This is an optimization exercise on Yosys and OpenROAD, whose aim is small area, a short achievable clock period and few clock cycles per item, not a production implementation.
Where RTL was checked, it was by simulation tests only, not by an equivalence proof against the original.
Some runs may be left out. An edit can pass the tests and still lose a function that they never use.
For runs 8 to 16, only the layout was checked, not whether the RTL still works.

==> run_1/final_congestion.png <==
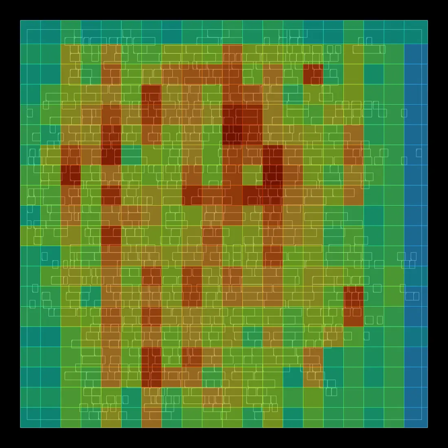
==> run_1/drive_strength.png <==
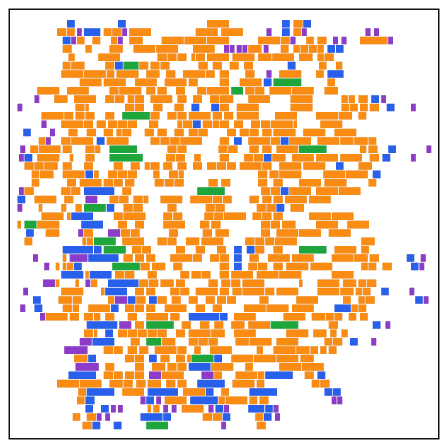
==> run_1/gate_families.png <==
The bar under the picture is 50 um long.
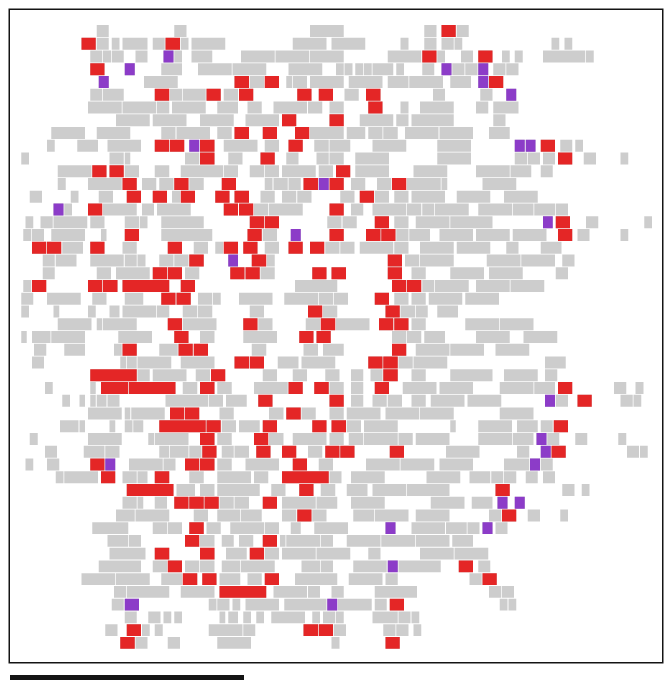
==> design/flow/design.v <==
module multiplier(
	input logic clk,
	input logic rst,
	input logic start_flag,
	input logic[15:0] a,
	input logic[15:0] b,
	output logic[31:0] result,
	output logic status
	);
	logic one1;
	logic two2;
	logic cb3;
	logic y7;
	logic y9;
	logic y11;
	logic y13;
	logic y15;
	logic y17;
	logic y19;
	logic y21;
	logic y23;
	logic y25;
	logic y27;
	logic y29;
	logic y31;
	logic y33;
	logic y35;
	logic y37;
	logic pp39;
	logic pp41;
	logic pp43;
	logic pp45;
	logic pp47;
	logic pp49;
	logic pp51;
	logic pp53;
	logic pp55;
	logic pp57;
	logic pp59;
	logic pp61;
	logic pp63;
	logic pp65;
	logic pp67;
	logic pp69;
	logic pp71;
	logic one73;
	logic two74;
	logic cb75;
	logic y79;
	logic y81;
	logic y83;
	logic y85;
	logic y87;
	logic y89;
	logic y91;
	logic y93;
	logic y95;
	logic y97;
	logic y99;
	logic y101;
	logic y103;
	logic y105;
	logic y107;
	logic y109;
	logic pp111;
	logic pp113;
	logic pp115;
	logic pp117;
	logic pp119;
	logic pp121;
	logic pp123;
	logic pp125;
	logic pp127;
	logic pp129;
	logic pp131;
	logic pp133;
	logic pp135;
	logic pp137;
	logic pp139;
	logic pp141;
	logic pp143;
	logic one145;
	logic two146;
	logic cb147;
	logic y151;
	logic y153;
	logic y155;
	logic y157;
	logic y159;
	logic y161;
	logic y163;
	logic y165;
	logic y167;
	logic y169;
	logic y171;
	logic y173;
	logic y175;
	logic y177;
	logic y179;
	logic y181;
	logic pp183;
	logic pp185;
	logic pp187;
	logic pp189;
	logic pp191;
	logic pp193;
	logic pp195;
	logic pp197;
	logic pp199;
	logic pp201;
	logic pp203;
	logic pp205;
	logic pp207;
	logic pp209;
	logic pp211;
	logic pp213;
	logic pp215;
	logic one217;
	logic two218;
	logic cb219;
	logic y223;
	logic y225;
	logic y227;
	logic y229;
	logic y231;
	logic y233;
	logic y235;
	logic y237;
	logic y239;
	logic y241;
	logic y243;
	logic y245;
	logic y247;
	logic y249;
	logic y251;
	logic y253;
	logic pp255;
	logic pp257;
	logic pp259;
	logic pp261;
	logic pp263;
	logic pp265;
	logic pp267;
	logic pp269;
	logic pp271;
	logic pp273;
	logic pp275;
	logic pp277;
	logic pp279;
	logic pp281;
	logic pp283;
	logic pp285;
	logic pp287;
	logic one289;
	logic two290;
	logic cb291;
	logic y295;
	logic y297;
	logic y299;
	logic y301;
	logic y303;
	logic y305;
	logic y307;
	logic y309;
	logic y311;
	logic y313;
	logic y315;
	logic y317;
	logic y319;
	logic y321;
	logic y323;
	logic y325;
	logic pp327;
	logic pp329;
	logic pp331;
	logic pp333;
	logic pp335;
	logic pp337;
	logic pp339;
	logic pp341;
	logic pp343;
	logic pp345;
	logic pp347;
	logic pp349;
	logic pp351;
	logic pp353;
	logic pp355;
	logic pp357;
	logic pp359;
	logic one361;
	logic two362;
	logic cb363;
	logic y367;
	logic y369;
	logic y371;
	logic y373;
	logic y375;
	logic y377;
	logic y379;
	logic y381;
	logic y383;
	logic y385;
	logic y387;
	logic y389;
	logic y391;
	logic y393;
	logic y395;
	logic y397;
	logic pp399;
	logic pp401;
	logic pp403;
	logic pp405;
	logic pp407;
	logic pp409;
	logic pp411;
	logic pp413;
	logic pp415;
	logic pp417;
	logic pp419;
	logic pp421;
	logic pp423;
	logic pp425;
	logic pp427;
	logic pp429;
	logic pp431;
	logic one433;
	logic two434;
	logic cb435;
	logic y439;
	logic y441;
	logic y443;
	logic y445;
	logic y447;
	logic y449;
	logic y451;
	logic y453;
	logic y455;
	logic y457;
	logic y459;
	logic y461;
	logic y463;
	logic y465;
	logic y467;
	logic y469;
	logic pp471;
	logic pp473;
	logic pp475;
	logic pp477;
	logic pp479;
	logic pp481;
	logic pp483;
	logic pp485;
	logic pp487;
	logic pp489;
	logic pp491;
	logic pp493;
	logic pp495;
	logic pp497;
	logic pp499;
	logic pp501;
	logic pp503;
	logic one505;
	logic two506;
	logic cb507;
	logic y511;
	logic y513;
	logic y515;
	logic y517;
	logic y519;
	logic y521;
	logic y523;
	logic y525;
	logic y527;
	logic y529;
	logic y531;
	logic y533;
	logic y535;
	logic y537;
	logic y539;
	logic y541;
	logic pp543;
	logic pp545;
	logic pp547;
	logic pp549;
	logic pp551;
	logic pp553;
	logic pp555;
	logic pp557;
	logic pp559;
	logic pp561;
	logic pp563;
	logic pp565;
	logic pp567;
	logic pp569;
	logic pp571;
	logic pp573;
	logic pp575;
	logic s577;
	logic c578;
	logic s580;
	logic c581;
	logic s583;
	logic c584;
	logic s586;
	logic c587;
	logic s589;
	logic c590;
	logic s592;
	logic c593;
	logic s595;
	logic c596;
	logic s598;
	logic c599;
	logic s601;
	logic c602;
	logic s604;
	logic c605;
	logic s607;
	logic c608;
	logic s610;
	logic c611;
	logic s613;
	logic c614;
	logic s617;
	logic c618;
	logic s620;
	logic c621;
	logic s623;
	logic c624;
	logic s627;
	logic c628;
	logic s630;
	logic c631;
	logic s633;
	logic c634;
	logic s636;
	logic c637;
	logic s639;
	logic c640;
	logic s643;
	logic c644;
	logic s646;
	logic c647;
	logic s649;
	logic c650;
	logic s651;
	logic c652;
	logic s654;
	logic c655;
	logic s657;
	logic c658;
	logic s660;
	logic c661;
	logic s663;
	logic c664;
	logic s666;
	logic c667;
	logic s669;
	logic c670;
	logic s672;
	logic c673;
	logic s675;
	logic c676;
	logic s678;
	logic c679;
	logic s681;
	logic c682;
	logic s684;
	logic c685;
	logic s687;
	logic c688;
	logic s690;
	logic c691;
	logic s693;
	logic c694;
	logic s696;
	logic c697;
	logic s699;
	logic c700;
	logic s702;
	logic c703;
	logic s705;
	logic c706;
	logic s708;
	logic c709;
	logic s711;
	logic c712;
	logic s714;
	logic c715;
	logic s717;
	logic c718;
	logic s720;
	logic c721;
	logic s723;
	logic c724;
	logic s726;
	logic c727;
	logic s729;
	logic c730;
	logic s732;
	logic c733;
	logic s735;
	logic c736;
	logic s738;
	logic c739;
	logic s741;
	logic c742;
	logic s744;
	logic c745;
	logic s747;
	logic c748;
	logic s751;
	logic c752;
	logic s754;
	logic c755;
	logic s757;
	logic c758;
	logic s759;
	logic c760;
	logic s762;
	logic c763;
	logic s765;
	logic c766;
	logic s768;
	logic c769;
	logic s771;
	logic c772;
	logic s774;
	logic c775;
	logic s777;
	logic c778;
	logic s780;
	logic c781;
	logic s783;
	logic c784;
	logic s786;
	logic c787;
	logic s789;
	logic c790;
	logic s792;
	logic c793;
	logic s795;
	logic c796;
	logic s798;
	logic c799;
	logic s801;
	logic c802;
	logic s804;
	logic c805;
	logic s807;
	logic c808;
	logic s810;
	logic c811;
	logic s813;
	logic c814;
	logic s816;
	logic c817;
	logic s819;
	logic c820;
	logic s822;
	logic c823;
	logic s825;
	logic c826;
	logic s828;
	logic c829;
	logic s830;
	logic c831;
	logic s833;
	logic c834;
	logic s836;
	logic c837;
	logic s839;
	logic c840;
	logic s842;
	logic c843;
	logic s845;
	logic c846;
	logic s848;
	logic c849;
	logic s851;
	logic c852;
	logic s854;
	logic c855;
	logic s857;
	logic c858;
	logic s860;
	logic c861;
	logic s863;
	logic c864;
	logic s866;
	logic c867;
	logic s869;
	logic c870;
	logic s872;
	logic c873;
	logic s875;
	logic c876;
	logic s878;
	logic c879;
	logic s881;
	logic c882;
	logic s884;
	logic c885;
	logic s887;
	logic c888;
	logic s890;
	logic c891;
	logic s893;
	logic c894;
	logic s896;
	logic c897;
	logic s899;
	logic c900;
	logic s902;
	logic c903;
	logic s905;
	logic c906;
	logic s908;
	logic c909;
	logic s911;
	logic c912;
	logic s913;
	logic c914;
	logic s916;
	logic c917;
	logic s919;
	logic c920;
	logic s922;
	logic c923;
	logic s925;
	logic c926;
	logic s928;
	logic c929;
	logic s931;
	logic c932;
	logic s934;
	logic c935;
	logic s937;
	logic c938;
	logic s940;
	logic c941;
	logic s943;
	logic c944;
	logic s946;
	logic c947;
	logic s949;
	logic c950;
	logic s952;
	logic c953;
	logic s955;
	logic c956;
	logic s958;
	logic c959;
	logic s961;
	logic c962;
	logic s964;
	logic c965;
	logic s967;
	logic c968;
	logic s970;
	logic c971;
	logic s973;
	logic c974;
	logic s976;
	logic c977;
	logic s979;
	logic c980;
	logic s982;
	logic c983;
	logic s985;
	logic c986;
	logic s988;
	logic c989;
	logic s991;
	logic c992;
	logic s994;
	logic c995;
	logic s997;
	logic c998;
	logic s1000;
	logic c1001;
	logic pg1003;
	logic pp21004;
	logic pg1007;
	logic pp21008;
	logic pg1011;
	logic pp21012;
	logic pg1015;
	logic pp21016;
	logic pg1019;
	logic pp21020;
	logic pg1023;
	logic pp21024;
	logic pg1027;
	logic pp21028;
	logic pg1031;
	logic pp21032;
	logic pg1035;
	logic pp21036;
	logic pg1039;
	logic pp21040;
	logic pg1043;
	logic pp21044;
	logic pg1047;
	logic pp21048;
	logic pg1051;
	logic pp21052;
	logic pg1055;
	logic pp21056;
	logic pg1059;
	logic pp21060;
	logic pg1063;
	logic pp21064;
	logic pg1067;
	logic pp21068;
	logic pg1071;
	logic pp21072;
	logic pg1075;
	logic pp21076;
	logic pg1079;
	logic pp21080;
	logic pg1083;
	logic pp21084;
	logic pg1087;
	logic pp21088;
	logic pg1091;
	logic pp21092;
	logic pg1095;
	logic pp21096;
	logic pg1099;
	logic pp21100;
	logic pg1103;
	logic pp21104;
	logic pg1107;
	logic pp21108;
	logic pg1111;
	logic pp21112;
	logic pg1115;
	logic pp21116;
	logic pg1119;
	logic pp21120;
	logic pg1123;
	logic pp21124;
	logic pg1127;
	logic pp21128;
	logic pg1131;
	logic pp21132;
	logic pg1135;
	logic pp21136;
	logic pg1139;
	logic pp21140;
	logic pg1143;
	logic pp21144;
	logic pg1147;
	logic pp21148;
	logic pg1151;
	logic pp21152;
	logic pg1155;
	logic pp21156;
	logic pg1159;
	logic pp21160;
	logic pg1163;
	logic pp21164;
	logic pg1167;
	logic pp21168;
	logic pg1171;
	logic pp21172;
	logic pg1175;
	logic pp21176;
	logic pg1179;
	logic pp21180;
	logic pg1183;
	logic pp21184;
	logic pg1187;
	logic pp21188;
	logic pg1191;
	logic pp21192;
	logic pg1195;
	logic pp21196;
	logic pg1199;
	logic pp21200;
	logic pg1203;
	logic pp21204;
	logic pg1207;
	logic pp21208;
	logic pg1211;
	logic pp21212;
	logic pg1215;
	logic pp21216;
	logic pg1219;
	logic pp21220;
	logic pg1223;
	logic pp21224;
	logic sum1227;
	logic sum1229;
	logic sum1231;
	logic sum1233;
	logic sum1235;
	logic sum1237;
	logic sum1239;
	logic sum1241;
	logic sum1243;
	logic sum1245;
	logic sum1247;
	logic sum1249;
	logic sum1251;
	logic sum1253;
	logic sum1255;
	logic sum1257;
	logic sum1259;
	logic sum1261;
	logic sum1263;
	logic sum1265;
	logic sum1267;
	logic sum1269;
	logic sum1271;
	logic sum1273;
	logic sum1275;
	logic sum1277;
	logic sum1279;
	logic sum1281;
	logic sum1283;
	logic sum1285;
	logic q0_0;
	logic q0_1;
	logic q1_0;
	logic q2_0;
	logic q2_1;
	logic q3_0;
	logic q3_1;
	logic q4_0;
	logic q4_1;
	logic q5_0;
	logic q5_1;
	logic q6_0;
	logic q6_1;
	logic q7_0;
	logic q7_1;
	logic q8_0;
	logic q8_1;
	logic q9_0;
	logic q9_1;
	logic q10_0;
	logic q10_1;
	logic q11_0;
	logic q11_1;
	logic q12_0;
	logic q12_1;
	logic q13_0;
	logic q13_1;
	logic q14_0;
	logic q14_1;
	logic q15_0;
	logic q15_1;
	logic q16_0;
	logic q16_1;
	logic q17_0;
	logic q17_1;
	logic q18_0;
	logic q18_1;
	logic q19_0;
	logic q19_1;
	logic q20_0;
	logic q20_1;
	logic q21_0;
	logic q21_1;
	logic q22_0;
	logic q22_1;
	logic q23_0;
	logic q23_1;
	logic q24_0;
	logic q24_1;
	logic q25_0;
	logic q25_1;
	logic q26_0;
	logic q26_1;
	logic q27_0;
	logic q27_1;
	logic q28_0;
	logic q28_1;
	logic q29_0;
	logic q29_1;
	logic q30_0;
	logic q30_1;
	logic done;
	mult_one u4 (.b0(b[0]), .bm(1'b0), .one(one1));
	mult_two u5 (.b1(b[1]), .b0(b[0]), .bm(1'b0), .two(two2));
	mult_cb u6 (.b1(b[1]), .b0(b[0]), .bm(1'b0), .cb(cb3));
	mult_y u8 (.a(a[0]), .n(b[1]), .y(y7));
	mult_y u10 (.a(a[1]), .n(b[1]), .y(y9));
	mult_y u12 (.a(a[2]), .n(b[1]), .y(y11));
	mult_y u14 (.a(a[3]), .n(b[1]), .y(y13));
	mult_y u16 (.a(a[4]), .n(b[1]), .y(y15));
	mult_y u18 (.a(a[5]), .n(b[1]), .y(y17));
	mult_y u20 (.a(a[6]), .n(b[1]), .y(y19));
	mult_y u22 (.a(a[7]), .n(b[1]), .y(y21));
	mult_y u24 (.a(a[8]), .n(b[1]), .y(y23));
	mult_y u26 (.a(a[9]), .n(b[1]), .y(y25));
	mult_y u28 (.a(a[10]), .n(b[1]), .y(y27));
	mult_y u30 (.a(a[11]), .n(b[1]), .y(y29));
	mult_y u32 (.a(a[12]), .n(b[1]), .y(y31));
	mult_y u34 (.a(a[13]), .n(b[1]), .y(y33));
	mult_y u36 (.a(a[14]), .n(b[1]), .y(y35));
	mult_y u38 (.a(a[15]), .n(b[1]), .y(y37));
	mult_pp u40 (.one(one1), .two(two2), .y0(y7), .y1(b[1]), .p(pp39));
	mult_pp u42 (.one(one1), .two(two2), .y0(y9), .y1(y7), .p(pp41));
	mult_pp u44 (.one(one1), .two(two2), .y0(y11), .y1(y9), .p(pp43));
	mult_pp u46 (.one(one1), .two(two2), .y0(y13), .y1(y11), .p(pp45));
	mult_pp u48 (.one(one1), .two(two2), .y0(y15), .y1(y13), .p(pp47));
	mult_pp u50 (.one(one1), .two(two2), .y0(y17), .y1(y15), .p(pp49));
	mult_pp u52 (.one(one1), .two(two2), .y0(y19), .y1(y17), .p(pp51));
	mult_pp u54 (.one(one1), .two(two2), .y0(y21), .y1(y19), .p(pp53));
	mult_pp u56 (.one(one1), .two(two2), .y0(y23), .y1(y21), .p(pp55));
	mult_pp u58 (.one(one1), .two(two2), .y0(y25), .y1(y23), .p(pp57));
	mult_pp u60 (.one(one1), .two(two2), .y0(y27), .y1(y25), .p(pp59));
	mult_pp u62 (.one(one1), .two(two2), .y0(y29), .y1(y27), .p(pp61));
	mult_pp u64 (.one(one1), .two(two2), .y0(y31), .y1(y29), .p(pp63));
	mult_pp u66 (.one(one1), .two(two2), .y0(y33), .y1(y31), .p(pp65));
	mult_pp u68 (.one(one1), .two(two2), .y0(y35), .y1(y33), .p(pp67));
	mult_pp u70 (.one(one1), .two(two2), .y0(y37), .y1(y35), .p(pp69));
	mult_pps u72 (.one(one1), .two(two2), .y0(y37), .p(pp71));
	mult_one u76 (.b0(b[2]), .bm(b[1]), .one(one73));
	mult_two u77 (.b1(b[3]), .b0(b[2]), .bm(b[1]), .two(two74));
	mult_cb u78 (.b1(b[3]), .b0(b[2]), .bm(b[1]), .cb(cb75));
	mult_y u80 (.a(a[0]), .n(b[3]), .y(y79));
	mult_y u82 (.a(a[1]), .n(b[3]), .y(y81));
	mult_y u84 (.a(a[2]), .n(b[3]), .y(y83));
	mult_y u86 (.a(a[3]), .n(b[3]), .y(y85));
	mult_y u88 (.a(a[4]), .n(b[3]), .y(y87));
	mult_y u90 (.a(a[5]), .n(b[3]), .y(y89));
	mult_y u92 (.a(a[6]), .n(b[3]), .y(y91));
	mult_y u94 (.a(a[7]), .n(b[3]), .y(y93));
	mult_y u96 (.a(a[8]), .n(b[3]), .y(y95));
	mult_y u98 (.a(a[9]), .n(b[3]), .y(y97));
	mult_y u100 (.a(a[10]), .n(b[3]), .y(y99));
	mult_y u102 (.a(a[11]), .n(b[3]), .y(y101));
	mult_y u104 (.a(a[12]), .n(b[3]), .y(y103));
	mult_y u106 (.a(a[13]), .n(b[3]), .y(y105));
	mult_y u108 (.a(a[14]), .n(b[3]), .y(y107));
	mult_y u110 (.a(a[15]), .n(b[3]), .y(y109));
	mult_pp u112 (.one(one73), .two(two74), .y0(y79), .y1(b[3]), .p(pp111));
	mult_pp u114 (.one(one73), .two(two74), .y0(y81), .y1(y79), .p(pp113));
	mult_pp u116 (.one(one73), .two(two74), .y0(y83), .y1(y81), .p(pp115));
	mult_pp u118 (.one(one73), .two(two74), .y0(y85), .y1(y83), .p(pp117));
	mult_pp u120 (.one(one73), .two(two74), .y0(y87), .y1(y85), .p(pp119));
	mult_pp u122 (.one(one73), .two(two74), .y0(y89), .y1(y87), .p(pp121));
	mult_pp u124 (.one(one73), .two(two74), .y0(y91), .y1(y89), .p(pp123));
	mult_pp u126 (.one(one73), .two(two74), .y0(y93), .y1(y91), .p(pp125));
	mult_pp u128 (.one(one73), .two(two74), .y0(y95), .y1(y93), .p(pp127));
	mult_pp u130 (.one(one73), .two(two74), .y0(y97), .y1(y95), .p(pp129));
	mult_pp u132 (.one(one73), .two(two74), .y0(y99), .y1(y97), .p(pp131));
	mult_pp u134 (.one(one73), .two(two74), .y0(y101), .y1(y99), .p(pp133));
	mult_pp u136 (.one(one73), .two(two74), .y0(y103), .y1(y101), .p(pp135));
	mult_pp u138 (.one(one73), .two(two74), .y0(y105), .y1(y103), .p(pp137));
	mult_pp u140 (.one(one73), .two(two74), .y0(y107), .y1(y105), .p(pp139));
	mult_pp u142 (.one(one73), .two(two74), .y0(y109), .y1(y107), .p(pp141));
	mult_pps u144 (.one(one73), .two(two74), .y0(y109), .p(pp143));
	mult_one u148 (.b0(b[4]), .bm(b[3]), .one(one145));
	mult_two u149 (.b1(b[5]), .b0(b[4]), .bm(b[3]), .two(two146));
	mult_cb u150 (.b1(b[5]), .b0(b[4]), .bm(b[3]), .cb(cb147));
	mult_y u152 (.a(a[0]), .n(b[5]), .y(y151));
	mult_y u154 (.a(a[1]), .n(b[5]), .y(y153));
	mult_y u156 (.a(a[2]), .n(b[5]), .y(y155));
	mult_y u158 (.a(a[3]), .n(b[5]), .y(y157));
	mult_y u160 (.a(a[4]), .n(b[5]), .y(y159));
	mult_y u162 (.a(a[5]), .n(b[5]), .y(y161));
	mult_y u164 (.a(a[6]), .n(b[5]), .y(y163));
	mult_y u166 (.a(a[7]), .n(b[5]), .y(y165));
	mult_y u168 (.a(a[8]), .n(b[5]), .y(y167));
	mult_y u170 (.a(a[9]), .n(b[5]), .y(y169));
	mult_y u172 (.a(a[10]), .n(b[5]), .y(y171));
	mult_y u174 (.a(a[11]), .n(b[5]), .y(y173));
	mult_y u176 (.a(a[12]), .n(b[5]), .y(y175));
	mult_y u178 (.a(a[13]), .n(b[5]), .y(y177));
	mult_y u180 (.a(a[14]), .n(b[5]), .y(y179));
	mult_y u182 (.a(a[15]), .n(b[5]), .y(y181));
	mult_pp u184 (.one(one145), .two(two146), .y0(y151), .y1(b[5]), .p(pp183));
	mult_pp u186 (.one(one145), .two(two146), .y0(y153), .y1(y151), .p(pp185));
	mult_pp u188 (.one(one145), .two(two146), .y0(y155), .y1(y153), .p(pp187));
	mult_pp u190 (.one(one145), .two(two146), .y0(y157), .y1(y155), .p(pp189));
	mult_pp u192 (.one(one145), .two(two146), .y0(y159), .y1(y157), .p(pp191));
	mult_pp u194 (.one(one145), .two(two146), .y0(y161), .y1(y159), .p(pp193));
	mult_pp u196 (.one(one145), .two(two146), .y0(y163), .y1(y161), .p(pp195));
	mult_pp u198 (.one(one145), .two(two146), .y0(y165), .y1(y163), .p(pp197));
	mult_pp u200 (.one(one145), .two(two146), .y0(y167), .y1(y165), .p(pp199));
	mult_pp u202 (.one(one145), .two(two146), .y0(y169), .y1(y167), .p(pp201));
	mult_pp u204 (.one(one145), .two(two146), .y0(y171), .y1(y169), .p(pp203));
	mult_pp u206 (.one(one145), .two(two146), .y0(y173), .y1(y171), .p(pp205));
	mult_pp u208 (.one(one145), .two(two146), .y0(y175), .y1(y173), .p(pp207));
	mult_pp u210 (.one(one145), .two(two146), .y0(y177), .y1(y175), .p(pp209));
	mult_pp u212 (.one(one145), .two(two146), .y0(y179), .y1(y177), .p(pp211));
	mult_pp u214 (.one(one145), .two(two146), .y0(y181), .y1(y179), .p(pp213));
	mult_pps u216 (.one(one145), .two(two146), .y0(y181), .p(pp215));
	mult_one u220 (.b0(b[6]), .bm(b[5]), .one(one217));
	mult_two u221 (.b1(b[7]), .b0(b[6]), .bm(b[5]), .two(two218));
	mult_cb u222 (.b1(b[7]), .b0(b[6]), .bm(b[5]), .cb(cb219));
	mult_y u224 (.a(a[0]), .n(b[7]), .y(y223));
	mult_y u226 (.a(a[1]), .n(b[7]), .y(y225));
	mult_y u228 (.a(a[2]), .n(b[7]), .y(y227));
	mult_y u230 (.a(a[3]), .n(b[7]), .y(y229));
	mult_y u232 (.a(a[4]), .n(b[7]), .y(y231));
	mult_y u234 (.a(a[5]), .n(b[7]), .y(y233));
	mult_y u236 (.a(a[6]), .n(b[7]), .y(y235));
	mult_y u238 (.a(a[7]), .n(b[7]), .y(y237));
	mult_y u240 (.a(a[8]), .n(b[7]), .y(y239));
	mult_y u242 (.a(a[9]), .n(b[7]), .y(y241));
	mult_y u244 (.a(a[10]), .n(b[7]), .y(y243));
	mult_y u246 (.a(a[11]), .n(b[7]), .y(y245));
	mult_y u248 (.a(a[12]), .n(b[7]), .y(y247));
	mult_y u250 (.a(a[13]), .n(b[7]), .y(y249));
	mult_y u252 (.a(a[14]), .n(b[7]), .y(y251));
	mult_y u254 (.a(a[15]), .n(b[7]), .y(y253));
	mult_pp u256 (.one(one217), .two(two218), .y0(y223), .y1(b[7]), .p(pp255));
	mult_pp u258 (.one(one217), .two(two218), .y0(y225), .y1(y223), .p(pp257));
	mult_pp u260 (.one(one217), .two(two218), .y0(y227), .y1(y225), .p(pp259));
	mult_pp u262 (.one(one217), .two(two218), .y0(y229), .y1(y227), .p(pp261));
	mult_pp u264 (.one(one217), .two(two218), .y0(y231), .y1(y229), .p(pp263));
	mult_pp u266 (.one(one217), .two(two218), .y0(y233), .y1(y231), .p(pp265));
	mult_pp u268 (.one(one217), .two(two218), .y0(y235), .y1(y233), .p(pp267));
	mult_pp u270 (.one(one217), .two(two218), .y0(y237), .y1(y235), .p(pp269));
	mult_pp u272 (.one(one217), .two(two218), .y0(y239), .y1(y237), .p(pp271));
	mult_pp u274 (.one(one217), .two(two218), .y0(y241), .y1(y239), .p(pp273));
	mult_pp u276 (.one(one217), .two(two218), .y0(y243), .y1(y241), .p(pp275));
	mult_pp u278 (.one(one217), .two(two218), .y0(y245), .y1(y243), .p(pp277));
	mult_pp u280 (.one(one217), .two(two218), .y0(y247), .y1(y245), .p(pp279));
	mult_pp u282 (.one(one217), .two(two218), .y0(y249), .y1(y247), .p(pp281));
	mult_pp u284 (.one(one217), .two(two218), .y0(y251), .y1(y249), .p(pp283));
	mult_pp u286 (.one(one217), .two(two218), .y0(y253), .y1(y251), .p(pp285));
	mult_pps u288 (.one(one217), .two(two218), .y0(y253), .p(pp287));
	mult_one u292 (.b0(b[8]), .bm(b[7]), .one(one289));
	mult_two u293 (.b1(b[9]), .b0(b[8]), .bm(b[7]), .two(two290));
	mult_cb u294 (.b1(b[9]), .b0(b[8]), .bm(b[7]), .cb(cb291));
	mult_y u296 (.a(a[0]), .n(b[9]), .y(y295));
	mult_y u298 (.a(a[1]), .n(b[9]), .y(y297));
	mult_y u300 (.a(a[2]), .n(b[9]), .y(y299));
	mult_y u302 (.a(a[3]), .n(b[9]), .y(y301));
	mult_y u304 (.a(a[4]), .n(b[9]), .y(y303));
	mult_y u306 (.a(a[5]), .n(b[9]), .y(y305));
	mult_y u308 (.a(a[6]), .n(b[9]), .y(y307));
	mult_y u310 (.a(a[7]), .n(b[9]), .y(y309));
	mult_y u312 (.a(a[8]), .n(b[9]), .y(y311));
	mult_y u314 (.a(a[9]), .n(b[9]), .y(y313));
	mult_y u316 (.a(a[10]), .n(b[9]), .y(y315));
	mult_y u318 (.a(a[11]), .n(b[9]), .y(y317));
	mult_y u320 (.a(a[12]), .n(b[9]), .y(y319));
	mult_y u322 (.a(a[13]), .n(b[9]), .y(y321));
	mult_y u324 (.a(a[14]), .n(b[9]), .y(y323));
	mult_y u326 (.a(a[15]), .n(b[9]), .y(y325));
	mult_pp u328 (.one(one289), .two(two290), .y0(y295), .y1(b[9]), .p(pp327));
	mult_pp u330 (.one(one289), .two(two290), .y0(y297), .y1(y295), .p(pp329));
	mult_pp u332 (.one(one289), .two(two290), .y0(y299), .y1(y297), .p(pp331));
	mult_pp u334 (.one(one289), .two(two290), .y0(y301), .y1(y299), .p(pp333));
	mult_pp u336 (.one(one289), .two(two290), .y0(y303), .y1(y301), .p(pp335));
	mult_pp u338 (.one(one289), .two(two290), .y0(y305), .y1(y303), .p(pp337));
	mult_pp u340 (.one(one289), .two(two290), .y0(y307), .y1(y305), .p(pp339));
	mult_pp u342 (.one(one289), .two(two290), .y0(y309), .y1(y307), .p(pp341));
	mult_pp u344 (.one(one289), .two(two290), .y0(y311), .y1(y309), .p(pp343));
	mult_pp u346 (.one(one289), .two(two290), .y0(y313), .y1(y311), .p(pp345));
	mult_pp u348 (.one(one289), .two(two290), .y0(y315), .y1(y313), .p(pp347));
	mult_pp u350 (.one(one289), .two(two290), .y0(y317), .y1(y315), .p(pp349));
	mult_pp u352 (.one(one289), .two(two290), .y0(y319), .y1(y317), .p(pp351));
	mult_pp u354 (.one(one289), .two(two290), .y0(y321), .y1(y319), .p(pp353));
	mult_pp u356 (.one(one289), .two(two290), .y0(y323), .y1(y321), .p(pp355));
	mult_pp u358 (.one(one289), .two(two290), .y0(y325), .y1(y323), .p(pp357));
	mult_pps u360 (.one(one289), .two(two290), .y0(y325), .p(pp359));
	mult_one u364 (.b0(b[10]), .bm(b[9]), .one(one361));
	mult_two u365 (.b1(b[11]), .b0(b[10]), .bm(b[9]), .two(two362));
	mult_cb u366 (.b1(b[11]), .b0(b[10]), .bm(b[9]), .cb(cb363));
	mult_y u368 (.a(a[0]), .n(b[11]), .y(y367));
	mult_y u370 (.a(a[1]), .n(b[11]), .y(y369));
	mult_y u372 (.a(a[2]), .n(b[11]), .y(y371));
	mult_y u374 (.a(a[3]), .n(b[11]), .y(y373));
	mult_y u376 (.a(a[4]), .n(b[11]), .y(y375));
	mult_y u378 (.a(a[5]), .n(b[11]), .y(y377));
	mult_y u380 (.a(a[6]), .n(b[11]), .y(y379));
	mult_y u382 (.a(a[7]), .n(b[11]), .y(y381));
	mult_y u384 (.a(a[8]), .n(b[11]), .y(y383));
	mult_y u386 (.a(a[9]), .n(b[11]), .y(y385));
	mult_y u388 (.a(a[10]), .n(b[11]), .y(y387));
	mult_y u390 (.a(a[11]), .n(b[11]), .y(y389));
	mult_y u392 (.a(a[12]), .n(b[11]), .y(y391));
	mult_y u394 (.a(a[13]), .n(b[11]), .y(y393));
	mult_y u396 (.a(a[14]), .n(b[11]), .y(y395));
	mult_y u398 (.a(a[15]), .n(b[11]), .y(y397));
	mult_pp u400 (.one(one361), .two(two362), .y0(y367), .y1(b[11]), .p(pp399));
	mult_pp u402 (.one(one361), .two(two362), .y0(y369), .y1(y367), .p(pp401));
	mult_pp u404 (.one(one361), .two(two362), .y0(y371), .y1(y369), .p(pp403));
	mult_pp u406 (.one(one361), .two(two362), .y0(y373), .y1(y371), .p(pp405));
	mult_pp u408 (.one(one361), .two(two362), .y0(y375), .y1(y373), .p(pp407));
	mult_pp u410 (.one(one361), .two(two362), .y0(y377), .y1(y375), .p(pp409));
	mult_pp u412 (.one(one361), .two(two362), .y0(y379), .y1(y377), .p(pp411));
	mult_pp u414 (.one(one361), .two(two362), .y0(y381), .y1(y379), .p(pp413));
	mult_pp u416 (.one(one361), .two(two362), .y0(y383), .y1(y381), .p(pp415));
	mult_pp u418 (.one(one361), .two(two362), .y0(y385), .y1(y383), .p(pp417));
	mult_pp u420 (.one(one361), .two(two362), .y0(y387), .y1(y385), .p(pp419));
	mult_pp u422 (.one(one361), .two(two362), .y0(y389), .y1(y387), .p(pp421));
	mult_pp u424 (.one(one361), .two(two362), .y0(y391), .y1(y389), .p(pp423));
	mult_pp u426 (.one(one361), .two(two362), .y0(y393), .y1(y391), .p(pp425));
	mult_pp u428 (.one(one361), .two(two362), .y0(y395), .y1(y393), .p(pp427));
	mult_pp u430 (.one(one361), .two(two362), .y0(y397), .y1(y395), .p(pp429));
	mult_pps u432 (.one(one361), .two(two362), .y0(y397), .p(pp431));
	mult_one u436 (.b0(b[12]), .bm(b[11]), .one(one433));
	mult_two u437 (.b1(b[13]), .b0(b[12]), .bm(b[11]), .two(two434));
	mult_cb u438 (.b1(b[13]), .b0(b[12]), .bm(b[11]), .cb(cb435));
	mult_y u440 (.a(a[0]), .n(b[13]), .y(y439));
	mult_y u442 (.a(a[1]), .n(b[13]), .y(y441));
	mult_y u444 (.a(a[2]), .n(b[13]), .y(y443));
	mult_y u446 (.a(a[3]), .n(b[13]), .y(y445));
	mult_y u448 (.a(a[4]), .n(b[13]), .y(y447));
	mult_y u450 (.a(a[5]), .n(b[13]), .y(y449));
	mult_y u452 (.a(a[6]), .n(b[13]), .y(y451));
	mult_y u454 (.a(a[7]), .n(b[13]), .y(y453));
	mult_y u456 (.a(a[8]), .n(b[13]), .y(y455));
	mult_y u458 (.a(a[9]), .n(b[13]), .y(y457));
	mult_y u460 (.a(a[10]), .n(b[13]), .y(y459));
	mult_y u462 (.a(a[11]), .n(b[13]), .y(y461));
	mult_y u464 (.a(a[12]), .n(b[13]), .y(y463));
	mult_y u466 (.a(a[13]), .n(b[13]), .y(y465));
	mult_y u468 (.a(a[14]), .n(b[13]), .y(y467));
	mult_y u470 (.a(a[15]), .n(b[13]), .y(y469));
	mult_pp u472 (.one(one433), .two(two434), .y0(y439), .y1(b[13]), .p(pp471));
	mult_pp u474 (.one(one433), .two(two434), .y0(y441), .y1(y439), .p(pp473));
	mult_pp u476 (.one(one433), .two(two434), .y0(y443), .y1(y441), .p(pp475));
	mult_pp u478 (.one(one433), .two(two434), .y0(y445), .y1(y443), .p(pp477));
	mult_pp u480 (.one(one433), .two(two434), .y0(y447), .y1(y445), .p(pp479));
	mult_pp u482 (.one(one433), .two(two434), .y0(y449), .y1(y447), .p(pp481));
	mult_pp u484 (.one(one433), .two(two434), .y0(y451), .y1(y449), .p(pp483));
	mult_pp u486 (.one(one433), .two(two434), .y0(y453), .y1(y451), .p(pp485));
	mult_pp u488 (.one(one433), .two(two434), .y0(y455), .y1(y453), .p(pp487));
	mult_pp u490 (.one(one433), .two(two434), .y0(y457), .y1(y455), .p(pp489));
	mult_pp u492 (.one(one433), .two(two434), .y0(y459), .y1(y457), .p(pp491));
	mult_pp u494 (.one(one433), .two(two434), .y0(y461), .y1(y459), .p(pp493));
	mult_pp u496 (.one(one433), .two(two434), .y0(y463), .y1(y461), .p(pp495));
	mult_pp u498 (.one(one433), .two(two434), .y0(y465), .y1(y463), .p(pp497));
	mult_pp u500 (.one(one433), .two(two434), .y0(y467), .y1(y465), .p(pp499));
	mult_pp u502 (.one(one433), .two(two434), .y0(y469), .y1(y467), .p(pp501));
	mult_pps u504 (.one(one433), .two(two434), .y0(y469), .p(pp503));
	mult_one u508 (.b0(b[14]), .bm(b[13]), .one(one505));
	mult_two u509 (.b1(b[15]), .b0(b[14]), .bm(b[13]), .two(two506));
	mult_cb u510 (.b1(b[15]), .b0(b[14]), .bm(b[13]), .cb(cb507));
	mult_y u512 (.a(a[0]), .n(b[15]), .y(y511));
	mult_y u514 (.a(a[1]), .n(b[15]), .y(y513));
	mult_y u516 (.a(a[2]), .n(b[15]), .y(y515));
	mult_y u518 (.a(a[3]), .n(b[15]), .y(y517));
	mult_y u520 (.a(a[4]), .n(b[15]), .y(y519));
	mult_y u522 (.a(a[5]), .n(b[15]), .y(y521));
	mult_y u524 (.a(a[6]), .n(b[15]), .y(y523));
	mult_y u526 (.a(a[7]), .n(b[15]), .y(y525));
	mult_y u528 (.a(a[8]), .n(b[15]), .y(y527));
	mult_y u530 (.a(a[9]), .n(b[15]), .y(y529));
	mult_y u532 (.a(a[10]), .n(b[15]), .y(y531));
	mult_y u534 (.a(a[11]), .n(b[15]), .y(y533));
	mult_y u536 (.a(a[12]), .n(b[15]), .y(y535));
	mult_y u538 (.a(a[13]), .n(b[15]), .y(y537));
	mult_y u540 (.a(a[14]), .n(b[15]), .y(y539));
	mult_y u542 (.a(a[15]), .n(b[15]), .y(y541));
	mult_pp u544 (.one(one505), .two(two506), .y0(y511), .y1(b[15]), .p(pp543));
	mult_pp u546 (.one(one505), .two(two506), .y0(y513), .y1(y511), .p(pp545));
	mult_pp u548 (.one(one505), .two(two506), .y0(y515), .y1(y513), .p(pp547));
	mult_pp u550 (.one(one505), .two(two506), .y0(y517), .y1(y515), .p(pp549));
	mult_pp u552 (.one(one505), .two(two506), .y0(y519), .y1(y517), .p(pp551));
	mult_pp u554 (.one(one505), .two(two506), .y0(y521), .y1(y519), .p(pp553));
	mult_pp u556 (.one(one505), .two(two506), .y0(y523), .y1(y521), .p(pp555));
	mult_pp u558 (.one(one505), .two(two506), .y0(y525), .y1(y523), .p(pp557));
	mult_pp u560 (.one(one505), .two(two506), .y0(y527), .y1(y525), .p(pp559));
	mult_pp u562 (.one(one505), .two(two506), .y0(y529), .y1(y527), .p(pp561));
	mult_pp u564 (.one(one505), .two(two506), .y0(y531), .y1(y529), .p(pp563));
	mult_pp u566 (.one(one505), .two(two506), .y0(y533), .y1(y531), .p(pp565));
	mult_pp u568 (.one(one505), .two(two506), .y0(y535), .y1(y533), .p(pp567));
	mult_pp u570 (.one(one505), .two(two506), .y0(y537), .y1(y535), .p(pp569));
	mult_pp u572 (.one(one505), .two(two506), .y0(y539), .y1(y537), .p(pp571));
	mult_pp u574 (.one(one505), .two(two506), .y0(y541), .y1(y539), .p(pp573));
	mult_pps u576 (.one(one505), .two(two506), .y0(y541), .p(pp575));
	mult_ha u579 (.x(cb363), .y(pp59), .s(s577), .c(c578));
	mult_ha u582 (.x(pp61), .y(pp129), .s(s580), .c(c581));
	mult_fa u585 (.x(cb435), .y(pp63), .z(pp131), .s(s583), .c(c584));
	mult_ha u588 (.x(pp199), .y(pp267), .s(s586), .c(c587));
	mult_fa u591 (.x(pp65), .y(pp133), .z(pp201), .s(s589), .c(c590));
	mult_ha u594 (.x(pp269), .y(pp337), .s(s592), .c(c593));
	mult_fa u597 (.x(cb507), .y(pp67), .z(pp135), .s(s595), .c(c596));
	mult_fa u600 (.x(pp203), .y(pp271), .z(pp339), .s(s598), .c(c599));
	mult_ha u603 (.x(pp407), .y(pp475), .s(s601), .c(c602));
	mult_fa u606 (.x(pp69), .y(pp137), .z(pp205), .s(s604), .c(c605));
	mult_fa u609 (.x(pp273), .y(pp341), .z(pp409), .s(s607), .c(c608));
	mult_ha u612 (.x(pp477), .y(pp545), .s(s610), .c(c611));
	mult_xnor u615 (.a(pp71), .b(pp139), .y(s613));
	mult_or2 u616 (.a(pp71), .b(pp139), .y(c614));
	mult_fa u619 (.x(pp207), .y(pp275), .z(pp343), .s(s617), .c(c618));
	mult_fa u622 (.x(pp411), .y(pp479), .z(pp547), .s(s620), .c(c621));
	mult_xnor u625 (.a(pp141), .b(pp209), .y(s623));
	mult_or2 u626 (.a(pp141), .b(pp209), .y(c624));
	mult_fa u629 (.x(pp277), .y(pp345), .z(pp413), .s(s627), .c(c628));
	mult_ha u632 (.x(pp481), .y(pp549), .s(s630), .c(c631));
	mult_fa u635 (.x(pp143), .y(pp211), .z(pp279), .s(s633), .c(c634));
	mult_fa u638 (.x(pp347), .y(pp415), .z(pp483), .s(s636), .c(c637));
	mult_xnor u641 (.a(pp213), .b(pp281), .y(s639));
	mult_or2 u642 (.a(pp213), .b(pp281), .y(c640));
	mult_ha u645 (.x(pp349), .y(pp417), .s(s643), .c(c644));
	mult_fa u648 (.x(pp215), .y(pp283), .z(pp351), .s(s646), .c(c647));
	assign s649 = ~pp285;
	assign c650 = pp285;
	mult_ha u653 (.x(cb219), .y(pp51), .s(s651), .c(c652));
	mult_ha u656 (.x(pp53), .y(pp121), .s(s654), .c(c655));
	mult_fa u659 (.x(cb291), .y(pp55), .z(pp123), .s(s657), .c(c658));
	mult_ha u662 (.x(pp191), .y(pp259), .s(s660), .c(c661));
	mult_fa u665 (.x(pp57), .y(pp125), .z(pp193), .s(s663), .c(c664));
	mult_ha u668 (.x(pp261), .y(pp329), .s(s666), .c(c667));
	mult_fa u671 (.x(pp127), .y(pp195), .z(pp263), .s(s669), .c(c670));
	mult_fa u674 (.x(pp331), .y(pp399), .z(s577), .s(s672), .c(c673));
	mult_fa u677 (.x(pp197), .y(pp265), .z(pp333), .s(s675), .c(c676));
	mult_fa u680 (.x(pp401), .y(c578), .z(s580), .s(s678), .c(c679));
	mult_fa u683 (.x(pp335), .y(pp403), .z(pp471), .s(s681), .c(c682));
	mult_fa u686 (.x(c581), .y(s586), .z(s583), .s(s684), .c(c685));
	mult_fa u689 (.x(pp405), .y(pp473), .z(c587), .s(s687), .c(c688));
	mult_fa u692 (.x(s592), .y(c584), .z(s589), .s(s690), .c(c691));
	mult_fa u695 (.x(pp543), .y(c593), .z(s601), .s(s693), .c(c694));
	mult_fa u698 (.x(c590), .y(s595), .z(s598), .s(s696), .c(c697));
	mult_fa u701 (.x(c602), .y(s610), .z(c596), .s(s699), .c(c700));
	mult_fa u704 (.x(c599), .y(s604), .z(s607), .s(s702), .c(c703));
	mult_fa u707 (.x(c611), .y(c605), .z(c608), .s(s705), .c(c706));
	mult_fa u710 (.x(s613), .y(s617), .z(s620), .s(s708), .c(c709));
	mult_fa u713 (.x(s630), .y(c614), .z(c618), .s(s711), .c(c712));
	mult_fa u716 (.x(c621), .y(s623), .z(s627), .s(s714), .c(c715));
	mult_fa u719 (.x(pp551), .y(c631), .z(c624), .s(s717), .c(c718));
	mult_fa u722 (.x(c628), .y(s633), .z(s636), .s(s720), .c(c721));
	mult_fa u725 (.x(pp485), .y(pp553), .z(s643), .s(s723), .c(c724));
	mult_fa u728 (.x(c634), .y(c637), .z(s639), .s(s726), .c(c727));
	mult_fa u731 (.x(pp419), .y(pp487), .z(pp555), .s(s729), .c(c730));
	mult_fa u734 (.x(c644), .y(c640), .z(s646), .s(s732), .c(c733));
	mult_fa u737 (.x(pp353), .y(pp421), .z(pp489), .s(s735), .c(c736));
	mult_fa u740 (.x(pp557), .y(s649), .z(c647), .s(s738), .c(c739));
	mult_fa u743 (.x(pp287), .y(pp355), .z(pp423), .s(s741), .c(c742));
	mult_fa u746 (.x(pp491), .y(pp559), .z(c650), .s(s744), .c(c745));
	mult_xnor u749 (.a(pp357), .b(pp425), .y(s747));
	mult_or2 u750 (.a(pp357), .b(pp425), .y(c748));
	mult_ha u753 (.x(pp493), .y(pp561), .s(s751), .c(c752));
	mult_fa u756 (.x(pp359), .y(pp427), .z(pp495), .s(s754), .c(c755));
	assign s757 = ~pp429;
	assign c758 = pp429;
	mult_ha u761 (.x(cb147), .y(pp47), .s(s759), .c(c760));
	mult_ha u764 (.x(pp49), .y(pp117), .s(s762), .c(c763));
	mult_fa u767 (.x(pp119), .y(pp187), .z(pp255), .s(s765), .c(c766));
	mult_fa u770 (.x(pp189), .y(pp257), .z(c652), .s(s768), .c(c769));
	mult_fa u773 (.x(pp327), .y(c655), .z(s660), .s(s771), .c(c772));
	mult_fa u776 (.x(c661), .y(s666), .z(c658), .s(s774), .c(c775));
	mult_fa u779 (.x(c667), .y(c664), .z(s669), .s(s777), .c(c778));
	mult_fa u782 (.x(c670), .y(s675), .z(c673), .s(s780), .c(c781));
	mult_fa u785 (.x(c676), .y(s681), .z(c679), .s(s783), .c(c784));
	mult_fa u788 (.x(c682), .y(s687), .z(c685), .s(s786), .c(c787));
	mult_fa u791 (.x(c688), .y(s693), .z(c691), .s(s789), .c(c790));
	mult_fa u794 (.x(c694), .y(c697), .z(s699), .s(s792), .c(c793));
	mult_fa u797 (.x(c700), .y(c703), .z(s705), .s(s795), .c(c796));
	mult_fa u800 (.x(c706), .y(c709), .z(s711), .s(s798), .c(c799));
	mult_fa u803 (.x(c712), .y(c715), .z(s717), .s(s801), .c(c802));
	mult_fa u806 (.x(s723), .y(c718), .z(c721), .s(s804), .c(c805));
	mult_fa u809 (.x(s729), .y(c724), .z(c727), .s(s807), .c(c808));
	mult_fa u812 (.x(c730), .y(s735), .z(c733), .s(s810), .c(c811));
	mult_fa u815 (.x(c736), .y(s741), .z(s744), .s(s813), .c(c814));
	mult_fa u818 (.x(s751), .y(c742), .z(s747), .s(s816), .c(c817));
	mult_fa u821 (.x(pp563), .y(c752), .z(c748), .s(s819), .c(c820));
	mult_fa u824 (.x(pp497), .y(pp565), .z(s757), .s(s822), .c(c823));
	mult_fa u827 (.x(pp431), .y(pp499), .z(pp567), .s(s825), .c(c826));
	assign s828 = ~pp501;
	assign c829 = pp501;
	mult_ha u832 (.x(cb75), .y(pp43), .s(s830), .c(c831));
	mult_ha u835 (.x(pp45), .y(pp113), .s(s833), .c(c834));
	mult_fa u838 (.x(pp115), .y(pp183), .z(s759), .s(s836), .c(c837));
	mult_fa u841 (.x(pp185), .y(c760), .z(s762), .s(s839), .c(c840));
	mult_fa u844 (.x(c763), .y(s651), .z(s765), .s(s842), .c(c843));
	mult_fa u847 (.x(s654), .y(c766), .z(s768), .s(s845), .c(c846));
	mult_fa u850 (.x(s657), .y(c769), .z(s771), .s(s848), .c(c849));
	mult_fa u853 (.x(s663), .y(c772), .z(s774), .s(s851), .c(c852));
	mult_fa u856 (.x(s672), .y(c775), .z(s777), .s(s854), .c(c855));
	mult_fa u859 (.x(s678), .y(c778), .z(s780), .s(s857), .c(c858));
	mult_fa u862 (.x(s684), .y(c781), .z(s783), .s(s860), .c(c861));
	mult_fa u865 (.x(s690), .y(c784), .z(s786), .s(s863), .c(c864));
	mult_fa u868 (.x(s696), .y(c787), .z(s789), .s(s866), .c(c867));
	mult_fa u871 (.x(s702), .y(c790), .z(s792), .s(s869), .c(c870));
	mult_fa u874 (.x(s708), .y(c793), .z(s795), .s(s872), .c(c873));
	mult_fa u877 (.x(s714), .y(c796), .z(s798), .s(s875), .c(c876));
	mult_fa u880 (.x(s720), .y(c799), .z(s801), .s(s878), .c(c879));
	mult_fa u883 (.x(s726), .y(c802), .z(s804), .s(s881), .c(c882));
	mult_fa u886 (.x(s732), .y(c805), .z(s807), .s(s884), .c(c885));
	mult_fa u889 (.x(s738), .y(c808), .z(s810), .s(s887), .c(c888));
	mult_fa u892 (.x(c739), .y(s813), .z(c811), .s(s890), .c(c891));
	mult_fa u895 (.x(c745), .y(s816), .z(c814), .s(s893), .c(c894));
	mult_fa u898 (.x(s754), .y(c817), .z(s819), .s(s896), .c(c897));
	mult_fa u901 (.x(c755), .y(s822), .z(c820), .s(s899), .c(c900));
	mult_fa u904 (.x(c758), .y(s825), .z(c823), .s(s902), .c(c903));
	mult_fa u907 (.x(pp569), .y(s828), .z(c826), .s(s905), .c(c906));
	mult_fa u910 (.x(pp503), .y(pp571), .z(c829), .s(s908), .c(c909));
	assign s911 = ~pp573;
	assign c912 = pp573;
	mult_ha u915 (.x(q0_0), .y(q0_1), .s(s913), .c(c914));
	mult_ha u918 (.x(q2_0), .y(q2_1), .s(s916), .c(c917));
	mult_ha u921 (.x(q3_0), .y(q3_1), .s(s919), .c(c920));
	mult_ha u924 (.x(q4_0), .y(q4_1), .s(s922), .c(c923));
	mult_ha u927 (.x(q5_0), .y(q5_1), .s(s925), .c(c926));
	mult_ha u930 (.x(q6_0), .y(q6_1), .s(s928), .c(c929));
	mult_ha u933 (.x(q7_0), .y(q7_1), .s(s931), .c(c932));
	mult_ha u936 (.x(q8_0), .y(q8_1), .s(s934), .c(c935));
	mult_ha u939 (.x(q9_0), .y(q9_1), .s(s937), .c(c938));
	mult_ha u942 (.x(q10_0), .y(q10_1), .s(s940), .c(c941));
	mult_ha u945 (.x(q11_0), .y(q11_1), .s(s943), .c(c944));
	mult_ha u948 (.x(q12_0), .y(q12_1), .s(s946), .c(c947));
	mult_ha u951 (.x(q13_0), .y(q13_1), .s(s949), .c(c950));
	mult_ha u954 (.x(q14_0), .y(q14_1), .s(s952), .c(c953));
	mult_ha u957 (.x(q15_0), .y(q15_1), .s(s955), .c(c956));
	mult_ha u960 (.x(q16_0), .y(q16_1), .s(s958), .c(c959));
	mult_ha u963 (.x(q17_0), .y(q17_1), .s(s961), .c(c962));
	mult_ha u966 (.x(q18_0), .y(q18_1), .s(s964), .c(c965));
	mult_ha u969 (.x(q19_0), .y(q19_1), .s(s967), .c(c968));
	mult_ha u972 (.x(q20_0), .y(q20_1), .s(s970), .c(c971));
	mult_ha u975 (.x(q21_0), .y(q21_1), .s(s973), .c(c974));
	mult_ha u978 (.x(q22_0), .y(q22_1), .s(s976), .c(c977));
	mult_ha u981 (.x(q23_0), .y(q23_1), .s(s979), .c(c980));
	mult_ha u984 (.x(q24_0), .y(q24_1), .s(s982), .c(c983));
	mult_ha u987 (.x(q25_0), .y(q25_1), .s(s985), .c(c986));
	mult_ha u990 (.x(q26_0), .y(q26_1), .s(s988), .c(c989));
	mult_ha u993 (.x(q27_0), .y(q27_1), .s(s991), .c(c992));
	mult_ha u996 (.x(q28_0), .y(q28_1), .s(s994), .c(c995));
	mult_ha u999 (.x(q29_0), .y(q29_1), .s(s997), .c(c998));
	mult_ha u1002 (.x(q30_0), .y(q30_1), .s(s1000), .c(c1001));
	mult_and2 u1005 (.a(q1_0), .b(c914), .y(pg1003));
	mult_and2 u1006 (.a(q1_0), .b(s913), .y(pp21004));
	mult_gc u1009 (.gh(c920), .ph(s919), .gl(c917), .g(pg1007));
	mult_and2 u1010 (.a(s919), .b(s916), .y(pp21008));
	mult_gc u1013 (.gh(c926), .ph(s925), .gl(c923), .g(pg1011));
	mult_and2 u1014 (.a(s925), .b(s922), .y(pp21012));
	mult_gc u1017 (.gh(c932), .ph(s931), .gl(c929), .g(pg1015));
	mult_and2 u1018 (.a(s931), .b(s928), .y(pp21016));
	mult_gc u1021 (.gh(c938), .ph(s937), .gl(c935), .g(pg1019));
	mult_and2 u1022 (.a(s937), .b(s934), .y(pp21020));
	mult_gc u1025 (.gh(c944), .ph(s943), .gl(c941), .g(pg1023));
	mult_and2 u1026 (.a(s943), .b(s940), .y(pp21024));
	mult_gc u1029 (.gh(c950), .ph(s949), .gl(c947), .g(pg1027));
	mult_and2 u1030 (.a(s949), .b(s946), .y(pp21028));
	mult_gc u1033 (.gh(c956), .ph(s955), .gl(c953), .g(pg1031));
	mult_and2 u1034 (.a(s955), .b(s952), .y(pp21032));
	mult_gc u1037 (.gh(c962), .ph(s961), .gl(c959), .g(pg1035));
	mult_and2 u1038 (.a(s961), .b(s958), .y(pp21036));
	mult_gc u1041 (.gh(c968), .ph(s967), .gl(c965), .g(pg1039));
	mult_and2 u1042 (.a(s967), .b(s964), .y(pp21040));
	mult_gc u1045 (.gh(c974), .ph(s973), .gl(c971), .g(pg1043));
	mult_and2 u1046 (.a(s973), .b(s970), .y(pp21044));
	mult_gc u1049 (.gh(c980), .ph(s979), .gl(c977), .g(pg1047));
	mult_and2 u1050 (.a(s979), .b(s976), .y(pp21048));
	mult_gc u1053 (.gh(c986), .ph(s985), .gl(c983), .g(pg1051));
	mult_and2 u1054 (.a(s985), .b(s982), .y(pp21052));
	mult_gc u1057 (.gh(c992), .ph(s991), .gl(c989), .g(pg1055));
	mult_and2 u1058 (.a(s991), .b(s988), .y(pp21056));
	mult_gc u1061 (.gh(c998), .ph(s997), .gl(c995), .g(pg1059));
	mult_and2 u1062 (.a(s997), .b(s994), .y(pp21060));
	mult_gc u1065 (.gh(pg1007), .ph(pp21008), .gl(pg1003), .g(pg1063));
	mult_and2 u1066 (.a(pp21008), .b(pp21004), .y(pp21064));
	mult_gc u1069 (.gh(pg1015), .ph(pp21016), .gl(pg1011), .g(pg1067));
	mult_and2 u1070 (.a(pp21016), .b(pp21012), .y(pp21068));
	mult_gc u1073 (.gh(pg1023), .ph(pp21024), .gl(pg1019), .g(pg1071));
	mult_and2 u1074 (.a(pp21024), .b(pp21020), .y(pp21072));
	mult_gc u1077 (.gh(pg1031), .ph(pp21032), .gl(pg1027), .g(pg1075));
	mult_and2 u1078 (.a(pp21032), .b(pp21028), .y(pp21076));
	mult_gc u1081 (.gh(pg1039), .ph(pp21040), .gl(pg1035), .g(pg1079));
	mult_and2 u1082 (.a(pp21040), .b(pp21036), .y(pp21080));
	mult_gc u1085 (.gh(pg1047), .ph(pp21048), .gl(pg1043), .g(pg1083));
	mult_and2 u1086 (.a(pp21048), .b(pp21044), .y(pp21084));
	mult_gc u1089 (.gh(pg1055), .ph(pp21056), .gl(pg1051), .g(pg1087));
	mult_and2 u1090 (.a(pp21056), .b(pp21052), .y(pp21088));
	mult_gc u1093 (.gh(c1001), .ph(s1000), .gl(pg1059), .g(pg1091));
	mult_and2 u1094 (.a(s1000), .b(pp21060), .y(pp21092));
	mult_gc u1097 (.gh(pg1067), .ph(pp21068), .gl(pg1063), .g(pg1095));
	mult_and2 u1098 (.a(pp21068), .b(pp21064), .y(pp21096));
	mult_gc u1101 (.gh(pg1075), .ph(pp21076), .gl(pg1071), .g(pg1099));
	mult_and2 u1102 (.a(pp21076), .b(pp21072), .y(pp21100));
	mult_gc u1105 (.gh(pg1083), .ph(pp21084), .gl(pg1079), .g(pg1103));
	mult_and2 u1106 (.a(pp21084), .b(pp21080), .y(pp21104));
	mult_gc u1109 (.gh(pg1091), .ph(pp21092), .gl(pg1087), .g(pg1107));
	mult_and2 u1110 (.a(pp21092), .b(pp21088), .y(pp21108));
	mult_gc u1113 (.gh(pg1099), .ph(pp21100), .gl(pg1095), .g(pg1111));
	mult_and2 u1114 (.a(pp21100), .b(pp21096), .y(pp21112));
	mult_gc u1117 (.gh(pg1107), .ph(pp21108), .gl(pg1103), .g(pg1115));
	mult_and2 u1118 (.a(pp21108), .b(pp21104), .y(pp21116));
	mult_gc u1121 (.gh(pg1115), .ph(pp21116), .gl(pg1111), .g(pg1119));
	mult_and2 u1122 (.a(pp21116), .b(pp21112), .y(pp21120));
	mult_gc u1125 (.gh(pg1103), .ph(pp21104), .gl(pg1111), .g(pg1123));
	mult_and2 u1126 (.a(pp21104), .b(pp21112), .y(pp21124));
	mult_gc u1129 (.gh(pg1071), .ph(pp21072), .gl(pg1095), .g(pg1127));
	mult_and2 u1130 (.a(pp21072), .b(pp21096), .y(pp21128));
	mult_gc u1133 (.gh(pg1079), .ph(pp21080), .gl(pg1111), .g(pg1131));
	mult_and2 u1134 (.a(pp21080), .b(pp21112), .y(pp21132));
	mult_gc u1137 (.gh(pg1087), .ph(pp21088), .gl(pg1123), .g(pg1135));
	mult_and2 u1138 (.a(pp21088), .b(pp21124), .y(pp21136));
	mult_gc u1141 (.gh(pg1011), .ph(pp21012), .gl(pg1063), .g(pg1139));
	mult_and2 u1142 (.a(pp21012), .b(pp21064), .y(pp21140));
	mult_gc u1145 (.gh(pg1019), .ph(pp21020), .gl(pg1095), .g(pg1143));
	mult_and2 u1146 (.a(pp21020), .b(pp21096), .y(pp21144));
	mult_gc u1149 (.gh(pg1027), .ph(pp21028), .gl(pg1127), .g(pg1147));
	mult_and2 u1150 (.a(pp21028), .b(pp21128), .y(pp21148));
	mult_gc u1153 (.gh(pg1035), .ph(pp21036), .gl(pg1111), .g(pg1151));
	mult_and2 u1154 (.a(pp21036), .b(pp21112), .y(pp21152));
	mult_gc u1157 (.gh(pg1043), .ph(pp21044), .gl(pg1131), .g(pg1155));
	mult_and2 u1158 (.a(pp21044), .b(pp21132), .y(pp21156));
	mult_gc u1161 (.gh(pg1051), .ph(pp21052), .gl(pg1123), .g(pg1159));
	mult_and2 u1162 (.a(pp21052), .b(pp21124), .y(pp21160));
	mult_gc u1165 (.gh(pg1059), .ph(pp21060), .gl(pg1135), .g(pg1163));
	mult_and2 u1166 (.a(pp21060), .b(pp21136), .y(pp21164));
	mult_gc u1169 (.gh(c917), .ph(s916), .gl(pg1003), .g(pg1167));
	mult_and2 u1170 (.a(s916), .b(pp21004), .y(pp21168));
	mult_gc u1173 (.gh(c923), .ph(s922), .gl(pg1063), .g(pg1171));
	mult_and2 u1174 (.a(s922), .b(pp21064), .y(pp21172));
	mult_gc u1177 (.gh(c929), .ph(s928), .gl(pg1139), .g(pg1175));
	mult_and2 u1178 (.a(s928), .b(pp21140), .y(pp21176));
	mult_gc u1181 (.gh(c935), .ph(s934), .gl(pg1095), .g(pg1179));
	mult_and2 u1182 (.a(s934), .b(pp21096), .y(pp21180));
	mult_gc u1185 (.gh(c941), .ph(s940), .gl(pg1143), .g(pg1183));
	mult_and2 u1186 (.a(s940), .b(pp21144), .y(pp21184));
	mult_gc u1189 (.gh(c947), .ph(s946), .gl(pg1127), .g(pg1187));
	mult_and2 u1190 (.a(s946), .b(pp21128), .y(pp21188));
	mult_gc u1193 (.gh(c953), .ph(s952), .gl(pg1147), .g(pg1191));
	mult_and2 u1194 (.a(s952), .b(pp21148), .y(pp21192));
	mult_gc u1197 (.gh(c959), .ph(s958), .gl(pg1111), .g(pg1195));
	mult_and2 u1198 (.a(s958), .b(pp21112), .y(pp21196));
	mult_gc u1201 (.gh(c965), .ph(s964), .gl(pg1151), .g(pg1199));
	mult_and2 u1202 (.a(s964), .b(pp21152), .y(pp21200));
	mult_gc u1205 (.gh(c971), .ph(s970), .gl(pg1131), .g(pg1203));
	mult_and2 u1206 (.a(s970), .b(pp21132), .y(pp21204));
	mult_gc u1209 (.gh(c977), .ph(s976), .gl(pg1155), .g(pg1207));
	mult_and2 u1210 (.a(s976), .b(pp21156), .y(pp21208));
	mult_gc u1213 (.gh(c983), .ph(s982), .gl(pg1123), .g(pg1211));
	mult_and2 u1214 (.a(s982), .b(pp21124), .y(pp21212));
	mult_gc u1217 (.gh(c989), .ph(s988), .gl(pg1159), .g(pg1215));
	mult_and2 u1218 (.a(s988), .b(pp21160), .y(pp21216));
	mult_gc u1221 (.gh(c995), .ph(s994), .gl(pg1135), .g(pg1219));
	mult_and2 u1222 (.a(s994), .b(pp21136), .y(pp21220));
	mult_gc u1225 (.gh(c1001), .ph(s1000), .gl(pg1163), .g(pg1223));
	mult_and2 u1226 (.a(s1000), .b(pp21164), .y(pp21224));
	mult_xor u1228 (.a(q1_0), .b(c914), .y(sum1227));
	mult_xor u1230 (.a(s916), .b(pg1003), .y(sum1229));
	mult_xor u1232 (.a(s919), .b(pg1167), .y(sum1231));
	mult_xor u1234 (.a(s922), .b(pg1063), .y(sum1233));
	mult_xor u1236 (.a(s925), .b(pg1171), .y(sum1235));
	mult_xor u1238 (.a(s928), .b(pg1139), .y(sum1237));
	mult_xor u1240 (.a(s931), .b(pg1175), .y(sum1239));
	mult_xor u1242 (.a(s934), .b(pg1095), .y(sum1241));
	mult_xor u1244 (.a(s937), .b(pg1179), .y(sum1243));
	mult_xor u1246 (.a(s940), .b(pg1143), .y(sum1245));
	mult_xor u1248 (.a(s943), .b(pg1183), .y(sum1247));
	mult_xor u1250 (.a(s946), .b(pg1127), .y(sum1249));
	mult_xor u1252 (.a(s949), .b(pg1187), .y(sum1251));
	mult_xor u1254 (.a(s952), .b(pg1147), .y(sum1253));
	mult_xor u1256 (.a(s955), .b(pg1191), .y(sum1255));
	mult_xor u1258 (.a(s958), .b(pg1111), .y(sum1257));
	mult_xor u1260 (.a(s961), .b(pg1195), .y(sum1259));
	mult_xor u1262 (.a(s964), .b(pg1151), .y(sum1261));
	mult_xor u1264 (.a(s967), .b(pg1199), .y(sum1263));
	mult_xor u1266 (.a(s970), .b(pg1131), .y(sum1265));
	mult_xor u1268 (.a(s973), .b(pg1203), .y(sum1267));
	mult_xor u1270 (.a(s976), .b(pg1155), .y(sum1269));
	mult_xor u1272 (.a(s979), .b(pg1207), .y(sum1271));
	mult_xor u1274 (.a(s982), .b(pg1123), .y(sum1273));
	mult_xor u1276 (.a(s985), .b(pg1211), .y(sum1275));
	mult_xor u1278 (.a(s988), .b(pg1159), .y(sum1277));
	mult_xor u1280 (.a(s991), .b(pg1215), .y(sum1279));
	mult_xor u1282 (.a(s994), .b(pg1135), .y(sum1281));
	mult_xor u1284 (.a(s997), .b(pg1219), .y(sum1283));
	mult_xor u1286 (.a(s1000), .b(pg1163), .y(sum1285));
	always_ff @(posedge clk) begin
		q0_0 <= cb3;
		q0_1 <= pp39;
		q1_0 <= pp41;
		q2_0 <= s830;
		q2_1 <= pp111;
		q3_0 <= c831;
		q3_1 <= s833;
		q4_0 <= c834;
		q4_1 <= s836;
		q5_0 <= c837;
		q5_1 <= s839;
		q6_0 <= c840;
		q6_1 <= s842;
		q7_0 <= c843;
		q7_1 <= s845;
		q8_0 <= c846;
		q8_1 <= s848;
		q9_0 <= c849;
		q9_1 <= s851;
		q10_0 <= c852;
		q10_1 <= s854;
		q11_0 <= c855;
		q11_1 <= s857;
		q12_0 <= c858;
		q12_1 <= s860;
		q13_0 <= c861;
		q13_1 <= s863;
		q14_0 <= c864;
		q14_1 <= s866;
		q15_0 <= c867;
		q15_1 <= s869;
		q16_0 <= c870;
		q16_1 <= s872;
		q17_0 <= c873;
		q17_1 <= s875;
		q18_0 <= c876;
		q18_1 <= s878;
		q19_0 <= c879;
		q19_1 <= s881;
		q20_0 <= c882;
		q20_1 <= s884;
		q21_0 <= c885;
		q21_1 <= s887;
		q22_0 <= c888;
		q22_1 <= s890;
		q23_0 <= c891;
		q23_1 <= s893;
		q24_0 <= c894;
		q24_1 <= s896;
		q25_0 <= c897;
		q25_1 <= s899;
		q26_0 <= c900;
		q26_1 <= s902;
		q27_0 <= c903;
		q27_1 <= s905;
		q28_0 <= c906;
		q28_1 <= s908;
		q29_0 <= c909;
		q29_1 <= s911;
		q30_0 <= c912;
		q30_1 <= pp575;
	end
	always_ff @(posedge clk or negedge rst) begin
		if(~rst) done <= 1'b0;
		else done <= start_flag;
	end
	assign result = {~pg1223, sum1285, sum1283, sum1281, sum1279, sum1277, sum1275, sum1273, sum1271, sum1269, sum1267, sum1265, sum1263, sum1261, sum1259, sum1257, sum1255, sum1253, sum1251, sum1249, sum1247, sum1245, sum1243, sum1241, sum1239, sum1237, sum1235, sum1233, sum1231, sum1229, sum1227, s913};
	assign status = done;
endmodule
module mult_and2(input logic a, input logic b, output logic y);
	assign y = a & b;
endmodule
module mult_cb(input logic b1, input logic b0, input logic bm, output logic cb);
	assign cb = b1 & ~(b0 & bm);
endmodule
module mult_fa(input logic x, input logic y, input logic z, output logic s, output logic c);
	assign s = x ^ y ^ z;
	assign c = (x & y) | (x & z) | (y & z);
endmodule
module mult_gc(input logic gh, input logic ph, input logic gl, output logic g);
	assign g = gh | (ph & gl);
endmodule
module mult_ha(input logic x, input logic y, output logic s, output logic c);
	assign s = x ^ y;
	assign c = x & y;
endmodule
module mult_one(input logic b0, input logic bm, output logic one);
	assign one = b0 ^ bm;
endmodule
module mult_or2(input logic a, input logic b, output logic y);
	assign y = a | b;
endmodule
module mult_pp(input logic one, input logic two, input logic y0, input logic y1, output logic p);
	assign p = (one & y0) | (two & y1);
endmodule
module mult_pps(input logic one, input logic two, input logic y0, output logic p);
	assign p = ~((one | two) & y0);
endmodule
module mult_two(input logic b1, input logic b0, input logic bm, output logic two);
	assign two = (b1 & ~b0 & ~bm) | (~b1 & b0 & bm);
endmodule
module mult_xnor(input logic a, input logic b, output logic y);
	assign y = ~(a ^ b);
endmodule
module mult_xor(input logic a, input logic b, output logic y);
	assign y = a ^ b;
endmodule
module mult_y(input logic a, input logic n, output logic y);
	assign y = a ^ n;
endmodule
==> design/flow/flow/run.sh <==
#!/bin/bash
set -euo pipefail
cd "$(dirname "$0")/.."
export BUFFER_PORTS_ARGS="-buffer_cell sky130_fd_sc_hd__buf_2"
bash standard.sh > make.log 2>&1
==> design/flow/standard.sh <==
#!/bin/bash
# synth_recipe.tcl (not shown) runs the flow's synth.tcl, then flattens the netlist and writes it again
# the make line also repeats each setting of config.mk as NAME=value (left out here)
make -C /OpenROAD-flow-scripts/flow DESIGN_CONFIG=/design/flow/config.mk WORK_HOME=/design/flow/orfs CLKGATE_MAP_FILE= SYNTH_SCRIPT=/design/flow/synth_recipe.tcl "${@:-finish}"
==> design/flow/config.mk <==
export PLATFORM = sky130hd
export DESIGN_NAME = multiplier
export DESIGN_NICKNAME = multiplier
export VERILOG_FILES = /design/flow/design.v
export SDC_FILE = /design/flow/constraint.sdc
export NUM_CORES = 4
export LEC_CHECK = 0
export CAP_MARGIN = 20
export CORE_MARGIN = 2
export CORE_UTILIZATION = 40
export GPL_TIMING_DRIVEN = 0
export SETUP_SLACK_MARGIN = 0.3
export SLEW_MARGIN = 20
export SYNTH_HIERARCHICAL = 1
==> design/flow/constraint.sdc <==
create_clock -name core_clock -period 4.0 [get_ports {clk}]
set_input_delay 0.8000 -clock core_clock [delete_from_list [all_inputs] [get_ports {clk}]]
set_output_delay 0.8000 -clock core_clock [all_outputs]
set_load 0.01 [all_outputs]
==> results.tsv, run 1 <==
stage	metric	value	unit
outcome	status	complete, no violations	
synth	synth_area_per_cell	11.3	sq um
cells_and_area	largest_class	multi-input gates	
synth	ys.flop_type	dfxtp_1	
clocking	cts.path.max_buffers	2	
synth	synth_commonest_cells	xor2_1 (166), a22o_1 (128), fa_1 (87)	
worst_setup_path	timing.critical_path.depth	8	
cells_and_area	multi_input_area_share	0.688	
route	wl	18000	um
synth	ys_seq_elements	62	
worst_setup_path	start_kind	input port	
synth	synth.area.top_cells	fa_1 (24%), xor2_1 (20%), dfxtp_1 (17%), a22o_1 (15%), ha_1 (8.1%)	
worst_setup_path	arrival	3.83	ns
timing	rsz0062_at_grt	true	
synth	yosysSeqAreaShare	0.171	
cells_and_area	buffer_area_frac	0.103	
worst_setup_path	worstPathCellList	buf_4 -> nand2b_1 -> o22ai_4 -> a22o_1 -> fa_1 -> fa_1 -> fa_1 -> fa_1	
global_route	grt.overflow.total	0	
worst_setup_path	end_kind	flop	
cells_and_area	drive_above_1_share	0.238	
timing	tns	0	ns
synth	synthCells	649	
floorplan	initial_core_util	0.407	
cells_and_area	clk_share	0.0340	
synth	synth_area_leader_cell	fa_1	
cells_and_area	design.seq.count	62	
clocking	clock_sinks	62	
cells_and_area	mostFrequentLayoutCell	xor2_1	
synth	synthArstFlopShare	0.0161	
route	ant_nets	0	
synth	synth_edf_count	0	
clocking	post_cts_buffers	18	
clocking	path_clk_slew	0.05	ns
global_route	grt_pass1_vias	5676	
worst_setup_path	cp_common_cell	fa_1	
timing	final_max_slew_viol_count	0	
synth	synth_top_family_by_area	adder cells	
worst_setup_path	cp-endpoint	q15_1	
min_path	hp-class	in -> async	
clocking	ctsResizeCount	33	
floorplan	die_area	19400	sq um
worst_setup_path	cp_slowest_cell	fa_1	
cells_and_area	num-multi-input-gates	554	
synth	synthAdderAreaFrac	0.319	
placed_design	io_buffer_count	67	
cells_and_area	layout_common_cells	xor2_1 (158), a22o_1 (128), fa_1 (87)	
cells_and_area	final_cell_area	8900	sq um
global_route	use_met3	0.0349	
timing	fin_crit	3.62	ns
route	drc	0	
timing	hold_violations	0	
route	first_pass_iters	6	
timing	fmax	277	MHz
global_route	grt_start_max_net_pins	25	
floorplan	ios	68	
clocking	cts_buffers	9	
worst_setup_path	crit_family	adder cells	
route	dr.first_iter.drc_count	323	
synth	yosys_warnings	7	
cells_and_area	fill_cells	1633	
timing	fin_ws	0.385	ns
synth	yosys.area_share.simple	0.0341	
floorplan	die_w	139	um
floorplan	placementRows	49	
flow_run	cap_violations	0	
worst_setup_path	slowest_delay	0.58	ns
route	vias	5392	
timing	whs	0.224	ns
synth	netlist.area_leader.share	0.238	
clocking	cts_tree	yes	
global_route	antenna_found_initial	0	
route	wl_met1	8320	um
cells_and_area	nNonClkBuffers	132	
placed_design	pre_cts_ws	-0.507	ns
route	highest_layer	met4	
cells_and_area	n_antenna_cell	0	
clocking	holdBufCountCts	0	
route	routedWlPerCell	18.1	um
worst_setup_path	critPathBufInv	1	
floorplan	nWellTaps	229	
cells_and_area	inv_count	5	
timing	worstMarginPinSlew	0.758	ns
cells_and_area	fin_nets	933	
cells_and_area	seq_share	0.140	
floorplan	die_h	139	um
cells_and_area	syn2layout_area_growth	21.8	%
synth	synth.area.mux_share	0	
route	met2WireLength	8650	um
synth	synth_area	7300	sq um
synth	synth_compound_area_frac	0.237	
placed_design	post-place-cells	948	
synth	synthXorXnorAreaFrac	0.204	
clocking	cts_htree_levels	3	
worst_setup_path	criticalPathCategory	in -> reg	
synth	yosysUniqueCellTypes	18	
synth	yosysMostFrequentCell	xor2_1	
placed_design	gp_congestion	0.851	
timing	relSlewSlack	0.494	
global_route	grt_pass1_wl	29100	um
worst_setup_path	path_max_fanout	24	
global_route	grt_use_met1	0.247	
placed_design	place_area	8000	sq um
cells_and_area	fin_cells	998	
timing	period_share	0.904	
worst_setup_path	required	4.21	ns
route	via_per_inst	5.40	
cells_and_area	multiInputGateArea	6120	sq um
worst_setup_path	cp-startpoint	b[3]	
cells_and_area	seqCellArea	1250	sq um
route	wl_met3	799	um
placed_design	dp_hpwl	13700	um
clocking	cts_root_buf	clkbuf_16	
timing	setup_viol	0	
floorplan	core_area	18000	sq um
cells_and_area	clock_buffers	13	
Testbench counts for the RTL of run 1, summed over its fixed seeds: cycles 1,608, items 1,600.
Back to the opening pictures, final_congestion.png:
final core utilization: 0.495
GRT Total Usage: 0.188
Top Usage Layer GRT: met2
M2 GR Usage: 0.315

Back to the opening pictures, drive_strength.png:
- orange: drive 1 or less (cells 586; share 76%; most used xor2_1)
- blue: drive 3 to 4 (cells 94; share 12%; most used buf_4)
- purple: drive 2 (cells 70; share 9.1%; most used buf_2)
- green: drive 6 and up (cells 19; share 2.5%; most used clkbuf_16)

Back to the opening pictures, gate_families.png:
- red: XOR/XNOR gates (cells 170; most used xor2_1)
- purple: AND and OR gates (cells 27; most used and2_1; where all over the die)

--- run 2 (diff from run 1) ---
--- a/design/flow/config.mk
+++ b/design/flow/config.mk
@@ -9,6 +9,5 @@
 export CORE_MARGIN = 2
 export CORE_UTILIZATION = 40
 export GPL_TIMING_DRIVEN = 0
-export SETUP_SLACK_MARGIN = 0.3
 export SLEW_MARGIN = 20
 export SYNTH_HIERARCHICAL = 1
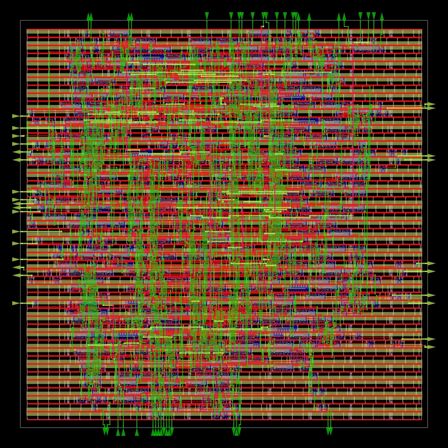
(run_2/final_routing.png)
wire per inst: 17.8 um
wire length on met2: 8180 um
Metal-1 WL: 7840 um

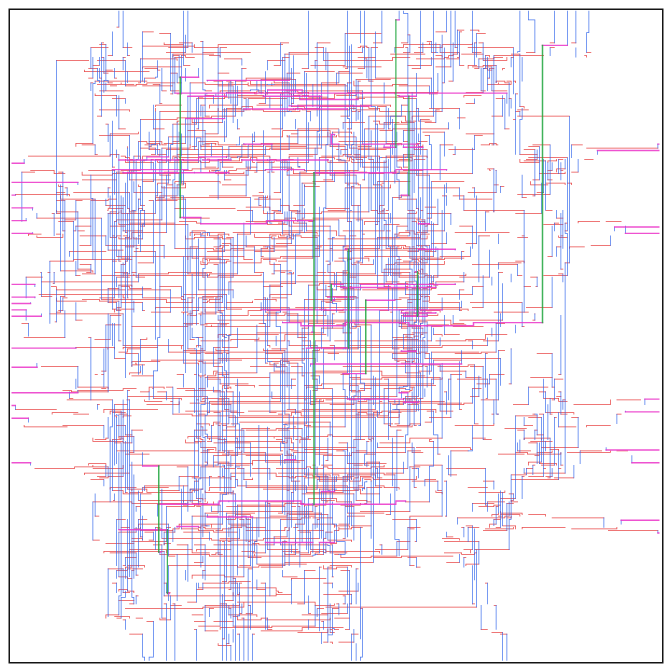
(run_2/metal_stack.png)
- red: met1 (wire length 7840 um)
- magenta: met3 (wire length 879 um)
- blue: met2 (wire length 8180 um)
- green: met4 (wire length 290 um)

==> run 2 against run 1 <==
  * Count of clock-buffer cells in the layout up 2
  * Worst hold slack worse by 0.0022 ns
  * Global-route usage down 0.34 points
  * Largest cell class unchanged
==> results.tsv, run 2 <==
stage	metric	value	unit	change
flow_run	cap_violations	0		unchanged
cells_and_area	n_antenna_cell	0		unchanged
synth	synth.area.top_cells	fa_1 (24%), xor2_1 (20%), dfxtp_1 (17%), a22o_1 (15%), ha_1 (8.1%)		
timing	worstMarginPinSlew	0.743	ns	-0.0147 ns
route	dr.first_iter.drc_count	252		-22%
cells_and_area	fin_cells	965		-3.3%
clocking	cts_buffers	9		unchanged
cells_and_area	syn2layout_area_growth	15.3	%	
synth	synth_edf_count	0		unchanged
timing	tns	0	ns	unchanged
cells_and_area	drive_above_1_share	0.185		-0.0532
worst_setup_path	cp-startpoint	q3_1		
placed_design	gp_congestion	0.864		+1.5%
clocking	cts.path.max_buffers	2		unchanged
global_route	use_met3	0.0418		+0.00691
timing	fmax	260	MHz	-6.1%
cells_and_area	fin_nets	900		-3.5%
timing	fin_ws	0.151	ns	-0.233 ns
worst_setup_path	required	3.20	ns	-1.01 ns
synth	synth_area_leader_cell	fa_1		
synth	synthAdderAreaFrac	0.319		unchanged
global_route	grt.overflow.total	0		unchanged
cells_and_area	multi_input_area_share	0.712		+0.0238
synth	yosysUniqueCellTypes	18		unchanged
cells_and_area	num-multi-input-gates	554		unchanged
min_path	hp-class	in -> async		
cells_and_area	final_cell_area	8420	sq um	-5.4%
cells_and_area	design.seq.count	62		unchanged
synth	synth.area.mux_share	0		unchanged
synth	synthXorXnorAreaFrac	0.204		unchanged
floorplan	nWellTaps	229		unchanged
global_route	grt_pass1_vias	5640		-0.63%
route	wl	17200	um	-4.6%
worst_setup_path	slowest_delay	0.33	ns	-0.25 ns
synth	synthCells	649		unchanged
timing	fin_crit	3.85	ns	+0.233 ns
global_route	grt_util_met2	0.293		-0.0220
timing	setup_viol	0		unchanged
synth	ys_seq_elements	62		unchanged
clocking	ctsResizeCount	12		-64%
route	vias	5325		-1.2%
global_route	antenna_found_initial	0		unchanged
timing	whs	0.222	ns	-0.00219 ns
worst_setup_path	crit_family	compound AO/OA/AOI/OAI gates		
cells_and_area	buffer_area_frac	0.0712		-0.0318
floorplan	ios	68		unchanged
global_route	busiest_layer	met2		
global_route	grt_use_total	0.184		-0.00335
synth	synth_area_per_cell	11.3	sq um	unchanged
worst_setup_path	arrival	3.05	ns	-0.78 ns
synth	yosys_warnings	7		unchanged
cells_and_area	clk_share	0.0324		-0.00163
route	wl_met3	878	um	+9.9%
worst_setup_path	cp-endpoint	result[30]		
worst_setup_path	end_kind	primary output		
timing	relSlewSlack	0.504		+0.00980
floorplan	die_area	19400	sq um	unchanged
clocking	cts_root_buf	clkbuf_16		
cells_and_area	fill_cells	1667		+2.1%
placed_design	io_buffer_count	67		unchanged
worst_setup_path	cp_common_cell	a21o_1		
cells_and_area	mostFrequentLayoutCell	xor2_1		
global_route	grt_start_max_net_pins	25		unchanged
cells_and_area	largest_class	multi-input gates		
worst_setup_path	start_kind	flop		
worst_setup_path	criticalPathCategory	reg -> out		
floorplan	placementRows	49		unchanged
placed_design	place_area	7990	sq um	about the same
outcome	status	complete, no violations		
route	first_pass_iters	4		-2
route	drc	0		unchanged
route	ant_nets	0		unchanged
route	via_per_inst	5.52		+2.1%
floorplan	initial_core_util	0.407		unchanged
synth	netlist.area_leader.share	0.238		unchanged
cells_and_area	seqCellArea	1250	sq um	-0.20%
synth	synthArstFlopShare	0.0161		unchanged
worst_setup_path	worstPathCellList	ha_1 -> a21o_1 -> a21o_1 -> a21o_1 -> a21o_1 -> a21o_2 -> a21o_1 -> a21o_1 -> xor2_1 -> buf_4 -> buf_2		
worst_setup_path	cp_slowest_cell	ha_1		
timing	rsz0062_at_grt	false		
timing	period_share	0.962		+0.0584
synth	ys.flop_type	dfxtp_1		
clocking	path_clk_slew	0.05	ns	about the same
clocking	cts_htree_levels	3		unchanged
cells_and_area	multiInputGateArea	5990	sq um	-2.1%
cells_and_area	inv_count	5		unchanged
global_route	grt_use_met1	0.246		-0.00142
clocking	clock_sinks	62		unchanged
route	highest_layer	met4		
clocking	post_cts_buffers	0		-18
synth	synth_area	7300	sq um	unchanged
worst_setup_path	critPathBufInv	2		+1
floorplan	core_area	18000	sq um	unchanged
placed_design	pre_cts_ws	-0.695	ns	-0.188 ns
cells_and_area	post-route-util	0.469		-0.0266
cells_and_area	clock_buffers	15		+2
timing	final_max_slew_viol_count	0		unchanged
synth	yosysSeqAreaShare	0.171		unchanged
floorplan	die_w	139	um	unchanged
cells_and_area	seq_share	0.148		+0.00767
cells_and_area	layout_common_cells	xor2_1 (158), a22o_1 (128), fa_1 (87)		
synth	yosys.area_share.simple	0.0341		unchanged
floorplan	die_h	139	um	unchanged
timing	hold_violations	0		unchanged
global_route	grt_pass1_wl	28700	um	-1.3%
placed_design	post-place-cells	949		+0.11%
cells_and_area	nNonClkBuffers	99		-25%
clocking	cts_tree	yes		
worst_setup_path	path_max_fanout	5		-79%
synth	synth_commonest_cells	xor2_1 (166), a22o_1 (128), fa_1 (87)		
clocking	holdBufCountCts	0		unchanged
synth	synth_top_family_by_area	adder cells		
worst_setup_path	timing.critical_path.depth	11		+3
synth	yosysMostFrequentCell	xor2_1		
placed_design	dp_hpwl	13500	um	-1.6%
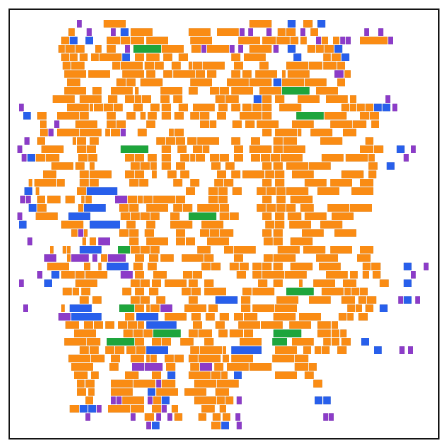
(run_2/drive_strength.png)
- blue: drive 3 to 4 (cells 52; share 7.1%; most used buf_4)
- purple: drive 2 (cells 72; share 9.8%; most used buf_2)
- green: drive 6 and up (cells 12; share 1.6%; most used clkbuf_16)
- orange: drive 1 or less (cells 600; share 82%; most used xor2_1)

--- run 3 (diff from run 2) ---
--- a/design/flow/config.mk
+++ b/design/flow/config.mk
@@ -9,5 +9,6 @@
 export CORE_MARGIN = 2
 export CORE_UTILIZATION = 40
 export GPL_TIMING_DRIVEN = 0
+export SETUP_SLACK_MARGIN = 0.6
 export SLEW_MARGIN = 20
 export SYNTH_HIERARCHICAL = 1
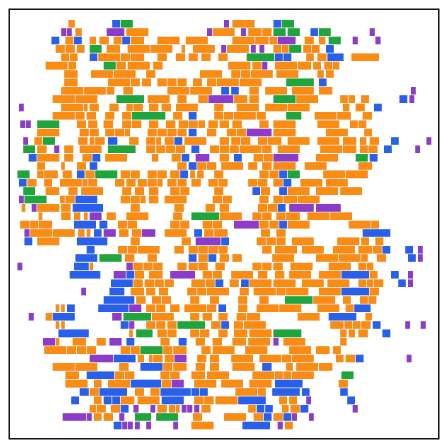
(run_3/drive_strength.png)
- purple: drive 2 (cells 77; share 9.7%; most used buf_2)
- green: drive 6 and up (cells 36; share 4.6%; most used buf_6)
- blue: drive 3 to 4 (cells 110; share 14%; most used buf_4)
- orange: drive 1 or less (cells 567; share 72%; most used xor2_1)

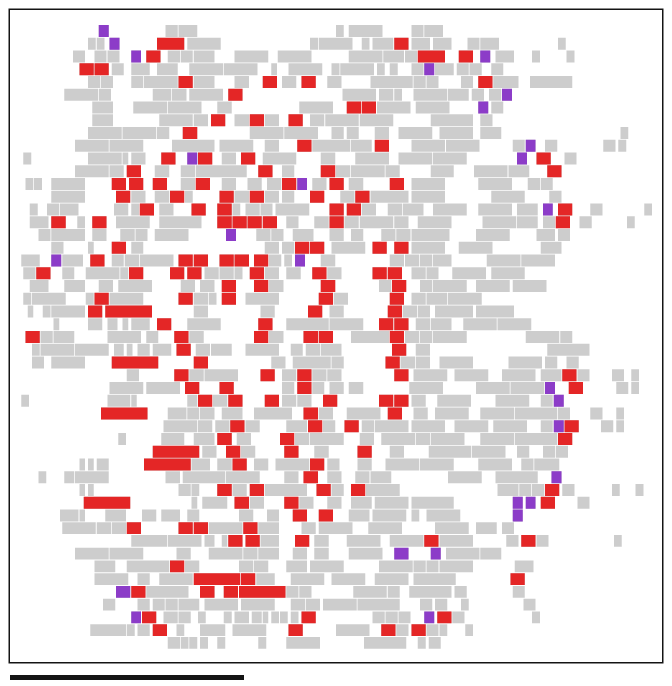
(run_3/gate_families.png)
The bar under the picture is 50 um long.
multi-input gate share of the layout cell area: 0.674
most common cell after layout, fill and taps aside: xor2_1

==> run 3 against run 2 <==
  * Die area did not move
  * Via count rose by 6.7%
  * First-iteration DRC count rose by 12%
  * Sequential share of layout area fell by 1.3 points
  * Synthesized area did not move
  * Non-clock buffer count rose by 52
==> results.tsv, run 3 <==
stage	metric	value	unit	change
outcome	status	complete, no violations		
cells_and_area	seq_share	0.135		-0.0134
synth	synthAdderAreaFrac	0.319		unchanged
timing	fin_crit	3.57	ns	-0.276 ns
clocking	path_clk_slew	0.06	ns	about the same
floorplan	die_area	19400	sq um	unchanged
synth	synth_commonest_cells	xor2_1 (166), a22o_1 (128), fa_1 (87)		
worst_setup_path	cp-startpoint	q7_1		
cells_and_area	fin_nets	954		+6.0%
cells_and_area	seqCellArea	1250	sq um	+0.20%
synth	yosysMostFrequentCell	xor2_1		
worst_setup_path	worstPathCellList	ha_4 -> and2_1 -> a21o_1 -> a21o_1 -> a21o_4 -> buf_6 -> a21o_1 -> a21o_1 -> a21o_1 -> xor2_1 -> buf_4 -> buf_6		
cells_and_area	nNonClkBuffers	151		+53%
worst_setup_path	start_kind	flop		
route	wl_met1	8670	um	+11%
cells_and_area	fin_cells	1019		+5.6%
global_route	grt.overflow.total	0		unchanged
route	wl_met3	927	um	+5.6%
synth	synthCells	649		unchanged
route	met2WireLength	9070	um	+11%
worst_setup_path	required	3.20	ns	about the same
route	drc	0		unchanged
placed_design	gp_congestion	0.878		+1.7%
worst_setup_path	criticalPathCategory	reg -> out		
synth	synthXorXnorAreaFrac	0.204		unchanged
route	vias	5681		+6.7%
synth	synth_area_leader_cell	fa_1		
synth	synth_area	7300	sq um	unchanged
worst_setup_path	cp_common_cell	a21o_1		
timing	hold_violations	0		unchanged
global_route	grt_use_met1	0.264		+0.0183
cells_and_area	drive_above_1_share	0.282		+0.0975
cells_and_area	inv_count	5		unchanged
worst_setup_path	timing.critical_path.depth	12		+1
worst_setup_path	cp-endpoint	result[23]		
worst_setup_path	critPathBufInv	3		+1
synth	synth_edf_count	0		unchanged
cells_and_area	clock_buffers	10		-5
clocking	clock_sinks	62		unchanged
worst_setup_path	slowest_delay	0.37	ns	+0.04 ns
global_route	grt_use_total	0.198		+0.0134
synth	yosys.area_share.simple	0.0341		unchanged
cells_and_area	n_antenna_cell	0		unchanged
timing	tns	0	ns	unchanged
clocking	ctsResizeCount	33		+21
clocking	cts_root_buf	clkbuf_16		
synth	synth_top_family_by_area	adder cells		
placed_design	post-place-cells	948		-0.11%
cells_and_area	multiInputGateArea	6250	sq um	+4.3%
cells_and_area	post-route-util	0.516		+0.0479
timing	period_share	0.893		-0.0691
synth	synth_area_per_cell	11.3	sq um	unchanged
cells_and_area	syn2layout_area_growth	27.0	%	
worst_setup_path	cp_slowest_cell	dfxtp_1		
timing	setup_viol	0		unchanged
cells_and_area	design.seq.count	62		unchanged
placed_design	place_area	8140	sq um	+1.8%
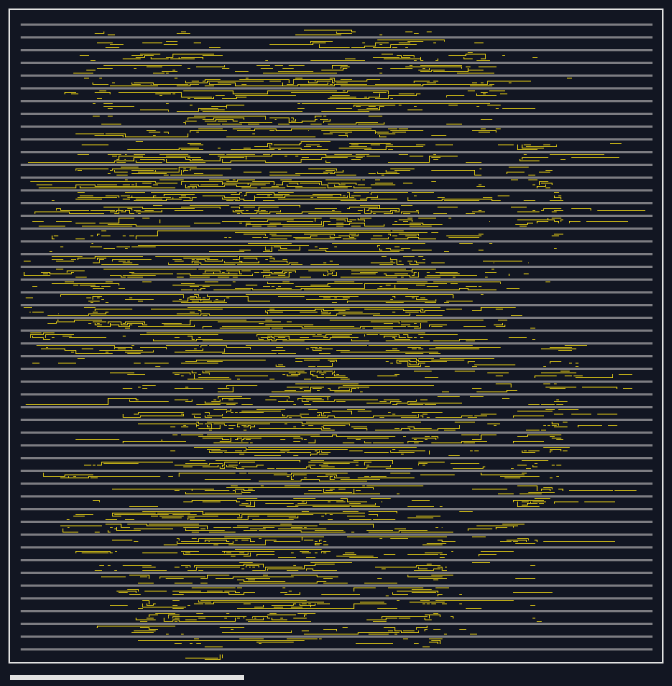
(run_3/met1.png)
The bar under the picture is 50 um long. Supply wires on this layer in grey.
- wire length on this layer: 8670 um
- longest straight run: 59.3 um
- main direction: horizontal
- share of all routed wire: 45%
- nets with wire on the layer: 874

--- run 4 (diff from run 3) ---
--- a/design/flow/config.mk
+++ b/design/flow/config.mk
@@ -7,8 +7,7 @@
 export LEC_CHECK = 0
 export CAP_MARGIN = 20
 export CORE_MARGIN = 2
-export CORE_UTILIZATION = 40
+export CORE_UTILIZATION = 70
 export GPL_TIMING_DRIVEN = 0
-export SETUP_SLACK_MARGIN = 0.6
 export SLEW_MARGIN = 20
 export SYNTH_HIERARCHICAL = 1
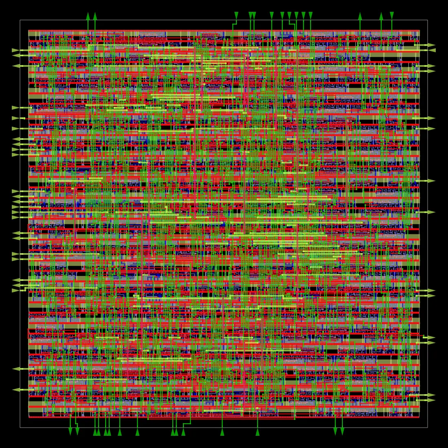
(run_4/final_routing.png)
wire per inst: 18.7 um
Vias: 5397
Metal-1 WL: 6960 um
GRT Total Usage: 0.307

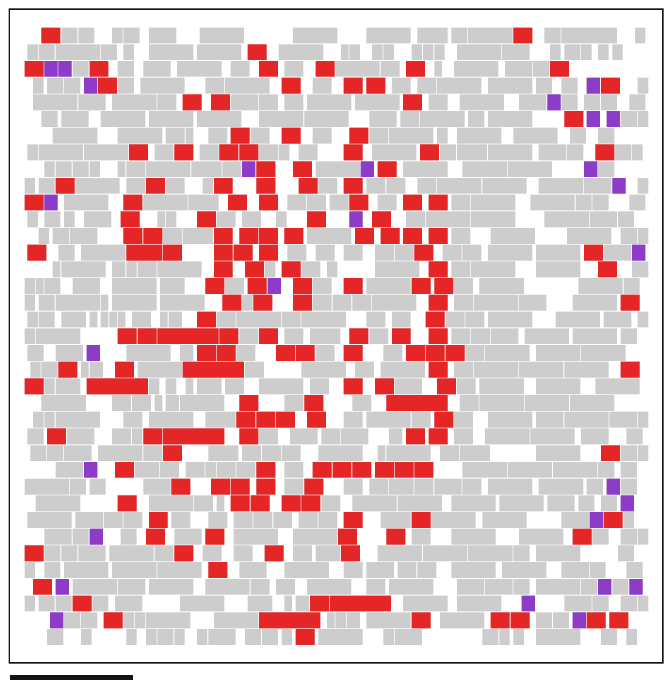
(run_4/gate_families.png)
The bar under the picture is 20 um long.
- purple: AND and OR gates (cells 27; most used and2_1; where all over the die)
- red: XOR/XNOR gates (cells 170; most used xor2_1)

==> run 4 against run 3 <==
  * Largest cell class unchanged
  * Still clean
  * Worst setup slack lost 0.29 ns
  * Critical path depth decreased by 1
  * Via count shrank 5.0%
  * First-iteration DRC count rose by 33%
  * Highest routed layer unchanged
  * Flip-flop and latch count unchanged
  * Global-route usage rose by 11 points
==> results.tsv, run 4 <==
stage	metric	value	unit	change
cells_and_area	clock_buffers	13		+3
worst_setup_path	end_kind	primary output		
cells_and_area	drive_above_1_share	0.183		-0.0997
cells_and_area	n_antenna_cell	0		unchanged
worst_setup_path	cp-endpoint	result[30]		
route	highest_layer	met4		
timing	fin_crit	3.86	ns	+0.291 ns
placed_design	post-place-cells	855		-9.8%
global_route	grt_pass1_wl	27000	um	
min_path	hp-class	in -> async		
placed_design	place_area	7870	sq um	-3.4%
cells_and_area	fin_nets	899		-5.8%
timing	tns	0	ns	unchanged
cells_and_area	syn2layout_area_growth	12.2	%	
outcome	status	complete, no violations		
synth	yosys.area_share.simple	0.0341		unchanged
placed_design	dp_hpwl	12500	um	
clocking	cts_root_buf	clkbuf_8		
worst_setup_path	start_kind	flop		
synth	synthCells	649		unchanged
worst_setup_path	required	3.20	ns	about the same
timing	final_max_slew_viol_count	0		
synth	synth_top_family_by_area	adder cells		
worst_setup_path	cp_slowest_cell	ha_1		
worst_setup_path	critPathBufInv	2		-1
route	drc	0		unchanged
synth	synthAdderAreaFrac	0.319		unchanged
worst_setup_path	cp-startpoint	q3_1		
timing	setup_viol	0		unchanged
worst_setup_path	worstPathCellList	ha_1 -> and2_1 -> a21o_1 -> a21o_1 -> a21o_1 -> a21o_1 -> a21o_1 -> a21o_1 -> xor2_1 -> buf_4 -> buf_2		
worst_setup_path	timing.critical_path.depth	11		-1
worst_setup_path	slowest_delay	0.33	ns	-0.04 ns
floorplan	placementRows	37		
clocking	path_clk_slew	0.07	ns	about the same
worst_setup_path	arrival	3.06	ns	
synth	synth_area	7300	sq um	unchanged
synth	synth_edf_count	0		unchanged
synth	synth_area_leader_cell	fa_1		
worst_setup_path	cp_common_cell	a21o_1		
global_route	grt.overflow.total	0		unchanged
placed_design	gp_congestion	0.916		+4.3%
route	met2WireLength	7840	um	-14%
cells_and_area	multi_input_area_share	0.734		+0.0599
cells_and_area	design.seq.count	62		unchanged
timing	fin_ws	0.137	ns	
synth	synth_compound_area_frac	0.237		
synth	yosysMostFrequentCell	xor2_1		
synth	synth_area_per_cell	11.3	sq um	unchanged
cells_and_area	multiInputGateArea	6020	sq um	-3.8%
timing	period_share	0.966		+0.0726
cells_and_area	mostFrequentLayoutCell	xor2_1		
clocking	clock_sinks	62		unchanged
cells_and_area	seq_share	0.152		+0.0174
cells_and_area	inv_count	5		unchanged
synth	synth_commonest_cells	xor2_1 (166), a22o_1 (128), fa_1 (87)		
worst_setup_path	criticalPathCategory	reg -> out		
floorplan	nWellTaps	136		
clocking	ctsResizeCount	12		-64%
floorplan	die_area	11300	sq um	-42%
timing	hold_violations	0		unchanged
route	via_per_inst	6.20		
cells_and_area	fin_cells	870		-15%
cells_and_area	seqCellArea	1250	sq um	-0.20%
synth	synthXorXnorAreaFrac	0.204		unchanged
route	ant_nets	0		
cells_and_area	nNonClkBuffers	98		-35%
clocking	cts.path.max_buffers	2		
route	wl_met3	1130	um	+22%
placed_design	io_buffer_count	67		
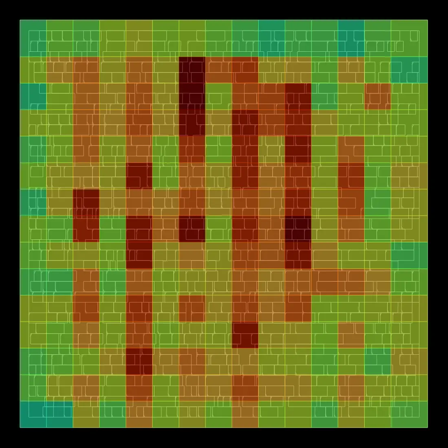
(run_4/final_congestion.png)
final core utilization: 0.801
met1 usage: 0.408

--- run 5 (diff from run 4) ---
--- a/design/flow/config.mk
+++ b/design/flow/config.mk
@@ -9,5 +9,6 @@
 export CORE_MARGIN = 2
 export CORE_UTILIZATION = 70
 export GPL_TIMING_DRIVEN = 0
+export SETUP_SLACK_MARGIN = 0.3
 export SLEW_MARGIN = 20
 export SYNTH_HIERARCHICAL = 1
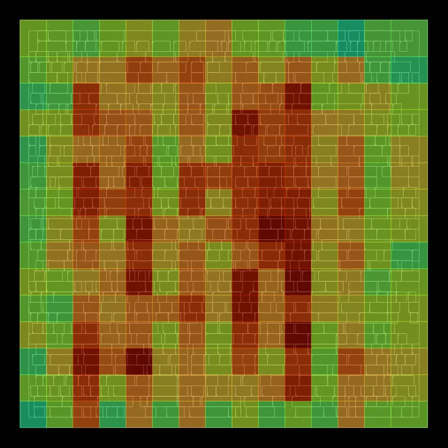
(run_5/final_congestion.png)
GRT Total Usage: 0.315
final core utilization: 0.839

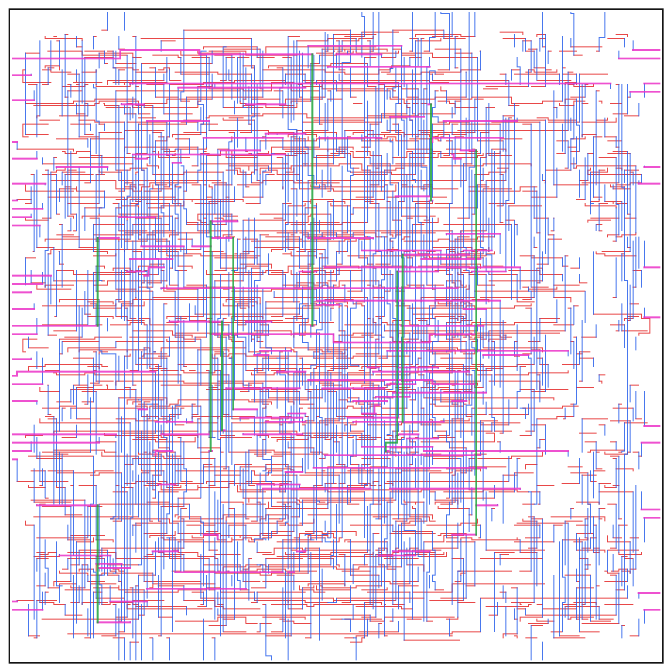
(run_5/metal_stack.png)
wire per inst: 19.6 um
Vias: 5616
final WL: 17700 um

==> run 5 against run 4 <==
  * Still clean on timing, DRC and antenna
  * Count of clock-buffer cells in the layout stayed put
  * Global-route usage grew 0.83 points
  * Worst hold slack worse by 0.0059 ns
  * Die area stayed put
  * Critical endpoint unchanged
  * Largest cell class unchanged
==> results.tsv, run 5 <==
stage	metric	value	unit	change
worst_setup_path	timing.critical_path.depth	11		unchanged
cells_and_area	inv_count	5		unchanged
synth	yosysMostFrequentCell	xor2_1		
outcome	status	complete, no violations		
clocking	clock_sinks	62		unchanged
min_path	hp-class	in -> async		
worst_setup_path	criticalPathCategory	reg -> out		
clocking	cts.path.max_buffers	2		unchanged
clocking	cts_root_buf	clkbuf_8		
cells_and_area	multi_input_area_share	0.715		-0.0184
synth	synthXorXnorAreaFrac	0.204		unchanged
timing	fin_ws	0.353	ns	+0.215 ns
synth	synth_area_leader_cell	fa_1		
worst_setup_path	cp-startpoint	q5_1		
floorplan	nWellTaps	136		unchanged
worst_setup_path	cp_common_cell	a21o_1		
synth	synth_commonest_cells	xor2_1 (166), a22o_1 (128), fa_1 (87)		
synth	synth_edf_count	0		unchanged
synth	yosysSeqAreaShare	0.171		
synth	synth_compound_area_frac	0.237		unchanged
floorplan	ios	68		
floorplan	placementRows	37		unchanged
global_route	grt_use_met1	0.419		+0.0111
synth	synthArstFlopShare	0.0161		
cells_and_area	clock_buffers	13		unchanged
cells_and_area	design.seq.count	62		unchanged
route	drc	0		unchanged
cells_and_area	layout_common_cells	xor2_1 (158), a22o_1 (128), fa_1 (87)		
worst_setup_path	slowest_delay	0.38	ns	+0.05 ns
global_route	grt.overflow.total	0		unchanged
timing	relSlewSlack	0.449		
cells_and_area	mostFrequentLayoutCell	xor2_1		
worst_setup_path	start_kind	flop		
synth	synth.area.mux_share	0		
timing	tns	0	ns	unchanged
placed_design	place_area	7880	sq um	+0.19%
floorplan	die_area	11300	sq um	unchanged
worst_setup_path	worstPathCellList	ha_4 -> a21o_1 -> a21o_1 -> a21o_4 -> a21o_4 -> a21o_4 -> a21o_1 -> a21o_1 -> xor2_1 -> buf_4 -> buf_6		
route	via_per_inst	6.24		+0.59%
synth	synth_area	7300	sq um	unchanged
timing	setup_viol	0		unchanged
worst_setup_path	cp-endpoint	result[30]		
timing	fin_crit	3.65	ns	-0.215 ns
synth	synth_area_per_cell	11.3	sq um	unchanged
clocking	path_clk_slew	0.07	ns	about the same
timing	hold_violations	0		unchanged
route	ant_nets	0		unchanged
timing	period_share	0.912		-0.0538
cells_and_area	seqCellArea	1250	sq um	+0.30%
cells_and_area	drive_above_1_share	0.234		+0.0517
cells_and_area	seq_share	0.146		-0.00639
placed_design	dp_hpwl	12500	um	-0.20%
cells_and_area	fin_cells	900		+3.4%
worst_setup_path	required	3.20	ns	about the same
cells_and_area	multiInputGateArea	6140	sq um	+2.1%
global_route	grt_pass1_wl	27600	um	+2.3%
synth	synth_top_family_by_area	adder cells		
cells_and_area	syn2layout_area_growth	17.5	%	
timing	final_max_slew_viol_count	0		unchanged
placed_design	io_buffer_count	67		unchanged
cells_and_area	nNonClkBuffers	128		+31%
placed_design	post-place-cells	855		unchanged
cells_and_area	n_antenna_cell	0		unchanged
worst_setup_path	critPathBufInv	2		unchanged
synth	yosys.area_share.simple	0.0341		unchanged
worst_setup_path	arrival	2.85	ns	-0.21 ns
synth	synthCells	649		unchanged
clocking	ctsResizeCount	28		+16
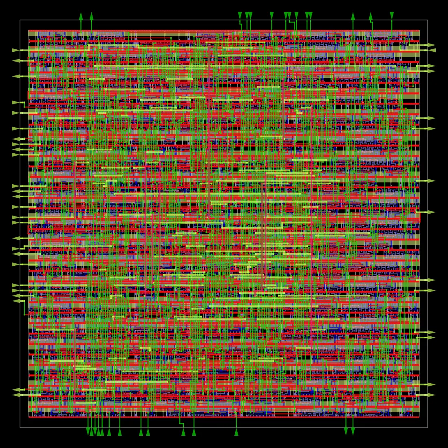
(run_5/final_routing.png)
met3 WL: 1300 um
Metal-1 WL: 7390 um
highest routing layer actually used: met4
wire length on met2: 8690 um

--- run 6 (diff from run 5) ---
--- a/design/flow/config.mk
+++ b/design/flow/config.mk
@@ -8,7 +8,7 @@
 export CAP_MARGIN = 20
 export CORE_MARGIN = 2
 export CORE_UTILIZATION = 70
-export GPL_TIMING_DRIVEN = 0
+export GPL_TIMING_DRIVEN = 1
 export SETUP_SLACK_MARGIN = 0.3
 export SLEW_MARGIN = 20
 export SYNTH_HIERARCHICAL = 1
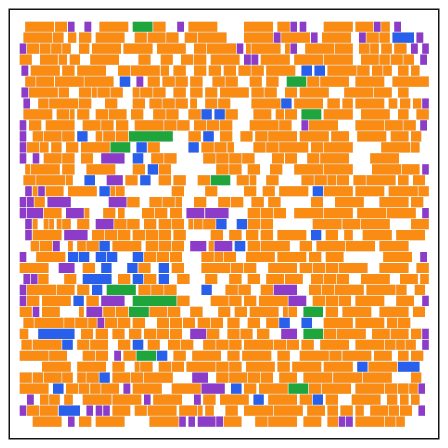
(run_6/drive_strength.png)
- purple: drive 2 (cells 91; share 12%; most used buf_2)
- orange: drive 1 or less (cells 596; share 79%; most used xor2_1)
- green: drive 6 and up (cells 13; share 1.7%; most used clkbuf_8)
- blue: drive 3 to 4 (cells 50; share 6.7%; most used buf_4)

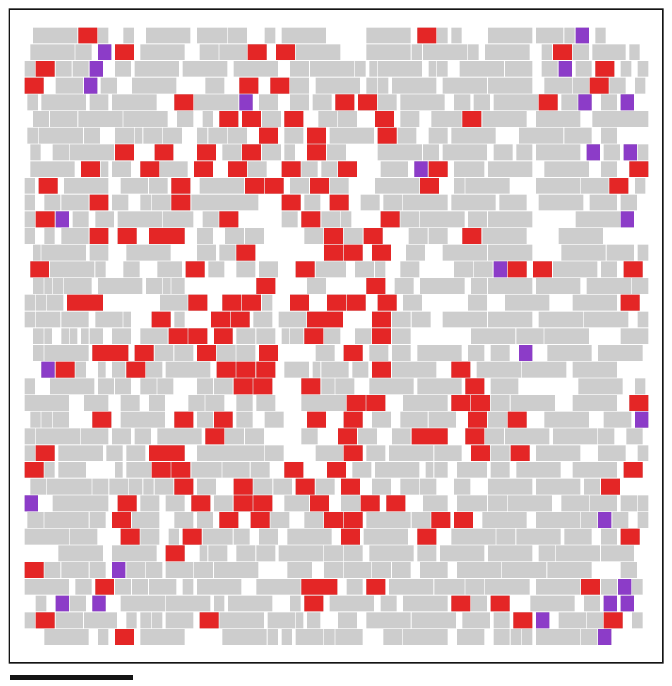
(run_6/gate_families.png)
The bar under the picture is 20 um long.
- red: XOR/XNOR gates (cells 170; most used xor2_1; where all over the die)
- purple: AND and OR gates (cells 27; most used and2_1; where all over the die)

==> run 6 against run 5 <==
  * Critical path depth is the same
  * Final cell count is 1.6% lower
  * Die area unchanged
  * Still clean
  * Core utilization decreased by 3.2 points
  * Worst hold slack lost 0.0015 ns
  * Cell area decreased by 3.8%
  * Global-route usage rose by 1.9 points
  * Non-clock buffer count is 15 lower
  * First-iteration DRC count unchanged
  * Synthesized cell count stayed put
==> results.tsv, run 6 <==
stage	metric	value	unit	change
floorplan	die_h	106	um	
timing	tns	0	ns	unchanged
synth	yosysUniqueCellTypes	18		
timing	fin_crit	3.64	ns	-0.00256 ns
cells_and_area	seqCellArea	1250	sq um	-0.30%
cells_and_area	fin_cells	886		-1.6%
clocking	cts.path.max_buffers	2		unchanged
timing	relSlewSlack	0.637		+0.188
synth	synth_area	7300	sq um	unchanged
route	first_pass_iters	4		
cells_and_area	layout_common_cells	xor2_1 (159), a22o_1 (128), fa_1 (87)		
synth	synth_area_leader_cell	fa_1		
worst_setup_path	slowest_delay	0.34	ns	-0.04 ns
cells_and_area	n_antenna_cell	0		unchanged
synth	yosys_warnings	7		
placed_design	gp_congestion	0.944		
cells_and_area	post-route-util	0.807		-0.0320
timing	period_share	0.911		about the same
clocking	clock_sinks	62		unchanged
worst_setup_path	cp_common_cell	a21o_1		
clocking	cts_buffers	9		
timing	hold_violations	0		unchanged
worst_setup_path	path_max_fanout	5		
cells_and_area	seq_share	0.151		+0.00533
synth	synthArstFlopShare	0.0161		unchanged
route	wl_met3	1190	um	-8.3%
clocking	holdBufCountCts	0		
route	wl	18100	um	+2.5%
worst_setup_path	cp_slowest_cell	ha_1		
synth	yosysMostFrequentCell	xor2_1		
flow_run	cap_violations	0		
synth	synth_area_per_cell	11.3	sq um	unchanged
synth	synth.area.mux_share	0		unchanged
synth	ys.flop_type	dfxtp_1		
cells_and_area	fin_nets	914		
cells_and_area	syn2layout_area_growth	13.0	%	
global_route	busiest_layer	met2		
worst_setup_path	critPathBufInv	2		unchanged
global_route	grt_start_max_net_pins	22		
clocking	cts_root_buf	clkbuf_8		
worst_setup_path	start_kind	flop		
synth	synthAdderAreaFrac	0.319		
timing	fmax	274	MHz	
worst_setup_path	end_kind	primary output		
timing	rsz0062_at_grt	true		
timing	worstMarginPinSlew	0.544	ns	
timing	fin_ws	0.355	ns	+0.00256 ns
global_route	grt_pass1_wl	28900	um	+4.6%
placed_design	post-place-cells	866		+1.3%
synth	synth_compound_area_frac	0.237		unchanged
worst_setup_path	arrival	2.84	ns	about the same
worst_setup_path	worstPathCellList	ha_1 -> and2_1 -> a21o_1 -> a21o_4 -> a21o_4 -> a21o_4 -> a21o_1 -> a21o_1 -> a21o_1 -> inv_1 -> buf_2		
global_route	grt_pass1_vias	5708		
worst_setup_path	timing.critical_path.depth	11		unchanged
global_route	grt_util_met2	0.555		
clocking	path_clk_slew	0.07	ns	about the same
cells_and_area	buffer_area_frac	0.0840		
global_route	grt_use_total	0.334		+0.0193
cells_and_area	drive_above_1_share	0.205		-0.0290
timing	setup_viol	0		unchanged
clocking	cts_htree_levels	3		
worst_setup_path	cp-startpoint	q7_1		
floorplan	ios	68		unchanged
cells_and_area	nNonClkBuffers	113		-12%
cells_and_area	inv_count	5		unchanged
synth	synth_top_family_by_area	adder cells		
placed_design	io_buffer_count	67		unchanged
route	drc	0		unchanged
global_route	grt_use_met1	0.452		+0.0330
cells_and_area	design.seq.count	62		unchanged
worst_setup_path	required	3.20	ns	about the same
global_route	antenna_found_initial	0		
synth	synthCells	649		unchanged
clocking	cts_tree	yes		
synth	netlist.area_leader.share	0.238		
floorplan	initial_core_util	0.714		
cells_and_area	clk_share	0.0261		
route	ant_nets	0		unchanged
cells_and_area	final_cell_area	8260	sq um	
worst_setup_path	crit_family	compound AO/OA/AOI/OAI gates		
synth	yosys.area_share.simple	0.0341		unchanged
route	via_per_inst	6.23		-0.16%
floorplan	placementRows	37		unchanged
timing	final_max_slew_viol_count	0		unchanged
cells_and_area	multi_input_area_share	0.716		about the same
worst_setup_path	criticalPathCategory	reg -> out		
synth	synth_commonest_cells	xor2_1 (166), a22o_1 (128), fa_1 (87)		
cells_and_area	largest_class	multi-input gates		
worst_setup_path	cp-endpoint	result[31]		
floorplan	nWellTaps	136		unchanged
global_route	grt.overflow.total	0		unchanged
route	highest_layer	met4		
synth	synth.area.top_cells	fa_1 (24%), xor2_1 (20%), dfxtp_1 (17%), a22o_1 (15%), ha_1 (8.1%)		
min_path	hp-class	in -> async		
clocking	ctsResizeCount	4		-86%
floorplan	core_area	10200	sq um	
placed_design	dp_hpwl	14400	um	+15%
placed_design	pre_cts_ws	0.0268	ns	
placed_design	place_area	7970	sq um	+1.1%
route	vias	5520		-1.7%
clocking	post_cts_buffers	0		
floorplan	die_area	11300	sq um	unchanged
route	met2WireLength	8730	um	+0.47%
synth	synth_edf_count	0		unchanged
cells_and_area	num-multi-input-gates	554		
timing	whs	0.200	ns	
synth	yosysSeqAreaShare	0.171		unchanged
synth	synthXorXnorAreaFrac	0.204		unchanged
synth	ys_seq_elements	62		
cells_and_area	clock_buffers	12		-1
cells_and_area	mostFrequentLayoutCell	xor2_1		
route	wl_met1	7890	um	+6.9%
floorplan	die_w	106	um	
cells_and_area	fill_cells	680		
outcome	status	complete, no violations		
route	dr.first_iter.drc_count	418		
cells_and_area	multiInputGateArea	5910	sq um	-3.7%
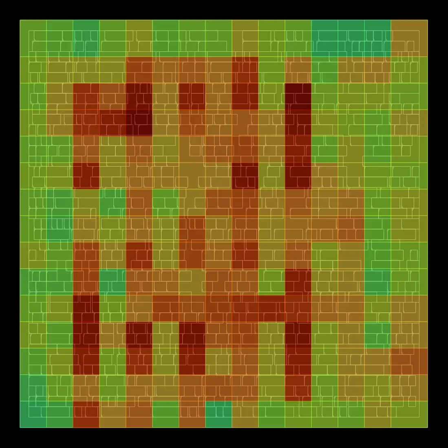
(run_6/final_congestion.png)
met3 usage: 0.0552
wire per inst: 20.4 um

--- run 7 (diff from run 6) ---
--- a/design/flow/config.mk
+++ b/design/flow/config.mk
@@ -7,8 +7,9 @@
 export LEC_CHECK = 0
 export CAP_MARGIN = 20
 export CORE_MARGIN = 2
-export CORE_UTILIZATION = 70
-export GPL_TIMING_DRIVEN = 1
+export CORE_UTILIZATION = 40
+export CTS_BUF_LIST = sky130_fd_sc_hd__clkbuf_2 sky130_fd_sc_hd__clkbuf_4
+export GPL_TIMING_DRIVEN = 0
 export SETUP_SLACK_MARGIN = 0.3
 export SLEW_MARGIN = 20
 export SYNTH_HIERARCHICAL = 1
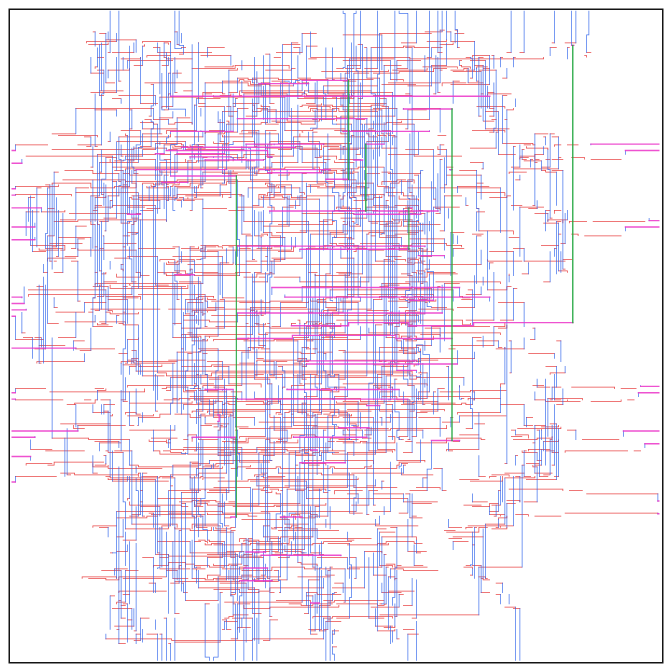
(run_7/metal_stack.png)
final WL: 17800 um
wire per inst: 18.0 um
Vias: 5421
GRT Total Usage: 0.186

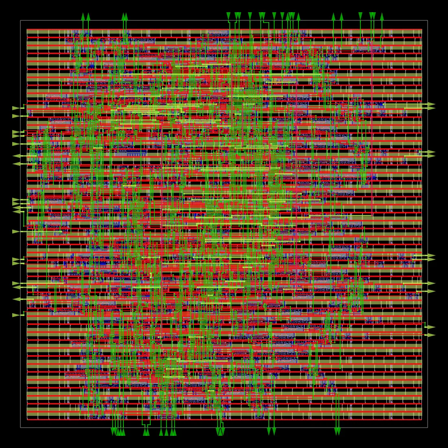
(run_7/final_routing.png)
met3 WL: 1040 um
wire length on met2: 8490 um
Metal-1 WL: 8040 um

==> run 7 against run 6 <==
  * Still clean on timing, DRC and antenna
  * Critical path depth stayed put
  * Die area increased by 72%
  * Cell area grew 4.8%
  * Synthesized area unchanged
  * Synthesized cell count stayed put
  * Flip-flop and latch count is the same
  * Wire length decreased by 1.7%
  * Final cell count up 12%
  * Largest cell class unchanged
==> results.tsv, run 7 <==
stage	metric	value	unit	change
cells_and_area	n_antenna_cell	1		+1
synth	yosysUniqueCellTypes	18		unchanged
outcome	status	complete, no violations		
clocking	holdBufCountCts	0		unchanged
synth	synth_area_per_cell	11.3	sq um	unchanged
timing	hold_violations	0		unchanged
cells_and_area	syn2layout_area_growth	18.5	%	
clocking	cts.path.max_buffers	2		unchanged
clocking	post_cts_buffers	10		+10
cells_and_area	mostFrequentLayoutCell	xor2_1		
worst_setup_path	cp-startpoint	q3_0		
floorplan	initial_core_util	0.407		-0.307
worst_setup_path	path_max_fanout	4		-1
global_route	busiest_layer	met2		
cells_and_area	clk_share	0.0153		-0.0107
clocking	ctsResizeCount	39		+35
timing	relSlewSlack	0.490		-0.147
clocking	cts_htree_levels	3		unchanged
timing	whs	0.101	ns	-0.0986 ns
global_route	grt_pass1_wl	28800	um	-0.12%
route	highest_layer	met4		
route	ant_nets	0		unchanged
worst_setup_path	cp-endpoint	result[30]		
worst_setup_path	end_kind	primary output		
placed_design	post-place-cells	948		+9.5%
floorplan	die_h	139	um	+31%
global_route	antenna_found_initial	1		+1
synth	ys_seq_elements	62		unchanged
cells_and_area	num-multi-input-gates	554		unchanged
synth	yosys.area_share.simple	0.0341		unchanged
synth	synth_area_leader_cell	fa_1		
worst_setup_path	worstPathCellList	ha_4 -> and2_1 -> a21o_1 -> a21o_4 -> a21o_4 -> a21o_4 -> a21o_4 -> a21o_1 -> xor2_1 -> buf_4 -> buf_6		
global_route	grt_start_max_net_pins	25		+14%
clocking	cts_root_buf	clkbuf_4		
placed_design	io_buffer_count	67		unchanged
synth	synth.area.top_cells	fa_1 (24%), xor2_1 (20%), dfxtp_1 (17%), a22o_1 (15%), ha_1 (8.1%)		
cells_and_area	largest_class	multi-input gates		
worst_setup_path	slowest_delay	0.35	ns	about the same
clocking	clock_sinks	62		unchanged
timing	rsz0062_at_grt	true		
synth	yosysSeqAreaShare	0.171		unchanged
global_route	grt_pass1_vias	5625		-1.5%
clocking	path_clk_slew	0.12	ns	+0.05 ns
timing	final_max_slew_viol_count	0		unchanged
cells_and_area	clock_buffers	11		-1
synth	synth_commonest_cells	xor2_1 (166), a22o_1 (128), fa_1 (87)		
flow_run	cap_violations	0		unchanged
synth	ys.flop_type	dfxtp_1		
synth	synth.area.mux_share	0		unchanged
global_route	grt_use_met1	0.248		-0.204
placed_design	gp_congestion	0.851		-9.9%
cells_and_area	seq_share	0.144		-0.00647
cells_and_area	layout_common_cells	xor2_1 (158), a22o_1 (128), fa_1 (87)		
timing	fin_ws	0.283	ns	-0.0723 ns
min_path	hp-class	in -> async		
cells_and_area	seqCellArea	1250	sq um	+0.30%
cells_and_area	drive_above_1_share	0.228		+0.0229
synth	synth_top_family_by_area	adder cells		
cells_and_area	fill_cells	1657		+140%
worst_setup_path	cp_common_cell	a21o_4		
global_route	grt.overflow.total	0		unchanged
cells_and_area	fin_nets	922		+0.88%
worst_setup_path	cp_slowest_cell	dfxtp_2		
worst_setup_path	criticalPathCategory	reg -> out		
route	dr.first_iter.drc_count	344		-18%
cells_and_area	multiInputGateArea	6120	sq um	+3.6%
route	first_pass_iters	5		+1
worst_setup_path	arrival	2.92	ns	+0.08 ns
timing	worstMarginPinSlew	0.764	ns	+0.220 ns
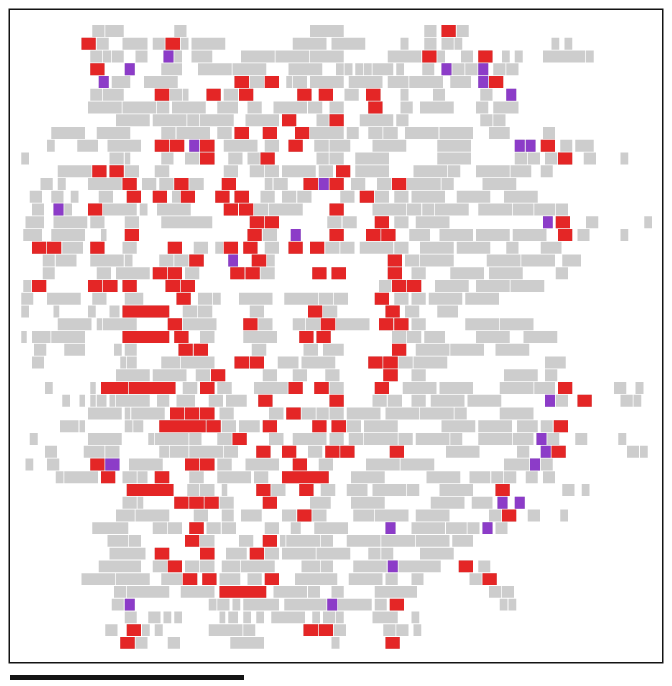
(run_7/gate_families.png)
The bar under the picture is 50 um long.
multi-input gate share of the layout cell area: 0.708
Layout Cells excl Fill: 988

--- run 8 (diff from run 7) ---
--- a/design/flow/design.v
+++ b/design/flow/design.v
@@ -691,36 +691,82 @@
 	logic pp21220;
 	logic pg1223;
 	logic pp21224;
-	logic sum1227;
-	logic sum1229;
-	logic sum1231;
-	logic sum1233;
-	logic sum1235;
-	logic sum1237;
-	logic sum1239;
-	logic sum1241;
-	logic sum1243;
-	logic sum1245;
-	logic sum1247;
-	logic sum1249;
-	logic sum1251;
-	logic sum1253;
-	logic sum1255;
-	logic sum1257;
-	logic sum1259;
-	logic sum1261;
-	logic sum1263;
-	logic sum1265;
-	logic sum1267;
-	logic sum1269;
-	logic sum1271;
-	logic sum1273;
-	logic sum1275;
-	logic sum1277;
-	logic sum1279;
-	logic sum1281;
-	logic sum1283;
-	logic sum1285;
+	logic pg1227;
+	logic pp21228;
+	logic pg1231;
+	logic pp21232;
+	logic pg1235;
+	logic pp21236;
+	logic pg1239;
+	logic pp21240;
+	logic pg1243;
+	logic pp21244;
+	logic pg1247;
+	logic pp21248;
+	logic pg1251;
+	logic pp21252;
+	logic pg1255;
+	logic pp21256;
+	logic pg1259;
+	logic pp21260;
+	logic pg1263;
+	logic pp21264;
+	logic pg1267;
+	logic pp21268;
+	logic pg1271;
+	logic pp21272;
+	logic pg1275;
+	logic pp21276;
+	logic pg1279;
+	logic pp21280;
+	logic pg1283;
+	logic pp21284;
+	logic pg1287;
+	logic pp21288;
+	logic pg1291;
+	logic pp21292;
+	logic pg1295;
+	logic pp21296;
+	logic pg1299;
+	logic pp21300;
+	logic pg1303;
+	logic pp21304;
+	logic pg1307;
+	logic pp21308;
+	logic pg1311;
+	logic pp21312;
+	logic pg1315;
+	logic pp21316;
+	logic sum1319;
+	logic sum1321;
+	logic sum1323;
+	logic sum1325;
+	logic sum1327;
+	logic sum1329;
+	logic sum1331;
+	logic sum1333;
+	logic sum1335;
+	logic sum1337;
+	logic sum1339;
+	logic sum1341;
+	logic sum1343;
+	logic sum1345;
+	logic sum1347;
+	logic sum1349;
+	logic sum1351;
+	logic sum1353;
+	logic sum1355;
+	logic sum1357;
+	logic sum1359;
+	logic sum1361;
+	logic sum1363;
+	logic sum1365;
+	logic sum1367;
+	logic sum1369;
+	logic sum1371;
+	logic sum1373;
+	logic sum1375;
+	logic sum1377;
 	logic q0_0;
 	logic q0_1;
 	logic q1_0;
@@ -1251,118 +1297,164 @@
 	mult_and2 u1058 (.a(s991), .b(s988), .y(pp21056));
 	mult_gc u1061 (.gh(c998), .ph(s997), .gl(c995), .g(pg1059));
 	mult_and2 u1062 (.a(s997), .b(s994), .y(pp21060));
-	mult_gc u1065 (.gh(pg1007), .ph(pp21008), .gl(pg1003), .g(pg1063));
-	mult_and2 u1066 (.a(pp21008), .b(pp21004), .y(pp21064));
-	mult_gc u1069 (.gh(pg1015), .ph(pp21016), .gl(pg1011), .g(pg1067));
-	mult_and2 u1070 (.a(pp21016), .b(pp21012), .y(pp21068));
-	mult_gc u1073 (.gh(pg1023), .ph(pp21024), .gl(pg1019), .g(pg1071));
-	mult_and2 u1074 (.a(pp21024), .b(pp21020), .y(pp21072));
-	mult_gc u1077 (.gh(pg1031), .ph(pp21032), .gl(pg1027), .g(pg1075));
-	mult_and2 u1078 (.a(pp21032), .b(pp21028), .y(pp21076));
-	mult_gc u1081 (.gh(pg1039), .ph(pp21040), .gl(pg1035), .g(pg1079));
-	mult_and2 u1082 (.a(pp21040), .b(pp21036), .y(pp21080));
-	mult_gc u1085 (.gh(pg1047), .ph(pp21048), .gl(pg1043), .g(pg1083));
-	mult_and2 u1086 (.a(pp21048), .b(pp21044), .y(pp21084));
-	mult_gc u1089 (.gh(pg1055), .ph(pp21056), .gl(pg1051), .g(pg1087));
-	mult_and2 u1090 (.a(pp21056), .b(pp21052), .y(pp21088));
-	mult_gc u1093 (.gh(c1001), .ph(s1000), .gl(pg1059), .g(pg1091));
-	mult_and2 u1094 (.a(s1000), .b(pp21060), .y(pp21092));
-	mult_gc u1097 (.gh(pg1067), .ph(pp21068), .gl(pg1063), .g(pg1095));
-	mult_and2 u1098 (.a(pp21068), .b(pp21064), .y(pp21096));
-	mult_gc u1101 (.gh(pg1075), .ph(pp21076), .gl(pg1071), .g(pg1099));
-	mult_and2 u1102 (.a(pp21076), .b(pp21072), .y(pp21100));
-	mult_gc u1105 (.gh(pg1083), .ph(pp21084), .gl(pg1079), .g(pg1103));
-	mult_and2 u1106 (.a(pp21084), .b(pp21080), .y(pp21104));
-	mult_gc u1109 (.gh(pg1091), .ph(pp21092), .gl(pg1087), .g(pg1107));
-	mult_and2 u1110 (.a(pp21092), .b(pp21088), .y(pp21108));
-	mult_gc u1113 (.gh(pg1099), .ph(pp21100), .gl(pg1095), .g(pg1111));
-	mult_and2 u1114 (.a(pp21100), .b(pp21096), .y(pp21112));
-	mult_gc u1117 (.gh(pg1107), .ph(pp21108), .gl(pg1103), .g(pg1115));
-	mult_and2 u1118 (.a(pp21108), .b(pp21104), .y(pp21116));
-	mult_gc u1121 (.gh(pg1115), .ph(pp21116), .gl(pg1111), .g(pg1119));
-	mult_and2 u1122 (.a(pp21116), .b(pp21112), .y(pp21120));
-	mult_gc u1125 (.gh(pg1103), .ph(pp21104), .gl(pg1111), .g(pg1123));
-	mult_and2 u1126 (.a(pp21104), .b(pp21112), .y(pp21124));
-	mult_gc u1129 (.gh(pg1071), .ph(pp21072), .gl(pg1095), .g(pg1127));
-	mult_and2 u1130 (.a(pp21072), .b(pp21096), .y(pp21128));
-	mult_gc u1133 (.gh(pg1079), .ph(pp21080), .gl(pg1111), .g(pg1131));
-	mult_and2 u1134 (.a(pp21080), .b(pp21112), .y(pp21132));
-	mult_gc u1137 (.gh(pg1087), .ph(pp21088), .gl(pg1123), .g(pg1135));
-	mult_and2 u1138 (.a(pp21088), .b(pp21124), .y(pp21136));
-	mult_gc u1141 (.gh(pg1011), .ph(pp21012), .gl(pg1063), .g(pg1139));
-	mult_and2 u1142 (.a(pp21012), .b(pp21064), .y(pp21140));
-	mult_gc u1145 (.gh(pg1019), .ph(pp21020), .gl(pg1095), .g(pg1143));
-	mult_and2 u1146 (.a(pp21020), .b(pp21096), .y(pp21144));
-	mult_gc u1149 (.gh(pg1027), .ph(pp21028), .gl(pg1127), .g(pg1147));
-	mult_and2 u1150 (.a(pp21028), .b(pp21128), .y(pp21148));
-	mult_gc u1153 (.gh(pg1035), .ph(pp21036), .gl(pg1111), .g(pg1151));
-	mult_and2 u1154 (.a(pp21036), .b(pp21112), .y(pp21152));
-	mult_gc u1157 (.gh(pg1043), .ph(pp21044), .gl(pg1131), .g(pg1155));
-	mult_and2 u1158 (.a(pp21044), .b(pp21132), .y(pp21156));
-	mult_gc u1161 (.gh(pg1051), .ph(pp21052), .gl(pg1123), .g(pg1159));
-	mult_and2 u1162 (.a(pp21052), .b(pp21124), .y(pp21160));
-	mult_gc u1165 (.gh(pg1059), .ph(pp21060), .gl(pg1135), .g(pg1163));
-	mult_and2 u1166 (.a(pp21060), .b(pp21136), .y(pp21164));
-	mult_gc u1169 (.gh(c917), .ph(s916), .gl(pg1003), .g(pg1167));
-	mult_and2 u1170 (.a(s916), .b(pp21004), .y(pp21168));
-	mult_gc u1173 (.gh(c923), .ph(s922), .gl(pg1063), .g(pg1171));
-	mult_and2 u1174 (.a(s922), .b(pp21064), .y(pp21172));
-	mult_gc u1177 (.gh(c929), .ph(s928), .gl(pg1139), .g(pg1175));
-	mult_and2 u1178 (.a(s928), .b(pp21140), .y(pp21176));
-	mult_gc u1181 (.gh(c935), .ph(s934), .gl(pg1095), .g(pg1179));
-	mult_and2 u1182 (.a(s934), .b(pp21096), .y(pp21180));
-	mult_gc u1185 (.gh(c941), .ph(s940), .gl(pg1143), .g(pg1183));
-	mult_and2 u1186 (.a(s940), .b(pp21144), .y(pp21184));
-	mult_gc u1189 (.gh(c947), .ph(s946), .gl(pg1127), .g(pg1187));
-	mult_and2 u1190 (.a(s946), .b(pp21128), .y(pp21188));
-	mult_gc u1193 (.gh(c953), .ph(s952), .gl(pg1147), .g(pg1191));
-	mult_and2 u1194 (.a(s952), .b(pp21148), .y(pp21192));
-	mult_gc u1197 (.gh(c959), .ph(s958), .gl(pg1111), .g(pg1195));
-	mult_and2 u1198 (.a(s958), .b(pp21112), .y(pp21196));
-	mult_gc u1201 (.gh(c965), .ph(s964), .gl(pg1151), .g(pg1199));
-	mult_and2 u1202 (.a(s964), .b(pp21152), .y(pp21200));
-	mult_gc u1205 (.gh(c971), .ph(s970), .gl(pg1131), .g(pg1203));
-	mult_and2 u1206 (.a(s970), .b(pp21132), .y(pp21204));
-	mult_gc u1209 (.gh(c977), .ph(s976), .gl(pg1155), .g(pg1207));
-	mult_and2 u1210 (.a(s976), .b(pp21156), .y(pp21208));
-	mult_gc u1213 (.gh(c983), .ph(s982), .gl(pg1123), .g(pg1211));
-	mult_and2 u1214 (.a(s982), .b(pp21124), .y(pp21212));
-	mult_gc u1217 (.gh(c989), .ph(s988), .gl(pg1159), .g(pg1215));
-	mult_and2 u1218 (.a(s988), .b(pp21160), .y(pp21216));
-	mult_gc u1221 (.gh(c995), .ph(s994), .gl(pg1135), .g(pg1219));
-	mult_and2 u1222 (.a(s994), .b(pp21136), .y(pp21220));
-	mult_gc u1225 (.gh(c1001), .ph(s1000), .gl(pg1163), .g(pg1223));
-	mult_and2 u1226 (.a(s1000), .b(pp21164), .y(pp21224));
-	mult_xor u1228 (.a(q1_0), .b(c914), .y(sum1227));
-	mult_xor u1230 (.a(s916), .b(pg1003), .y(sum1229));
-	mult_xor u1232 (.a(s919), .b(pg1167), .y(sum1231));
-	mult_xor u1234 (.a(s922), .b(pg1063), .y(sum1233));
-	mult_xor u1236 (.a(s925), .b(pg1171), .y(sum1235));
-	mult_xor u1238 (.a(s928), .b(pg1139), .y(sum1237));
-	mult_xor u1240 (.a(s931), .b(pg1175), .y(sum1239));
-	mult_xor u1242 (.a(s934), .b(pg1095), .y(sum1241));
-	mult_xor u1244 (.a(s937), .b(pg1179), .y(sum1243));
-	mult_xor u1246 (.a(s940), .b(pg1143), .y(sum1245));
-	mult_xor u1248 (.a(s943), .b(pg1183), .y(sum1247));
-	mult_xor u1250 (.a(s946), .b(pg1127), .y(sum1249));
-	mult_xor u1252 (.a(s949), .b(pg1187), .y(sum1251));
-	mult_xor u1254 (.a(s952), .b(pg1147), .y(sum1253));
-	mult_xor u1256 (.a(s955), .b(pg1191), .y(sum1255));
-	mult_xor u1258 (.a(s958), .b(pg1111), .y(sum1257));
-	mult_xor u1260 (.a(s961), .b(pg1195), .y(sum1259));
-	mult_xor u1262 (.a(s964), .b(pg1151), .y(sum1261));
-	mult_xor u1264 (.a(s967), .b(pg1199), .y(sum1263));
-	mult_xor u1266 (.a(s970), .b(pg1131), .y(sum1265));
-	mult_xor u1268 (.a(s973), .b(pg1203), .y(sum1267));
-	mult_xor u1270 (.a(s976), .b(pg1155), .y(sum1269));
-	mult_xor u1272 (.a(s979), .b(pg1207), .y(sum1271));
-	mult_xor u1274 (.a(s982), .b(pg1123), .y(sum1273));
-	mult_xor u1276 (.a(s985), .b(pg1211), .y(sum1275));
-	mult_xor u1278 (.a(s988), .b(pg1159), .y(sum1277));
-	mult_xor u1280 (.a(s991), .b(pg1215), .y(sum1279));
-	mult_xor u1282 (.a(s994), .b(pg1135), .y(sum1281));
-	mult_xor u1284 (.a(s997), .b(pg1219), .y(sum1283));
-	mult_xor u1286 (.a(s1000), .b(pg1163), .y(sum1285));
+	mult_gc u1065 (.gh(c917), .ph(s916), .gl(pg1003), .g(pg1063));
+	mult_and2 u1066 (.a(s916), .b(pp21004), .y(pp21064));
+	mult_gc u1069 (.gh(pg1007), .ph(pp21008), .gl(pg1003), .g(pg1067));
+	mult_and2 u1070 (.a(pp21008), .b(pp21004), .y(pp21068));
+	mult_gc u1073 (.gh(c929), .ph(s928), .gl(pg1011), .g(pg1071));
+	mult_and2 u1074 (.a(s928), .b(pp21012), .y(pp21072));
+	mult_gc u1077 (.gh(pg1015), .ph(pp21016), .gl(pg1011), .g(pg1075));
+	mult_and2 u1078 (.a(pp21016), .b(pp21012), .y(pp21076));
+	mult_gc u1081 (.gh(c941), .ph(s940), .gl(pg1019), .g(pg1079));
+	mult_and2 u1082 (.a(s940), .b(pp21020), .y(pp21080));
+	mult_gc u1085 (.gh(pg1023), .ph(pp21024), .gl(pg1019), .g(pg1083));
+	mult_and2 u1086 (.a(pp21024), .b(pp21020), .y(pp21084));
+	mult_gc u1089 (.gh(c953), .ph(s952), .gl(pg1027), .g(pg1087));
+	mult_and2 u1090 (.a(s952), .b(pp21028), .y(pp21088));
+	mult_gc u1093 (.gh(pg1031), .ph(pp21032), .gl(pg1027), .g(pg1091));
+	mult_and2 u1094 (.a(pp21032), .b(pp21028), .y(pp21092));
+	mult_gc u1097 (.gh(c965), .ph(s964), .gl(pg1035), .g(pg1095));
+	mult_and2 u1098 (.a(s964), .b(pp21036), .y(pp21096));
+	mult_gc u1101 (.gh(pg1039), .ph(pp21040), .gl(pg1035), .g(pg1099));
+	mult_and2 u1102 (.a(pp21040), .b(pp21036), .y(pp21100));
+	mult_gc u1105 (.gh(c977), .ph(s976), .gl(pg1043), .g(pg1103));
+	mult_and2 u1106 (.a(s976), .b(pp21044), .y(pp21104));
+	mult_gc u1109 (.gh(pg1047), .ph(pp21048), .gl(pg1043), .g(pg1107));
+	mult_and2 u1110 (.a(pp21048), .b(pp21044), .y(pp21108));
+	mult_gc u1113 (.gh(c989), .ph(s988), .gl(pg1051), .g(pg1111));
+	mult_and2 u1114 (.a(s988), .b(pp21052), .y(pp21112));
+	mult_gc u1117 (.gh(pg1055), .ph(pp21056), .gl(pg1051), .g(pg1115));
+	mult_and2 u1118 (.a(pp21056), .b(pp21052), .y(pp21116));
+	mult_gc u1121 (.gh(c1001), .ph(s1000), .gl(pg1059), .g(pg1119));
+	mult_and2 u1122 (.a(s1000), .b(pp21060), .y(pp21120));
+	mult_gc u1125 (.gh(c1001), .ph(s1000), .gl(pg1059), .g(pg1123));
+	mult_and2 u1126 (.a(s1000), .b(pp21060), .y(pp21124));
+	mult_gc u1129 (.gh(c923), .ph(s922), .gl(pg1067), .g(pg1127));
+	mult_and2 u1130 (.a(s922), .b(pp21068), .y(pp21128));
+	mult_gc u1133 (.gh(pg1011), .ph(pp21012), .gl(pg1067), .g(pg1131));
+	mult_and2 u1134 (.a(pp21012), .b(pp21068), .y(pp21132));
+	mult_gc u1137 (.gh(pg1071), .ph(pp21072), .gl(pg1067), .g(pg1135));
+	mult_and2 u1138 (.a(pp21072), .b(pp21068), .y(pp21136));
+	mult_gc u1141 (.gh(pg1075), .ph(pp21076), .gl(pg1067), .g(pg1139));
+	mult_and2 u1142 (.a(pp21076), .b(pp21068), .y(pp21140));
+	mult_gc u1145 (.gh(c947), .ph(s946), .gl(pg1083), .g(pg1143));
+	mult_and2 u1146 (.a(s946), .b(pp21084), .y(pp21144));
+	mult_gc u1149 (.gh(pg1027), .ph(pp21028), .gl(pg1083), .g(pg1147));
+	mult_and2 u1150 (.a(pp21028), .b(pp21084), .y(pp21148));
+	mult_gc u1153 (.gh(pg1087), .ph(pp21088), .gl(pg1083), .g(pg1151));
+	mult_and2 u1154 (.a(pp21088), .b(pp21084), .y(pp21152));
+	mult_gc u1157 (.gh(pg1091), .ph(pp21092), .gl(pg1083), .g(pg1155));
+	mult_and2 u1158 (.a(pp21092), .b(pp21084), .y(pp21156));
+	mult_gc u1161 (.gh(c971), .ph(s970), .gl(pg1099), .g(pg1159));
+	mult_and2 u1162 (.a(s970), .b(pp21100), .y(pp21160));
+	mult_gc u1165 (.gh(pg1043), .ph(pp21044), .gl(pg1099), .g(pg1163));
+	mult_and2 u1166 (.a(pp21044), .b(pp21100), .y(pp21164));
+	mult_gc u1169 (.gh(pg1103), .ph(pp21104), .gl(pg1099), .g(pg1167));
+	mult_and2 u1170 (.a(pp21104), .b(pp21100), .y(pp21168));
+	mult_gc u1173 (.gh(pg1107), .ph(pp21108), .gl(pg1099), .g(pg1171));
+	mult_and2 u1174 (.a(pp21108), .b(pp21100), .y(pp21172));
+	mult_gc u1177 (.gh(c995), .ph(s994), .gl(pg1115), .g(pg1175));
+	mult_and2 u1178 (.a(s994), .b(pp21116), .y(pp21176));
+	mult_gc u1181 (.gh(pg1059), .ph(pp21060), .gl(pg1115), .g(pg1179));
+	mult_and2 u1182 (.a(pp21060), .b(pp21116), .y(pp21180));
+	mult_gc u1185 (.gh(pg1119), .ph(pp21120), .gl(pg1115), .g(pg1183));
+	mult_and2 u1186 (.a(pp21120), .b(pp21116), .y(pp21184));
+	mult_gc u1189 (.gh(pg1123), .ph(pp21124), .gl(pg1115), .g(pg1187));
+	mult_and2 u1190 (.a(pp21124), .b(pp21116), .y(pp21188));
+	mult_gc u1193 (.gh(c935), .ph(s934), .gl(pg1139), .g(pg1191));
+	mult_and2 u1194 (.a(s934), .b(pp21140), .y(pp21192));
+	mult_gc u1197 (.gh(pg1019), .ph(pp21020), .gl(pg1139), .g(pg1195));
+	mult_and2 u1198 (.a(pp21020), .b(pp21140), .y(pp21196));
+	mult_gc u1201 (.gh(pg1079), .ph(pp21080), .gl(pg1139), .g(pg1199));
+	mult_and2 u1202 (.a(pp21080), .b(pp21140), .y(pp21200));
+	mult_gc u1205 (.gh(pg1083), .ph(pp21084), .gl(pg1139), .g(pg1203));
+	mult_and2 u1206 (.a(pp21084), .b(pp21140), .y(pp21204));
+	mult_gc u1209 (.gh(pg1143), .ph(pp21144), .gl(pg1139), .g(pg1207));
+	mult_and2 u1210 (.a(pp21144), .b(pp21140), .y(pp21208));
+	mult_gc u1213 (.gh(pg1147), .ph(pp21148), .gl(pg1139), .g(pg1211));
+	mult_and2 u1214 (.a(pp21148), .b(pp21140), .y(pp21212));
+	mult_gc u1217 (.gh(pg1151), .ph(pp21152), .gl(pg1139), .g(pg1215));
+	mult_and2 u1218 (.a(pp21152), .b(pp21140), .y(pp21216));
+	mult_gc u1221 (.gh(pg1155), .ph(pp21156), .gl(pg1139), .g(pg1219));
+	mult_and2 u1222 (.a(pp21156), .b(pp21140), .y(pp21220));
+	mult_gc u1225 (.gh(c983), .ph(s982), .gl(pg1171), .g(pg1223));
+	mult_and2 u1226 (.a(s982), .b(pp21172), .y(pp21224));
+	mult_gc u1229 (.gh(pg1051), .ph(pp21052), .gl(pg1171), .g(pg1227));
+	mult_and2 u1230 (.a(pp21052), .b(pp21172), .y(pp21228));
+	mult_gc u1233 (.gh(pg1111), .ph(pp21112), .gl(pg1171), .g(pg1231));
+	mult_and2 u1234 (.a(pp21112), .b(pp21172), .y(pp21232));
+	mult_gc u1237 (.gh(pg1115), .ph(pp21116), .gl(pg1171), .g(pg1235));
+	mult_and2 u1238 (.a(pp21116), .b(pp21172), .y(pp21236));
+	mult_gc u1241 (.gh(pg1175), .ph(pp21176), .gl(pg1171), .g(pg1239));
+	mult_and2 u1242 (.a(pp21176), .b(pp21172), .y(pp21240));
+	mult_gc u1245 (.gh(pg1179), .ph(pp21180), .gl(pg1171), .g(pg1243));
+	mult_and2 u1246 (.a(pp21180), .b(pp21172), .y(pp21244));
+	mult_gc u1249 (.gh(pg1183), .ph(pp21184), .gl(pg1171), .g(pg1247));
+	mult_and2 u1250 (.a(pp21184), .b(pp21172), .y(pp21248));
+	mult_gc u1253 (.gh(pg1187), .ph(pp21188), .gl(pg1171), .g(pg1251));
+	mult_and2 u1254 (.a(pp21188), .b(pp21172), .y(pp21252));
+	mult_gc u1257 (.gh(c959), .ph(s958), .gl(pg1219), .g(pg1255));
+	mult_and2 u1258 (.a(s958), .b(pp21220), .y(pp21256));
+	mult_gc u1261 (.gh(pg1035), .ph(pp21036), .gl(pg1219), .g(pg1259));
+	mult_and2 u1262 (.a(pp21036), .b(pp21220), .y(pp21260));
+	mult_gc u1265 (.gh(pg1095), .ph(pp21096), .gl(pg1219), .g(pg1263));
+	mult_and2 u1266 (.a(pp21096), .b(pp21220), .y(pp21264));
+	mult_gc u1269 (.gh(pg1099), .ph(pp21100), .gl(pg1219), .g(pg1267));
+	mult_and2 u1270 (.a(pp21100), .b(pp21220), .y(pp21268));
+	mult_gc u1273 (.gh(pg1159), .ph(pp21160), .gl(pg1219), .g(pg1271));
+	mult_and2 u1274 (.a(pp21160), .b(pp21220), .y(pp21272));
+	mult_gc u1277 (.gh(pg1163), .ph(pp21164), .gl(pg1219), .g(pg1275));
+	mult_and2 u1278 (.a(pp21164), .b(pp21220), .y(pp21276));
+	mult_gc u1281 (.gh(pg1167), .ph(pp21168), .gl(pg1219), .g(pg1279));
+	mult_and2 u1282 (.a(pp21168), .b(pp21220), .y(pp21280));
+	mult_gc u1285 (.gh(pg1171), .ph(pp21172), .gl(pg1219), .g(pg1283));
+	mult_and2 u1286 (.a(pp21172), .b(pp21220), .y(pp21284));
+	mult_gc u1289 (.gh(pg1223), .ph(pp21224), .gl(pg1219), .g(pg1287));
+	mult_and2 u1290 (.a(pp21224), .b(pp21220), .y(pp21288));
+	mult_gc u1293 (.gh(pg1227), .ph(pp21228), .gl(pg1219), .g(pg1291));
+	mult_and2 u1294 (.a(pp21228), .b(pp21220), .y(pp21292));
+	mult_gc u1297 (.gh(pg1231), .ph(pp21232), .gl(pg1219), .g(pg1295));
+	mult_and2 u1298 (.a(pp21232), .b(pp21220), .y(pp21296));
+	mult_gc u1301 (.gh(pg1235), .ph(pp21236), .gl(pg1219), .g(pg1299));
+	mult_and2 u1302 (.a(pp21236), .b(pp21220), .y(pp21300));
+	mult_gc u1305 (.gh(pg1239), .ph(pp21240), .gl(pg1219), .g(pg1303));
+	mult_and2 u1306 (.a(pp21240), .b(pp21220), .y(pp21304));
+	mult_gc u1309 (.gh(pg1243), .ph(pp21244), .gl(pg1219), .g(pg1307));
+	mult_and2 u1310 (.a(pp21244), .b(pp21220), .y(pp21308));
+	mult_gc u1313 (.gh(pg1247), .ph(pp21248), .gl(pg1219), .g(pg1311));
+	mult_and2 u1314 (.a(pp21248), .b(pp21220), .y(pp21312));
+	mult_gc u1317 (.gh(pg1251), .ph(pp21252), .gl(pg1219), .g(pg1315));
+	mult_and2 u1318 (.a(pp21252), .b(pp21220), .y(pp21316));
+	mult_xor u1320 (.a(q1_0), .b(c914), .y(sum1319));
+	mult_xor u1322 (.a(s916), .b(pg1003), .y(sum1321));
+	mult_xor u1324 (.a(s919), .b(pg1063), .y(sum1323));
+	mult_xor u1326 (.a(s922), .b(pg1067), .y(sum1325));
+	mult_xor u1328 (.a(s925), .b(pg1127), .y(sum1327));
+	mult_xor u1330 (.a(s928), .b(pg1131), .y(sum1329));
+	mult_xor u1332 (.a(s931), .b(pg1135), .y(sum1331));
+	mult_xor u1334 (.a(s934), .b(pg1139), .y(sum1333));
+	mult_xor u1336 (.a(s937), .b(pg1191), .y(sum1335));
+	mult_xor u1338 (.a(s940), .b(pg1195), .y(sum1337));
+	mult_xor u1340 (.a(s943), .b(pg1199), .y(sum1339));
+	mult_xor u1342 (.a(s946), .b(pg1203), .y(sum1341));
+	mult_xor u1344 (.a(s949), .b(pg1207), .y(sum1343));
+	mult_xor u1346 (.a(s952), .b(pg1211), .y(sum1345));
+	mult_xor u1348 (.a(s955), .b(pg1215), .y(sum1347));
+	mult_xor u1350 (.a(s958), .b(pg1219), .y(sum1349));
+	mult_xor u1352 (.a(s961), .b(pg1255), .y(sum1351));
+	mult_xor u1354 (.a(s964), .b(pg1259), .y(sum1353));
+	mult_xor u1356 (.a(s967), .b(pg1263), .y(sum1355));
+	mult_xor u1358 (.a(s970), .b(pg1267), .y(sum1357));
+	mult_xor u1360 (.a(s973), .b(pg1271), .y(sum1359));
+	mult_xor u1362 (.a(s976), .b(pg1275), .y(sum1361));
+	mult_xor u1364 (.a(s979), .b(pg1279), .y(sum1363));
+	mult_xor u1366 (.a(s982), .b(pg1283), .y(sum1365));
+	mult_xor u1368 (.a(s985), .b(pg1287), .y(sum1367));
+	mult_xor u1370 (.a(s988), .b(pg1291), .y(sum1369));
+	mult_xor u1372 (.a(s991), .b(pg1295), .y(sum1371));
+	mult_xor u1374 (.a(s994), .b(pg1299), .y(sum1373));
+	mult_xor u1376 (.a(s997), .b(pg1303), .y(sum1375));
+	mult_xor u1378 (.a(s1000), .b(pg1307), .y(sum1377));
 	always_ff @(posedge clk) begin
 		q0_0 <= cb3;
 		q0_1 <= pp39;
@@ -1430,7 +1522,7 @@
 		if(~rst) done <= 1'b0;
 		else done <= start_flag;
 	end
-	assign result = {~pg1223, sum1285, sum1283, sum1281, sum1279, sum1277, sum1275, sum1273, sum1271, sum1269, sum1267, sum1265, sum1263, sum1261, sum1259, sum1257, sum1255, sum1253, sum1251, sum1249, sum1247, sum1245, sum1243, sum1241, sum1239, sum1237, sum1235, sum1233, sum1231, sum1229, sum1227, s913};
+	assign result = {~pg1311, sum1377, sum1375, sum1373, sum1371, sum1369, sum1367, sum1365, sum1363, sum1361, sum1359, sum1357, sum1355, sum1353, sum1351, sum1349, sum1347, sum1345, sum1343, sum1341, sum1339, sum1337, sum1335, sum1333, sum1331, sum1329, sum1327, sum1325, sum1323, sum1321, sum1319, s913};
 	assign status = done;
 endmodule
 module mult_and2(input logic a, input logic b, output logic y);
--- a/design/flow/config.mk
+++ b/design/flow/config.mk
@@ -8,8 +8,6 @@
 export CAP_MARGIN = 20
 export CORE_MARGIN = 2
 export CORE_UTILIZATION = 40
-export CTS_BUF_LIST = sky130_fd_sc_hd__clkbuf_2 sky130_fd_sc_hd__clkbuf_4
 export GPL_TIMING_DRIVEN = 0
-export SETUP_SLACK_MARGIN = 0.3
 export SLEW_MARGIN = 20
 export SYNTH_HIERARCHICAL = 1
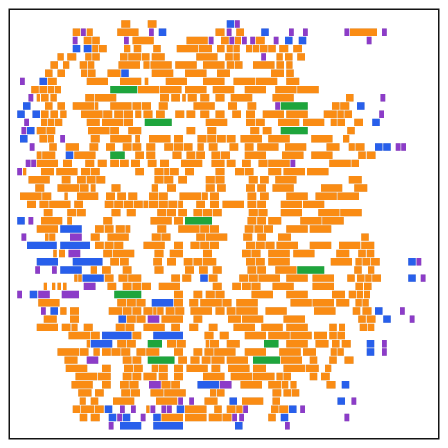
(run_8/drive_strength.png)
Design Area, Final: 8750 sq um
setup ws final: 0.170 ns
Area Overhead vs Synth: 14.9%

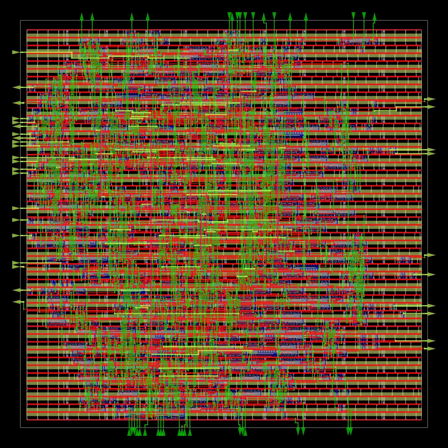
(run_8/final_routing.png)
met3 WL: 852 um
GRT Total Usage: 0.189
wire per inst: 17.9 um

==> run 8 against run 7 <==
  * Still clean on timing, DRC and antenna
  * Via count up 3.2%
  * First-iteration DRC count down 29%
  * Worst setup slack worse by 0.11 ns
  * Synthesized area up 4.3%
  * Synthesized cell count up 7.1%
  * Critical path depth down 3
  * Final cell count up 2.8%
  * Sequential share of layout area down 0.21 points
  * Worst hold slack better by 0.12 ns
  * Wire length up 2.0%
  * Critical path type is now in -> reg
  * Largest cell class unchanged
==> results.tsv, run 8 <==
stage	metric	value	unit	change
clocking	holdBufCountCts	0		unchanged
worst_setup_path	cp-startpoint	b[5]		
synth	yosysSeqAreaShare	0.164		-0.00709
cells_and_area	fill_cells	1742		+5.1%
timing	fmax	261	MHz	
clocking	ctsResizeCount	18		-54%
worst_setup_path	slowest_delay	0.59	ns	+0.24 ns
synth	yosysUniqueCellTypes	18		unchanged
synth	synthAdderAreaFrac	0.306		
cells_and_area	mostFrequentLayoutCell	xor2_1		
placed_design	gp_congestion	0.878		+3.1%
global_route	use_met3	0.0350		
synth	synth_area_leader_cell	fa_1		
cells_and_area	num-multi-input-gates	600		+8.3%
route	drc	0		
flow_run	cap_violations	0		unchanged
worst_setup_path	cp_common_cell	fa_1		
timing	tns	0	ns	
timing	fin_crit	3.83	ns	
cells_and_area	clk_share	0.0329		+0.0175
timing	hold_violations	0		unchanged
global_route	grt.overflow.total	0		unchanged
global_route	grt_pass1_vias	5916		+5.2%
synth	ys_seq_elements	62		unchanged
placed_design	post-place-cells	1000		+5.5%
worst_setup_path	cp_slowest_cell	fa_1		
synth	synth.area.mux_share	0		unchanged
floorplan	ios	68		
route	ant_nets	0		unchanged
cells_and_area	fin_cells	1016		+2.8%
worst_setup_path	critPathBufInv	2		
global_route	grt_pass1_wl	30300	um	+5.0%
synth	synth_top_family_by_area	adder cells		
timing	final_max_slew_viol_count	0		unchanged
cells_and_area	buffer_area_frac	0.0680		
clocking	cts_root_buf	clkbuf_16		
clocking	post_cts_buffers	0		-10
worst_setup_path	path_max_fanout	24		+20
route	first_pass_iters	5		unchanged
cells_and_area	post-route-util	0.468		
timing	relSlewSlack	0.513		+0.0226
synth	synthCells	695		
timing	worstMarginPinSlew	0.730	ns	-0.0338 ns
worst_setup_path	end_kind	flop		
worst_setup_path	start_kind	input port		
synth	synth_compound_area_frac	0.250		
route	wl_met1	8380	um	+4.2%
synth	synth_area_per_cell	11.0	sq um	-2.6%
cells_and_area	seq_share	0.142		-0.00214
floorplan	die_area	20200	sq um	
synth	ys.flop_type	dfxtp_1		
clocking	cts_tree	yes		
outcome	status	complete, no violations		
cells_and_area	n_antenna_cell	0		-1
cells_and_area	multi_input_area_share	0.721		+0.0133
placed_design	place_area	8300	sq um	
clocking	cts_buffers	9		
global_route	grt_start_max_net_pins	25		unchanged
synth	synth_commonest_cells	xor2_1 (166), a22o_1 (128), fa_1 (87)		
route	via_per_inst	5.51		
clocking	cts_htree_levels	3		unchanged
floorplan	core_area	18700	sq um	
cells_and_area	drive_above_1_share	0.175		-0.0530
placed_design	pre_cts_ws	-0.665	ns	
cells_and_area	layout_common_cells	xor2_1 (159), a22o_1 (128), fa_1 (87)		
synth	yosys.area_share.simple	0.0516		+0.0175
placed_design	io_buffer_count	67		unchanged
cells_and_area	multiInputGateArea	6310	sq um	+3.1%
global_route	grt_util_met2	0.311		
floorplan	die_w	142	um	
cells_and_area	fin_nets	946		+2.6%
timing	rsz0062_at_grt	false		
clocking	cts.path.max_buffers	2		unchanged
worst_setup_path	worstPathCellList	clkbuf_4 -> xor2_1 -> buf_4 -> a22o_1 -> fa_1 -> fa_1 -> fa_1 -> fa_1		
worst_setup_path	arrival	4.04	ns	+1.12 ns
floorplan	nWellTaps	234		
route	dr.first_iter.drc_count	243		-29%
global_route	busiest_layer	met2		
synth	synth_edf_count	0		
floorplan	initial_core_util	0.407		+0.000797
clocking	path_clk_slew	0.05	ns	-0.07 ns
cells_and_area	largest_class	multi-input gates		
floorplan	die_h	142	um	+2.1%
synth	synthXorXnorAreaFrac	0.195		
timing	whs	0.220	ns	+0.118 ns
global_route	antenna_found_initial	0		-1
floorplan	placementRows	50		
worst_setup_path	timing.critical_path.depth	8		
clocking	clock_sinks	62		unchanged
min_path	hp-class	in -> async		
worst_setup_path	criticalPathCategory	in -> reg		
worst_setup_path	crit_family	adder cells		
worst_setup_path	cp-endpoint	q18_1		
cells_and_area	inv_count	5		
timing	setup_viol	0		
placed_design	dp_hpwl	14500	um	
cells_and_area	clock_buffers	13		+2
cells_and_area	design.seq.count	62		
cells_and_area	seqCellArea	1250	sq um	-0.30%
cells_and_area	nNonClkBuffers	99		
synth	synth_area	7620	sq um	
route	highest_layer	met4		
synth	yosys_warnings	7		
worst_setup_path	required	4.21	ns	
timing	period_share	0.958		
route	met2WireLength	8630	um	+1.7%
synth	synthArstFlopShare	0.0161		
synth	synth.area.top_cells	fa_1 (23%), xor2_1 (19%), dfxtp_1 (16%), a22o_1 (15%), ha_1 (7.7%)		
synth	yosysMostFrequentCell	xor2_1		
synth	netlist.area_leader.share	0.229		
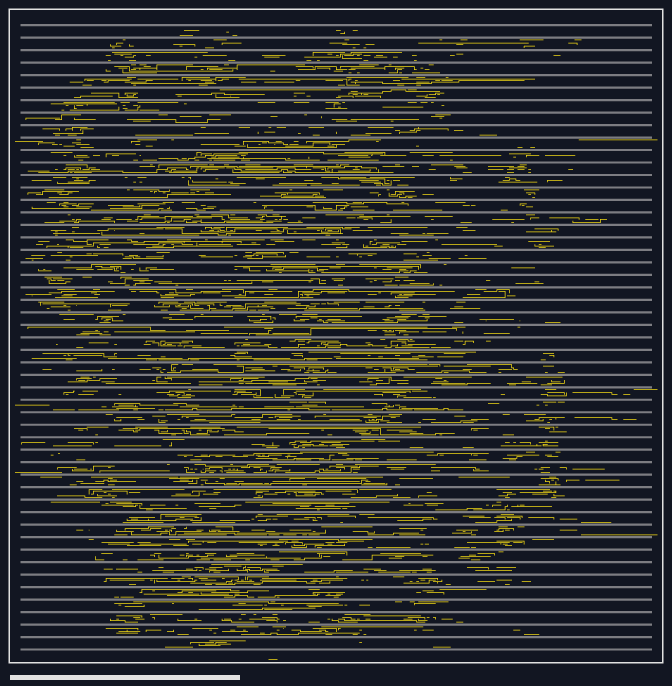
(run_8/met1.png)
The bar under the picture is 50 um long. Supply wires on this layer in grey.
final WL: 18200 um
Vias: 5595
met1 usage: 0.253

--- run 9: outline of the changes from run 8 ---
design/flow/design.v: 1568 -> 1465 lines; modules unchanged: 11
  multiplier: edited, 1527 -> 1403 lines
  mult_and001: new, 3 lines
  mult_and011: new, 3 lines
  mult_and100: new, 3 lines
  mult_and110: new, 3 lines
  mult_g0101: new, 3 lines
  mult_g0111: new, 3 lines
  mult_g1000: new, 3 lines
  mult_g1010: new, 3 lines
  mult_nand2: new, 3 lines
  removed: mult_and2, mult_gc
==> module mult_and100 as of run 9 <==
module mult_and100(input logic a, input logic b, output logic y);
	assign y = (~a & b);
endmodule
==> module mult_and110 as of run 9 <==
module mult_and110(input logic a, input logic b, output logic y);
	assign y = (~a & ~b);
endmodule
==> module mult_g1010 as of run 9 <==
module mult_g1010(input logic gh, input logic ph, input logic gl, output logic g);
	assign g = (~gh | (ph & ~gl));
endmodule
==> module mult_and001 as of run 9 <==
module mult_and001(input logic a, input logic b, output logic y);
	assign y = ~(a & b);
endmodule
==> module mult_nand2 as of run 9 <==
module mult_nand2(input logic a, input logic b, output logic y);
	assign y = ~(a & b);
endmodule
==> module mult_and011 as of run 9 <==
module mult_and011(input logic a, input logic b, output logic y);
	assign y = ~(a & ~b);
endmodule
==> module mult_g0101 as of run 9 <==
module mult_g0101(input logic gh, input logic ph, input logic gl, output logic g);
	assign g = ~(gh | (~ph & gl));
endmodule
==> module mult_g1000 as of run 9 <==
module mult_g1000(input logic gh, input logic ph, input logic gl, output logic g);
	assign g = (~gh | (ph & gl));
endmodule
==> module mult_g0111 as of run 9 <==
module mult_g0111(input logic gh, input logic ph, input logic gl, output logic g);
	assign g = ~(gh | (~ph & ~gl));
endmodule
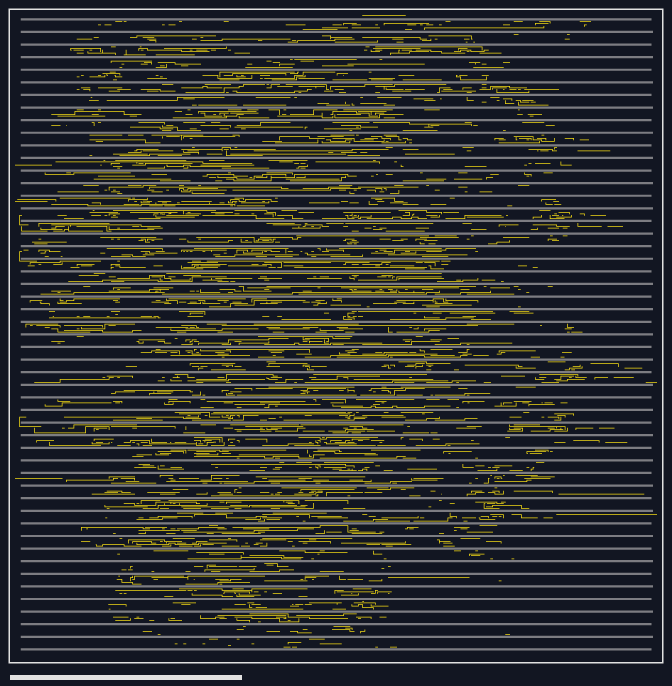
(run_9/met1.png)
The bar under the picture is 50 um long. Supply wires on this layer in grey.
- wire length on this layer: 8100 um
- share of all routed wire: 49%
- main direction: horizontal
- nets with wire on the layer: 874

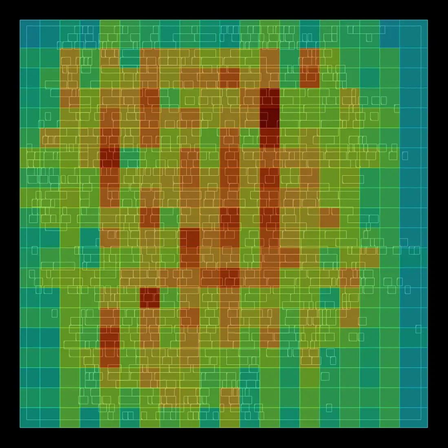
(run_9/final_congestion.png)
wire per inst: 15.8 um
met1 usage: 0.244
met3 usage: 0.0374
final core utilization: 0.468
M2 GR Usage: 0.279

==> run 9 against run 8 <==
  * Still clean
  * Final cell count increased by 2.7%
  * Core utilization hardly changed
  * Synthesized cell count rose by 3.6%
  * Largest cell class unchanged
==> results.tsv, run 9 <==
stage	metric	value	unit	change
cells_and_area	largest_class	multi-input gates		
route	dr.first_iter.drc_count	238		-2.1%
timing	tns	0	ns	unchanged
flow_run	cap_violations	0		unchanged
cells_and_area	mostFrequentLayoutCell	xor2_1		
timing	period_share	0.949		-0.00842
timing	whs	0.223	ns	+0.00306 ns
synth	yosysMostFrequentCell	xor2_1		
worst_setup_path	path_max_fanout	24		unchanged
cells_and_area	fill_cells	1777		+2.0%
cells_and_area	clk_share	0.0349		+0.00203
cells_and_area	multiInputGateArea	6050	sq um	-4.1%
timing	worstMarginPinSlew	0.714	ns	-0.0160 ns
floorplan	initial_core_util	0.404		-0.00351
cells_and_area	multi_input_area_share	0.698		-0.0235
synth	synth_edf_count	0		unchanged
placed_design	dp_hpwl	13100	um	-9.8%
worst_setup_path	worstPathCellList	clkbuf_4 -> nand2b_1 -> o22ai_4 -> a22o_1 -> fa_1 -> fa_1 -> fa_1 -> fa_1		
clocking	cts_root_buf	clkbuf_16		
worst_setup_path	start_kind	input port		
clocking	cts_buffers	9		unchanged
outcome	status	complete, no violations		
worst_setup_path	end_kind	flop		
timing	fmax	263	MHz	+0.89%
synth	ys.flop_type	dfxtp_1		
floorplan	die_area	19800	sq um	-1.8%
cells_and_area	n_antenna_cell	0		unchanged
floorplan	nWellTaps	234		unchanged
worst_setup_path	critPathBufInv	1		-1
worst_setup_path	cp_slowest_cell	fa_1		
placed_design	io_buffer_count	67		unchanged
clocking	cts.path.max_buffers	2		unchanged
synth	synth_area_per_cell	10.4	sq um	-5.3%
clocking	holdBufCountCts	0		unchanged
route	ant_nets	0		unchanged
timing	setup_viol	0		unchanged
worst_setup_path	slowest_delay	0.58	ns	about the same
synth	synthArstFlopShare	0.0161		unchanged
cells_and_area	seqCellArea	1250	sq um	unchanged
timing	fin_crit	3.80	ns	-0.0337 ns
worst_setup_path	timing.critical_path.depth	8		unchanged
route	wl	16500	um	-9.2%
floorplan	placementRows	50		unchanged
route	via_per_inst	5.12		-7.0%
worst_setup_path	cp-endpoint	q15_1		
cells_and_area	design.seq.count	62		unchanged
synth	synth_area_leader_cell	fa_1		
placed_design	pre_cts_ws	-0.664	ns	+0.00125 ns
synth	synth_commonest_cells	xor2_1 (184), a22o_1 (128), fa_1 (87)		
clocking	cts_tree	yes		
placed_design	place_area	8160	sq um	-1.8%
cells_and_area	buffer_area_frac	0.0701		+0.00207
cells_and_area	nNonClkBuffers	101		+2.0%
floorplan	core_area	18500	sq um	-1.0%
global_route	grt_pass1_wl	27700	um	-8.5%
synth	yosysUniqueCellTypes	21		+3
route	drc	0		unchanged
worst_setup_path	cp_common_cell	fa_1		
cells_and_area	seq_share	0.144		+0.00131
synth	yosys.area_share.simple	0.0410		-0.0106
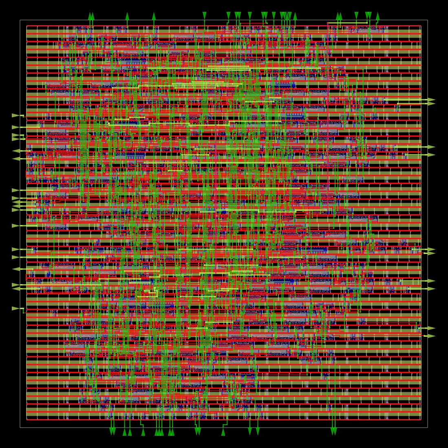
(run_9/final_routing.png)
met3 WL: 834 um
GRT Total Usage: 0.175
Vias: 5339

--- run 10 (diff from run 9) ---
--- a/design/flow/design.v
+++ b/design/flow/design.v
@@ -609,20 +609,20 @@
 	logic pa1087;
 	logic pg1089;
 	logic pg1091;
-	logic pa1093;
-	logic pg1095;
-	logic pa1097;
-	logic pg1099;
-	logic pa1101;
-	logic pg1103;
-	logic pa1105;
-	logic pg1107;
-	logic pa1109;
-	logic pg1111;
-	logic pa1113;
-	logic pg1115;
-	logic pa1117;
-	logic pg1119;
+	logic pg1093;
+	logic pa1095;
+	logic pg1097;
+	logic pa1099;
+	logic pg1101;
+	logic pa1103;
+	logic pg1105;
+	logic pa1107;
+	logic pg1109;
+	logic pa1111;
+	logic pg1113;
+	logic pa1115;
+	logic pg1117;
+	logic pa1119;
 	logic pg1121;
 	logic pa1123;
 	logic pg1125;
@@ -630,66 +630,112 @@
 	logic pg1129;
 	logic pa1131;
 	logic pg1133;
-	logic pg1135;
-	logic pa1137;
-	logic pg1139;
+	logic pa1135;
+	logic pg1137;
+	logic pa1139;
 	logic pg1141;
-	logic pg1143;
+	logic pa1143;
 	logic pg1145;
-	logic pg1147;
+	logic pa1147;
 	logic pg1149;
 	logic pg1151;
 	logic pg1153;
 	logic pg1155;
 	logic pg1157;
-	logic pg1159;
+	logic pa1159;
 	logic pg1161;
-	logic pg1163;
+	logic pa1163;
 	logic pg1165;
-	logic pg1167;
+	logic pa1167;
 	logic pg1169;
-	logic pg1171;
+	logic pa1171;
 	logic pg1173;
-	logic pg1175;
+	logic pa1175;
 	logic pg1177;
-	logic pg1179;
+	logic pa1179;
 	logic pg1181;
-	logic pg1183;
+	logic pa1183;
 	logic pg1185;
-	logic pg1187;
+	logic pa1187;
 	logic pg1189;
-	logic pg1191;
+	logic pa1191;
 	logic pg1193;
-	logic sum1195;
-	logic sum1197;
-	logic sum1199;
-	logic sum1201;
-	logic sum1203;
-	logic sum1205;
-	logic sum1207;
-	logic sum1209;
-	logic sum1211;
-	logic sum1213;
-	logic sum1215;
-	logic sum1217;
-	logic sum1219;
-	logic sum1221;
-	logic sum1223;
-	logic sum1225;
-	logic sum1227;
-	logic sum1229;
-	logic sum1231;
-	logic sum1233;
-	logic sum1235;
-	logic sum1237;
-	logic sum1239;
-	logic sum1241;
-	logic sum1243;
-	logic sum1245;
-	logic sum1247;
-	logic sum1249;
-	logic sum1251;
-	logic sum1253;
+	logic pa1195;
+	logic pg1197;
+	logic pa1199;
+	logic pg1201;
+	logic pa1203;
+	logic pg1205;
+	logic pg1207;
+	logic pg1209;
+	logic pg1211;
+	logic pg1213;
+	logic pg1215;
+	logic pg1217;
+	logic pg1219;
+	logic pg1221;
+	logic pa1223;
+	logic pg1225;
+	logic pa1227;
+	logic pg1229;
+	logic pa1231;
+	logic pg1233;
+	logic pa1235;
+	logic pg1237;
+	logic pa1239;
+	logic pg1241;
+	logic pa1243;
+	logic pg1245;
+	logic pa1247;
+	logic pg1249;
+	logic pa1251;
+	logic pg1253;
+	logic pg1255;
+	logic pg1257;
+	logic pg1259;
+	logic pg1261;
+	logic pg1263;
+	logic pg1265;
+	logic pg1267;
+	logic pg1269;
+	logic pg1271;
+	logic pg1273;
+	logic pg1275;
+	logic pg1277;
+	logic pg1279;
+	logic pg1281;
+	logic pg1283;
+	logic pg1285;
+	logic sum1287;
+	logic sum1289;
+	logic sum1291;
+	logic sum1293;
+	logic sum1295;
+	logic sum1297;
+	logic sum1299;
+	logic sum1301;
+	logic sum1303;
+	logic sum1305;
+	logic sum1307;
+	logic sum1309;
+	logic sum1311;
+	logic sum1313;
+	logic sum1315;
+	logic sum1317;
+	logic sum1319;
+	logic sum1321;
+	logic sum1323;
+	logic sum1325;
+	logic sum1327;
+	logic sum1329;
+	logic sum1331;
+	logic sum1333;
+	logic sum1335;
+	logic sum1337;
+	logic sum1339;
+	logic sum1341;
+	logic sum1343;
+	logic sum1345;
 	logic q0_0;
 	logic q0_1;
 	logic q1_0;
@@ -1249,88 +1295,134 @@
 	mult_g1010 u1086 (.gh(g1019), .ph(p1017), .gl(g1015), .g(pg1085));
 	mult_and001 u1088 (.a(p1025), .b(p1021), .y(pa1087));
 	mult_g1010 u1090 (.gh(g1027), .ph(p1025), .gl(g1023), .g(pg1089));
-	mult_g0111 u1092 (.gh(pg1037), .ph(pa1035), .gl(pa1033), .g(pg1091));
-	mult_and110 u1094 (.a(pa1043), .b(pa1039), .y(pa1093));
-	mult_g0101 u1096 (.gh(pg1045), .ph(pa1043), .gl(pg1041), .g(pg1095));
-	mult_and110 u1098 (.a(pa1051), .b(pa1047), .y(pa1097));
-	mult_g0101 u1100 (.gh(pg1053), .ph(pa1051), .gl(pg1049), .g(pg1099));
-	mult_and110 u1102 (.a(pa1059), .b(pa1055), .y(pa1101));
-	mult_g0101 u1104 (.gh(pg1061), .ph(pa1059), .gl(pg1057), .g(pg1103));
-	mult_and110 u1106 (.a(pa1067), .b(pa1063), .y(pa1105));
-	mult_g0101 u1108 (.gh(pg1069), .ph(pa1067), .gl(pg1065), .g(pg1107));
-	mult_and110 u1110 (.a(pa1075), .b(pa1071), .y(pa1109));
-	mult_g0101 u1112 (.gh(pg1077), .ph(pa1075), .gl(pg1073), .g(pg1111));
-	mult_and110 u1114 (.a(pa1083), .b(pa1079), .y(pa1113));
-	mult_g0101 u1116 (.gh(pg1085), .ph(pa1083), .gl(pg1081), .g(pg1115));
-	mult_and011 u1118 (.a(p1029), .b(pa1087), .y(pa1117));
-	mult_g1000 u1120 (.gh(g1031), .ph(p1029), .gl(pg1089), .g(pg1119));
-	mult_g1010 u1122 (.gh(pg1095), .ph(pa1093), .gl(pg1091), .g(pg1121));
-	mult_and001 u1124 (.a(pa1101), .b(pa1097), .y(pa1123));
-	mult_g1010 u1126 (.gh(pg1103), .ph(pa1101), .gl(pg1099), .g(pg1125));
-	mult_and001 u1128 (.a(pa1109), .b(pa1105), .y(pa1127));
-	mult_g1010 u1130 (.gh(pg1111), .ph(pa1109), .gl(pg1107), .g(pg1129));
-	mult_and100 u1132 (.a(pa1117), .b(pa1113), .y(pa1131));
-	mult_g0111 u1134 (.gh(pg1119), .ph(pa1117), .gl(pg1115), .g(pg1133));
-	mult_g0101 u1136 (.gh(pg1125), .ph(pa1123), .gl(pg1121), .g(pg1135));
-	mult_and011 u1138 (.a(pa1131), .b(pa1127), .y(pa1137));
-	mult_g1000 u1140 (.gh(pg1133), .ph(pa1131), .gl(pg1129), .g(pg1139));
-	mult_g0111 u1142 (.gh(pg1139), .ph(pa1137), .gl(pg1135), .g(pg1141));
-	mult_g0111 u1144 (.gh(pg1129), .ph(pa1127), .gl(pg1135), .g(pg1143));
-	mult_g1000 u1146 (.gh(pg1099), .ph(pa1097), .gl(pg1121), .g(pg1145));
-	mult_g1010 u1148 (.gh(pg1107), .ph(pa1105), .gl(pg1135), .g(pg1147));
-	mult_g1010 u1150 (.gh(pg1115), .ph(pa1113), .gl(pg1143), .g(pg1149));
-	mult_g0111 u1152 (.gh(pg1041), .ph(pa1039), .gl(pg1091), .g(pg1151));
-	mult_g0101 u1154 (.gh(pg1049), .ph(pa1047), .gl(pg1121), .g(pg1153));
-	mult_g0101 u1156 (.gh(pg1057), .ph(pa1055), .gl(pg1145), .g(pg1155));
-	mult_g0111 u1158 (.gh(pg1065), .ph(pa1063), .gl(pg1135), .g(pg1157));
-	mult_g0101 u1160 (.gh(pg1073), .ph(pa1071), .gl(pg1147), .g(pg1159));
-	mult_g0111 u1162 (.gh(pg1081), .ph(pa1079), .gl(pg1143), .g(pg1161));
-	mult_g0101 u1164 (.gh(pg1089), .ph(pa1087), .gl(pg1149), .g(pg1163));
-	mult_g1010 u1166 (.gh(g919), .ph(p917), .gl(pa1033), .g(pg1165));
-	mult_g1010 u1168 (.gh(g927), .ph(p925), .gl(pg1091), .g(pg1167));
-	mult_g1010 u1170 (.gh(g935), .ph(p933), .gl(pg1151), .g(pg1169));
-	mult_g1000 u1172 (.gh(g943), .ph(p941), .gl(pg1121), .g(pg1171));
-	mult_g1010 u1174 (.gh(g951), .ph(p949), .gl(pg1153), .g(pg1173));
-	mult_g1000 u1176 (.gh(g959), .ph(p957), .gl(pg1145), .g(pg1175));
-	mult_g1010 u1178 (.gh(g967), .ph(p965), .gl(pg1155), .g(pg1177));
-	mult_g1010 u1180 (.gh(g975), .ph(p973), .gl(pg1135), .g(pg1179));
-	mult_g1010 u1182 (.gh(g983), .ph(p981), .gl(pg1157), .g(pg1181));
-	mult_g1000 u1184 (.gh(g991), .ph(p989), .gl(pg1147), .g(pg1183));
-	mult_g1010 u1186 (.gh(g999), .ph(p997), .gl(pg1159), .g(pg1185));
-	mult_g1010 u1188 (.gh(g1007), .ph(p1005), .gl(pg1143), .g(pg1187));
-	mult_g1010 u1190 (.gh(g1015), .ph(p1013), .gl(pg1161), .g(pg1189));
-	mult_g1000 u1192 (.gh(g1023), .ph(p1021), .gl(pg1149), .g(pg1191));
-	mult_g1010 u1194 (.gh(g1031), .ph(p1029), .gl(pg1163), .g(pg1193));
-	mult_xnor u1196 (.a(q1_0), .b(g915), .y(sum1195));
-	mult_xnor u1198 (.a(p917), .b(pa1033), .y(sum1197));
-	mult_xor u1200 (.a(p921), .b(pg1165), .y(sum1199));
-	mult_xnor u1202 (.a(p925), .b(pg1091), .y(sum1201));
-	mult_xor u1204 (.a(p929), .b(pg1167), .y(sum1203));
-	mult_xnor u1206 (.a(p933), .b(pg1151), .y(sum1205));
-	mult_xor u1208 (.a(p937), .b(pg1169), .y(sum1207));
-	mult_xor u1210 (.a(p941), .b(pg1121), .y(sum1209));
-	mult_xor u1212 (.a(p945), .b(pg1171), .y(sum1211));
-	mult_xnor u1214 (.a(p949), .b(pg1153), .y(sum1213));
-	mult_xor u1216 (.a(p953), .b(pg1173), .y(sum1215));
-	mult_xor u1218 (.a(p957), .b(pg1145), .y(sum1217));
-	mult_xor u1220 (.a(p961), .b(pg1175), .y(sum1219));
-	mult_xnor u1222 (.a(p965), .b(pg1155), .y(sum1221));
-	mult_xor u1224 (.a(p969), .b(pg1177), .y(sum1223));
-	mult_xnor u1226 (.a(p973), .b(pg1135), .y(sum1225));
-	mult_xor u1228 (.a(p977), .b(pg1179), .y(sum1227));
-	mult_xnor u1230 (.a(p981), .b(pg1157), .y(sum1229));
-	mult_xor u1232 (.a(p985), .b(pg1181), .y(sum1231));
-	mult_xor u1234 (.a(p989), .b(pg1147), .y(sum1233));
-	mult_xor u1236 (.a(p993), .b(pg1183), .y(sum1235));
-	mult_xnor u1238 (.a(p997), .b(pg1159), .y(sum1237));
-	mult_xor u1240 (.a(p1001), .b(pg1185), .y(sum1239));
-	mult_xnor u1242 (.a(p1005), .b(pg1143), .y(sum1241));
-	mult_xor u1244 (.a(p1009), .b(pg1187), .y(sum1243));
-	mult_xnor u1246 (.a(p1013), .b(pg1161), .y(sum1245));
-	mult_xor u1248 (.a(p1017), .b(pg1189), .y(sum1247));
-	mult_xor u1250 (.a(p1021), .b(pg1149), .y(sum1249));
-	mult_xor u1252 (.a(p1025), .b(pg1191), .y(sum1251));
-	mult_xnor u1254 (.a(p1029), .b(pg1163), .y(sum1253));
+	mult_g1010 u1092 (.gh(g919), .ph(p917), .gl(pa1033), .g(pg1091));
+	mult_g0111 u1094 (.gh(pg1037), .ph(pa1035), .gl(pa1033), .g(pg1093));
+	mult_and011 u1096 (.a(p933), .b(pa1039), .y(pa1095));
+	mult_g1000 u1098 (.gh(g935), .ph(p933), .gl(pg1041), .g(pg1097));
+	mult_and110 u1100 (.a(pa1043), .b(pa1039), .y(pa1099));
+	mult_g0101 u1102 (.gh(pg1045), .ph(pa1043), .gl(pg1041), .g(pg1101));
+	mult_and011 u1104 (.a(p949), .b(pa1047), .y(pa1103));
+	mult_g1000 u1106 (.gh(g951), .ph(p949), .gl(pg1049), .g(pg1105));
+	mult_and110 u1108 (.a(pa1051), .b(pa1047), .y(pa1107));
+	mult_g0101 u1110 (.gh(pg1053), .ph(pa1051), .gl(pg1049), .g(pg1109));
+	mult_and011 u1112 (.a(p965), .b(pa1055), .y(pa1111));
+	mult_g1000 u1114 (.gh(g967), .ph(p965), .gl(pg1057), .g(pg1113));
+	mult_and110 u1116 (.a(pa1059), .b(pa1055), .y(pa1115));
+	mult_g0101 u1118 (.gh(pg1061), .ph(pa1059), .gl(pg1057), .g(pg1117));
+	mult_and011 u1120 (.a(p981), .b(pa1063), .y(pa1119));
+	mult_g1000 u1122 (.gh(g983), .ph(p981), .gl(pg1065), .g(pg1121));
+	mult_and110 u1124 (.a(pa1067), .b(pa1063), .y(pa1123));
+	mult_g0101 u1126 (.gh(pg1069), .ph(pa1067), .gl(pg1065), .g(pg1125));
+	mult_and011 u1128 (.a(p997), .b(pa1071), .y(pa1127));
+	mult_g1000 u1130 (.gh(g999), .ph(p997), .gl(pg1073), .g(pg1129));
+	mult_and110 u1132 (.a(pa1075), .b(pa1071), .y(pa1131));
+	mult_g0101 u1134 (.gh(pg1077), .ph(pa1075), .gl(pg1073), .g(pg1133));
+	mult_and011 u1136 (.a(p1013), .b(pa1079), .y(pa1135));
+	mult_g1000 u1138 (.gh(g1015), .ph(p1013), .gl(pg1081), .g(pg1137));
+	mult_and110 u1140 (.a(pa1083), .b(pa1079), .y(pa1139));
+	mult_g0101 u1142 (.gh(pg1085), .ph(pa1083), .gl(pg1081), .g(pg1141));
+	mult_and011 u1144 (.a(p1029), .b(pa1087), .y(pa1143));
+	mult_g1000 u1146 (.gh(g1031), .ph(p1029), .gl(pg1089), .g(pg1145));
+	mult_and011 u1148 (.a(p1029), .b(pa1087), .y(pa1147));
+	mult_g1000 u1150 (.gh(g1031), .ph(p1029), .gl(pg1089), .g(pg1149));
+	mult_g1010 u1152 (.gh(g927), .ph(p925), .gl(pg1093), .g(pg1151));
+	mult_g0111 u1154 (.gh(pg1041), .ph(pa1039), .gl(pg1093), .g(pg1153));
+	mult_g0111 u1156 (.gh(pg1097), .ph(pa1095), .gl(pg1093), .g(pg1155));
+	mult_g1010 u1158 (.gh(pg1101), .ph(pa1099), .gl(pg1093), .g(pg1157));
+	mult_and001 u1160 (.a(p957), .b(pa1107), .y(pa1159));
+	mult_g1010 u1162 (.gh(g959), .ph(p957), .gl(pg1109), .g(pg1161));
+	mult_and100 u1164 (.a(pa1055), .b(pa1107), .y(pa1163));
+	mult_g0111 u1166 (.gh(pg1057), .ph(pa1055), .gl(pg1109), .g(pg1165));
+	mult_and100 u1168 (.a(pa1111), .b(pa1107), .y(pa1167));
+	mult_g0111 u1170 (.gh(pg1113), .ph(pa1111), .gl(pg1109), .g(pg1169));
+	mult_and001 u1172 (.a(pa1115), .b(pa1107), .y(pa1171));
+	mult_g1010 u1174 (.gh(pg1117), .ph(pa1115), .gl(pg1109), .g(pg1173));
+	mult_and001 u1176 (.a(p989), .b(pa1123), .y(pa1175));
+	mult_g1010 u1178 (.gh(g991), .ph(p989), .gl(pg1125), .g(pg1177));
+	mult_and100 u1180 (.a(pa1071), .b(pa1123), .y(pa1179));
+	mult_g0111 u1182 (.gh(pg1073), .ph(pa1071), .gl(pg1125), .g(pg1181));
+	mult_and100 u1184 (.a(pa1127), .b(pa1123), .y(pa1183));
+	mult_g0111 u1186 (.gh(pg1129), .ph(pa1127), .gl(pg1125), .g(pg1185));
+	mult_and001 u1188 (.a(pa1131), .b(pa1123), .y(pa1187));
+	mult_g1010 u1190 (.gh(pg1133), .ph(pa1131), .gl(pg1125), .g(pg1189));
+	mult_and001 u1192 (.a(p1021), .b(pa1139), .y(pa1191));
+	mult_g1010 u1194 (.gh(g1023), .ph(p1021), .gl(pg1141), .g(pg1193));
+	mult_and100 u1196 (.a(pa1087), .b(pa1139), .y(pa1195));
+	mult_g0111 u1198 (.gh(pg1089), .ph(pa1087), .gl(pg1141), .g(pg1197));
+	mult_and100 u1200 (.a(pa1143), .b(pa1139), .y(pa1199));
+	mult_g0111 u1202 (.gh(pg1145), .ph(pa1143), .gl(pg1141), .g(pg1201));
+	mult_and100 u1204 (.a(pa1147), .b(pa1139), .y(pa1203));
+	mult_g0111 u1206 (.gh(pg1149), .ph(pa1147), .gl(pg1141), .g(pg1205));
+	mult_g1000 u1208 (.gh(g943), .ph(p941), .gl(pg1157), .g(pg1207));
+	mult_g0101 u1210 (.gh(pg1049), .ph(pa1047), .gl(pg1157), .g(pg1209));
+	mult_g0101 u1212 (.gh(pg1105), .ph(pa1103), .gl(pg1157), .g(pg1211));
+	mult_g1000 u1214 (.gh(pg1109), .ph(pa1107), .gl(pg1157), .g(pg1213));
+	mult_g0101 u1216 (.gh(pg1161), .ph(pa1159), .gl(pg1157), .g(pg1215));
+	mult_g1000 u1218 (.gh(pg1165), .ph(pa1163), .gl(pg1157), .g(pg1217));
+	mult_g1000 u1220 (.gh(pg1169), .ph(pa1167), .gl(pg1157), .g(pg1219));
+	mult_g0101 u1222 (.gh(pg1173), .ph(pa1171), .gl(pg1157), .g(pg1221));
+	mult_and011 u1224 (.a(p1005), .b(pa1187), .y(pa1223));
+	mult_g1000 u1226 (.gh(g1007), .ph(p1005), .gl(pg1189), .g(pg1225));
+	mult_and110 u1228 (.a(pa1079), .b(pa1187), .y(pa1227));
+	mult_g0101 u1230 (.gh(pg1081), .ph(pa1079), .gl(pg1189), .g(pg1229));
+	mult_and110 u1232 (.a(pa1135), .b(pa1187), .y(pa1231));
+	mult_g0101 u1234 (.gh(pg1137), .ph(pa1135), .gl(pg1189), .g(pg1233));
+	mult_and011 u1236 (.a(pa1139), .b(pa1187), .y(pa1235));
+	mult_g1000 u1238 (.gh(pg1141), .ph(pa1139), .gl(pg1189), .g(pg1237));
+	mult_and110 u1240 (.a(pa1191), .b(pa1187), .y(pa1239));
+	mult_g0101 u1242 (.gh(pg1193), .ph(pa1191), .gl(pg1189), .g(pg1241));
+	mult_and011 u1244 (.a(pa1195), .b(pa1187), .y(pa1243));
+	mult_g1000 u1246 (.gh(pg1197), .ph(pa1195), .gl(pg1189), .g(pg1245));
+	mult_and011 u1248 (.a(pa1199), .b(pa1187), .y(pa1247));
+	mult_g1000 u1250 (.gh(pg1201), .ph(pa1199), .gl(pg1189), .g(pg1249));
+	mult_and011 u1252 (.a(pa1203), .b(pa1187), .y(pa1251));
+	mult_g1000 u1254 (.gh(pg1205), .ph(pa1203), .gl(pg1189), .g(pg1253));
+	mult_g1010 u1256 (.gh(g975), .ph(p973), .gl(pg1221), .g(pg1255));
+	mult_g0111 u1258 (.gh(pg1065), .ph(pa1063), .gl(pg1221), .g(pg1257));
+	mult_g0111 u1260 (.gh(pg1121), .ph(pa1119), .gl(pg1221), .g(pg1259));
+	mult_g1010 u1262 (.gh(pg1125), .ph(pa1123), .gl(pg1221), .g(pg1261));
+	mult_g0111 u1264 (.gh(pg1177), .ph(pa1175), .gl(pg1221), .g(pg1263));
+	mult_g1010 u1266 (.gh(pg1181), .ph(pa1179), .gl(pg1221), .g(pg1265));
+	mult_g1010 u1268 (.gh(pg1185), .ph(pa1183), .gl(pg1221), .g(pg1267));
+	mult_g0111 u1270 (.gh(pg1189), .ph(pa1187), .gl(pg1221), .g(pg1269));
+	mult_g0111 u1272 (.gh(pg1225), .ph(pa1223), .gl(pg1221), .g(pg1271));
+	mult_g1010 u1274 (.gh(pg1229), .ph(pa1227), .gl(pg1221), .g(pg1273));
+	mult_g1010 u1276 (.gh(pg1233), .ph(pa1231), .gl(pg1221), .g(pg1275));
+	mult_g0111 u1278 (.gh(pg1237), .ph(pa1235), .gl(pg1221), .g(pg1277));
+	mult_g1010 u1280 (.gh(pg1241), .ph(pa1239), .gl(pg1221), .g(pg1279));
+	mult_g0111 u1282 (.gh(pg1245), .ph(pa1243), .gl(pg1221), .g(pg1281));
+	mult_g0111 u1284 (.gh(pg1249), .ph(pa1247), .gl(pg1221), .g(pg1283));
+	mult_g0111 u1286 (.gh(pg1253), .ph(pa1251), .gl(pg1221), .g(pg1285));
+	mult_xnor u1288 (.a(q1_0), .b(g915), .y(sum1287));
+	mult_xnor u1290 (.a(p917), .b(pa1033), .y(sum1289));
+	mult_xor u1292 (.a(p921), .b(pg1091), .y(sum1291));
+	mult_xnor u1294 (.a(p925), .b(pg1093), .y(sum1293));
+	mult_xor u1296 (.a(p929), .b(pg1151), .y(sum1295));
+	mult_xnor u1298 (.a(p933), .b(pg1153), .y(sum1297));
+	mult_xnor u1300 (.a(p937), .b(pg1155), .y(sum1299));
+	mult_xor u1302 (.a(p941), .b(pg1157), .y(sum1301));
+	mult_xor u1304 (.a(p945), .b(pg1207), .y(sum1303));
+	mult_xnor u1306 (.a(p949), .b(pg1209), .y(sum1305));
+	mult_xnor u1308 (.a(p953), .b(pg1211), .y(sum1307));
+	mult_xor u1310 (.a(p957), .b(pg1213), .y(sum1309));
+	mult_xnor u1312 (.a(p961), .b(pg1215), .y(sum1311));
+	mult_xor u1314 (.a(p965), .b(pg1217), .y(sum1313));
+	mult_xor u1316 (.a(p969), .b(pg1219), .y(sum1315));
+	mult_xnor u1318 (.a(p973), .b(pg1221), .y(sum1317));
+	mult_xor u1320 (.a(p977), .b(pg1255), .y(sum1319));
+	mult_xnor u1322 (.a(p981), .b(pg1257), .y(sum1321));
+	mult_xnor u1324 (.a(p985), .b(pg1259), .y(sum1323));
+	mult_xor u1326 (.a(p989), .b(pg1261), .y(sum1325));
+	mult_xnor u1328 (.a(p993), .b(pg1263), .y(sum1327));
+	mult_xor u1330 (.a(p997), .b(pg1265), .y(sum1329));
+	mult_xor u1332 (.a(p1001), .b(pg1267), .y(sum1331));
+	mult_xnor u1334 (.a(p1005), .b(pg1269), .y(sum1333));
+	mult_xnor u1336 (.a(p1009), .b(pg1271), .y(sum1335));
+	mult_xor u1338 (.a(p1013), .b(pg1273), .y(sum1337));
+	mult_xor u1340 (.a(p1017), .b(pg1275), .y(sum1339));
+	mult_xnor u1342 (.a(p1021), .b(pg1277), .y(sum1341));
+	mult_xor u1344 (.a(p1025), .b(pg1279), .y(sum1343));
+	mult_xnor u1346 (.a(p1029), .b(pg1281), .y(sum1345));
 	always_ff @(posedge clk) begin
 		q0_0 <= cb3;
 		q0_1 <= pp39;
@@ -1398,7 +1490,7 @@
 		if(~rst) done <= 1'b0;
 		else done <= start_flag;
 	end
-	assign result = {~pg1193, sum1253, sum1251, sum1249, sum1247, sum1245, sum1243, sum1241, sum1239, sum1237, sum1235, sum1233, sum1231, sum1229, sum1227, sum1225, sum1223, sum1221, sum1219, sum1217, sum1215, sum1213, sum1211, sum1209, sum1207, sum1205, sum1203, sum1201, sum1199, sum1197, sum1195, p913};
+	assign result = {pg1283, sum1345, sum1343, sum1341, sum1339, sum1337, sum1335, sum1333, sum1331, sum1329, sum1327, sum1325, sum1323, sum1321, sum1319, sum1317, sum1315, sum1313, sum1311, sum1309, sum1307, sum1305, sum1303, sum1301, sum1299, sum1297, sum1295, sum1293, sum1291, sum1289, sum1287, p913};
 	assign status = done;
 endmodule
 module mult_and001(input logic a, input logic b, output logic y);
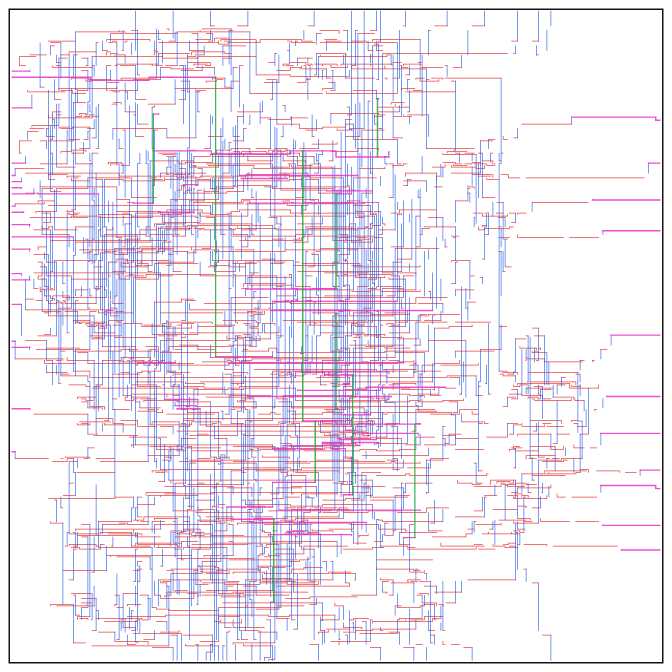
(run_10/metal_stack.png)
wire per inst: 15.9 um
Vias: 5723
GRT Total Usage: 0.181

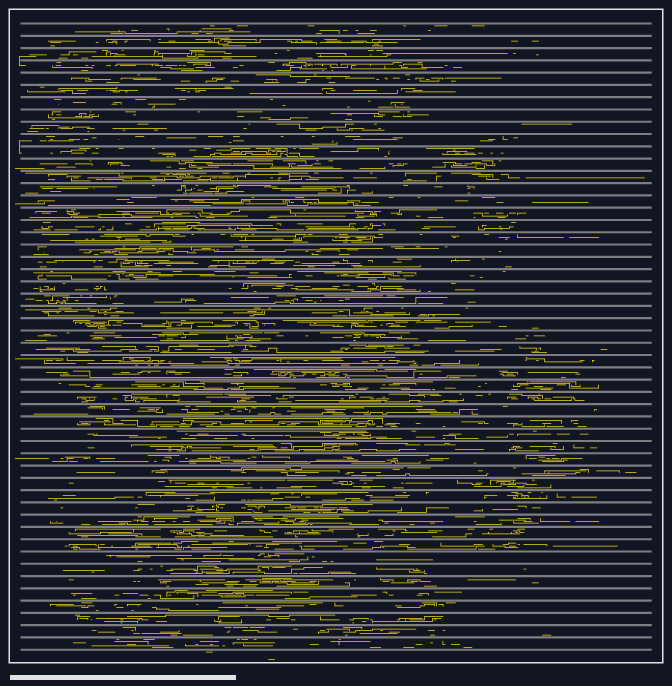
(run_10/met1.png)
The bar under the picture is 50 um long. Supply wires on this layer in grey.
- share of all routed wire: 48%
- longest straight run: 51.5 um
- nets with wire on the layer: 881
- wire length on this layer: 8490 um

==> run 10 against run 9 <==
  * Still clean on timing, DRC and antenna
  * Die area increased by 5.3%
  * Non-clock buffer count unchanged
  * Final cell count increased by 7.4%
  * Worst hold slack got worse by 0.0029 ns
  * Wire length increased by 7.9%
  * Sequential share of layout area decreased by 0.68 points
==> results.tsv, run 10 <==
stage	metric	value	unit	change
placed_design	pre_cts_ws	-0.618	ns	+0.0462 ns
global_route	grt.overflow.total	0		
timing	final_max_slew_viol_count	0		
outcome	status	complete, no violations		
clocking	cts_root_buf	clkbuf_16		
worst_setup_path	required	4.22	ns	
global_route	antenna_found_initial	0		
worst_setup_path	cp_slowest_cell	fa_1		
cells_and_area	drive_above_1_share	0.221		
cells_and_area	fin_cells	1120		
cells_and_area	fill_cells	1921		+8.1%
clocking	post_cts_buffers	0		
synth	yosysUniqueCellTypes	22		+4.8%
cells_and_area	mostFrequentLayoutCell	xor2_1		
synth	synth_edf_count	0		unchanged
clocking	path_clk_slew	0.05	ns	
timing	worstMarginPinSlew	0.741	ns	+0.0264 ns
cells_and_area	n_antenna_cell	0		unchanged
clocking	ctsResizeCount	13		
worst_setup_path	cp_common_cell	fa_1		
synth	netlist.area_leader.share	0.221		
floorplan	die_h	144	um	
timing	relSlewSlack	0.506		
min_path	hp-class	in -> async		
global_route	grt_start_max_net_pins	25		
global_route	grt_pass1_vias	5645		
worst_setup_path	slowest_delay	0.57	ns	about the same
clocking	cts.path.max_buffers	2		unchanged
timing	hold_violations	0		
synth	synth_area_leader_cell	fa_1		
cells_and_area	final_cell_area	9100	sq um	
synth	ys_seq_elements	62		
global_route	use_met3	0.0275		-0.00988
route	ant_nets	0		unchanged
timing	tns	0	ns	unchanged
placed_design	dp_hpwl	14300	um	+9.3%
cells_and_area	layout_common_cells	xor2_1 (172), a22o_1 (128), fa_1 (87)		
worst_setup_path	critPathBufInv	1		unchanged
global_route	grt_util_met2	0.292		+0.0135
clocking	cts_buffers	9		unchanged
timing	fmax	259	MHz	-1.8%
flow_run	cap_violations	0		unchanged
clocking	cts_htree_levels	3		
synth	synth.area.top_cells	fa_1 (22%), xor2_1 (20%), dfxtp_1 (15%), a22o_1 (14%), o21ai_2 (3.2%)		
floorplan	placementRows	51		+2.0%
worst_setup_path	timing.critical_path.depth	8		unchanged
cells_and_area	inv_count	46		
cells_and_area	syn2layout_area_growth	15.4	%	
cells_and_area	clk_share	0.0337		-0.00124
worst_setup_path	path_max_fanout	20		-17%
synth	synthCells	767		
floorplan	nWellTaps	265		+13%
floorplan	die_w	144	um	
worst_setup_path	worstPathCellList	buf_2 -> nand2b_1 -> o22ai_4 -> a22o_1 -> fa_1 -> fa_1 -> fa_1 -> fa_1		
route	via_per_inst	5.11		-0.18%
floorplan	ios	68		
synth	synthXorXnorAreaFrac	0.222		
floorplan	die_area	20900	sq um	+5.3%
floorplan	initial_core_util	0.407		+0.00282
timing	whs	0.220	ns	-0.00291 ns
synth	yosys_warnings	7		
placed_design	gp_congestion	0.833		
cells_and_area	fin_nets	989		
worst_setup_path	end_kind	flop		
synth	synth.area.mux_share	0		
placed_design	io_buffer_count	67		unchanged
floorplan	core_area	19400	sq um	+4.8%
synth	synth_commonest_cells	xor2_1 (180), a22o_1 (128), fa_1 (87)		
cells_and_area	multiInputGateArea	6430	sq um	+6.3%
clocking	clock_sinks	62		
timing	fin_ws	0.134	ns	
cells_and_area	seqCellArea	1250	sq um	unchanged
global_route	grt_pass1_wl	29300	um	+5.7%
synth	synth_top_family_by_area	compound AO/OA/AOI/OAI gates		
placed_design	place_area	8630	sq um	+5.9%
synth	synth_compound_area_frac	0.259		
clocking	holdBufCountCts	0		unchanged
cells_and_area	buffer_area_frac	0.0676		-0.00249
route	drc	0		unchanged
placed_design	post-place-cells	1104		
timing	rsz0062_at_grt	false		
synth	ys.flop_type	dfxtp_1		
route	first_pass_iters	5		
timing	fin_crit	3.87	ns	+0.0689 ns
worst_setup_path	criticalPathCategory	in -> reg		
synth	yosysMostFrequentCell	xor2_1		
worst_setup_path	crit_family	adder cells		
worst_setup_path	start_kind	input port		
timing	setup_viol	0		unchanged
cells_and_area	clock_buffers	14		
synth	synth_area_per_cell	10.3	sq um	-0.98%
cells_and_area	post-route-util	0.469		+0.000917
worst_setup_path	arrival	4.08	ns	
cells_and_area	nNonClkBuffers	101		unchanged
cells_and_area	seq_share	0.137		-0.00679
synth	synthArstFlopShare	0.0161		unchanged
route	dr.first_iter.drc_count	237		-0.42%
global_route	busiest_layer	met2		
worst_setup_path	cp-startpoint	b[15]		
cells_and_area	design.seq.count	62		unchanged
synth	yosysSeqAreaShare	0.158		
cells_and_area	num-multi-input-gates	630		
timing	period_share	0.966		+0.0172
cells_and_area	multi_input_area_share	0.706		+0.00880
synth	yosys.area_share.simple	0.0609		+0.0199
clocking	cts_tree	yes		
worst_setup_path	cp-endpoint	q17_1		
synth	synth_area	7890	sq um	
global_route	grt_use_met1	0.252		+0.00805
synth	synthAdderAreaFrac	0.248		
cells_and_area	largest_class	multi-input gates		
route	highest_layer	met4		
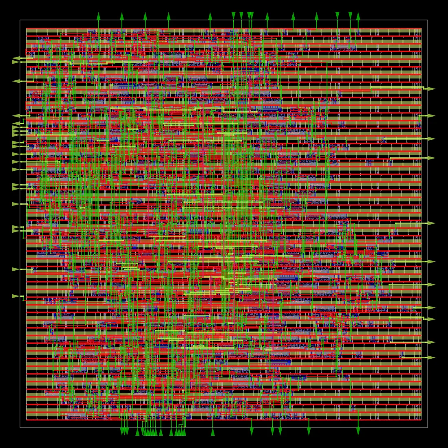
(run_10/final_routing.png)
Metal-1 WL: 8490 um
final WL: 17800 um
wire length on met2: 8170 um
met3 WL: 864 um

--- run 11 (changed files replaced; the others as in run 10) ---
removed: design/flow/flow/run.sh
removed: design/flow/standard.sh
==> design/flow/design.v <==
module multiplier(
	input logic clk,
	input logic rst,
	input logic start_flag,
	input logic[15:0] a,
	input logic[15:0] b,
	output logic[31:0] result,
	output logic status
	);
	logic signed[15:0] sa, sb;
	logic[31:0] prod;
	logic done;
	assign sa = a;
	assign sb = b;
	always_ff @(posedge clk) begin
		prod <= sa * sb;
	end
	always_ff @(posedge clk or negedge rst) begin
		if(~rst) done <= 1'b0;
		else done <= start_flag;
	end
	assign result = prod;
	assign status = done;
endmodule
==> design/flow/run.sh <==
#!/bin/bash
# synth_recipe.tcl (not shown) runs the flow's synth.tcl, then flattens the netlist and writes it again
# the make line also repeats each setting of config.mk as NAME=value (left out here)
make -C /OpenROAD-flow-scripts/flow DESIGN_CONFIG=/design/flow/config.mk WORK_HOME=/design/flow/orfs CLKGATE_MAP_FILE= SYNTH_SCRIPT=/design/flow/synth_recipe.tcl finish
==> design/flow/config.mk <==
export PLATFORM = sky130hd
export DESIGN_NAME = multiplier
export DESIGN_NICKNAME = multiplier
export VERILOG_FILES = /design/flow/design.v
export SDC_FILE = /design/flow/constraint.sdc
export NUM_CORES = 4
export LEC_CHECK = 0
export CAP_MARGIN = 20
export CORE_MARGIN = 2
export CORE_UTILIZATION = 40
export SLEW_MARGIN = 20
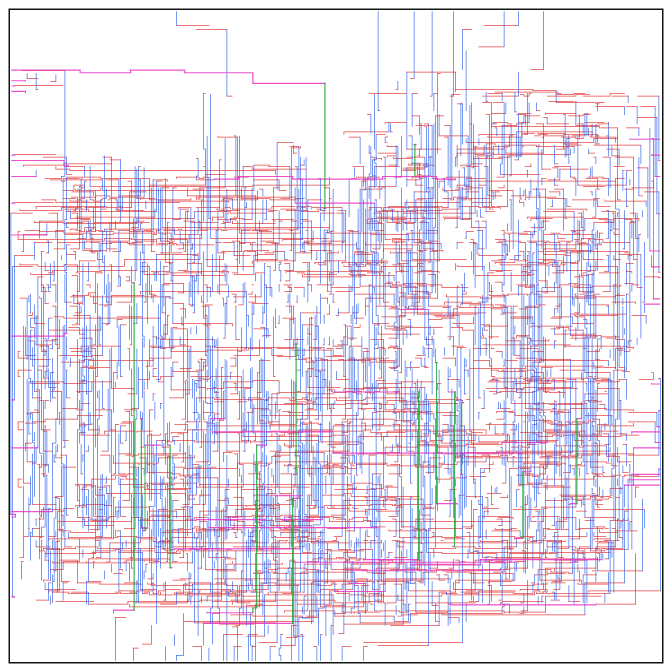
(run_11/metal_stack.png)
- blue: met2 (wire length 16000 um)
- red: met1 (wire length 11200 um)
- green: met4 (wire length 513 um)
- magenta: met3 (wire length 828 um)

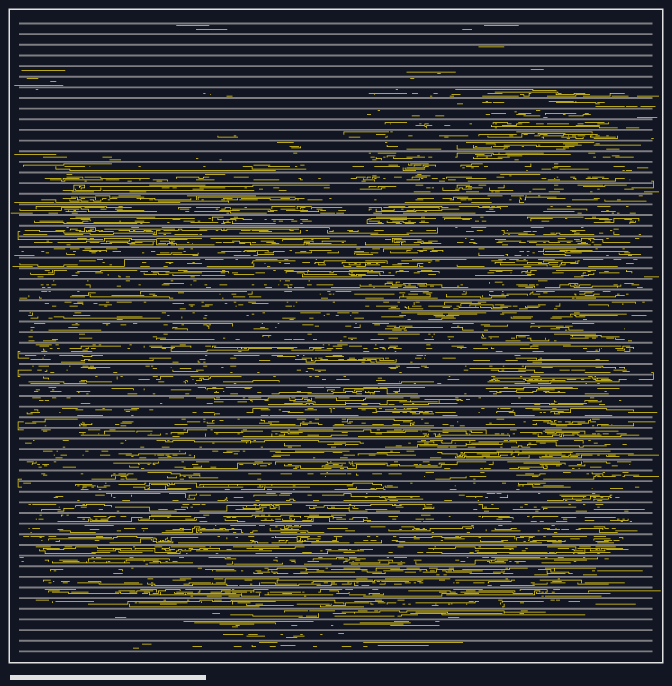
(run_11/met1.png)
The bar under the picture is 50 um long. Supply wires on this layer in grey.
final WL: 28500 um
Vias: 8338
met1 usage: 0.261

==> run 11 against run 10 <==
  * Now fails the layout checks on setup timing
  * Global-route usage is 3.1 points higher
  * Worst setup slack worse by 2.2 ns
  * Flip-flop and latch count is 29 lower
  * Synthesized area is 34% higher
  * Worst hold slack better by 0.43 ns
  * Cell area is 63% higher
  * Count of clock-buffer cells in the layout is 9 lower
  * Via count is 46% higher
  * Wire length is 60% higher
  * Maximum frequency is 36% lower
  * Critical path type unchanged
==> results.tsv, run 11 <==
stage	metric	value	unit	change
outcome	status	complete, but fails checks		
outcome	failed_checks	setup timing		
worst_setup_path	slowest_delay	0.59	ns	+0.02 ns
cells_and_area	nNonClkBuffers	303		+200%
global_route	grt_start_max_net_pins	14		-44%
floorplan	core_area	26000	sq um	+34%
cells_and_area	num-multi-input-gates	767		+22%
floorplan	die_area	27800	sq um	+33%
clocking	holdBufCountCts	0		unchanged
route	ant_nets	0		unchanged
synth	netlist.area_leader.share	0.496		+0.275
timing	fin_crit	6.08	ns	+2.22 ns
cells_and_area	post-route-util	0.571		+0.102
worst_setup_path	criticalPathCategory	in -> reg		
synth	ys_seq_elements	33		-47%
clocking	clock_sinks	33		-47%
placed_design	dp_hpwl	22900	um	+60%
global_route	grt_util_met2	0.406		+0.114
synth	yosysMostFrequentCell	inv_1		
synth	synth_compound_area_frac	0.0505		-0.208
synth	synth.area.mux_share	0		unchanged
cells_and_area	syn2layout_area_growth	40.2	%	
floorplan	nWellTaps	335		+26%
timing	relSlewSlack	0.702		+0.196
global_route	antenna_found_initial	0		unchanged
worst_setup_path	timing.critical_path.depth	22		+14
clocking	cts.path.max_buffers	2		unchanged
worst_setup_path	end_kind	flop		
synth	synthAdderAreaFrac	0.593		+0.345
global_route	grt_pass1_wl	46800	um	+60%
timing	tns	-39.41	ns	-39.41 ns
global_route	grt_use_total	0.212		+0.0314
cells_and_area	mostFrequentLayoutCell	inv_1		
route	highest_layer	met4		
route	wl_met1	11200	um	+32%
cells_and_area	clk_share	0.00961		-0.0241
timing	hold_violations	0		unchanged
clocking	ctsResizeCount	304		+291
global_route	grt_pass1_vias	9397		+66%
route	wl_met3	828	um	-4.2%
min_path	hp-class	in -> async		
worst_setup_path	critPathBufInv	7		+6
placed_design	gp_congestion	0.838		+0.65%
synth	yosys.area_share.simple	0.147		+0.0865
synth	synth_area_leader_cell	fa_1		
cells_and_area	layout_common_cells	inv_1 (254), fa_1 (239), buf_4 (162)		
synth	yosysUniqueCellTypes	50		+130%
cells_and_area	drive_above_1_share	0.350		+0.129
cells_and_area	seq_share	0.0449		-0.0920
timing	setup_viol	25		+25
global_route	use_met3	0.0219		-0.00562
floorplan	die_w	167	um	+15%
clocking	cts_root_buf	clkbuf_16		
floorplan	die_h	167	um	+15%
synth	synth_edf_count	0		unchanged
global_route	grt.overflow.total	0		unchanged
clocking	post_cts_buffers	57		+57
worst_setup_path	cp_common_cell	fa_1		
route	routedWlPerCell	16.4	um	+3.2%
timing	worstMarginPinSlew	0.444	ns	-0.297 ns
worst_setup_path	crit_family	adder cells		
global_route	busiest_layer	met2		
synth	synthXorXnorAreaFrac	0.0290		-0.193
cells_and_area	largest_class	multi-input gates		
cells_and_area	seqCellArea	666	sq um	-47%
cells_and_area	multi_input_area_share	0.651		-0.0550
timing	final_max_slew_viol_count	0		unchanged
timing	period_share	1.52		+0.554
route	via_per_inst	4.80		-6.1%
route	drc	0		unchanged
worst_setup_path	start_kind	input port		
cells_and_area	buffer_area_frac	0.192		+0.124
worst_setup_path	path_max_fanout	6		-70%
cells_and_area	clock_buffers	5		-9
clocking	cts_htree_levels	2		-1
floorplan	ios	68		unchanged
cells_and_area	multiInputGateArea	9660	sq um	+50%
placed_design	pre_cts_ws	-2.93	ns	-2.31 ns
cells_and_area	inv_count	292		+530%
synth	synth_top_family_by_area	adder cells		
floorplan	initial_core_util	0.407		+0.000592
route	dr.first_iter.drc_count	315		+33%
cells_and_area	final_cell_area	14800	sq um	+63%
timing	fin_ws	-2.08	ns	-2.22 ns
synth	synth.area.top_cells	fa_1 (50%), inv_1 (10%), ha_1 (9.7%), and2_1 (7.3%), dfxtp_1 (6.1%)		
flow_run	cap_violations	0		unchanged
cells_and_area	design.seq.count	33		-47%
clocking	cts_buffers	5		-4
worst_setup_path	worstPathCellList	buf_6 -> buf_8 -> buf_4 -> nand2_4 -> inv_2 -> fa_2 -> buf_12 -> fa_2 -> fa_1 -> fa_1 -> fa_1 -> inv_2 -> fa_1 -> inv_2 -> ha_4 -> and3_4 -> and2_4 -> nand3_4 -> a2bb2oi_4 -> o211a_1 -> or3_4 -> o211ai_1		
cells_and_area	fill_cells	2297		+20%
floorplan	placementRows	59		+16%
worst_setup_path	cp-endpoint	prod[30]		
synth	synth_area_per_cell	9.38	sq um	-8.8%
route	first_pass_iters	4		-1
timing	whs	0.653	ns	+0.433 ns
timing	rsz0062_at_grt	true		
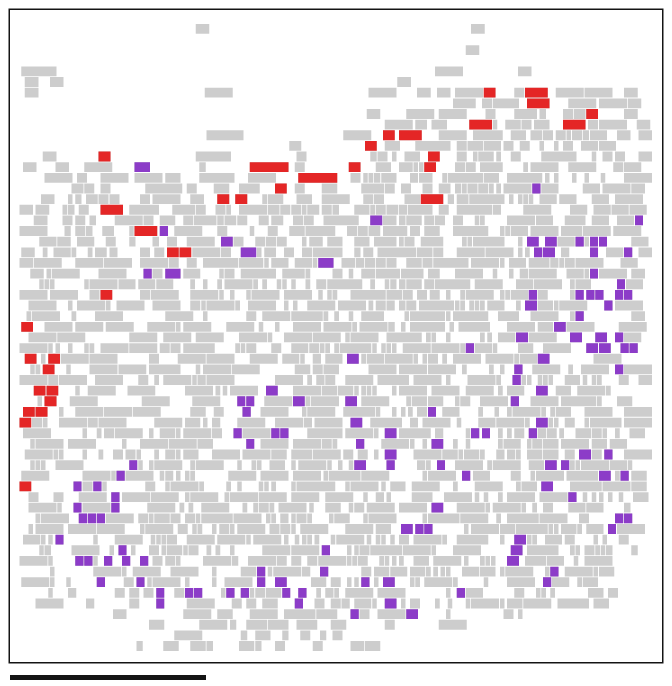
(run_11/gate_families.png)
The bar under the picture is 50 um long.
- red: XOR/XNOR gates (cells 35; most used xnor2_1)
- purple: AND and OR gates (cells 130; most used and2_1)

--- run 12 (diff from run 11) ---
==> design/flow/design.v (replaced) <==
module multiplier(
	input logic clk,
	input logic rst,
	input logic start_flag,
	input logic[15:0] a,
	input logic[15:0] b,
	output logic[31:0] result,
	output logic status
	);
	localparam n = 16;
	typedef enum logic [2:0] {IDLE, CHECK, SHIFT, COUNT_CHECK, DONE} state_t;
	logic[15:0] M;
	logic[15:0] Q;
	logic[16:0] regA;	 
	logic c0;
	logic[7:0] counter;
	state_t state;
	logic[34:0] organizer;
	assign organizer = {regA[16], regA, Q, c0};
	always@(posedge clk or negedge rst) begin
		if(~rst) begin
			state <= IDLE;
			M <= 0;
			Q <= 0;
			regA <= 0;
			c0 <= 0;
			counter <= 0;
		end
		else begin
			case(state)
				IDLE, DONE: begin
					if(start_flag) begin
						counter <= n;
						M <= a;
						Q <= b;
						regA <= 0;
						c0 <= 0;
						state <= CHECK;
					end
					else begin
						state <= IDLE;
					end
				end
				CHECK: begin
					if({Q[0], c0} == 2'b10) begin
						regA <= regA - {M[15], M};
					end
					else if({Q[0], c0} == 2'b01) begin
						regA <= regA + {M[15], M};
					end
					state <= SHIFT;
				end
				SHIFT: begin
					{regA, Q, c0} <= organizer[34:1];
					counter <= counter - 1;
					state <= COUNT_CHECK;
				end
				COUNT_CHECK: begin
					if(counter == 0) begin
						state <= DONE;
					end
					else begin
						state <= CHECK;
					end
				end
				default: begin
					state <= IDLE;
				end
			endcase
		end
	end
	assign status = (state == DONE);
	assign result = {regA[15:0], Q};
endmodule
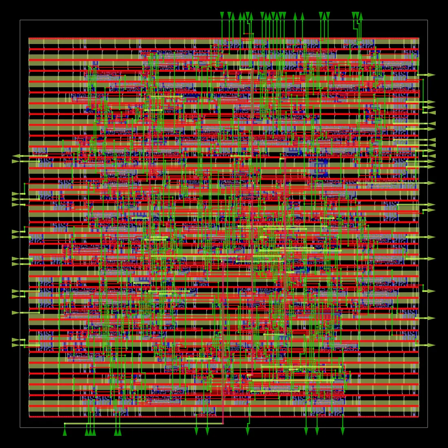
(run_12/final_routing.png)
wire length on met2: 3850 um
final WL: 9150 um
GRT Total Usage: 0.181

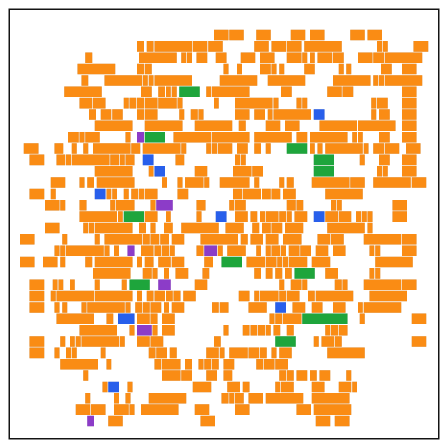
(run_12/drive_strength.png)
Buffers, non-clock: 74
Design Area, Final: 4650 sq um
setup ws final: 0.628 ns
Area Overhead vs Synth: 19.7%

==> run 12 against run 11 <==
  * The run now finishes clean
  * Sequential share of layout area up 28 points
  * First-iteration DRC count fell by 46%
  * Flip-flop and latch count is 28 higher
==> results.tsv, run 12 <==
stage	metric	value	unit	change
global_route	busiest_layer	met1		
synth	synth.area.top_cells	dfrtp_1 (39%), nand2_1 (8.9%), buf_4 (6.2%), ha_1 (6.1%), xnor2_1 (5.0%)		
clocking	cts_buffers	9		+4
floorplan	die_area	10500	sq um	-62%
route	routedWlPerCell	14.5	um	-11%
route	vias	3262		-61%
global_route	grt.overflow.total	0		unchanged
synth	synth_top_family_by_area	simple AND/OR/NAND/NOR gates		
clocking	cts_htree_levels	3		+1
placed_design	gp_congestion	0.860		+2.6%
global_route	grt_use_met1	0.274		+0.0129
placed_design	io_buffer_count	67		
global_route	grt_pass1_vias	2980		-68%
timing	tns	0	ns	+39.41 ns
synth	synthXorXnorAreaFrac	0.0541		+0.0251
timing	relSlewSlack	0.421		-0.281
global_route	grt_util_met2	0.259		-0.147
synth	synth.area.mux_share	0.00290		+0.00290
timing	worstMarginPinSlew	0.866	ns	+0.422 ns
floorplan	initial_core_util	0.416		+0.00924
cells_and_area	post-route-util	0.499		-0.0723
synth	netlist.area_leader.share	0.393		-0.103
synth	synth_compound_area_frac	0.186		+0.136
worst_setup_path	crit_family	compound AO/OA/AOI/OAI gates		
global_route	grt_pass1_wl	14900	um	-68%
cells_and_area	seq_share	0.328		+0.283
min_path	hp-class	in -> async		
timing	whs	0.305	ns	-0.349 ns
timing	setup_viol	0		-100%
floorplan	nWellTaps	129		-61%
route	via_per_inst	5.19		+8.1%
route	highest_layer	met4		
worst_setup_path	r2r_start	c0		
cells_and_area	drive_above_1_share	0.0540		-0.296
floorplan	ios	68		unchanged
clocking	cts.path.max_buffers	2		unchanged
route	first_pass_iters	5		+1
global_route	antenna_found_initial	0		unchanged
clocking	post_cts_buffers	0		-100%
floorplan	placementRows	35		-41%
synth	yosysUniqueCellTypes	55		+10%
cells_and_area	largest_registers	regA (17), M (16), Q (16)		
synth	synth_edf_count	0		unchanged
global_route	grt_start_max_net_pins	30		+16
synth	yosys_warnings	1		
timing	period_share	0.843		-0.677
worst_setup_path	critPathBufInv	2		-5
cells_and_area	seqCellArea	1530	sq um	+130%
synth	synthArstFlopShare	1.00		
timing	rsz0062_at_grt	false		
clocking	ctsResizeCount	0		-100%
global_route	use_met3	0.0298		+0.00797
route	dr.first_iter.drc_count	169		-46%
cells_and_area	buffer_area_frac	0.154		-0.0372
route	wl_met1	4700	um	-58%
cells_and_area	largest_class	multi-input gates		
worst_setup_path	slowest_delay	0.49	ns	-0.10 ns
flow_run	cap_violations	0		unchanged
clocking	cts_tree	yes		
timing	fin_crit	3.37	ns	-2.71 ns
synth	synthAdderAreaFrac	0.0663		-0.526
route	wl_met3	395	um	-52%
worst_setup_path	criticalPathCategory	reg -> reg		
clocking	holdBufCountCts	0		unchanged
clocking	path_clk_slew	0.07	ns	
worst_setup_path	start_kind	flop		
timing	final_max_slew_viol_count	0		unchanged
worst_setup_path	timing.critical_path.depth	12		-45%
outcome	status	complete, no violations		
cells_and_area	inv_count	13		-96%
cells_and_area	fill_cells	923		-60%
worst_setup_path	cp-endpoint	regA[13]		
cells_and_area	clock_buffers	12		+7
worst_setup_path	worstPathCellList	inv_1 -> ha_1 -> mux2_2 -> inv_1 -> ha_1 -> nor2b_1 -> o2111ai_1 -> a311oi_1 -> nor2_1 -> o21ai_0 -> nor4b_1 -> o22a_1		
worst_setup_path	path_max_fanout	17		+11
floorplan	die_w	103	um	-38%
placed_design	pre_cts_ws	0.654	ns	+3.58 ns
cells_and_area	multi_input_area_share	0.431		-0.221
synth	yosysMostFrequentCell	nand2_1		
cells_and_area	mostFrequentLayoutCell	nand2_1		
synth	synth_area_per_cell	8.46	sq um	-9.8%
route	drc	0		unchanged
route	ant_nets	0		unchanged
cells_and_area	design.seq.count	61		+85%
clocking	cts_root_buf	clkbuf_8		
cells_and_area	multiInputGateArea	2000	sq um	-79%
cells_and_area	num-multi-input-gates	336		-56%
timing	skew	0.0123	ns	
cells_and_area	layout_common_cells	nand2_1 (92), clkdlybuf4s50_1 (66), dfrtp_1 (61)		
cells_and_area	clk_share	0.0414		+0.0318
synth	synth_area_leader_cell	dfrtp_1		
timing	hold_violations	0		unchanged
floorplan	die_h	103	um	-38%
synth	yosys.area_share.simple	0.206		+0.0584
placed_design	dp_hpwl	6880	um	-70%
clocking	clock_sinks	61		+85%
synth	ys_seq_elements	61		+85%
worst_setup_path	end_kind	flop		
floorplan	core_area	9330	sq um	-64%
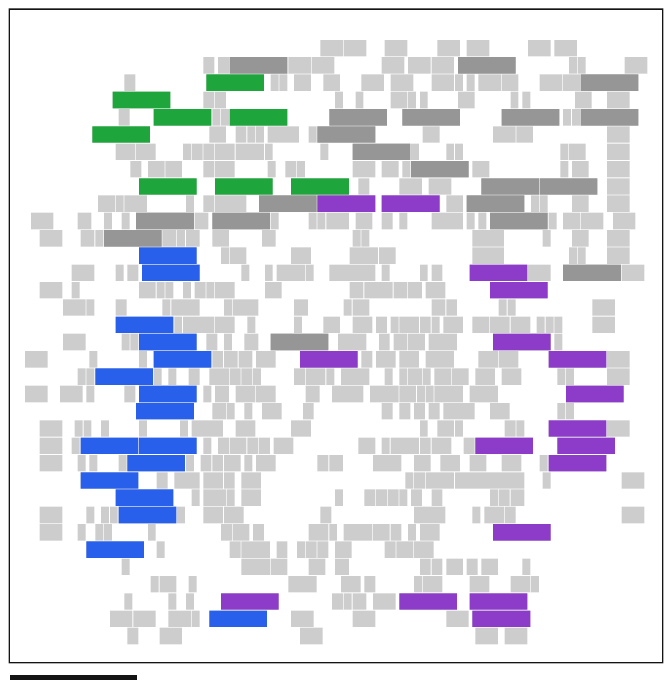
(run_12/registers.png)
The bar under the picture is 20 um long.
- green: counter (flops 8)
- purple: regA (flops 17)
- blue: M (flops 16)

--- run 13: outline of the changes from run 12 ---
design/flow/design.v: 74 -> 795 lines; modules unchanged: 0
  multiplier: edited, 74 -> 795 lines
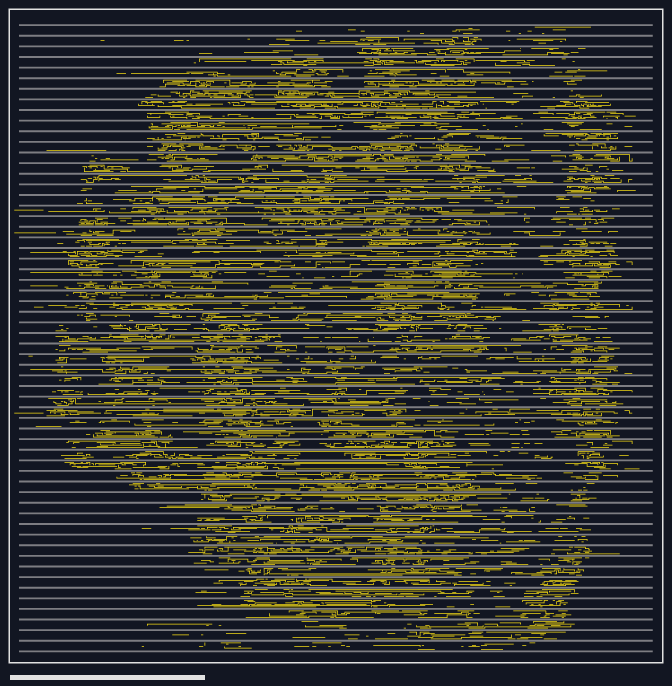
(run_13/met1.png)
The bar under the picture is 50 um long. Supply wires on this layer in grey.
- longest straight run: 59.3 um
- wire length on this layer: 15700 um
- share of all routed wire: 48%

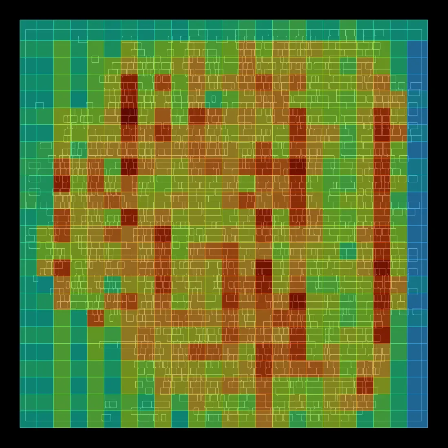
(run_13/final_congestion.png)
final core utilization: 0.512
M2 GR Usage: 0.354

==> run 13 against run 12 <==
  * Still clean
  * Synthesized cell count rose to 3.2 times the previous value
  * Final cell count rose to 3.1 times the previous value
  * First-iteration DRC count grew to 5.9 times the previous value
  * Via count rose to 3.4 times the previous value
  * Critical path depth unchanged
  * Global-route usage is 4.7 points higher
  * Synthesized area grew to 2.7 times the previous value
  * Cell area rose to 2.9 times the previous value
  * Critical endpoint is now hc_q[20]
  * Largest cell class unchanged
  * Highest routed layer unchanged
==> results.tsv, run 13 <==
stage	metric	value	unit	change
cells_and_area	seq_share	0.0934		-0.235
cells_and_area	design.seq.count	62		+1.6%
placed_design	post-place-cells	1913		
clocking	cts_tree	yes		
cells_and_area	mostFrequentLayoutCell	buf_4		
cells_and_area	multiInputGateArea	8480	sq um	+320%
synth	synthAdderAreaFrac	0.270		+0.203
worst_setup_path	timing.critical_path.depth	12		unchanged
route	ant_nets	0		unchanged
route	wl	32400	um	+250%
route	drc	0		unchanged
synth	synth_compound_area_frac	0.312		+0.126
placed_design	place_area	12800	sq um	
placed_design	gp_congestion	0.897		+4.3%
global_route	grt_pass1_wl	52600	um	+250%
synth	synthArstFlopShare	0.0161		-0.984
cells_and_area	drive_above_1_share	0.178		+0.124
worst_setup_path	critPathBufInv	5		+3
worst_setup_path	worstPathCellList	clkdlybuf4s50_1 -> buf_4 -> buf_4 -> maj3_1 -> o22ai_2 -> a21oi_2 -> fa_1 -> inv_1 -> fa_1 -> fa_1 -> inv_1 -> fa_1		
global_route	use_met3	0.0154		-0.0144
global_route	grt_use_met1	0.341		+0.0676
timing	fmax	258	MHz	
timing	tns	0	ns	unchanged
cells_and_area	syn2layout_area_growth	25.5	%	
timing	rsz0062_at_grt	true		
cells_and_area	largest_reg_flops	31		
worst_setup_path	cp-endpoint	hc_q[20]		
synth	yosys.area_share.simple	0.156		-0.0498
cells_and_area	inv_count	103		+90
route	routedWlPerCell	16.7	um	+15%
cells_and_area	multi_input_area_share	0.635		+0.204
cells_and_area	buffer_area_frac	0.186		+0.0315
clocking	post_cts_buffers	0		unchanged
floorplan	placementRows	59		+69%
route	via_per_inst	5.67		+9.4%
floorplan	core_area	26100	sq um	+180%
route	dr.first_iter.drc_count	999		+490%
clocking	clock_sinks	62		+1.6%
cells_and_area	fin_nets	1772		
floorplan	nWellTaps	335		+160%
route	wl_met3	1670	um	+320%
synth	ys_seq_elements	62		+1.6%
worst_setup_path	arrival	4.07	ns	
synth	synth_top_family_by_area	compound AO/OA/AOI/OAI gates		
worst_setup_path	path_max_fanout	9		-8
synth	synth_edf_count	0		unchanged
clocking	cts_buffers	9		unchanged
synth	yosysMostFrequentCell	nand2_1		
cells_and_area	clock_buffers	11		-1
cells_and_area	layout_common_cells	buf_4 (195), nand2_1 (168), a21oi_1 (157)		
worst_setup_path	crit_family	adder cells		
cells_and_area	seqCellArea	1250	sq um	-18%
placed_design	pre_cts_ws	-0.465	ns	-1.12 ns
synth	synth.area.mux_share	0		-0.00290
placed_design	io_buffer_count	67		unchanged
cells_and_area	fill_cells	2523		+170%
clocking	ctsResizeCount	10		+10
clocking	path_clk_slew	0.06	ns	about the same
route	wl_met1	15700	um	+230%
cells_and_area	largest_registers	hs_q (31), hc_q (30), done (1)		
global_route	grt_pass1_vias	10000		+240%
cells_and_area	regMostFlops	hs_q		
min_path	hp-class	in -> async		
synth	yosys_warnings	1		unchanged
timing	fin_crit	3.87	ns	+0.497 ns
clocking	cts_root_buf	clkbuf_16		
worst_setup_path	criticalPathCategory	in -> reg		
route	met2WireLength	14400	um	+270%
floorplan	ios	68		unchanged
synth	synth.area.top_cells	fa_1 (16%), dfxtp_1 (11%), a21oi_1 (7.6%), ha_1 (6.8%), nand2_1 (5.9%)		
synth	synthXorXnorAreaFrac	0.0469		-0.00718
clocking	cts.path.max_buffers	2		unchanged
timing	final_max_slew_viol_count	0		unchanged
flow_run	cap_violations	0		unchanged
synth	yosysSeqAreaShare	0.117		
worst_setup_path	cp_slowest_cell	fa_1		
route	first_pass_iters	5		unchanged
cells_and_area	fin_cells	1935		
timing	fin_ws	0.131	ns	-0.497 ns
cells_and_area	largest_class	multi-input gates		
global_route	grt.overflow.total	0		unchanged
worst_setup_path	slowest_delay	0.56	ns	+0.07 ns
worst_setup_path	required	4.20	ns	
synth	synth_area_leader_cell	fa_1		
route	highest_layer	met4		
synth	yosysUniqueCellTypes	64		+16%
worst_setup_path	cp_common_cell	fa_1		
route	vias	11000		+240%
cells_and_area	n_antenna_cell	0		
timing	hold_violations	0		unchanged
synth	synth_commonest_cells	nand2_1 (168), a21oi_1 (162), clkbuf_1 (126)		
placed_design	dp_hpwl	25600	um	+270%
synth	synthCells	1470		
synth	ys.flop_type	dfxtp_1		
cells_and_area	clk_share	0.0250		-0.0164
timing	setup_viol	0		unchanged
outcome	status	complete, no violations		
timing	period_share	0.967		+0.124
global_route	antenna_found_initial	0		unchanged
worst_setup_path	end_kind	flop		
floorplan	die_w	167	um	+63%
worst_setup_path	start_kind	input port		
floorplan	die_h	167	um	+63%
floorplan	initial_core_util	0.408		-0.00828
timing	relSlewSlack	0.721		+0.301
clocking	cts_htree_levels	3		unchanged
global_route	busiest_layer	met2		
synth	synth_area_per_cell	7.24	sq um	-15%
floorplan	die_area	27900	sq um	+170%
cells_and_area	final_cell_area	13300	sq um	+190%
cells_and_area	num-multi-input-gates	1139		+240%
timing	worstMarginPinSlew	0.415	ns	-0.451 ns
global_route	grt_use_total	0.228		+0.0468
clocking	holdBufCountCts	0		unchanged
synth	netlist.area_leader.share	0.158		-0.235
worst_setup_path	cp-startpoint	a[10]		
cells_and_area	nNonClkBuffers	280		+280%
timing	whs	0.618	ns	+0.313 ns
global_route	grt_start_max_net_pins	47		+57%
synth	synth_area	10600	sq um	
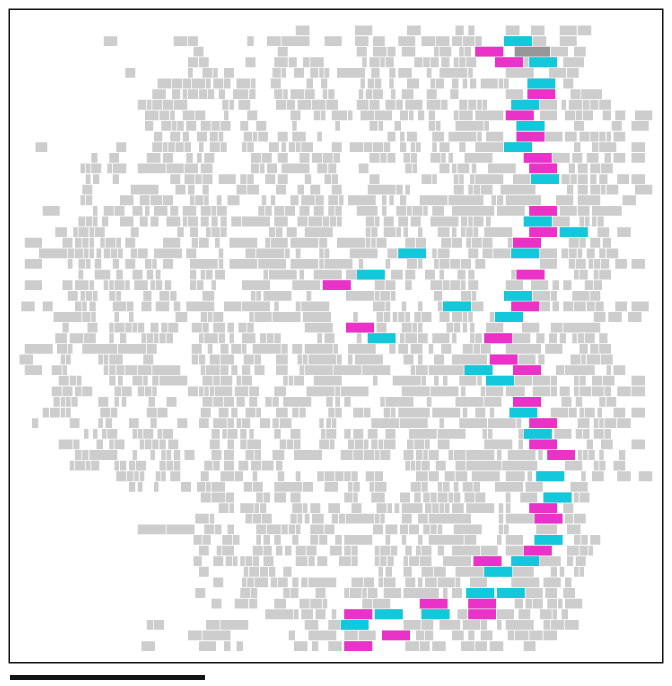
(run_13/registers.png)
The bar under the picture is 50 um long.
- cyan: hc_q (flops 30; where a vertical strip on the right)
- magenta: hs_q (flops 31)
- not coloured: 1

--- run 14 (diff from run 13) ---
--- a/design/flow/config.mk
+++ b/design/flow/config.mk
@@ -5,6 +5,7 @@
 export SDC_FILE = /design/flow/constraint.sdc
 export NUM_CORES = 4
 export LEC_CHECK = 0
+export ABC_CLOCK_PERIOD_IN_PS = 2500
 export CAP_MARGIN = 20
 export CORE_MARGIN = 2
 export CORE_UTILIZATION = 40
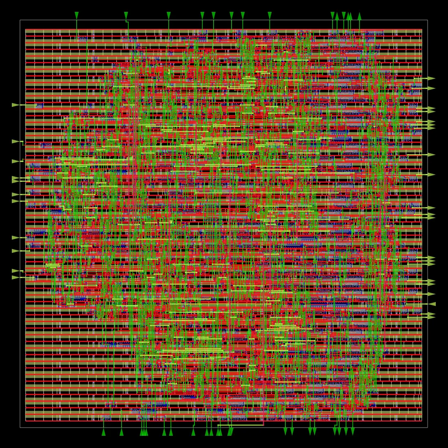
(run_14/final_routing.png)
wire length on met2: 14400 um
wire per inst: 16.7 um
met3 WL: 1670 um
Vias: 11000

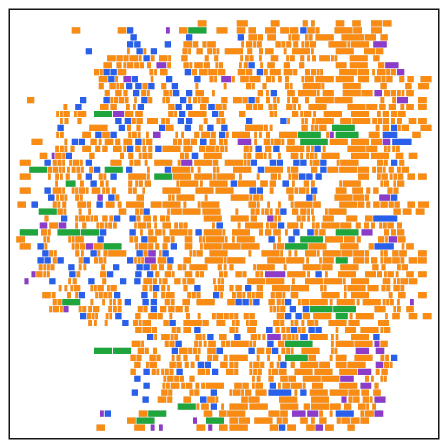
(run_14/drive_strength.png)
- blue: drive 3 to 4 (cells 204; share 13%; most used buf_4)
- purple: drive 2 (cells 50; share 3.1%; most used buf_2)
- green: drive 6 and up (cells 31; share 1.9%; most used buf_12)
- orange: drive 1 or less (cells 1315; share 82%; most used nand2_1)

==> run 14 against run 13 <==
  * Sequential share of layout area stayed put
  * Via count unchanged
  * Wire length unchanged
  * Count of clock-buffer cells in the layout is the same
  * Global-route usage unchanged
  * Cell area unchanged
  * Core utilization is the same
==> results.tsv, run 14 <==
stage	metric	value	unit	change
worst_setup_path	required	4.20	ns	about the same
global_route	use_met3	0.0154		unchanged
timing	relSlewSlack	0.721		unchanged
route	ant_nets	0		unchanged
worst_setup_path	critPathBufInv	5		unchanged
global_route	antenna_found_initial	0		unchanged
floorplan	die_h	167	um	unchanged
global_route	grt_pass1_vias	10000		unchanged
cells_and_area	num-multi-input-gates	1139		unchanged
worst_setup_path	arrival	4.07	ns	about the same
route	wl	32400	um	unchanged
synth	synth.area.mux_share	0		unchanged
placed_design	pre_cts_ws	-0.465	ns	unchanged
floorplan	initial_core_util	0.408		unchanged
timing	fin_ws	0.131	ns	unchanged
route	first_pass_iters	5		unchanged
synth	synth_area	10600	sq um	unchanged
synth	yosysUniqueCellTypes	64		unchanged
cells_and_area	inv_count	103		unchanged
synth	synthCells	1470		unchanged
outcome	status	complete, no violations		
synth	synth_area_leader_cell	fa_1		
synth	synth_top_family_by_area	compound AO/OA/AOI/OAI gates		
worst_setup_path	path_max_fanout	9		unchanged
cells_and_area	largest_registers	hs_q (31), hc_q (30), done (1)		
cells_and_area	syn2layout_area_growth	25.5	%	unchanged
cells_and_area	post-route-util	0.512		unchanged
worst_setup_path	cp_common_cell	fa_1		
route	drc	0		unchanged
timing	hold_violations	0		unchanged
global_route	grt_use_total	0.228		unchanged
synth	yosysMostFrequentCell	nand2_1		
placed_design	gp_congestion	0.897		unchanged
timing	worstMarginPinSlew	0.415	ns	unchanged
timing	setup_viol	0		unchanged
placed_design	dp_hpwl	25600	um	unchanged
synth	ys_seq_elements	62		unchanged
synth	synth_edf_count	0		unchanged
timing	fmax	258	MHz	unchanged
clocking	ctsResizeCount	10		unchanged
worst_setup_path	crit_family	adder cells		
placed_design	io_buffer_count	67		unchanged
clocking	cts_htree_levels	3		unchanged
synth	yosysSeqAreaShare	0.117		unchanged
placed_design	post-place-cells	1913		unchanged
worst_setup_path	criticalPathCategory	in -> reg		
cells_and_area	layout_common_cells	buf_4 (195), nand2_1 (168), a21oi_1 (157)		
cells_and_area	mostFrequentLayoutCell	buf_4		
global_route	busiest_layer	met2		
cells_and_area	design.seq.count	62		unchanged
synth	synth_area_per_cell	7.24	sq um	unchanged
timing	final_max_slew_viol_count	0		unchanged
route	highest_layer	met4		
cells_and_area	seq_share	0.0934		unchanged
cells_and_area	largest_reg_flops	31		unchanged
cells_and_area	fill_cells	2523		unchanged
cells_and_area	seqCellArea	1250	sq um	unchanged
synth	synth_compound_area_frac	0.312		unchanged
floorplan	ios	68		unchanged
cells_and_area	n_antenna_cell	0		unchanged
worst_setup_path	timing.critical_path.depth	12		unchanged
route	dr.first_iter.drc_count	999		unchanged
cells_and_area	largest_class	multi-input gates		
flow_run	cap_violations	0		unchanged
timing	fin_crit	3.87	ns	unchanged
synth	synthXorXnorAreaFrac	0.0469		unchanged
worst_setup_path	slowest_delay	0.56	ns	about the same
clocking	holdBufCountCts	0		unchanged
clocking	clock_sinks	62		unchanged
min_path	hp-class	in -> async		
timing	whs	0.618	ns	unchanged
synth	netlist.area_leader.share	0.158		unchanged
clocking	cts_buffers	9		unchanged
synth	synth.area.top_cells	fa_1 (16%), dfxtp_1 (11%), a21oi_1 (7.6%), ha_1 (6.8%), nand2_1 (5.9%)		
cells_and_area	nNonClkBuffers	280		unchanged
synth	ys.flop_type	dfxtp_1		
route	via_per_inst	5.67		unchanged
cells_and_area	multiInputGateArea	8480	sq um	unchanged
worst_setup_path	cp-startpoint	a[10]		
cells_and_area	fin_nets	1772		unchanged
timing	period_share	0.967		unchanged
cells_and_area	buffer_area_frac	0.186		unchanged
floorplan	die_w	167	um	unchanged
cells_and_area	clock_buffers	11		unchanged
global_route	grt.overflow.total	0		unchanged
cells_and_area	regMostFlops	hs_q		
synth	synth_commonest_cells	nand2_1 (168), a21oi_1 (162), clkbuf_1 (126)		
timing	tns	0	ns	unchanged
floorplan	placementRows	59		unchanged
global_route	grt_start_max_net_pins	47		unchanged
timing	rsz0062_at_grt	true		
clocking	cts_root_buf	clkbuf_16		
floorplan	die_area	27900	sq um	unchanged
cells_and_area	multi_input_area_share	0.635		unchanged
clocking	cts.path.max_buffers	2		unchanged
floorplan	nWellTaps	335		unchanged
cells_and_area	final_cell_area	13300	sq um	unchanged
clocking	path_clk_slew	0.06	ns	about the same
worst_setup_path	worstPathCellList	clkdlybuf4s50_1 -> buf_4 -> buf_4 -> maj3_1 -> o22ai_2 -> a21oi_2 -> fa_1 -> inv_1 -> fa_1 -> fa_1 -> inv_1 -> fa_1		
worst_setup_path	end_kind	flop		
cells_and_area	fin_cells	1935		unchanged
floorplan	core_area	26100	sq um	unchanged
synth	yosys_warnings	1		unchanged
cells_and_area	clk_share	0.0250		unchanged
cells_and_area	drive_above_1_share	0.178		unchanged
clocking	cts_tree	yes		
global_route	grt_pass1_wl	52600	um	unchanged
global_route	grt_util_met2	0.354		unchanged
synth	yosys.area_share.simple	0.156		unchanged
clocking	post_cts_buffers	0		unchanged
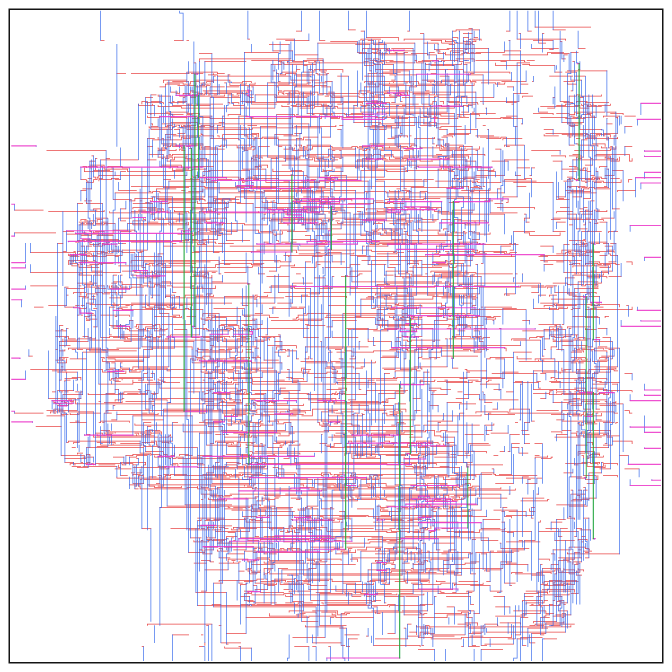
(run_14/metal_stack.png)
- magenta: met3 (wire length 1670 um)
- red: met1 (wire length 15700 um)
- green: met4 (wire length 647 um)
- blue: met2 (wire length 14400 um)

--- run 15 (diff from run 14) ---
--- a/design/flow/config.mk
+++ b/design/flow/config.mk
@@ -5,7 +5,7 @@
 export SDC_FILE = /design/flow/constraint.sdc
 export NUM_CORES = 4
 export LEC_CHECK = 0
-export ABC_CLOCK_PERIOD_IN_PS = 2500
+export ABC_AREA = 1
 export CAP_MARGIN = 20
 export CORE_MARGIN = 2
 export CORE_UTILIZATION = 40
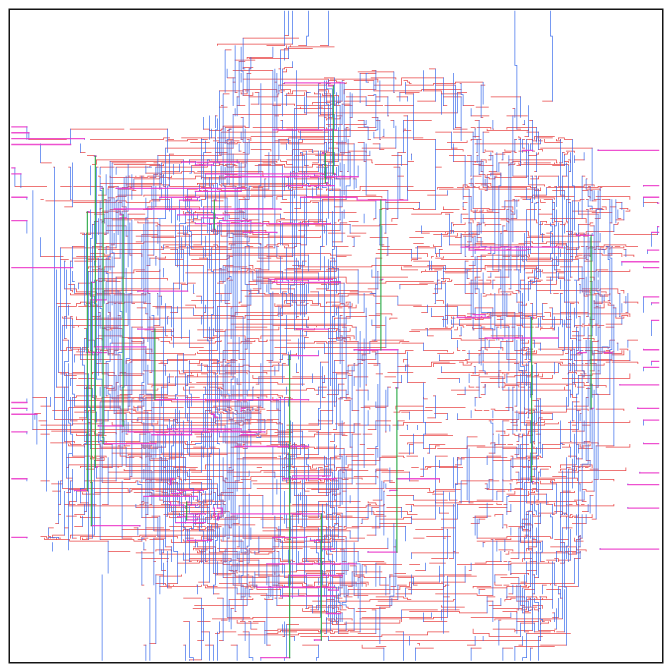
(run_15/metal_stack.png)
- red: met1 (wire length 11000 um)
- green: met4 (wire length 606 um)
- magenta: met3 (wire length 1020 um)
- blue: met2 (wire length 11100 um)

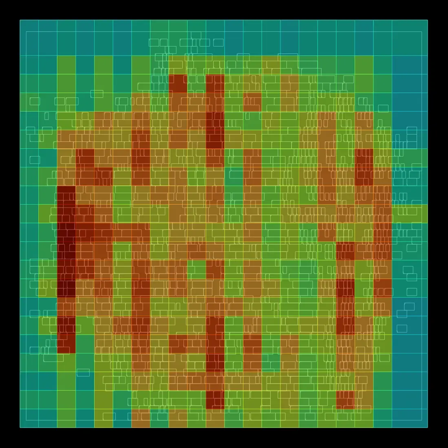
(run_15/final_congestion.png)
M2 GR Usage: 0.359
met1 usage: 0.292
met3 usage: 0.0139
GRT Total Usage: 0.213

==> run 15 against run 14 <==
  * Critical path type unchanged
  * Largest cell class unchanged
  * Global-route usage is 1.5 points lower
  * Synthesized cell count shrank 24%
  * Still clean on timing, DRC and antenna
  * Die area fell by 18%
  * Synthesized area is 19% lower
==> results.tsv, run 15 <==
stage	metric	value	unit	change
outcome	status	complete, no violations		
worst_setup_path	cp_common_cell	fa_1		
placed_design	post-place-cells	1543		-19%
clocking	path_clk_slew	0.06	ns	about the same
synth	synthCells	1119		-24%
floorplan	die_area	22900	sq um	-18%
worst_setup_path	required	4.18	ns	-0.02 ns
placed_design	gp_congestion	0.907		+1.2%
synth	synthXorXnorAreaFrac	0.144		+0.0976
floorplan	core_area	21200	sq um	-19%
timing	fin_ws	0.0747	ns	-0.0564 ns
cells_and_area	regMostFlops	hs_q		
route	ant_nets	0		unchanged
cells_and_area	layout_common_cells	nand2_1 (232), inv_1 (215), xor2_1 (134)		
route	dr.first_iter.drc_count	448		-55%
cells_and_area	num-multi-input-gates	790		-31%
cells_and_area	multiInputGateArea	6570	sq um	-23%
route	first_pass_iters	5		unchanged
worst_setup_path	arrival	4.11	ns	+0.04 ns
global_route	antenna_found_initial	0		unchanged
min_path	hp-class	in -> async		
cells_and_area	drive_above_1_share	0.189		+0.0111
cells_and_area	seqCellArea	1250	sq um	unchanged
synth	synth.area.top_cells	fa_1 (19%), xor2_1 (14%), dfxtp_1 (14%), nand2_1 (10%), inv_1 (9.4%)		
clocking	post_cts_buffers	0		unchanged
global_route	busiest_layer	met2		
worst_setup_path	slowest_delay	0.54	ns	-0.02 ns
cells_and_area	n_antenna_cell	0		unchanged
cells_and_area	largest_class	multi-input gates		
route	routedWlPerCell	15.2	um	-9.4%
synth	yosysMostFrequentCell	nand2_1		
cells_and_area	inv_count	222		+120%
clocking	cts_root_buf	clkbuf_16		
worst_setup_path	cp-startpoint	b[6]		
timing	fmax	255	MHz	-1.4%
floorplan	placementRows	53		-10%
route	via_per_inst	4.89		-14%
synth	synth_area_per_cell	7.75	sq um	+7.0%
global_route	grt_pass1_vias	7421		-26%
cells_and_area	clk_share	0.0264		+0.00136
global_route	grt.overflow.total	0		unchanged
clocking	cts.path.max_buffers	2		unchanged
cells_and_area	post-route-util	0.520		+0.00779
global_route	grt_pass1_wl	38000	um	-28%
clocking	clock_sinks	62		unchanged
synth	yosysUniqueCellTypes	34		-47%
floorplan	ios	68		unchanged
timing	worstMarginPinSlew	0.523	ns	+0.108 ns
cells_and_area	multi_input_area_share	0.597		-0.0382
cells_and_area	fill_cells	2028		-20%
worst_setup_path	crit_family	adder cells		
synth	yosys.area_share.simple	0.158		+0.00252
timing	tns	0	ns	unchanged
clocking	cts_tree	yes		
cells_and_area	buffer_area_frac	0.156		-0.0295
worst_setup_path	critPathBufInv	4		-1
cells_and_area	seq_share	0.113		+0.0199
timing	fin_crit	3.93	ns	+0.0564 ns
worst_setup_path	worstPathCellList	clkdlybuf4s50_1 -> nand2_2 -> inv_1 -> o21ai_4 -> buf_6 -> o22ai_2 -> xor2_1 -> fa_1 -> inv_1 -> fa_1 -> fa_1 -> fa_1		
cells_and_area	clock_buffers	11		unchanged
cells_and_area	fin_nets	1457		-18%
worst_setup_path	timing.critical_path.depth	12		unchanged
timing	relSlewSlack	0.651		-0.0703
synth	ys.flop_type	dfxtp_1		
synth	synth_commonest_cells	nand2_1 (240), inv_1 (217), xor2_1 (143)		
placed_design	dp_hpwl	20300	um	-21%
cells_and_area	mostFrequentLayoutCell	nand2_1		
timing	setup_viol	0		unchanged
cells_and_area	design.seq.count	62		unchanged
worst_setup_path	path_max_fanout	6		-3
placed_design	place_area	10400	sq um	
global_route	grt_start_max_net_pins	14		-70%
flow_run	cap_violations	0		unchanged
synth	synth_area	8670	sq um	-19%
synth	synth_area_leader_cell	fa_1		
route	met2WireLength	11100	um	-23%
synth	synth_compound_area_frac	0.148		-0.165
clocking	cts_htree_levels	3		unchanged
worst_setup_path	end_kind	flop		
timing	rsz0062_at_grt	true		
synth	yosysSeqAreaShare	0.144		+0.0266
timing	final_max_slew_viol_count	0		unchanged
synth	netlist.area_leader.share	0.194		+0.0359
synth	yosys_warnings	1		unchanged
floorplan	die_w	151	um	-9.5%
worst_setup_path	criticalPathCategory	in -> reg		
cells_and_area	fin_cells	1559		-19%
floorplan	initial_core_util	0.410		+0.00155
synth	ys_seq_elements	62		unchanged
synth	synth_top_family_by_area	adder cells		
clocking	holdBufCountCts	0		unchanged
route	highest_layer	met4		
cells_and_area	final_cell_area	11000	sq um	-18%
cells_and_area	nNonClkBuffers	195		-30%
synth	synth.area.mux_share	0		unchanged
cells_and_area	syn2layout_area_growth	26.9	%	
clocking	ctsResizeCount	18		+8
placed_design	pre_cts_ws	-0.461	ns	+0.00427 ns
placed_design	io_buffer_count	67		unchanged
floorplan	nWellTaps	275		-18%
cells_and_area	largest_registers	hs_q (31), hc_q (30), done (1)		
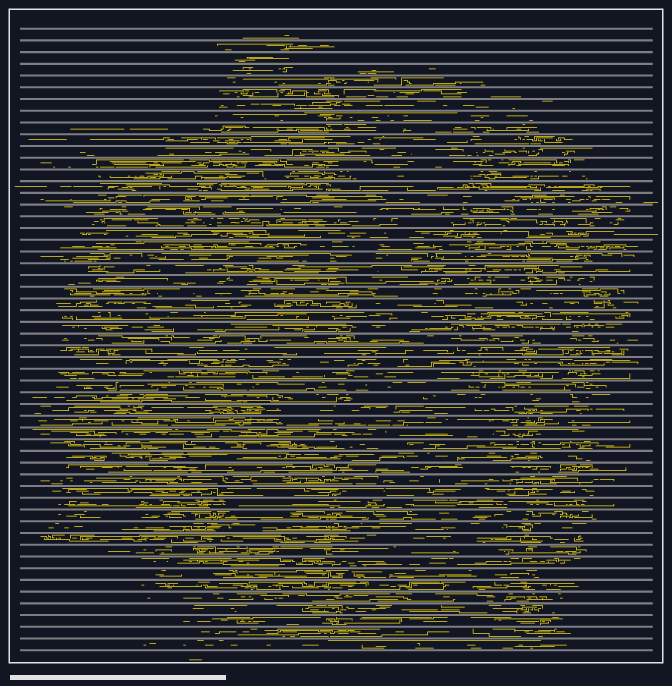
(run_15/met1.png)
The bar under the picture is 50 um long. Supply wires on this layer in grey.
final WL: 23600 um
Vias: 7617

--- run 16 (diff from run 15) ---
--- a/design/flow/design.v
+++ b/design/flow/design.v
@@ -778,18 +778,24 @@
 	logic[31:0] rs, rc;
 	assign rs = {1'b1, pp160, c382, c380, c376, c372, c366, c360, c352, c344, c334, c324, c312, c300, c286, c272, c258, c244, s241, c220, c210, s207, s197, s189, s181, s175, s169, s165, c162, pp24, pp5, pp4};
 	assign rc = {1'b0, c384, s383, s381, s379, s375, s371, s365, s359, s351, s343, s333, s323, s311, s299, s285, s271, s257, s243, s231, s219, s209, s199, s191, s183, s177, s171, s167, s163, s161, 1'b0, neg3};
-	logic[31:0] hs_q, hc_q;
+	logic[23:0] hs_q, hc_q;
+	logic[8:0] lo;
+	logic[7:0] lo_q;
+	logic cin_q;
+	assign lo = {1'b0, rs[7:0]} + {1'b0, rc[7:0]};
 	logic done;
 	always_ff @(posedge clk) begin
-		hs_q <= rs[31:0];
-		hc_q <= rc[31:0];
+		hs_q <= rs[31:8];
+		hc_q <= rc[31:8];
+		lo_q <= lo[7:0];
+		cin_q <= lo[8];
 	end
 	always_ff @(posedge clk or negedge rst) begin
 		if(~rst) done <= 1'b0;
 		else done <= start_flag;
 	end
-	logic[32:0] hi;
-	assign hi = {hs_q, 1'b0} + {hc_q, 1'b0};
-	assign result = hi[32:1];
+	logic[24:0] hi;
+	assign hi = {hs_q, 1'b1} + {hc_q, cin_q};
+	assign result = {hi[24:1], lo_q};
 	assign status = done;
 endmodule
--- a/design/flow/config.mk
+++ b/design/flow/config.mk
@@ -5,7 +5,6 @@
 export SDC_FILE = /design/flow/constraint.sdc
 export NUM_CORES = 4
 export LEC_CHECK = 0
-export ABC_AREA = 1
 export CAP_MARGIN = 20
 export CORE_MARGIN = 2
 export CORE_UTILIZATION = 40
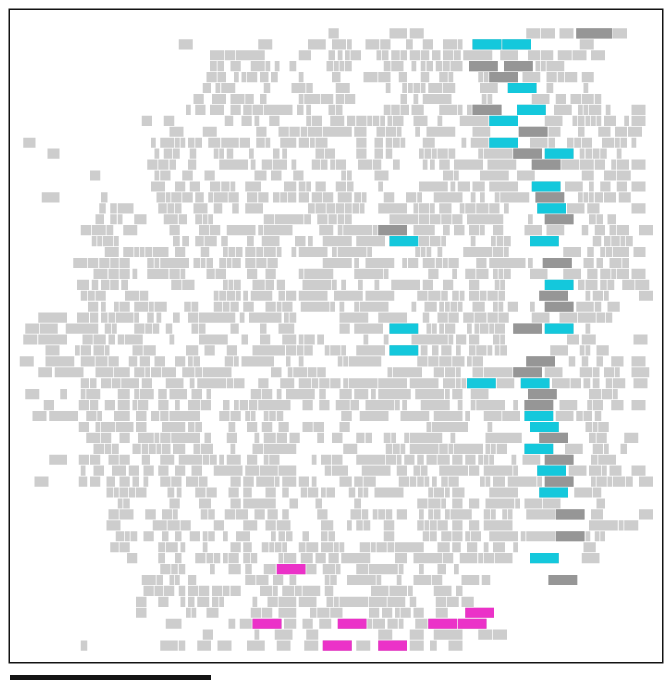
(run_16/registers.png)
The bar under the picture is 50 um long.
- magenta: lo_q (flops 8; where south)
- cyan: hc_q (flops 23)

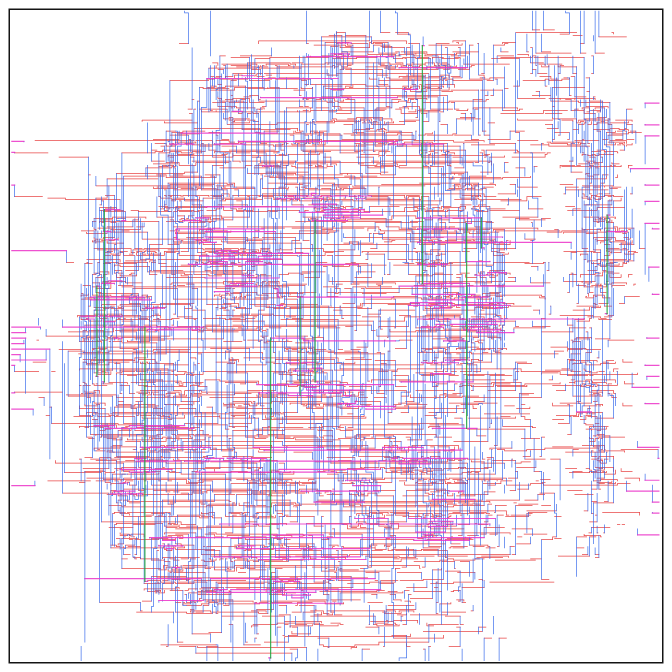
(run_16/metal_stack.png)
- magenta: met3 (wire length 2320 um)
- green: met4 (wire length 415 um)
- blue: met2 (wire length 13600 um)
- red: met1 (wire length 15000 um)

==> run 16 against run 15 <==
  * Via count rose by 36%
  * Global-route usage rose by 2.4 points
  * Non-clock buffer count rose by 79
  * Synthesized area rose by 16%
  * Largest cell class unchanged
  * First-iteration DRC count rose by 150%
  * Synthesized cell count rose by 22%
  * Still clean
  * Count of clock-buffer cells in the layout fell by 5
==> results.tsv, run 16 <==
stage	metric	value	unit	change
outcome	status	complete, no violations		
route	wl	31300	um	+32%
cells_and_area	clk_share	0.0116		-0.0148
floorplan	placementRows	57		+7.5%
placed_design	post-place-cells	1805		+17%
cells_and_area	n_antenna_cell	0		unchanged
clocking	post_cts_buffers	2		+2
route	dr.first_iter.drc_count	1111		+150%
global_route	use_met3	0.0240		+0.0101
cells_and_area	layout_common_cells	buf_4 (190), a21oi_1 (152), nand2_1 (132)		
cells_and_area	mostFrequentLayoutCell	buf_4		
cells_and_area	num-multi-input-gates	1036		+31%
cells_and_area	multi_input_area_share	0.643		+0.0462
global_route	antenna_found_initial	0		unchanged
cells_and_area	syn2layout_area_growth	25.4	%	
worst_setup_path	critPathBufInv	4		unchanged
floorplan	nWellTaps	324		+18%
cells_and_area	fill_cells	2369		+17%
global_route	grt_pass1_wl	50200	um	+32%
floorplan	core_area	24500	sq um	+16%
global_route	busiest_layer	met2		
worst_setup_path	path_max_fanout	4		-2
floorplan	die_area	26300	sq um	+15%
clocking	cts_tree	yes		
synth	ys.flop_type	dfxtp_1		
floorplan	initial_core_util	0.409		-0.000431
clocking	cts_root_buf	clkbuf_16		
synth	yosysMostFrequentCell	a21oi_1		
worst_setup_path	crit_family	adder cells		
global_route	grt_util_met2	0.363		+0.00420
global_route	grt.overflow.total	0		unchanged
clocking	clock_sinks	56		-9.7%
worst_setup_path	worstPathCellList	clkdlybuf4s50_1 -> clkinv_1 -> buf_4 -> o311a_1 -> o22ai_2 -> fa_1 -> fa_1 -> fa_1 -> inv_1 -> ha_1 -> ha_1		
clocking	path_clk_slew	0.07	ns	about the same
cells_and_area	post-route-util	0.513		-0.00669
synth	synth_top_family_by_area	compound AO/OA/AOI/OAI gates		
cells_and_area	largest_registers	hc_q (23), hs_q (23), lo_q (8)		
synth	yosysSeqAreaShare	0.112		-0.0313
timing	rsz0062_at_grt	true		
cells_and_area	buffer_area_frac	0.189		+0.0326
cells_and_area	clock_buffers	6		-5
cells_and_area	drive_above_1_share	0.195		+0.00551
placed_design	place_area	12200	sq um	+17%
worst_setup_path	cp-startpoint	b[4]		
global_route	grt_use_total	0.237		+0.0237
worst_setup_path	end_kind	flop		
cells_and_area	design.seq.count	56		-9.7%
placed_design	gp_congestion	0.887		-2.2%
synth	yosys.area_share.simple	0.136		-0.0225
route	first_pass_iters	5		unchanged
global_route	grt_use_met1	0.361		+0.0683
synth	synth_area	10000	sq um	+16%
global_route	grt_start_max_net_pins	34		+20
global_route	grt_pass1_vias	9299		+25%
floorplan	ios	68		unchanged
synth	yosysUniqueCellTypes	61		+79%
timing	relSlewSlack	0.638		-0.0131
clocking	ctsResizeCount	26		+8
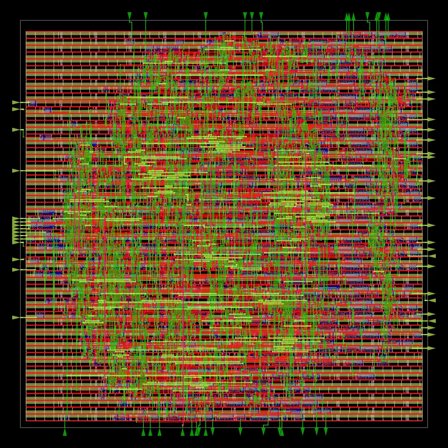
(run_16/final_routing.png)
wire per inst: 17.3 um
Vias: 10400


==> gallery <==
Gate-type map.
shot_01.png
The bar under the picture is 50 um long.
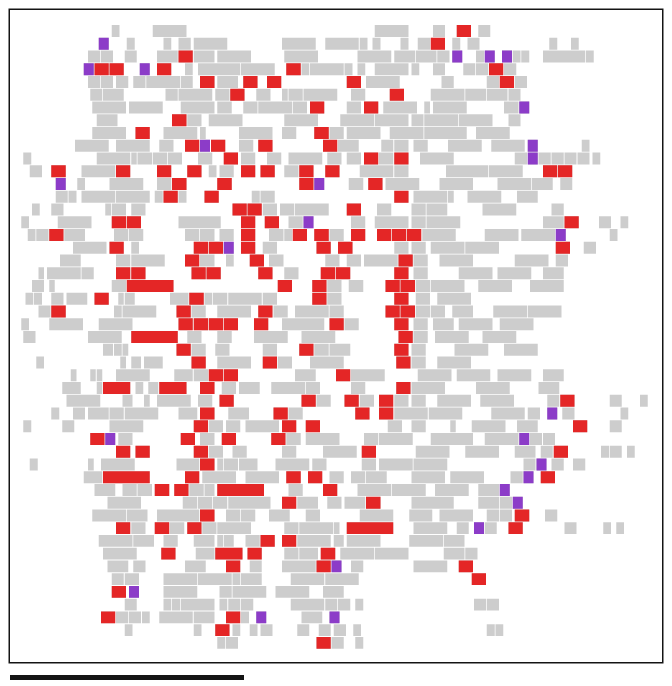
shot_02.png
The bar under the picture is 20 um long.
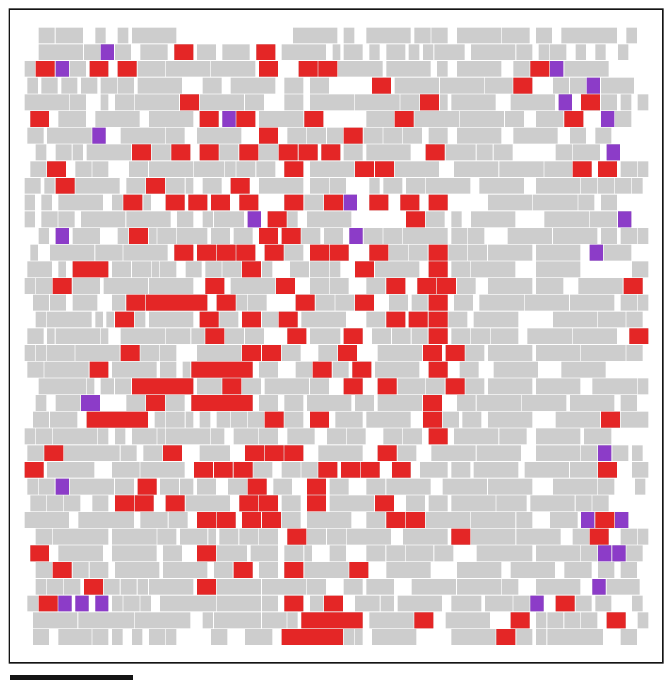
shot_03.png
The bar under the picture is 50 um long.
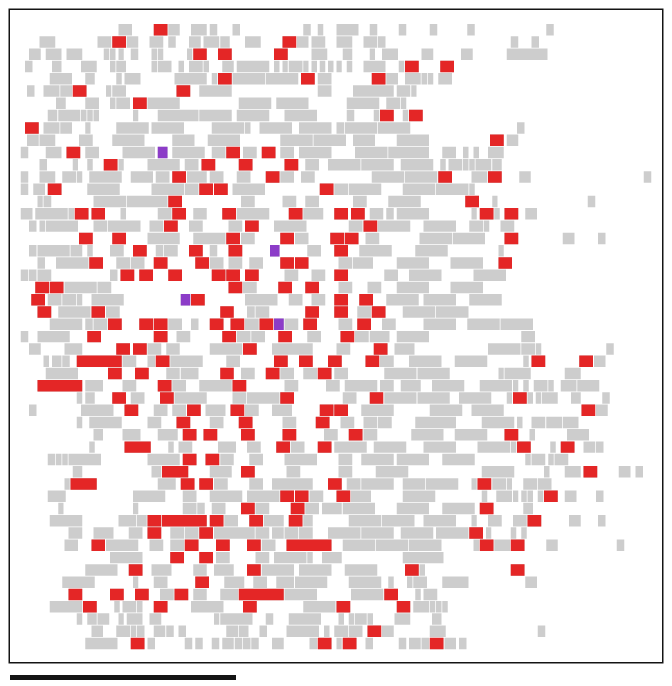
shot_01.png -> run 2
shot_02.png -> run 5
shot_03.png -> run 10
- most cells: shot_03.png

Key to shot_03.png:
- red: XOR/XNOR gates (cells 200; most used xor2_1)
- purple: AND and OR gates (cells 4; most used or2_1)


## Gallery

Track usage over the die.
Plate I
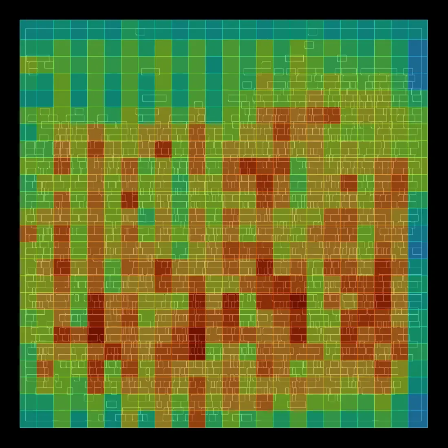
Plate II
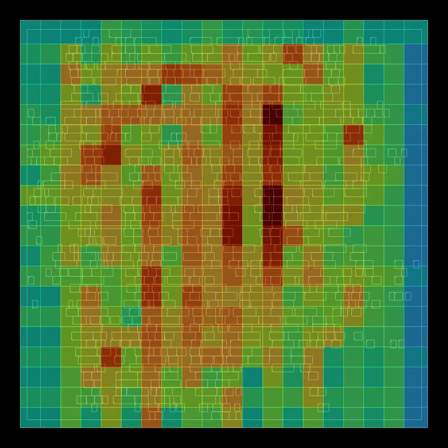
Plate III
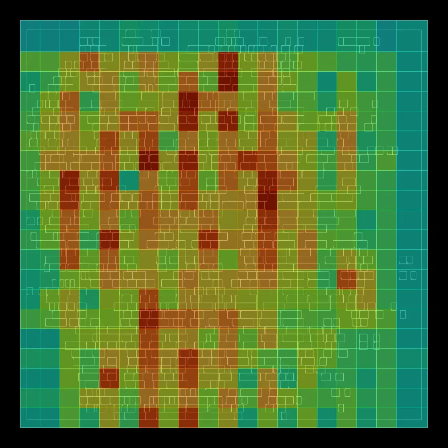
Plate IV
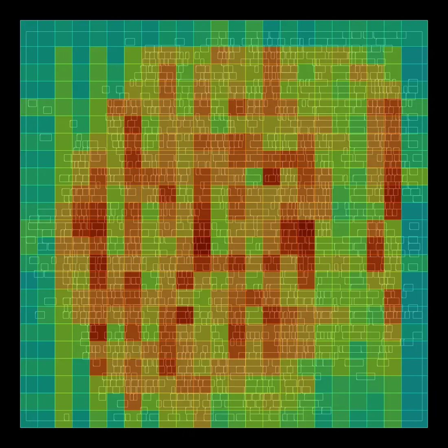
Plate V
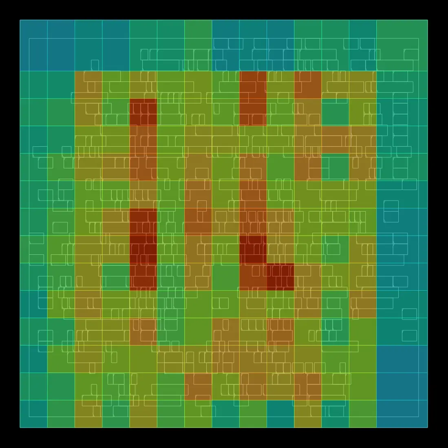
| picture | from |
|---|---|
| Plate IV | run 16 |
| Plate III | run 8 |
| Plate II | run 2 |
| Plate V | run 12 |
| Plate I | run 11 |

## what the ideal ports hide
No port has a modelled driver above. Below, the same layouts with a new extraction and two added sets of constraints.
Step 1: set_driving_cell puts a clkbuf_16 on clk and a buf_2 on each other input, an assumption about the parent block.
Step 2 also shifts input and output timing later by t, the mid clock arrival at the registers, as if the neighbouring blocks saw the same clock.
Slacks: ideal / step 1 / step 2; pairs: ideal / step 1.
| run | shift t [ns] | setup WS [ns] | worst setup path after step 2 |
|---|---|---|---|
| run 1 | 0.379 | 0.385 / 0.376 / 0.026 | input to register |
| run 2 | 0.381 | 0.151 / 0.107 / -0.206 | input to register |
| run 3 | 0.382 | 0.428 / 0.385 / 0.253 | input to register |
| run 4 | 0.386 | 0.137 / 0.100 / -0.217 | input to register |
| run 5 | 0.392 | 0.353 / 0.315 / 0.004 | input to register |
| run 6 | 0.390 | 0.355 / 0.322 / 0.111 | input to register |
| run 7 | 0.486 | 0.283 / 0.246 / -0.110 | input to register |
| run 8 | 0.384 | 0.170 / 0.180 / -0.203 | input to register |
| run 9 | 0.378 | 0.203 / 0.176 / -0.161 | input to register |
| run 10 | 0.385 | 0.134 / 0.158 / -0.227 | input to register |
| run 11 | 0.319 | -2.081 / -2.077 / -2.396 | input to register |
| run 12 | 0.372 | 0.628 / 0.628 / 0.628 | register to register |
| run 13 | 0.359 | 0.131 / 0.103 / -0.210 | input to register |
| run 14 | 0.359 | 0.131 / 0.103 / -0.210 | input to register |
| run 15 | 0.357 | 0.075 / 0.091 / -0.266 | input to register |
| run 16 | 0.338 | 0.077 / 0.097 / -0.241 | input to register |
Met with ideal ports but missed after step 2: setup timing in 10 of these runs. For run 7, which loses most, drivers alone change the setup slack by -0.037 ns; drivers and shift together by -0.393 ns.
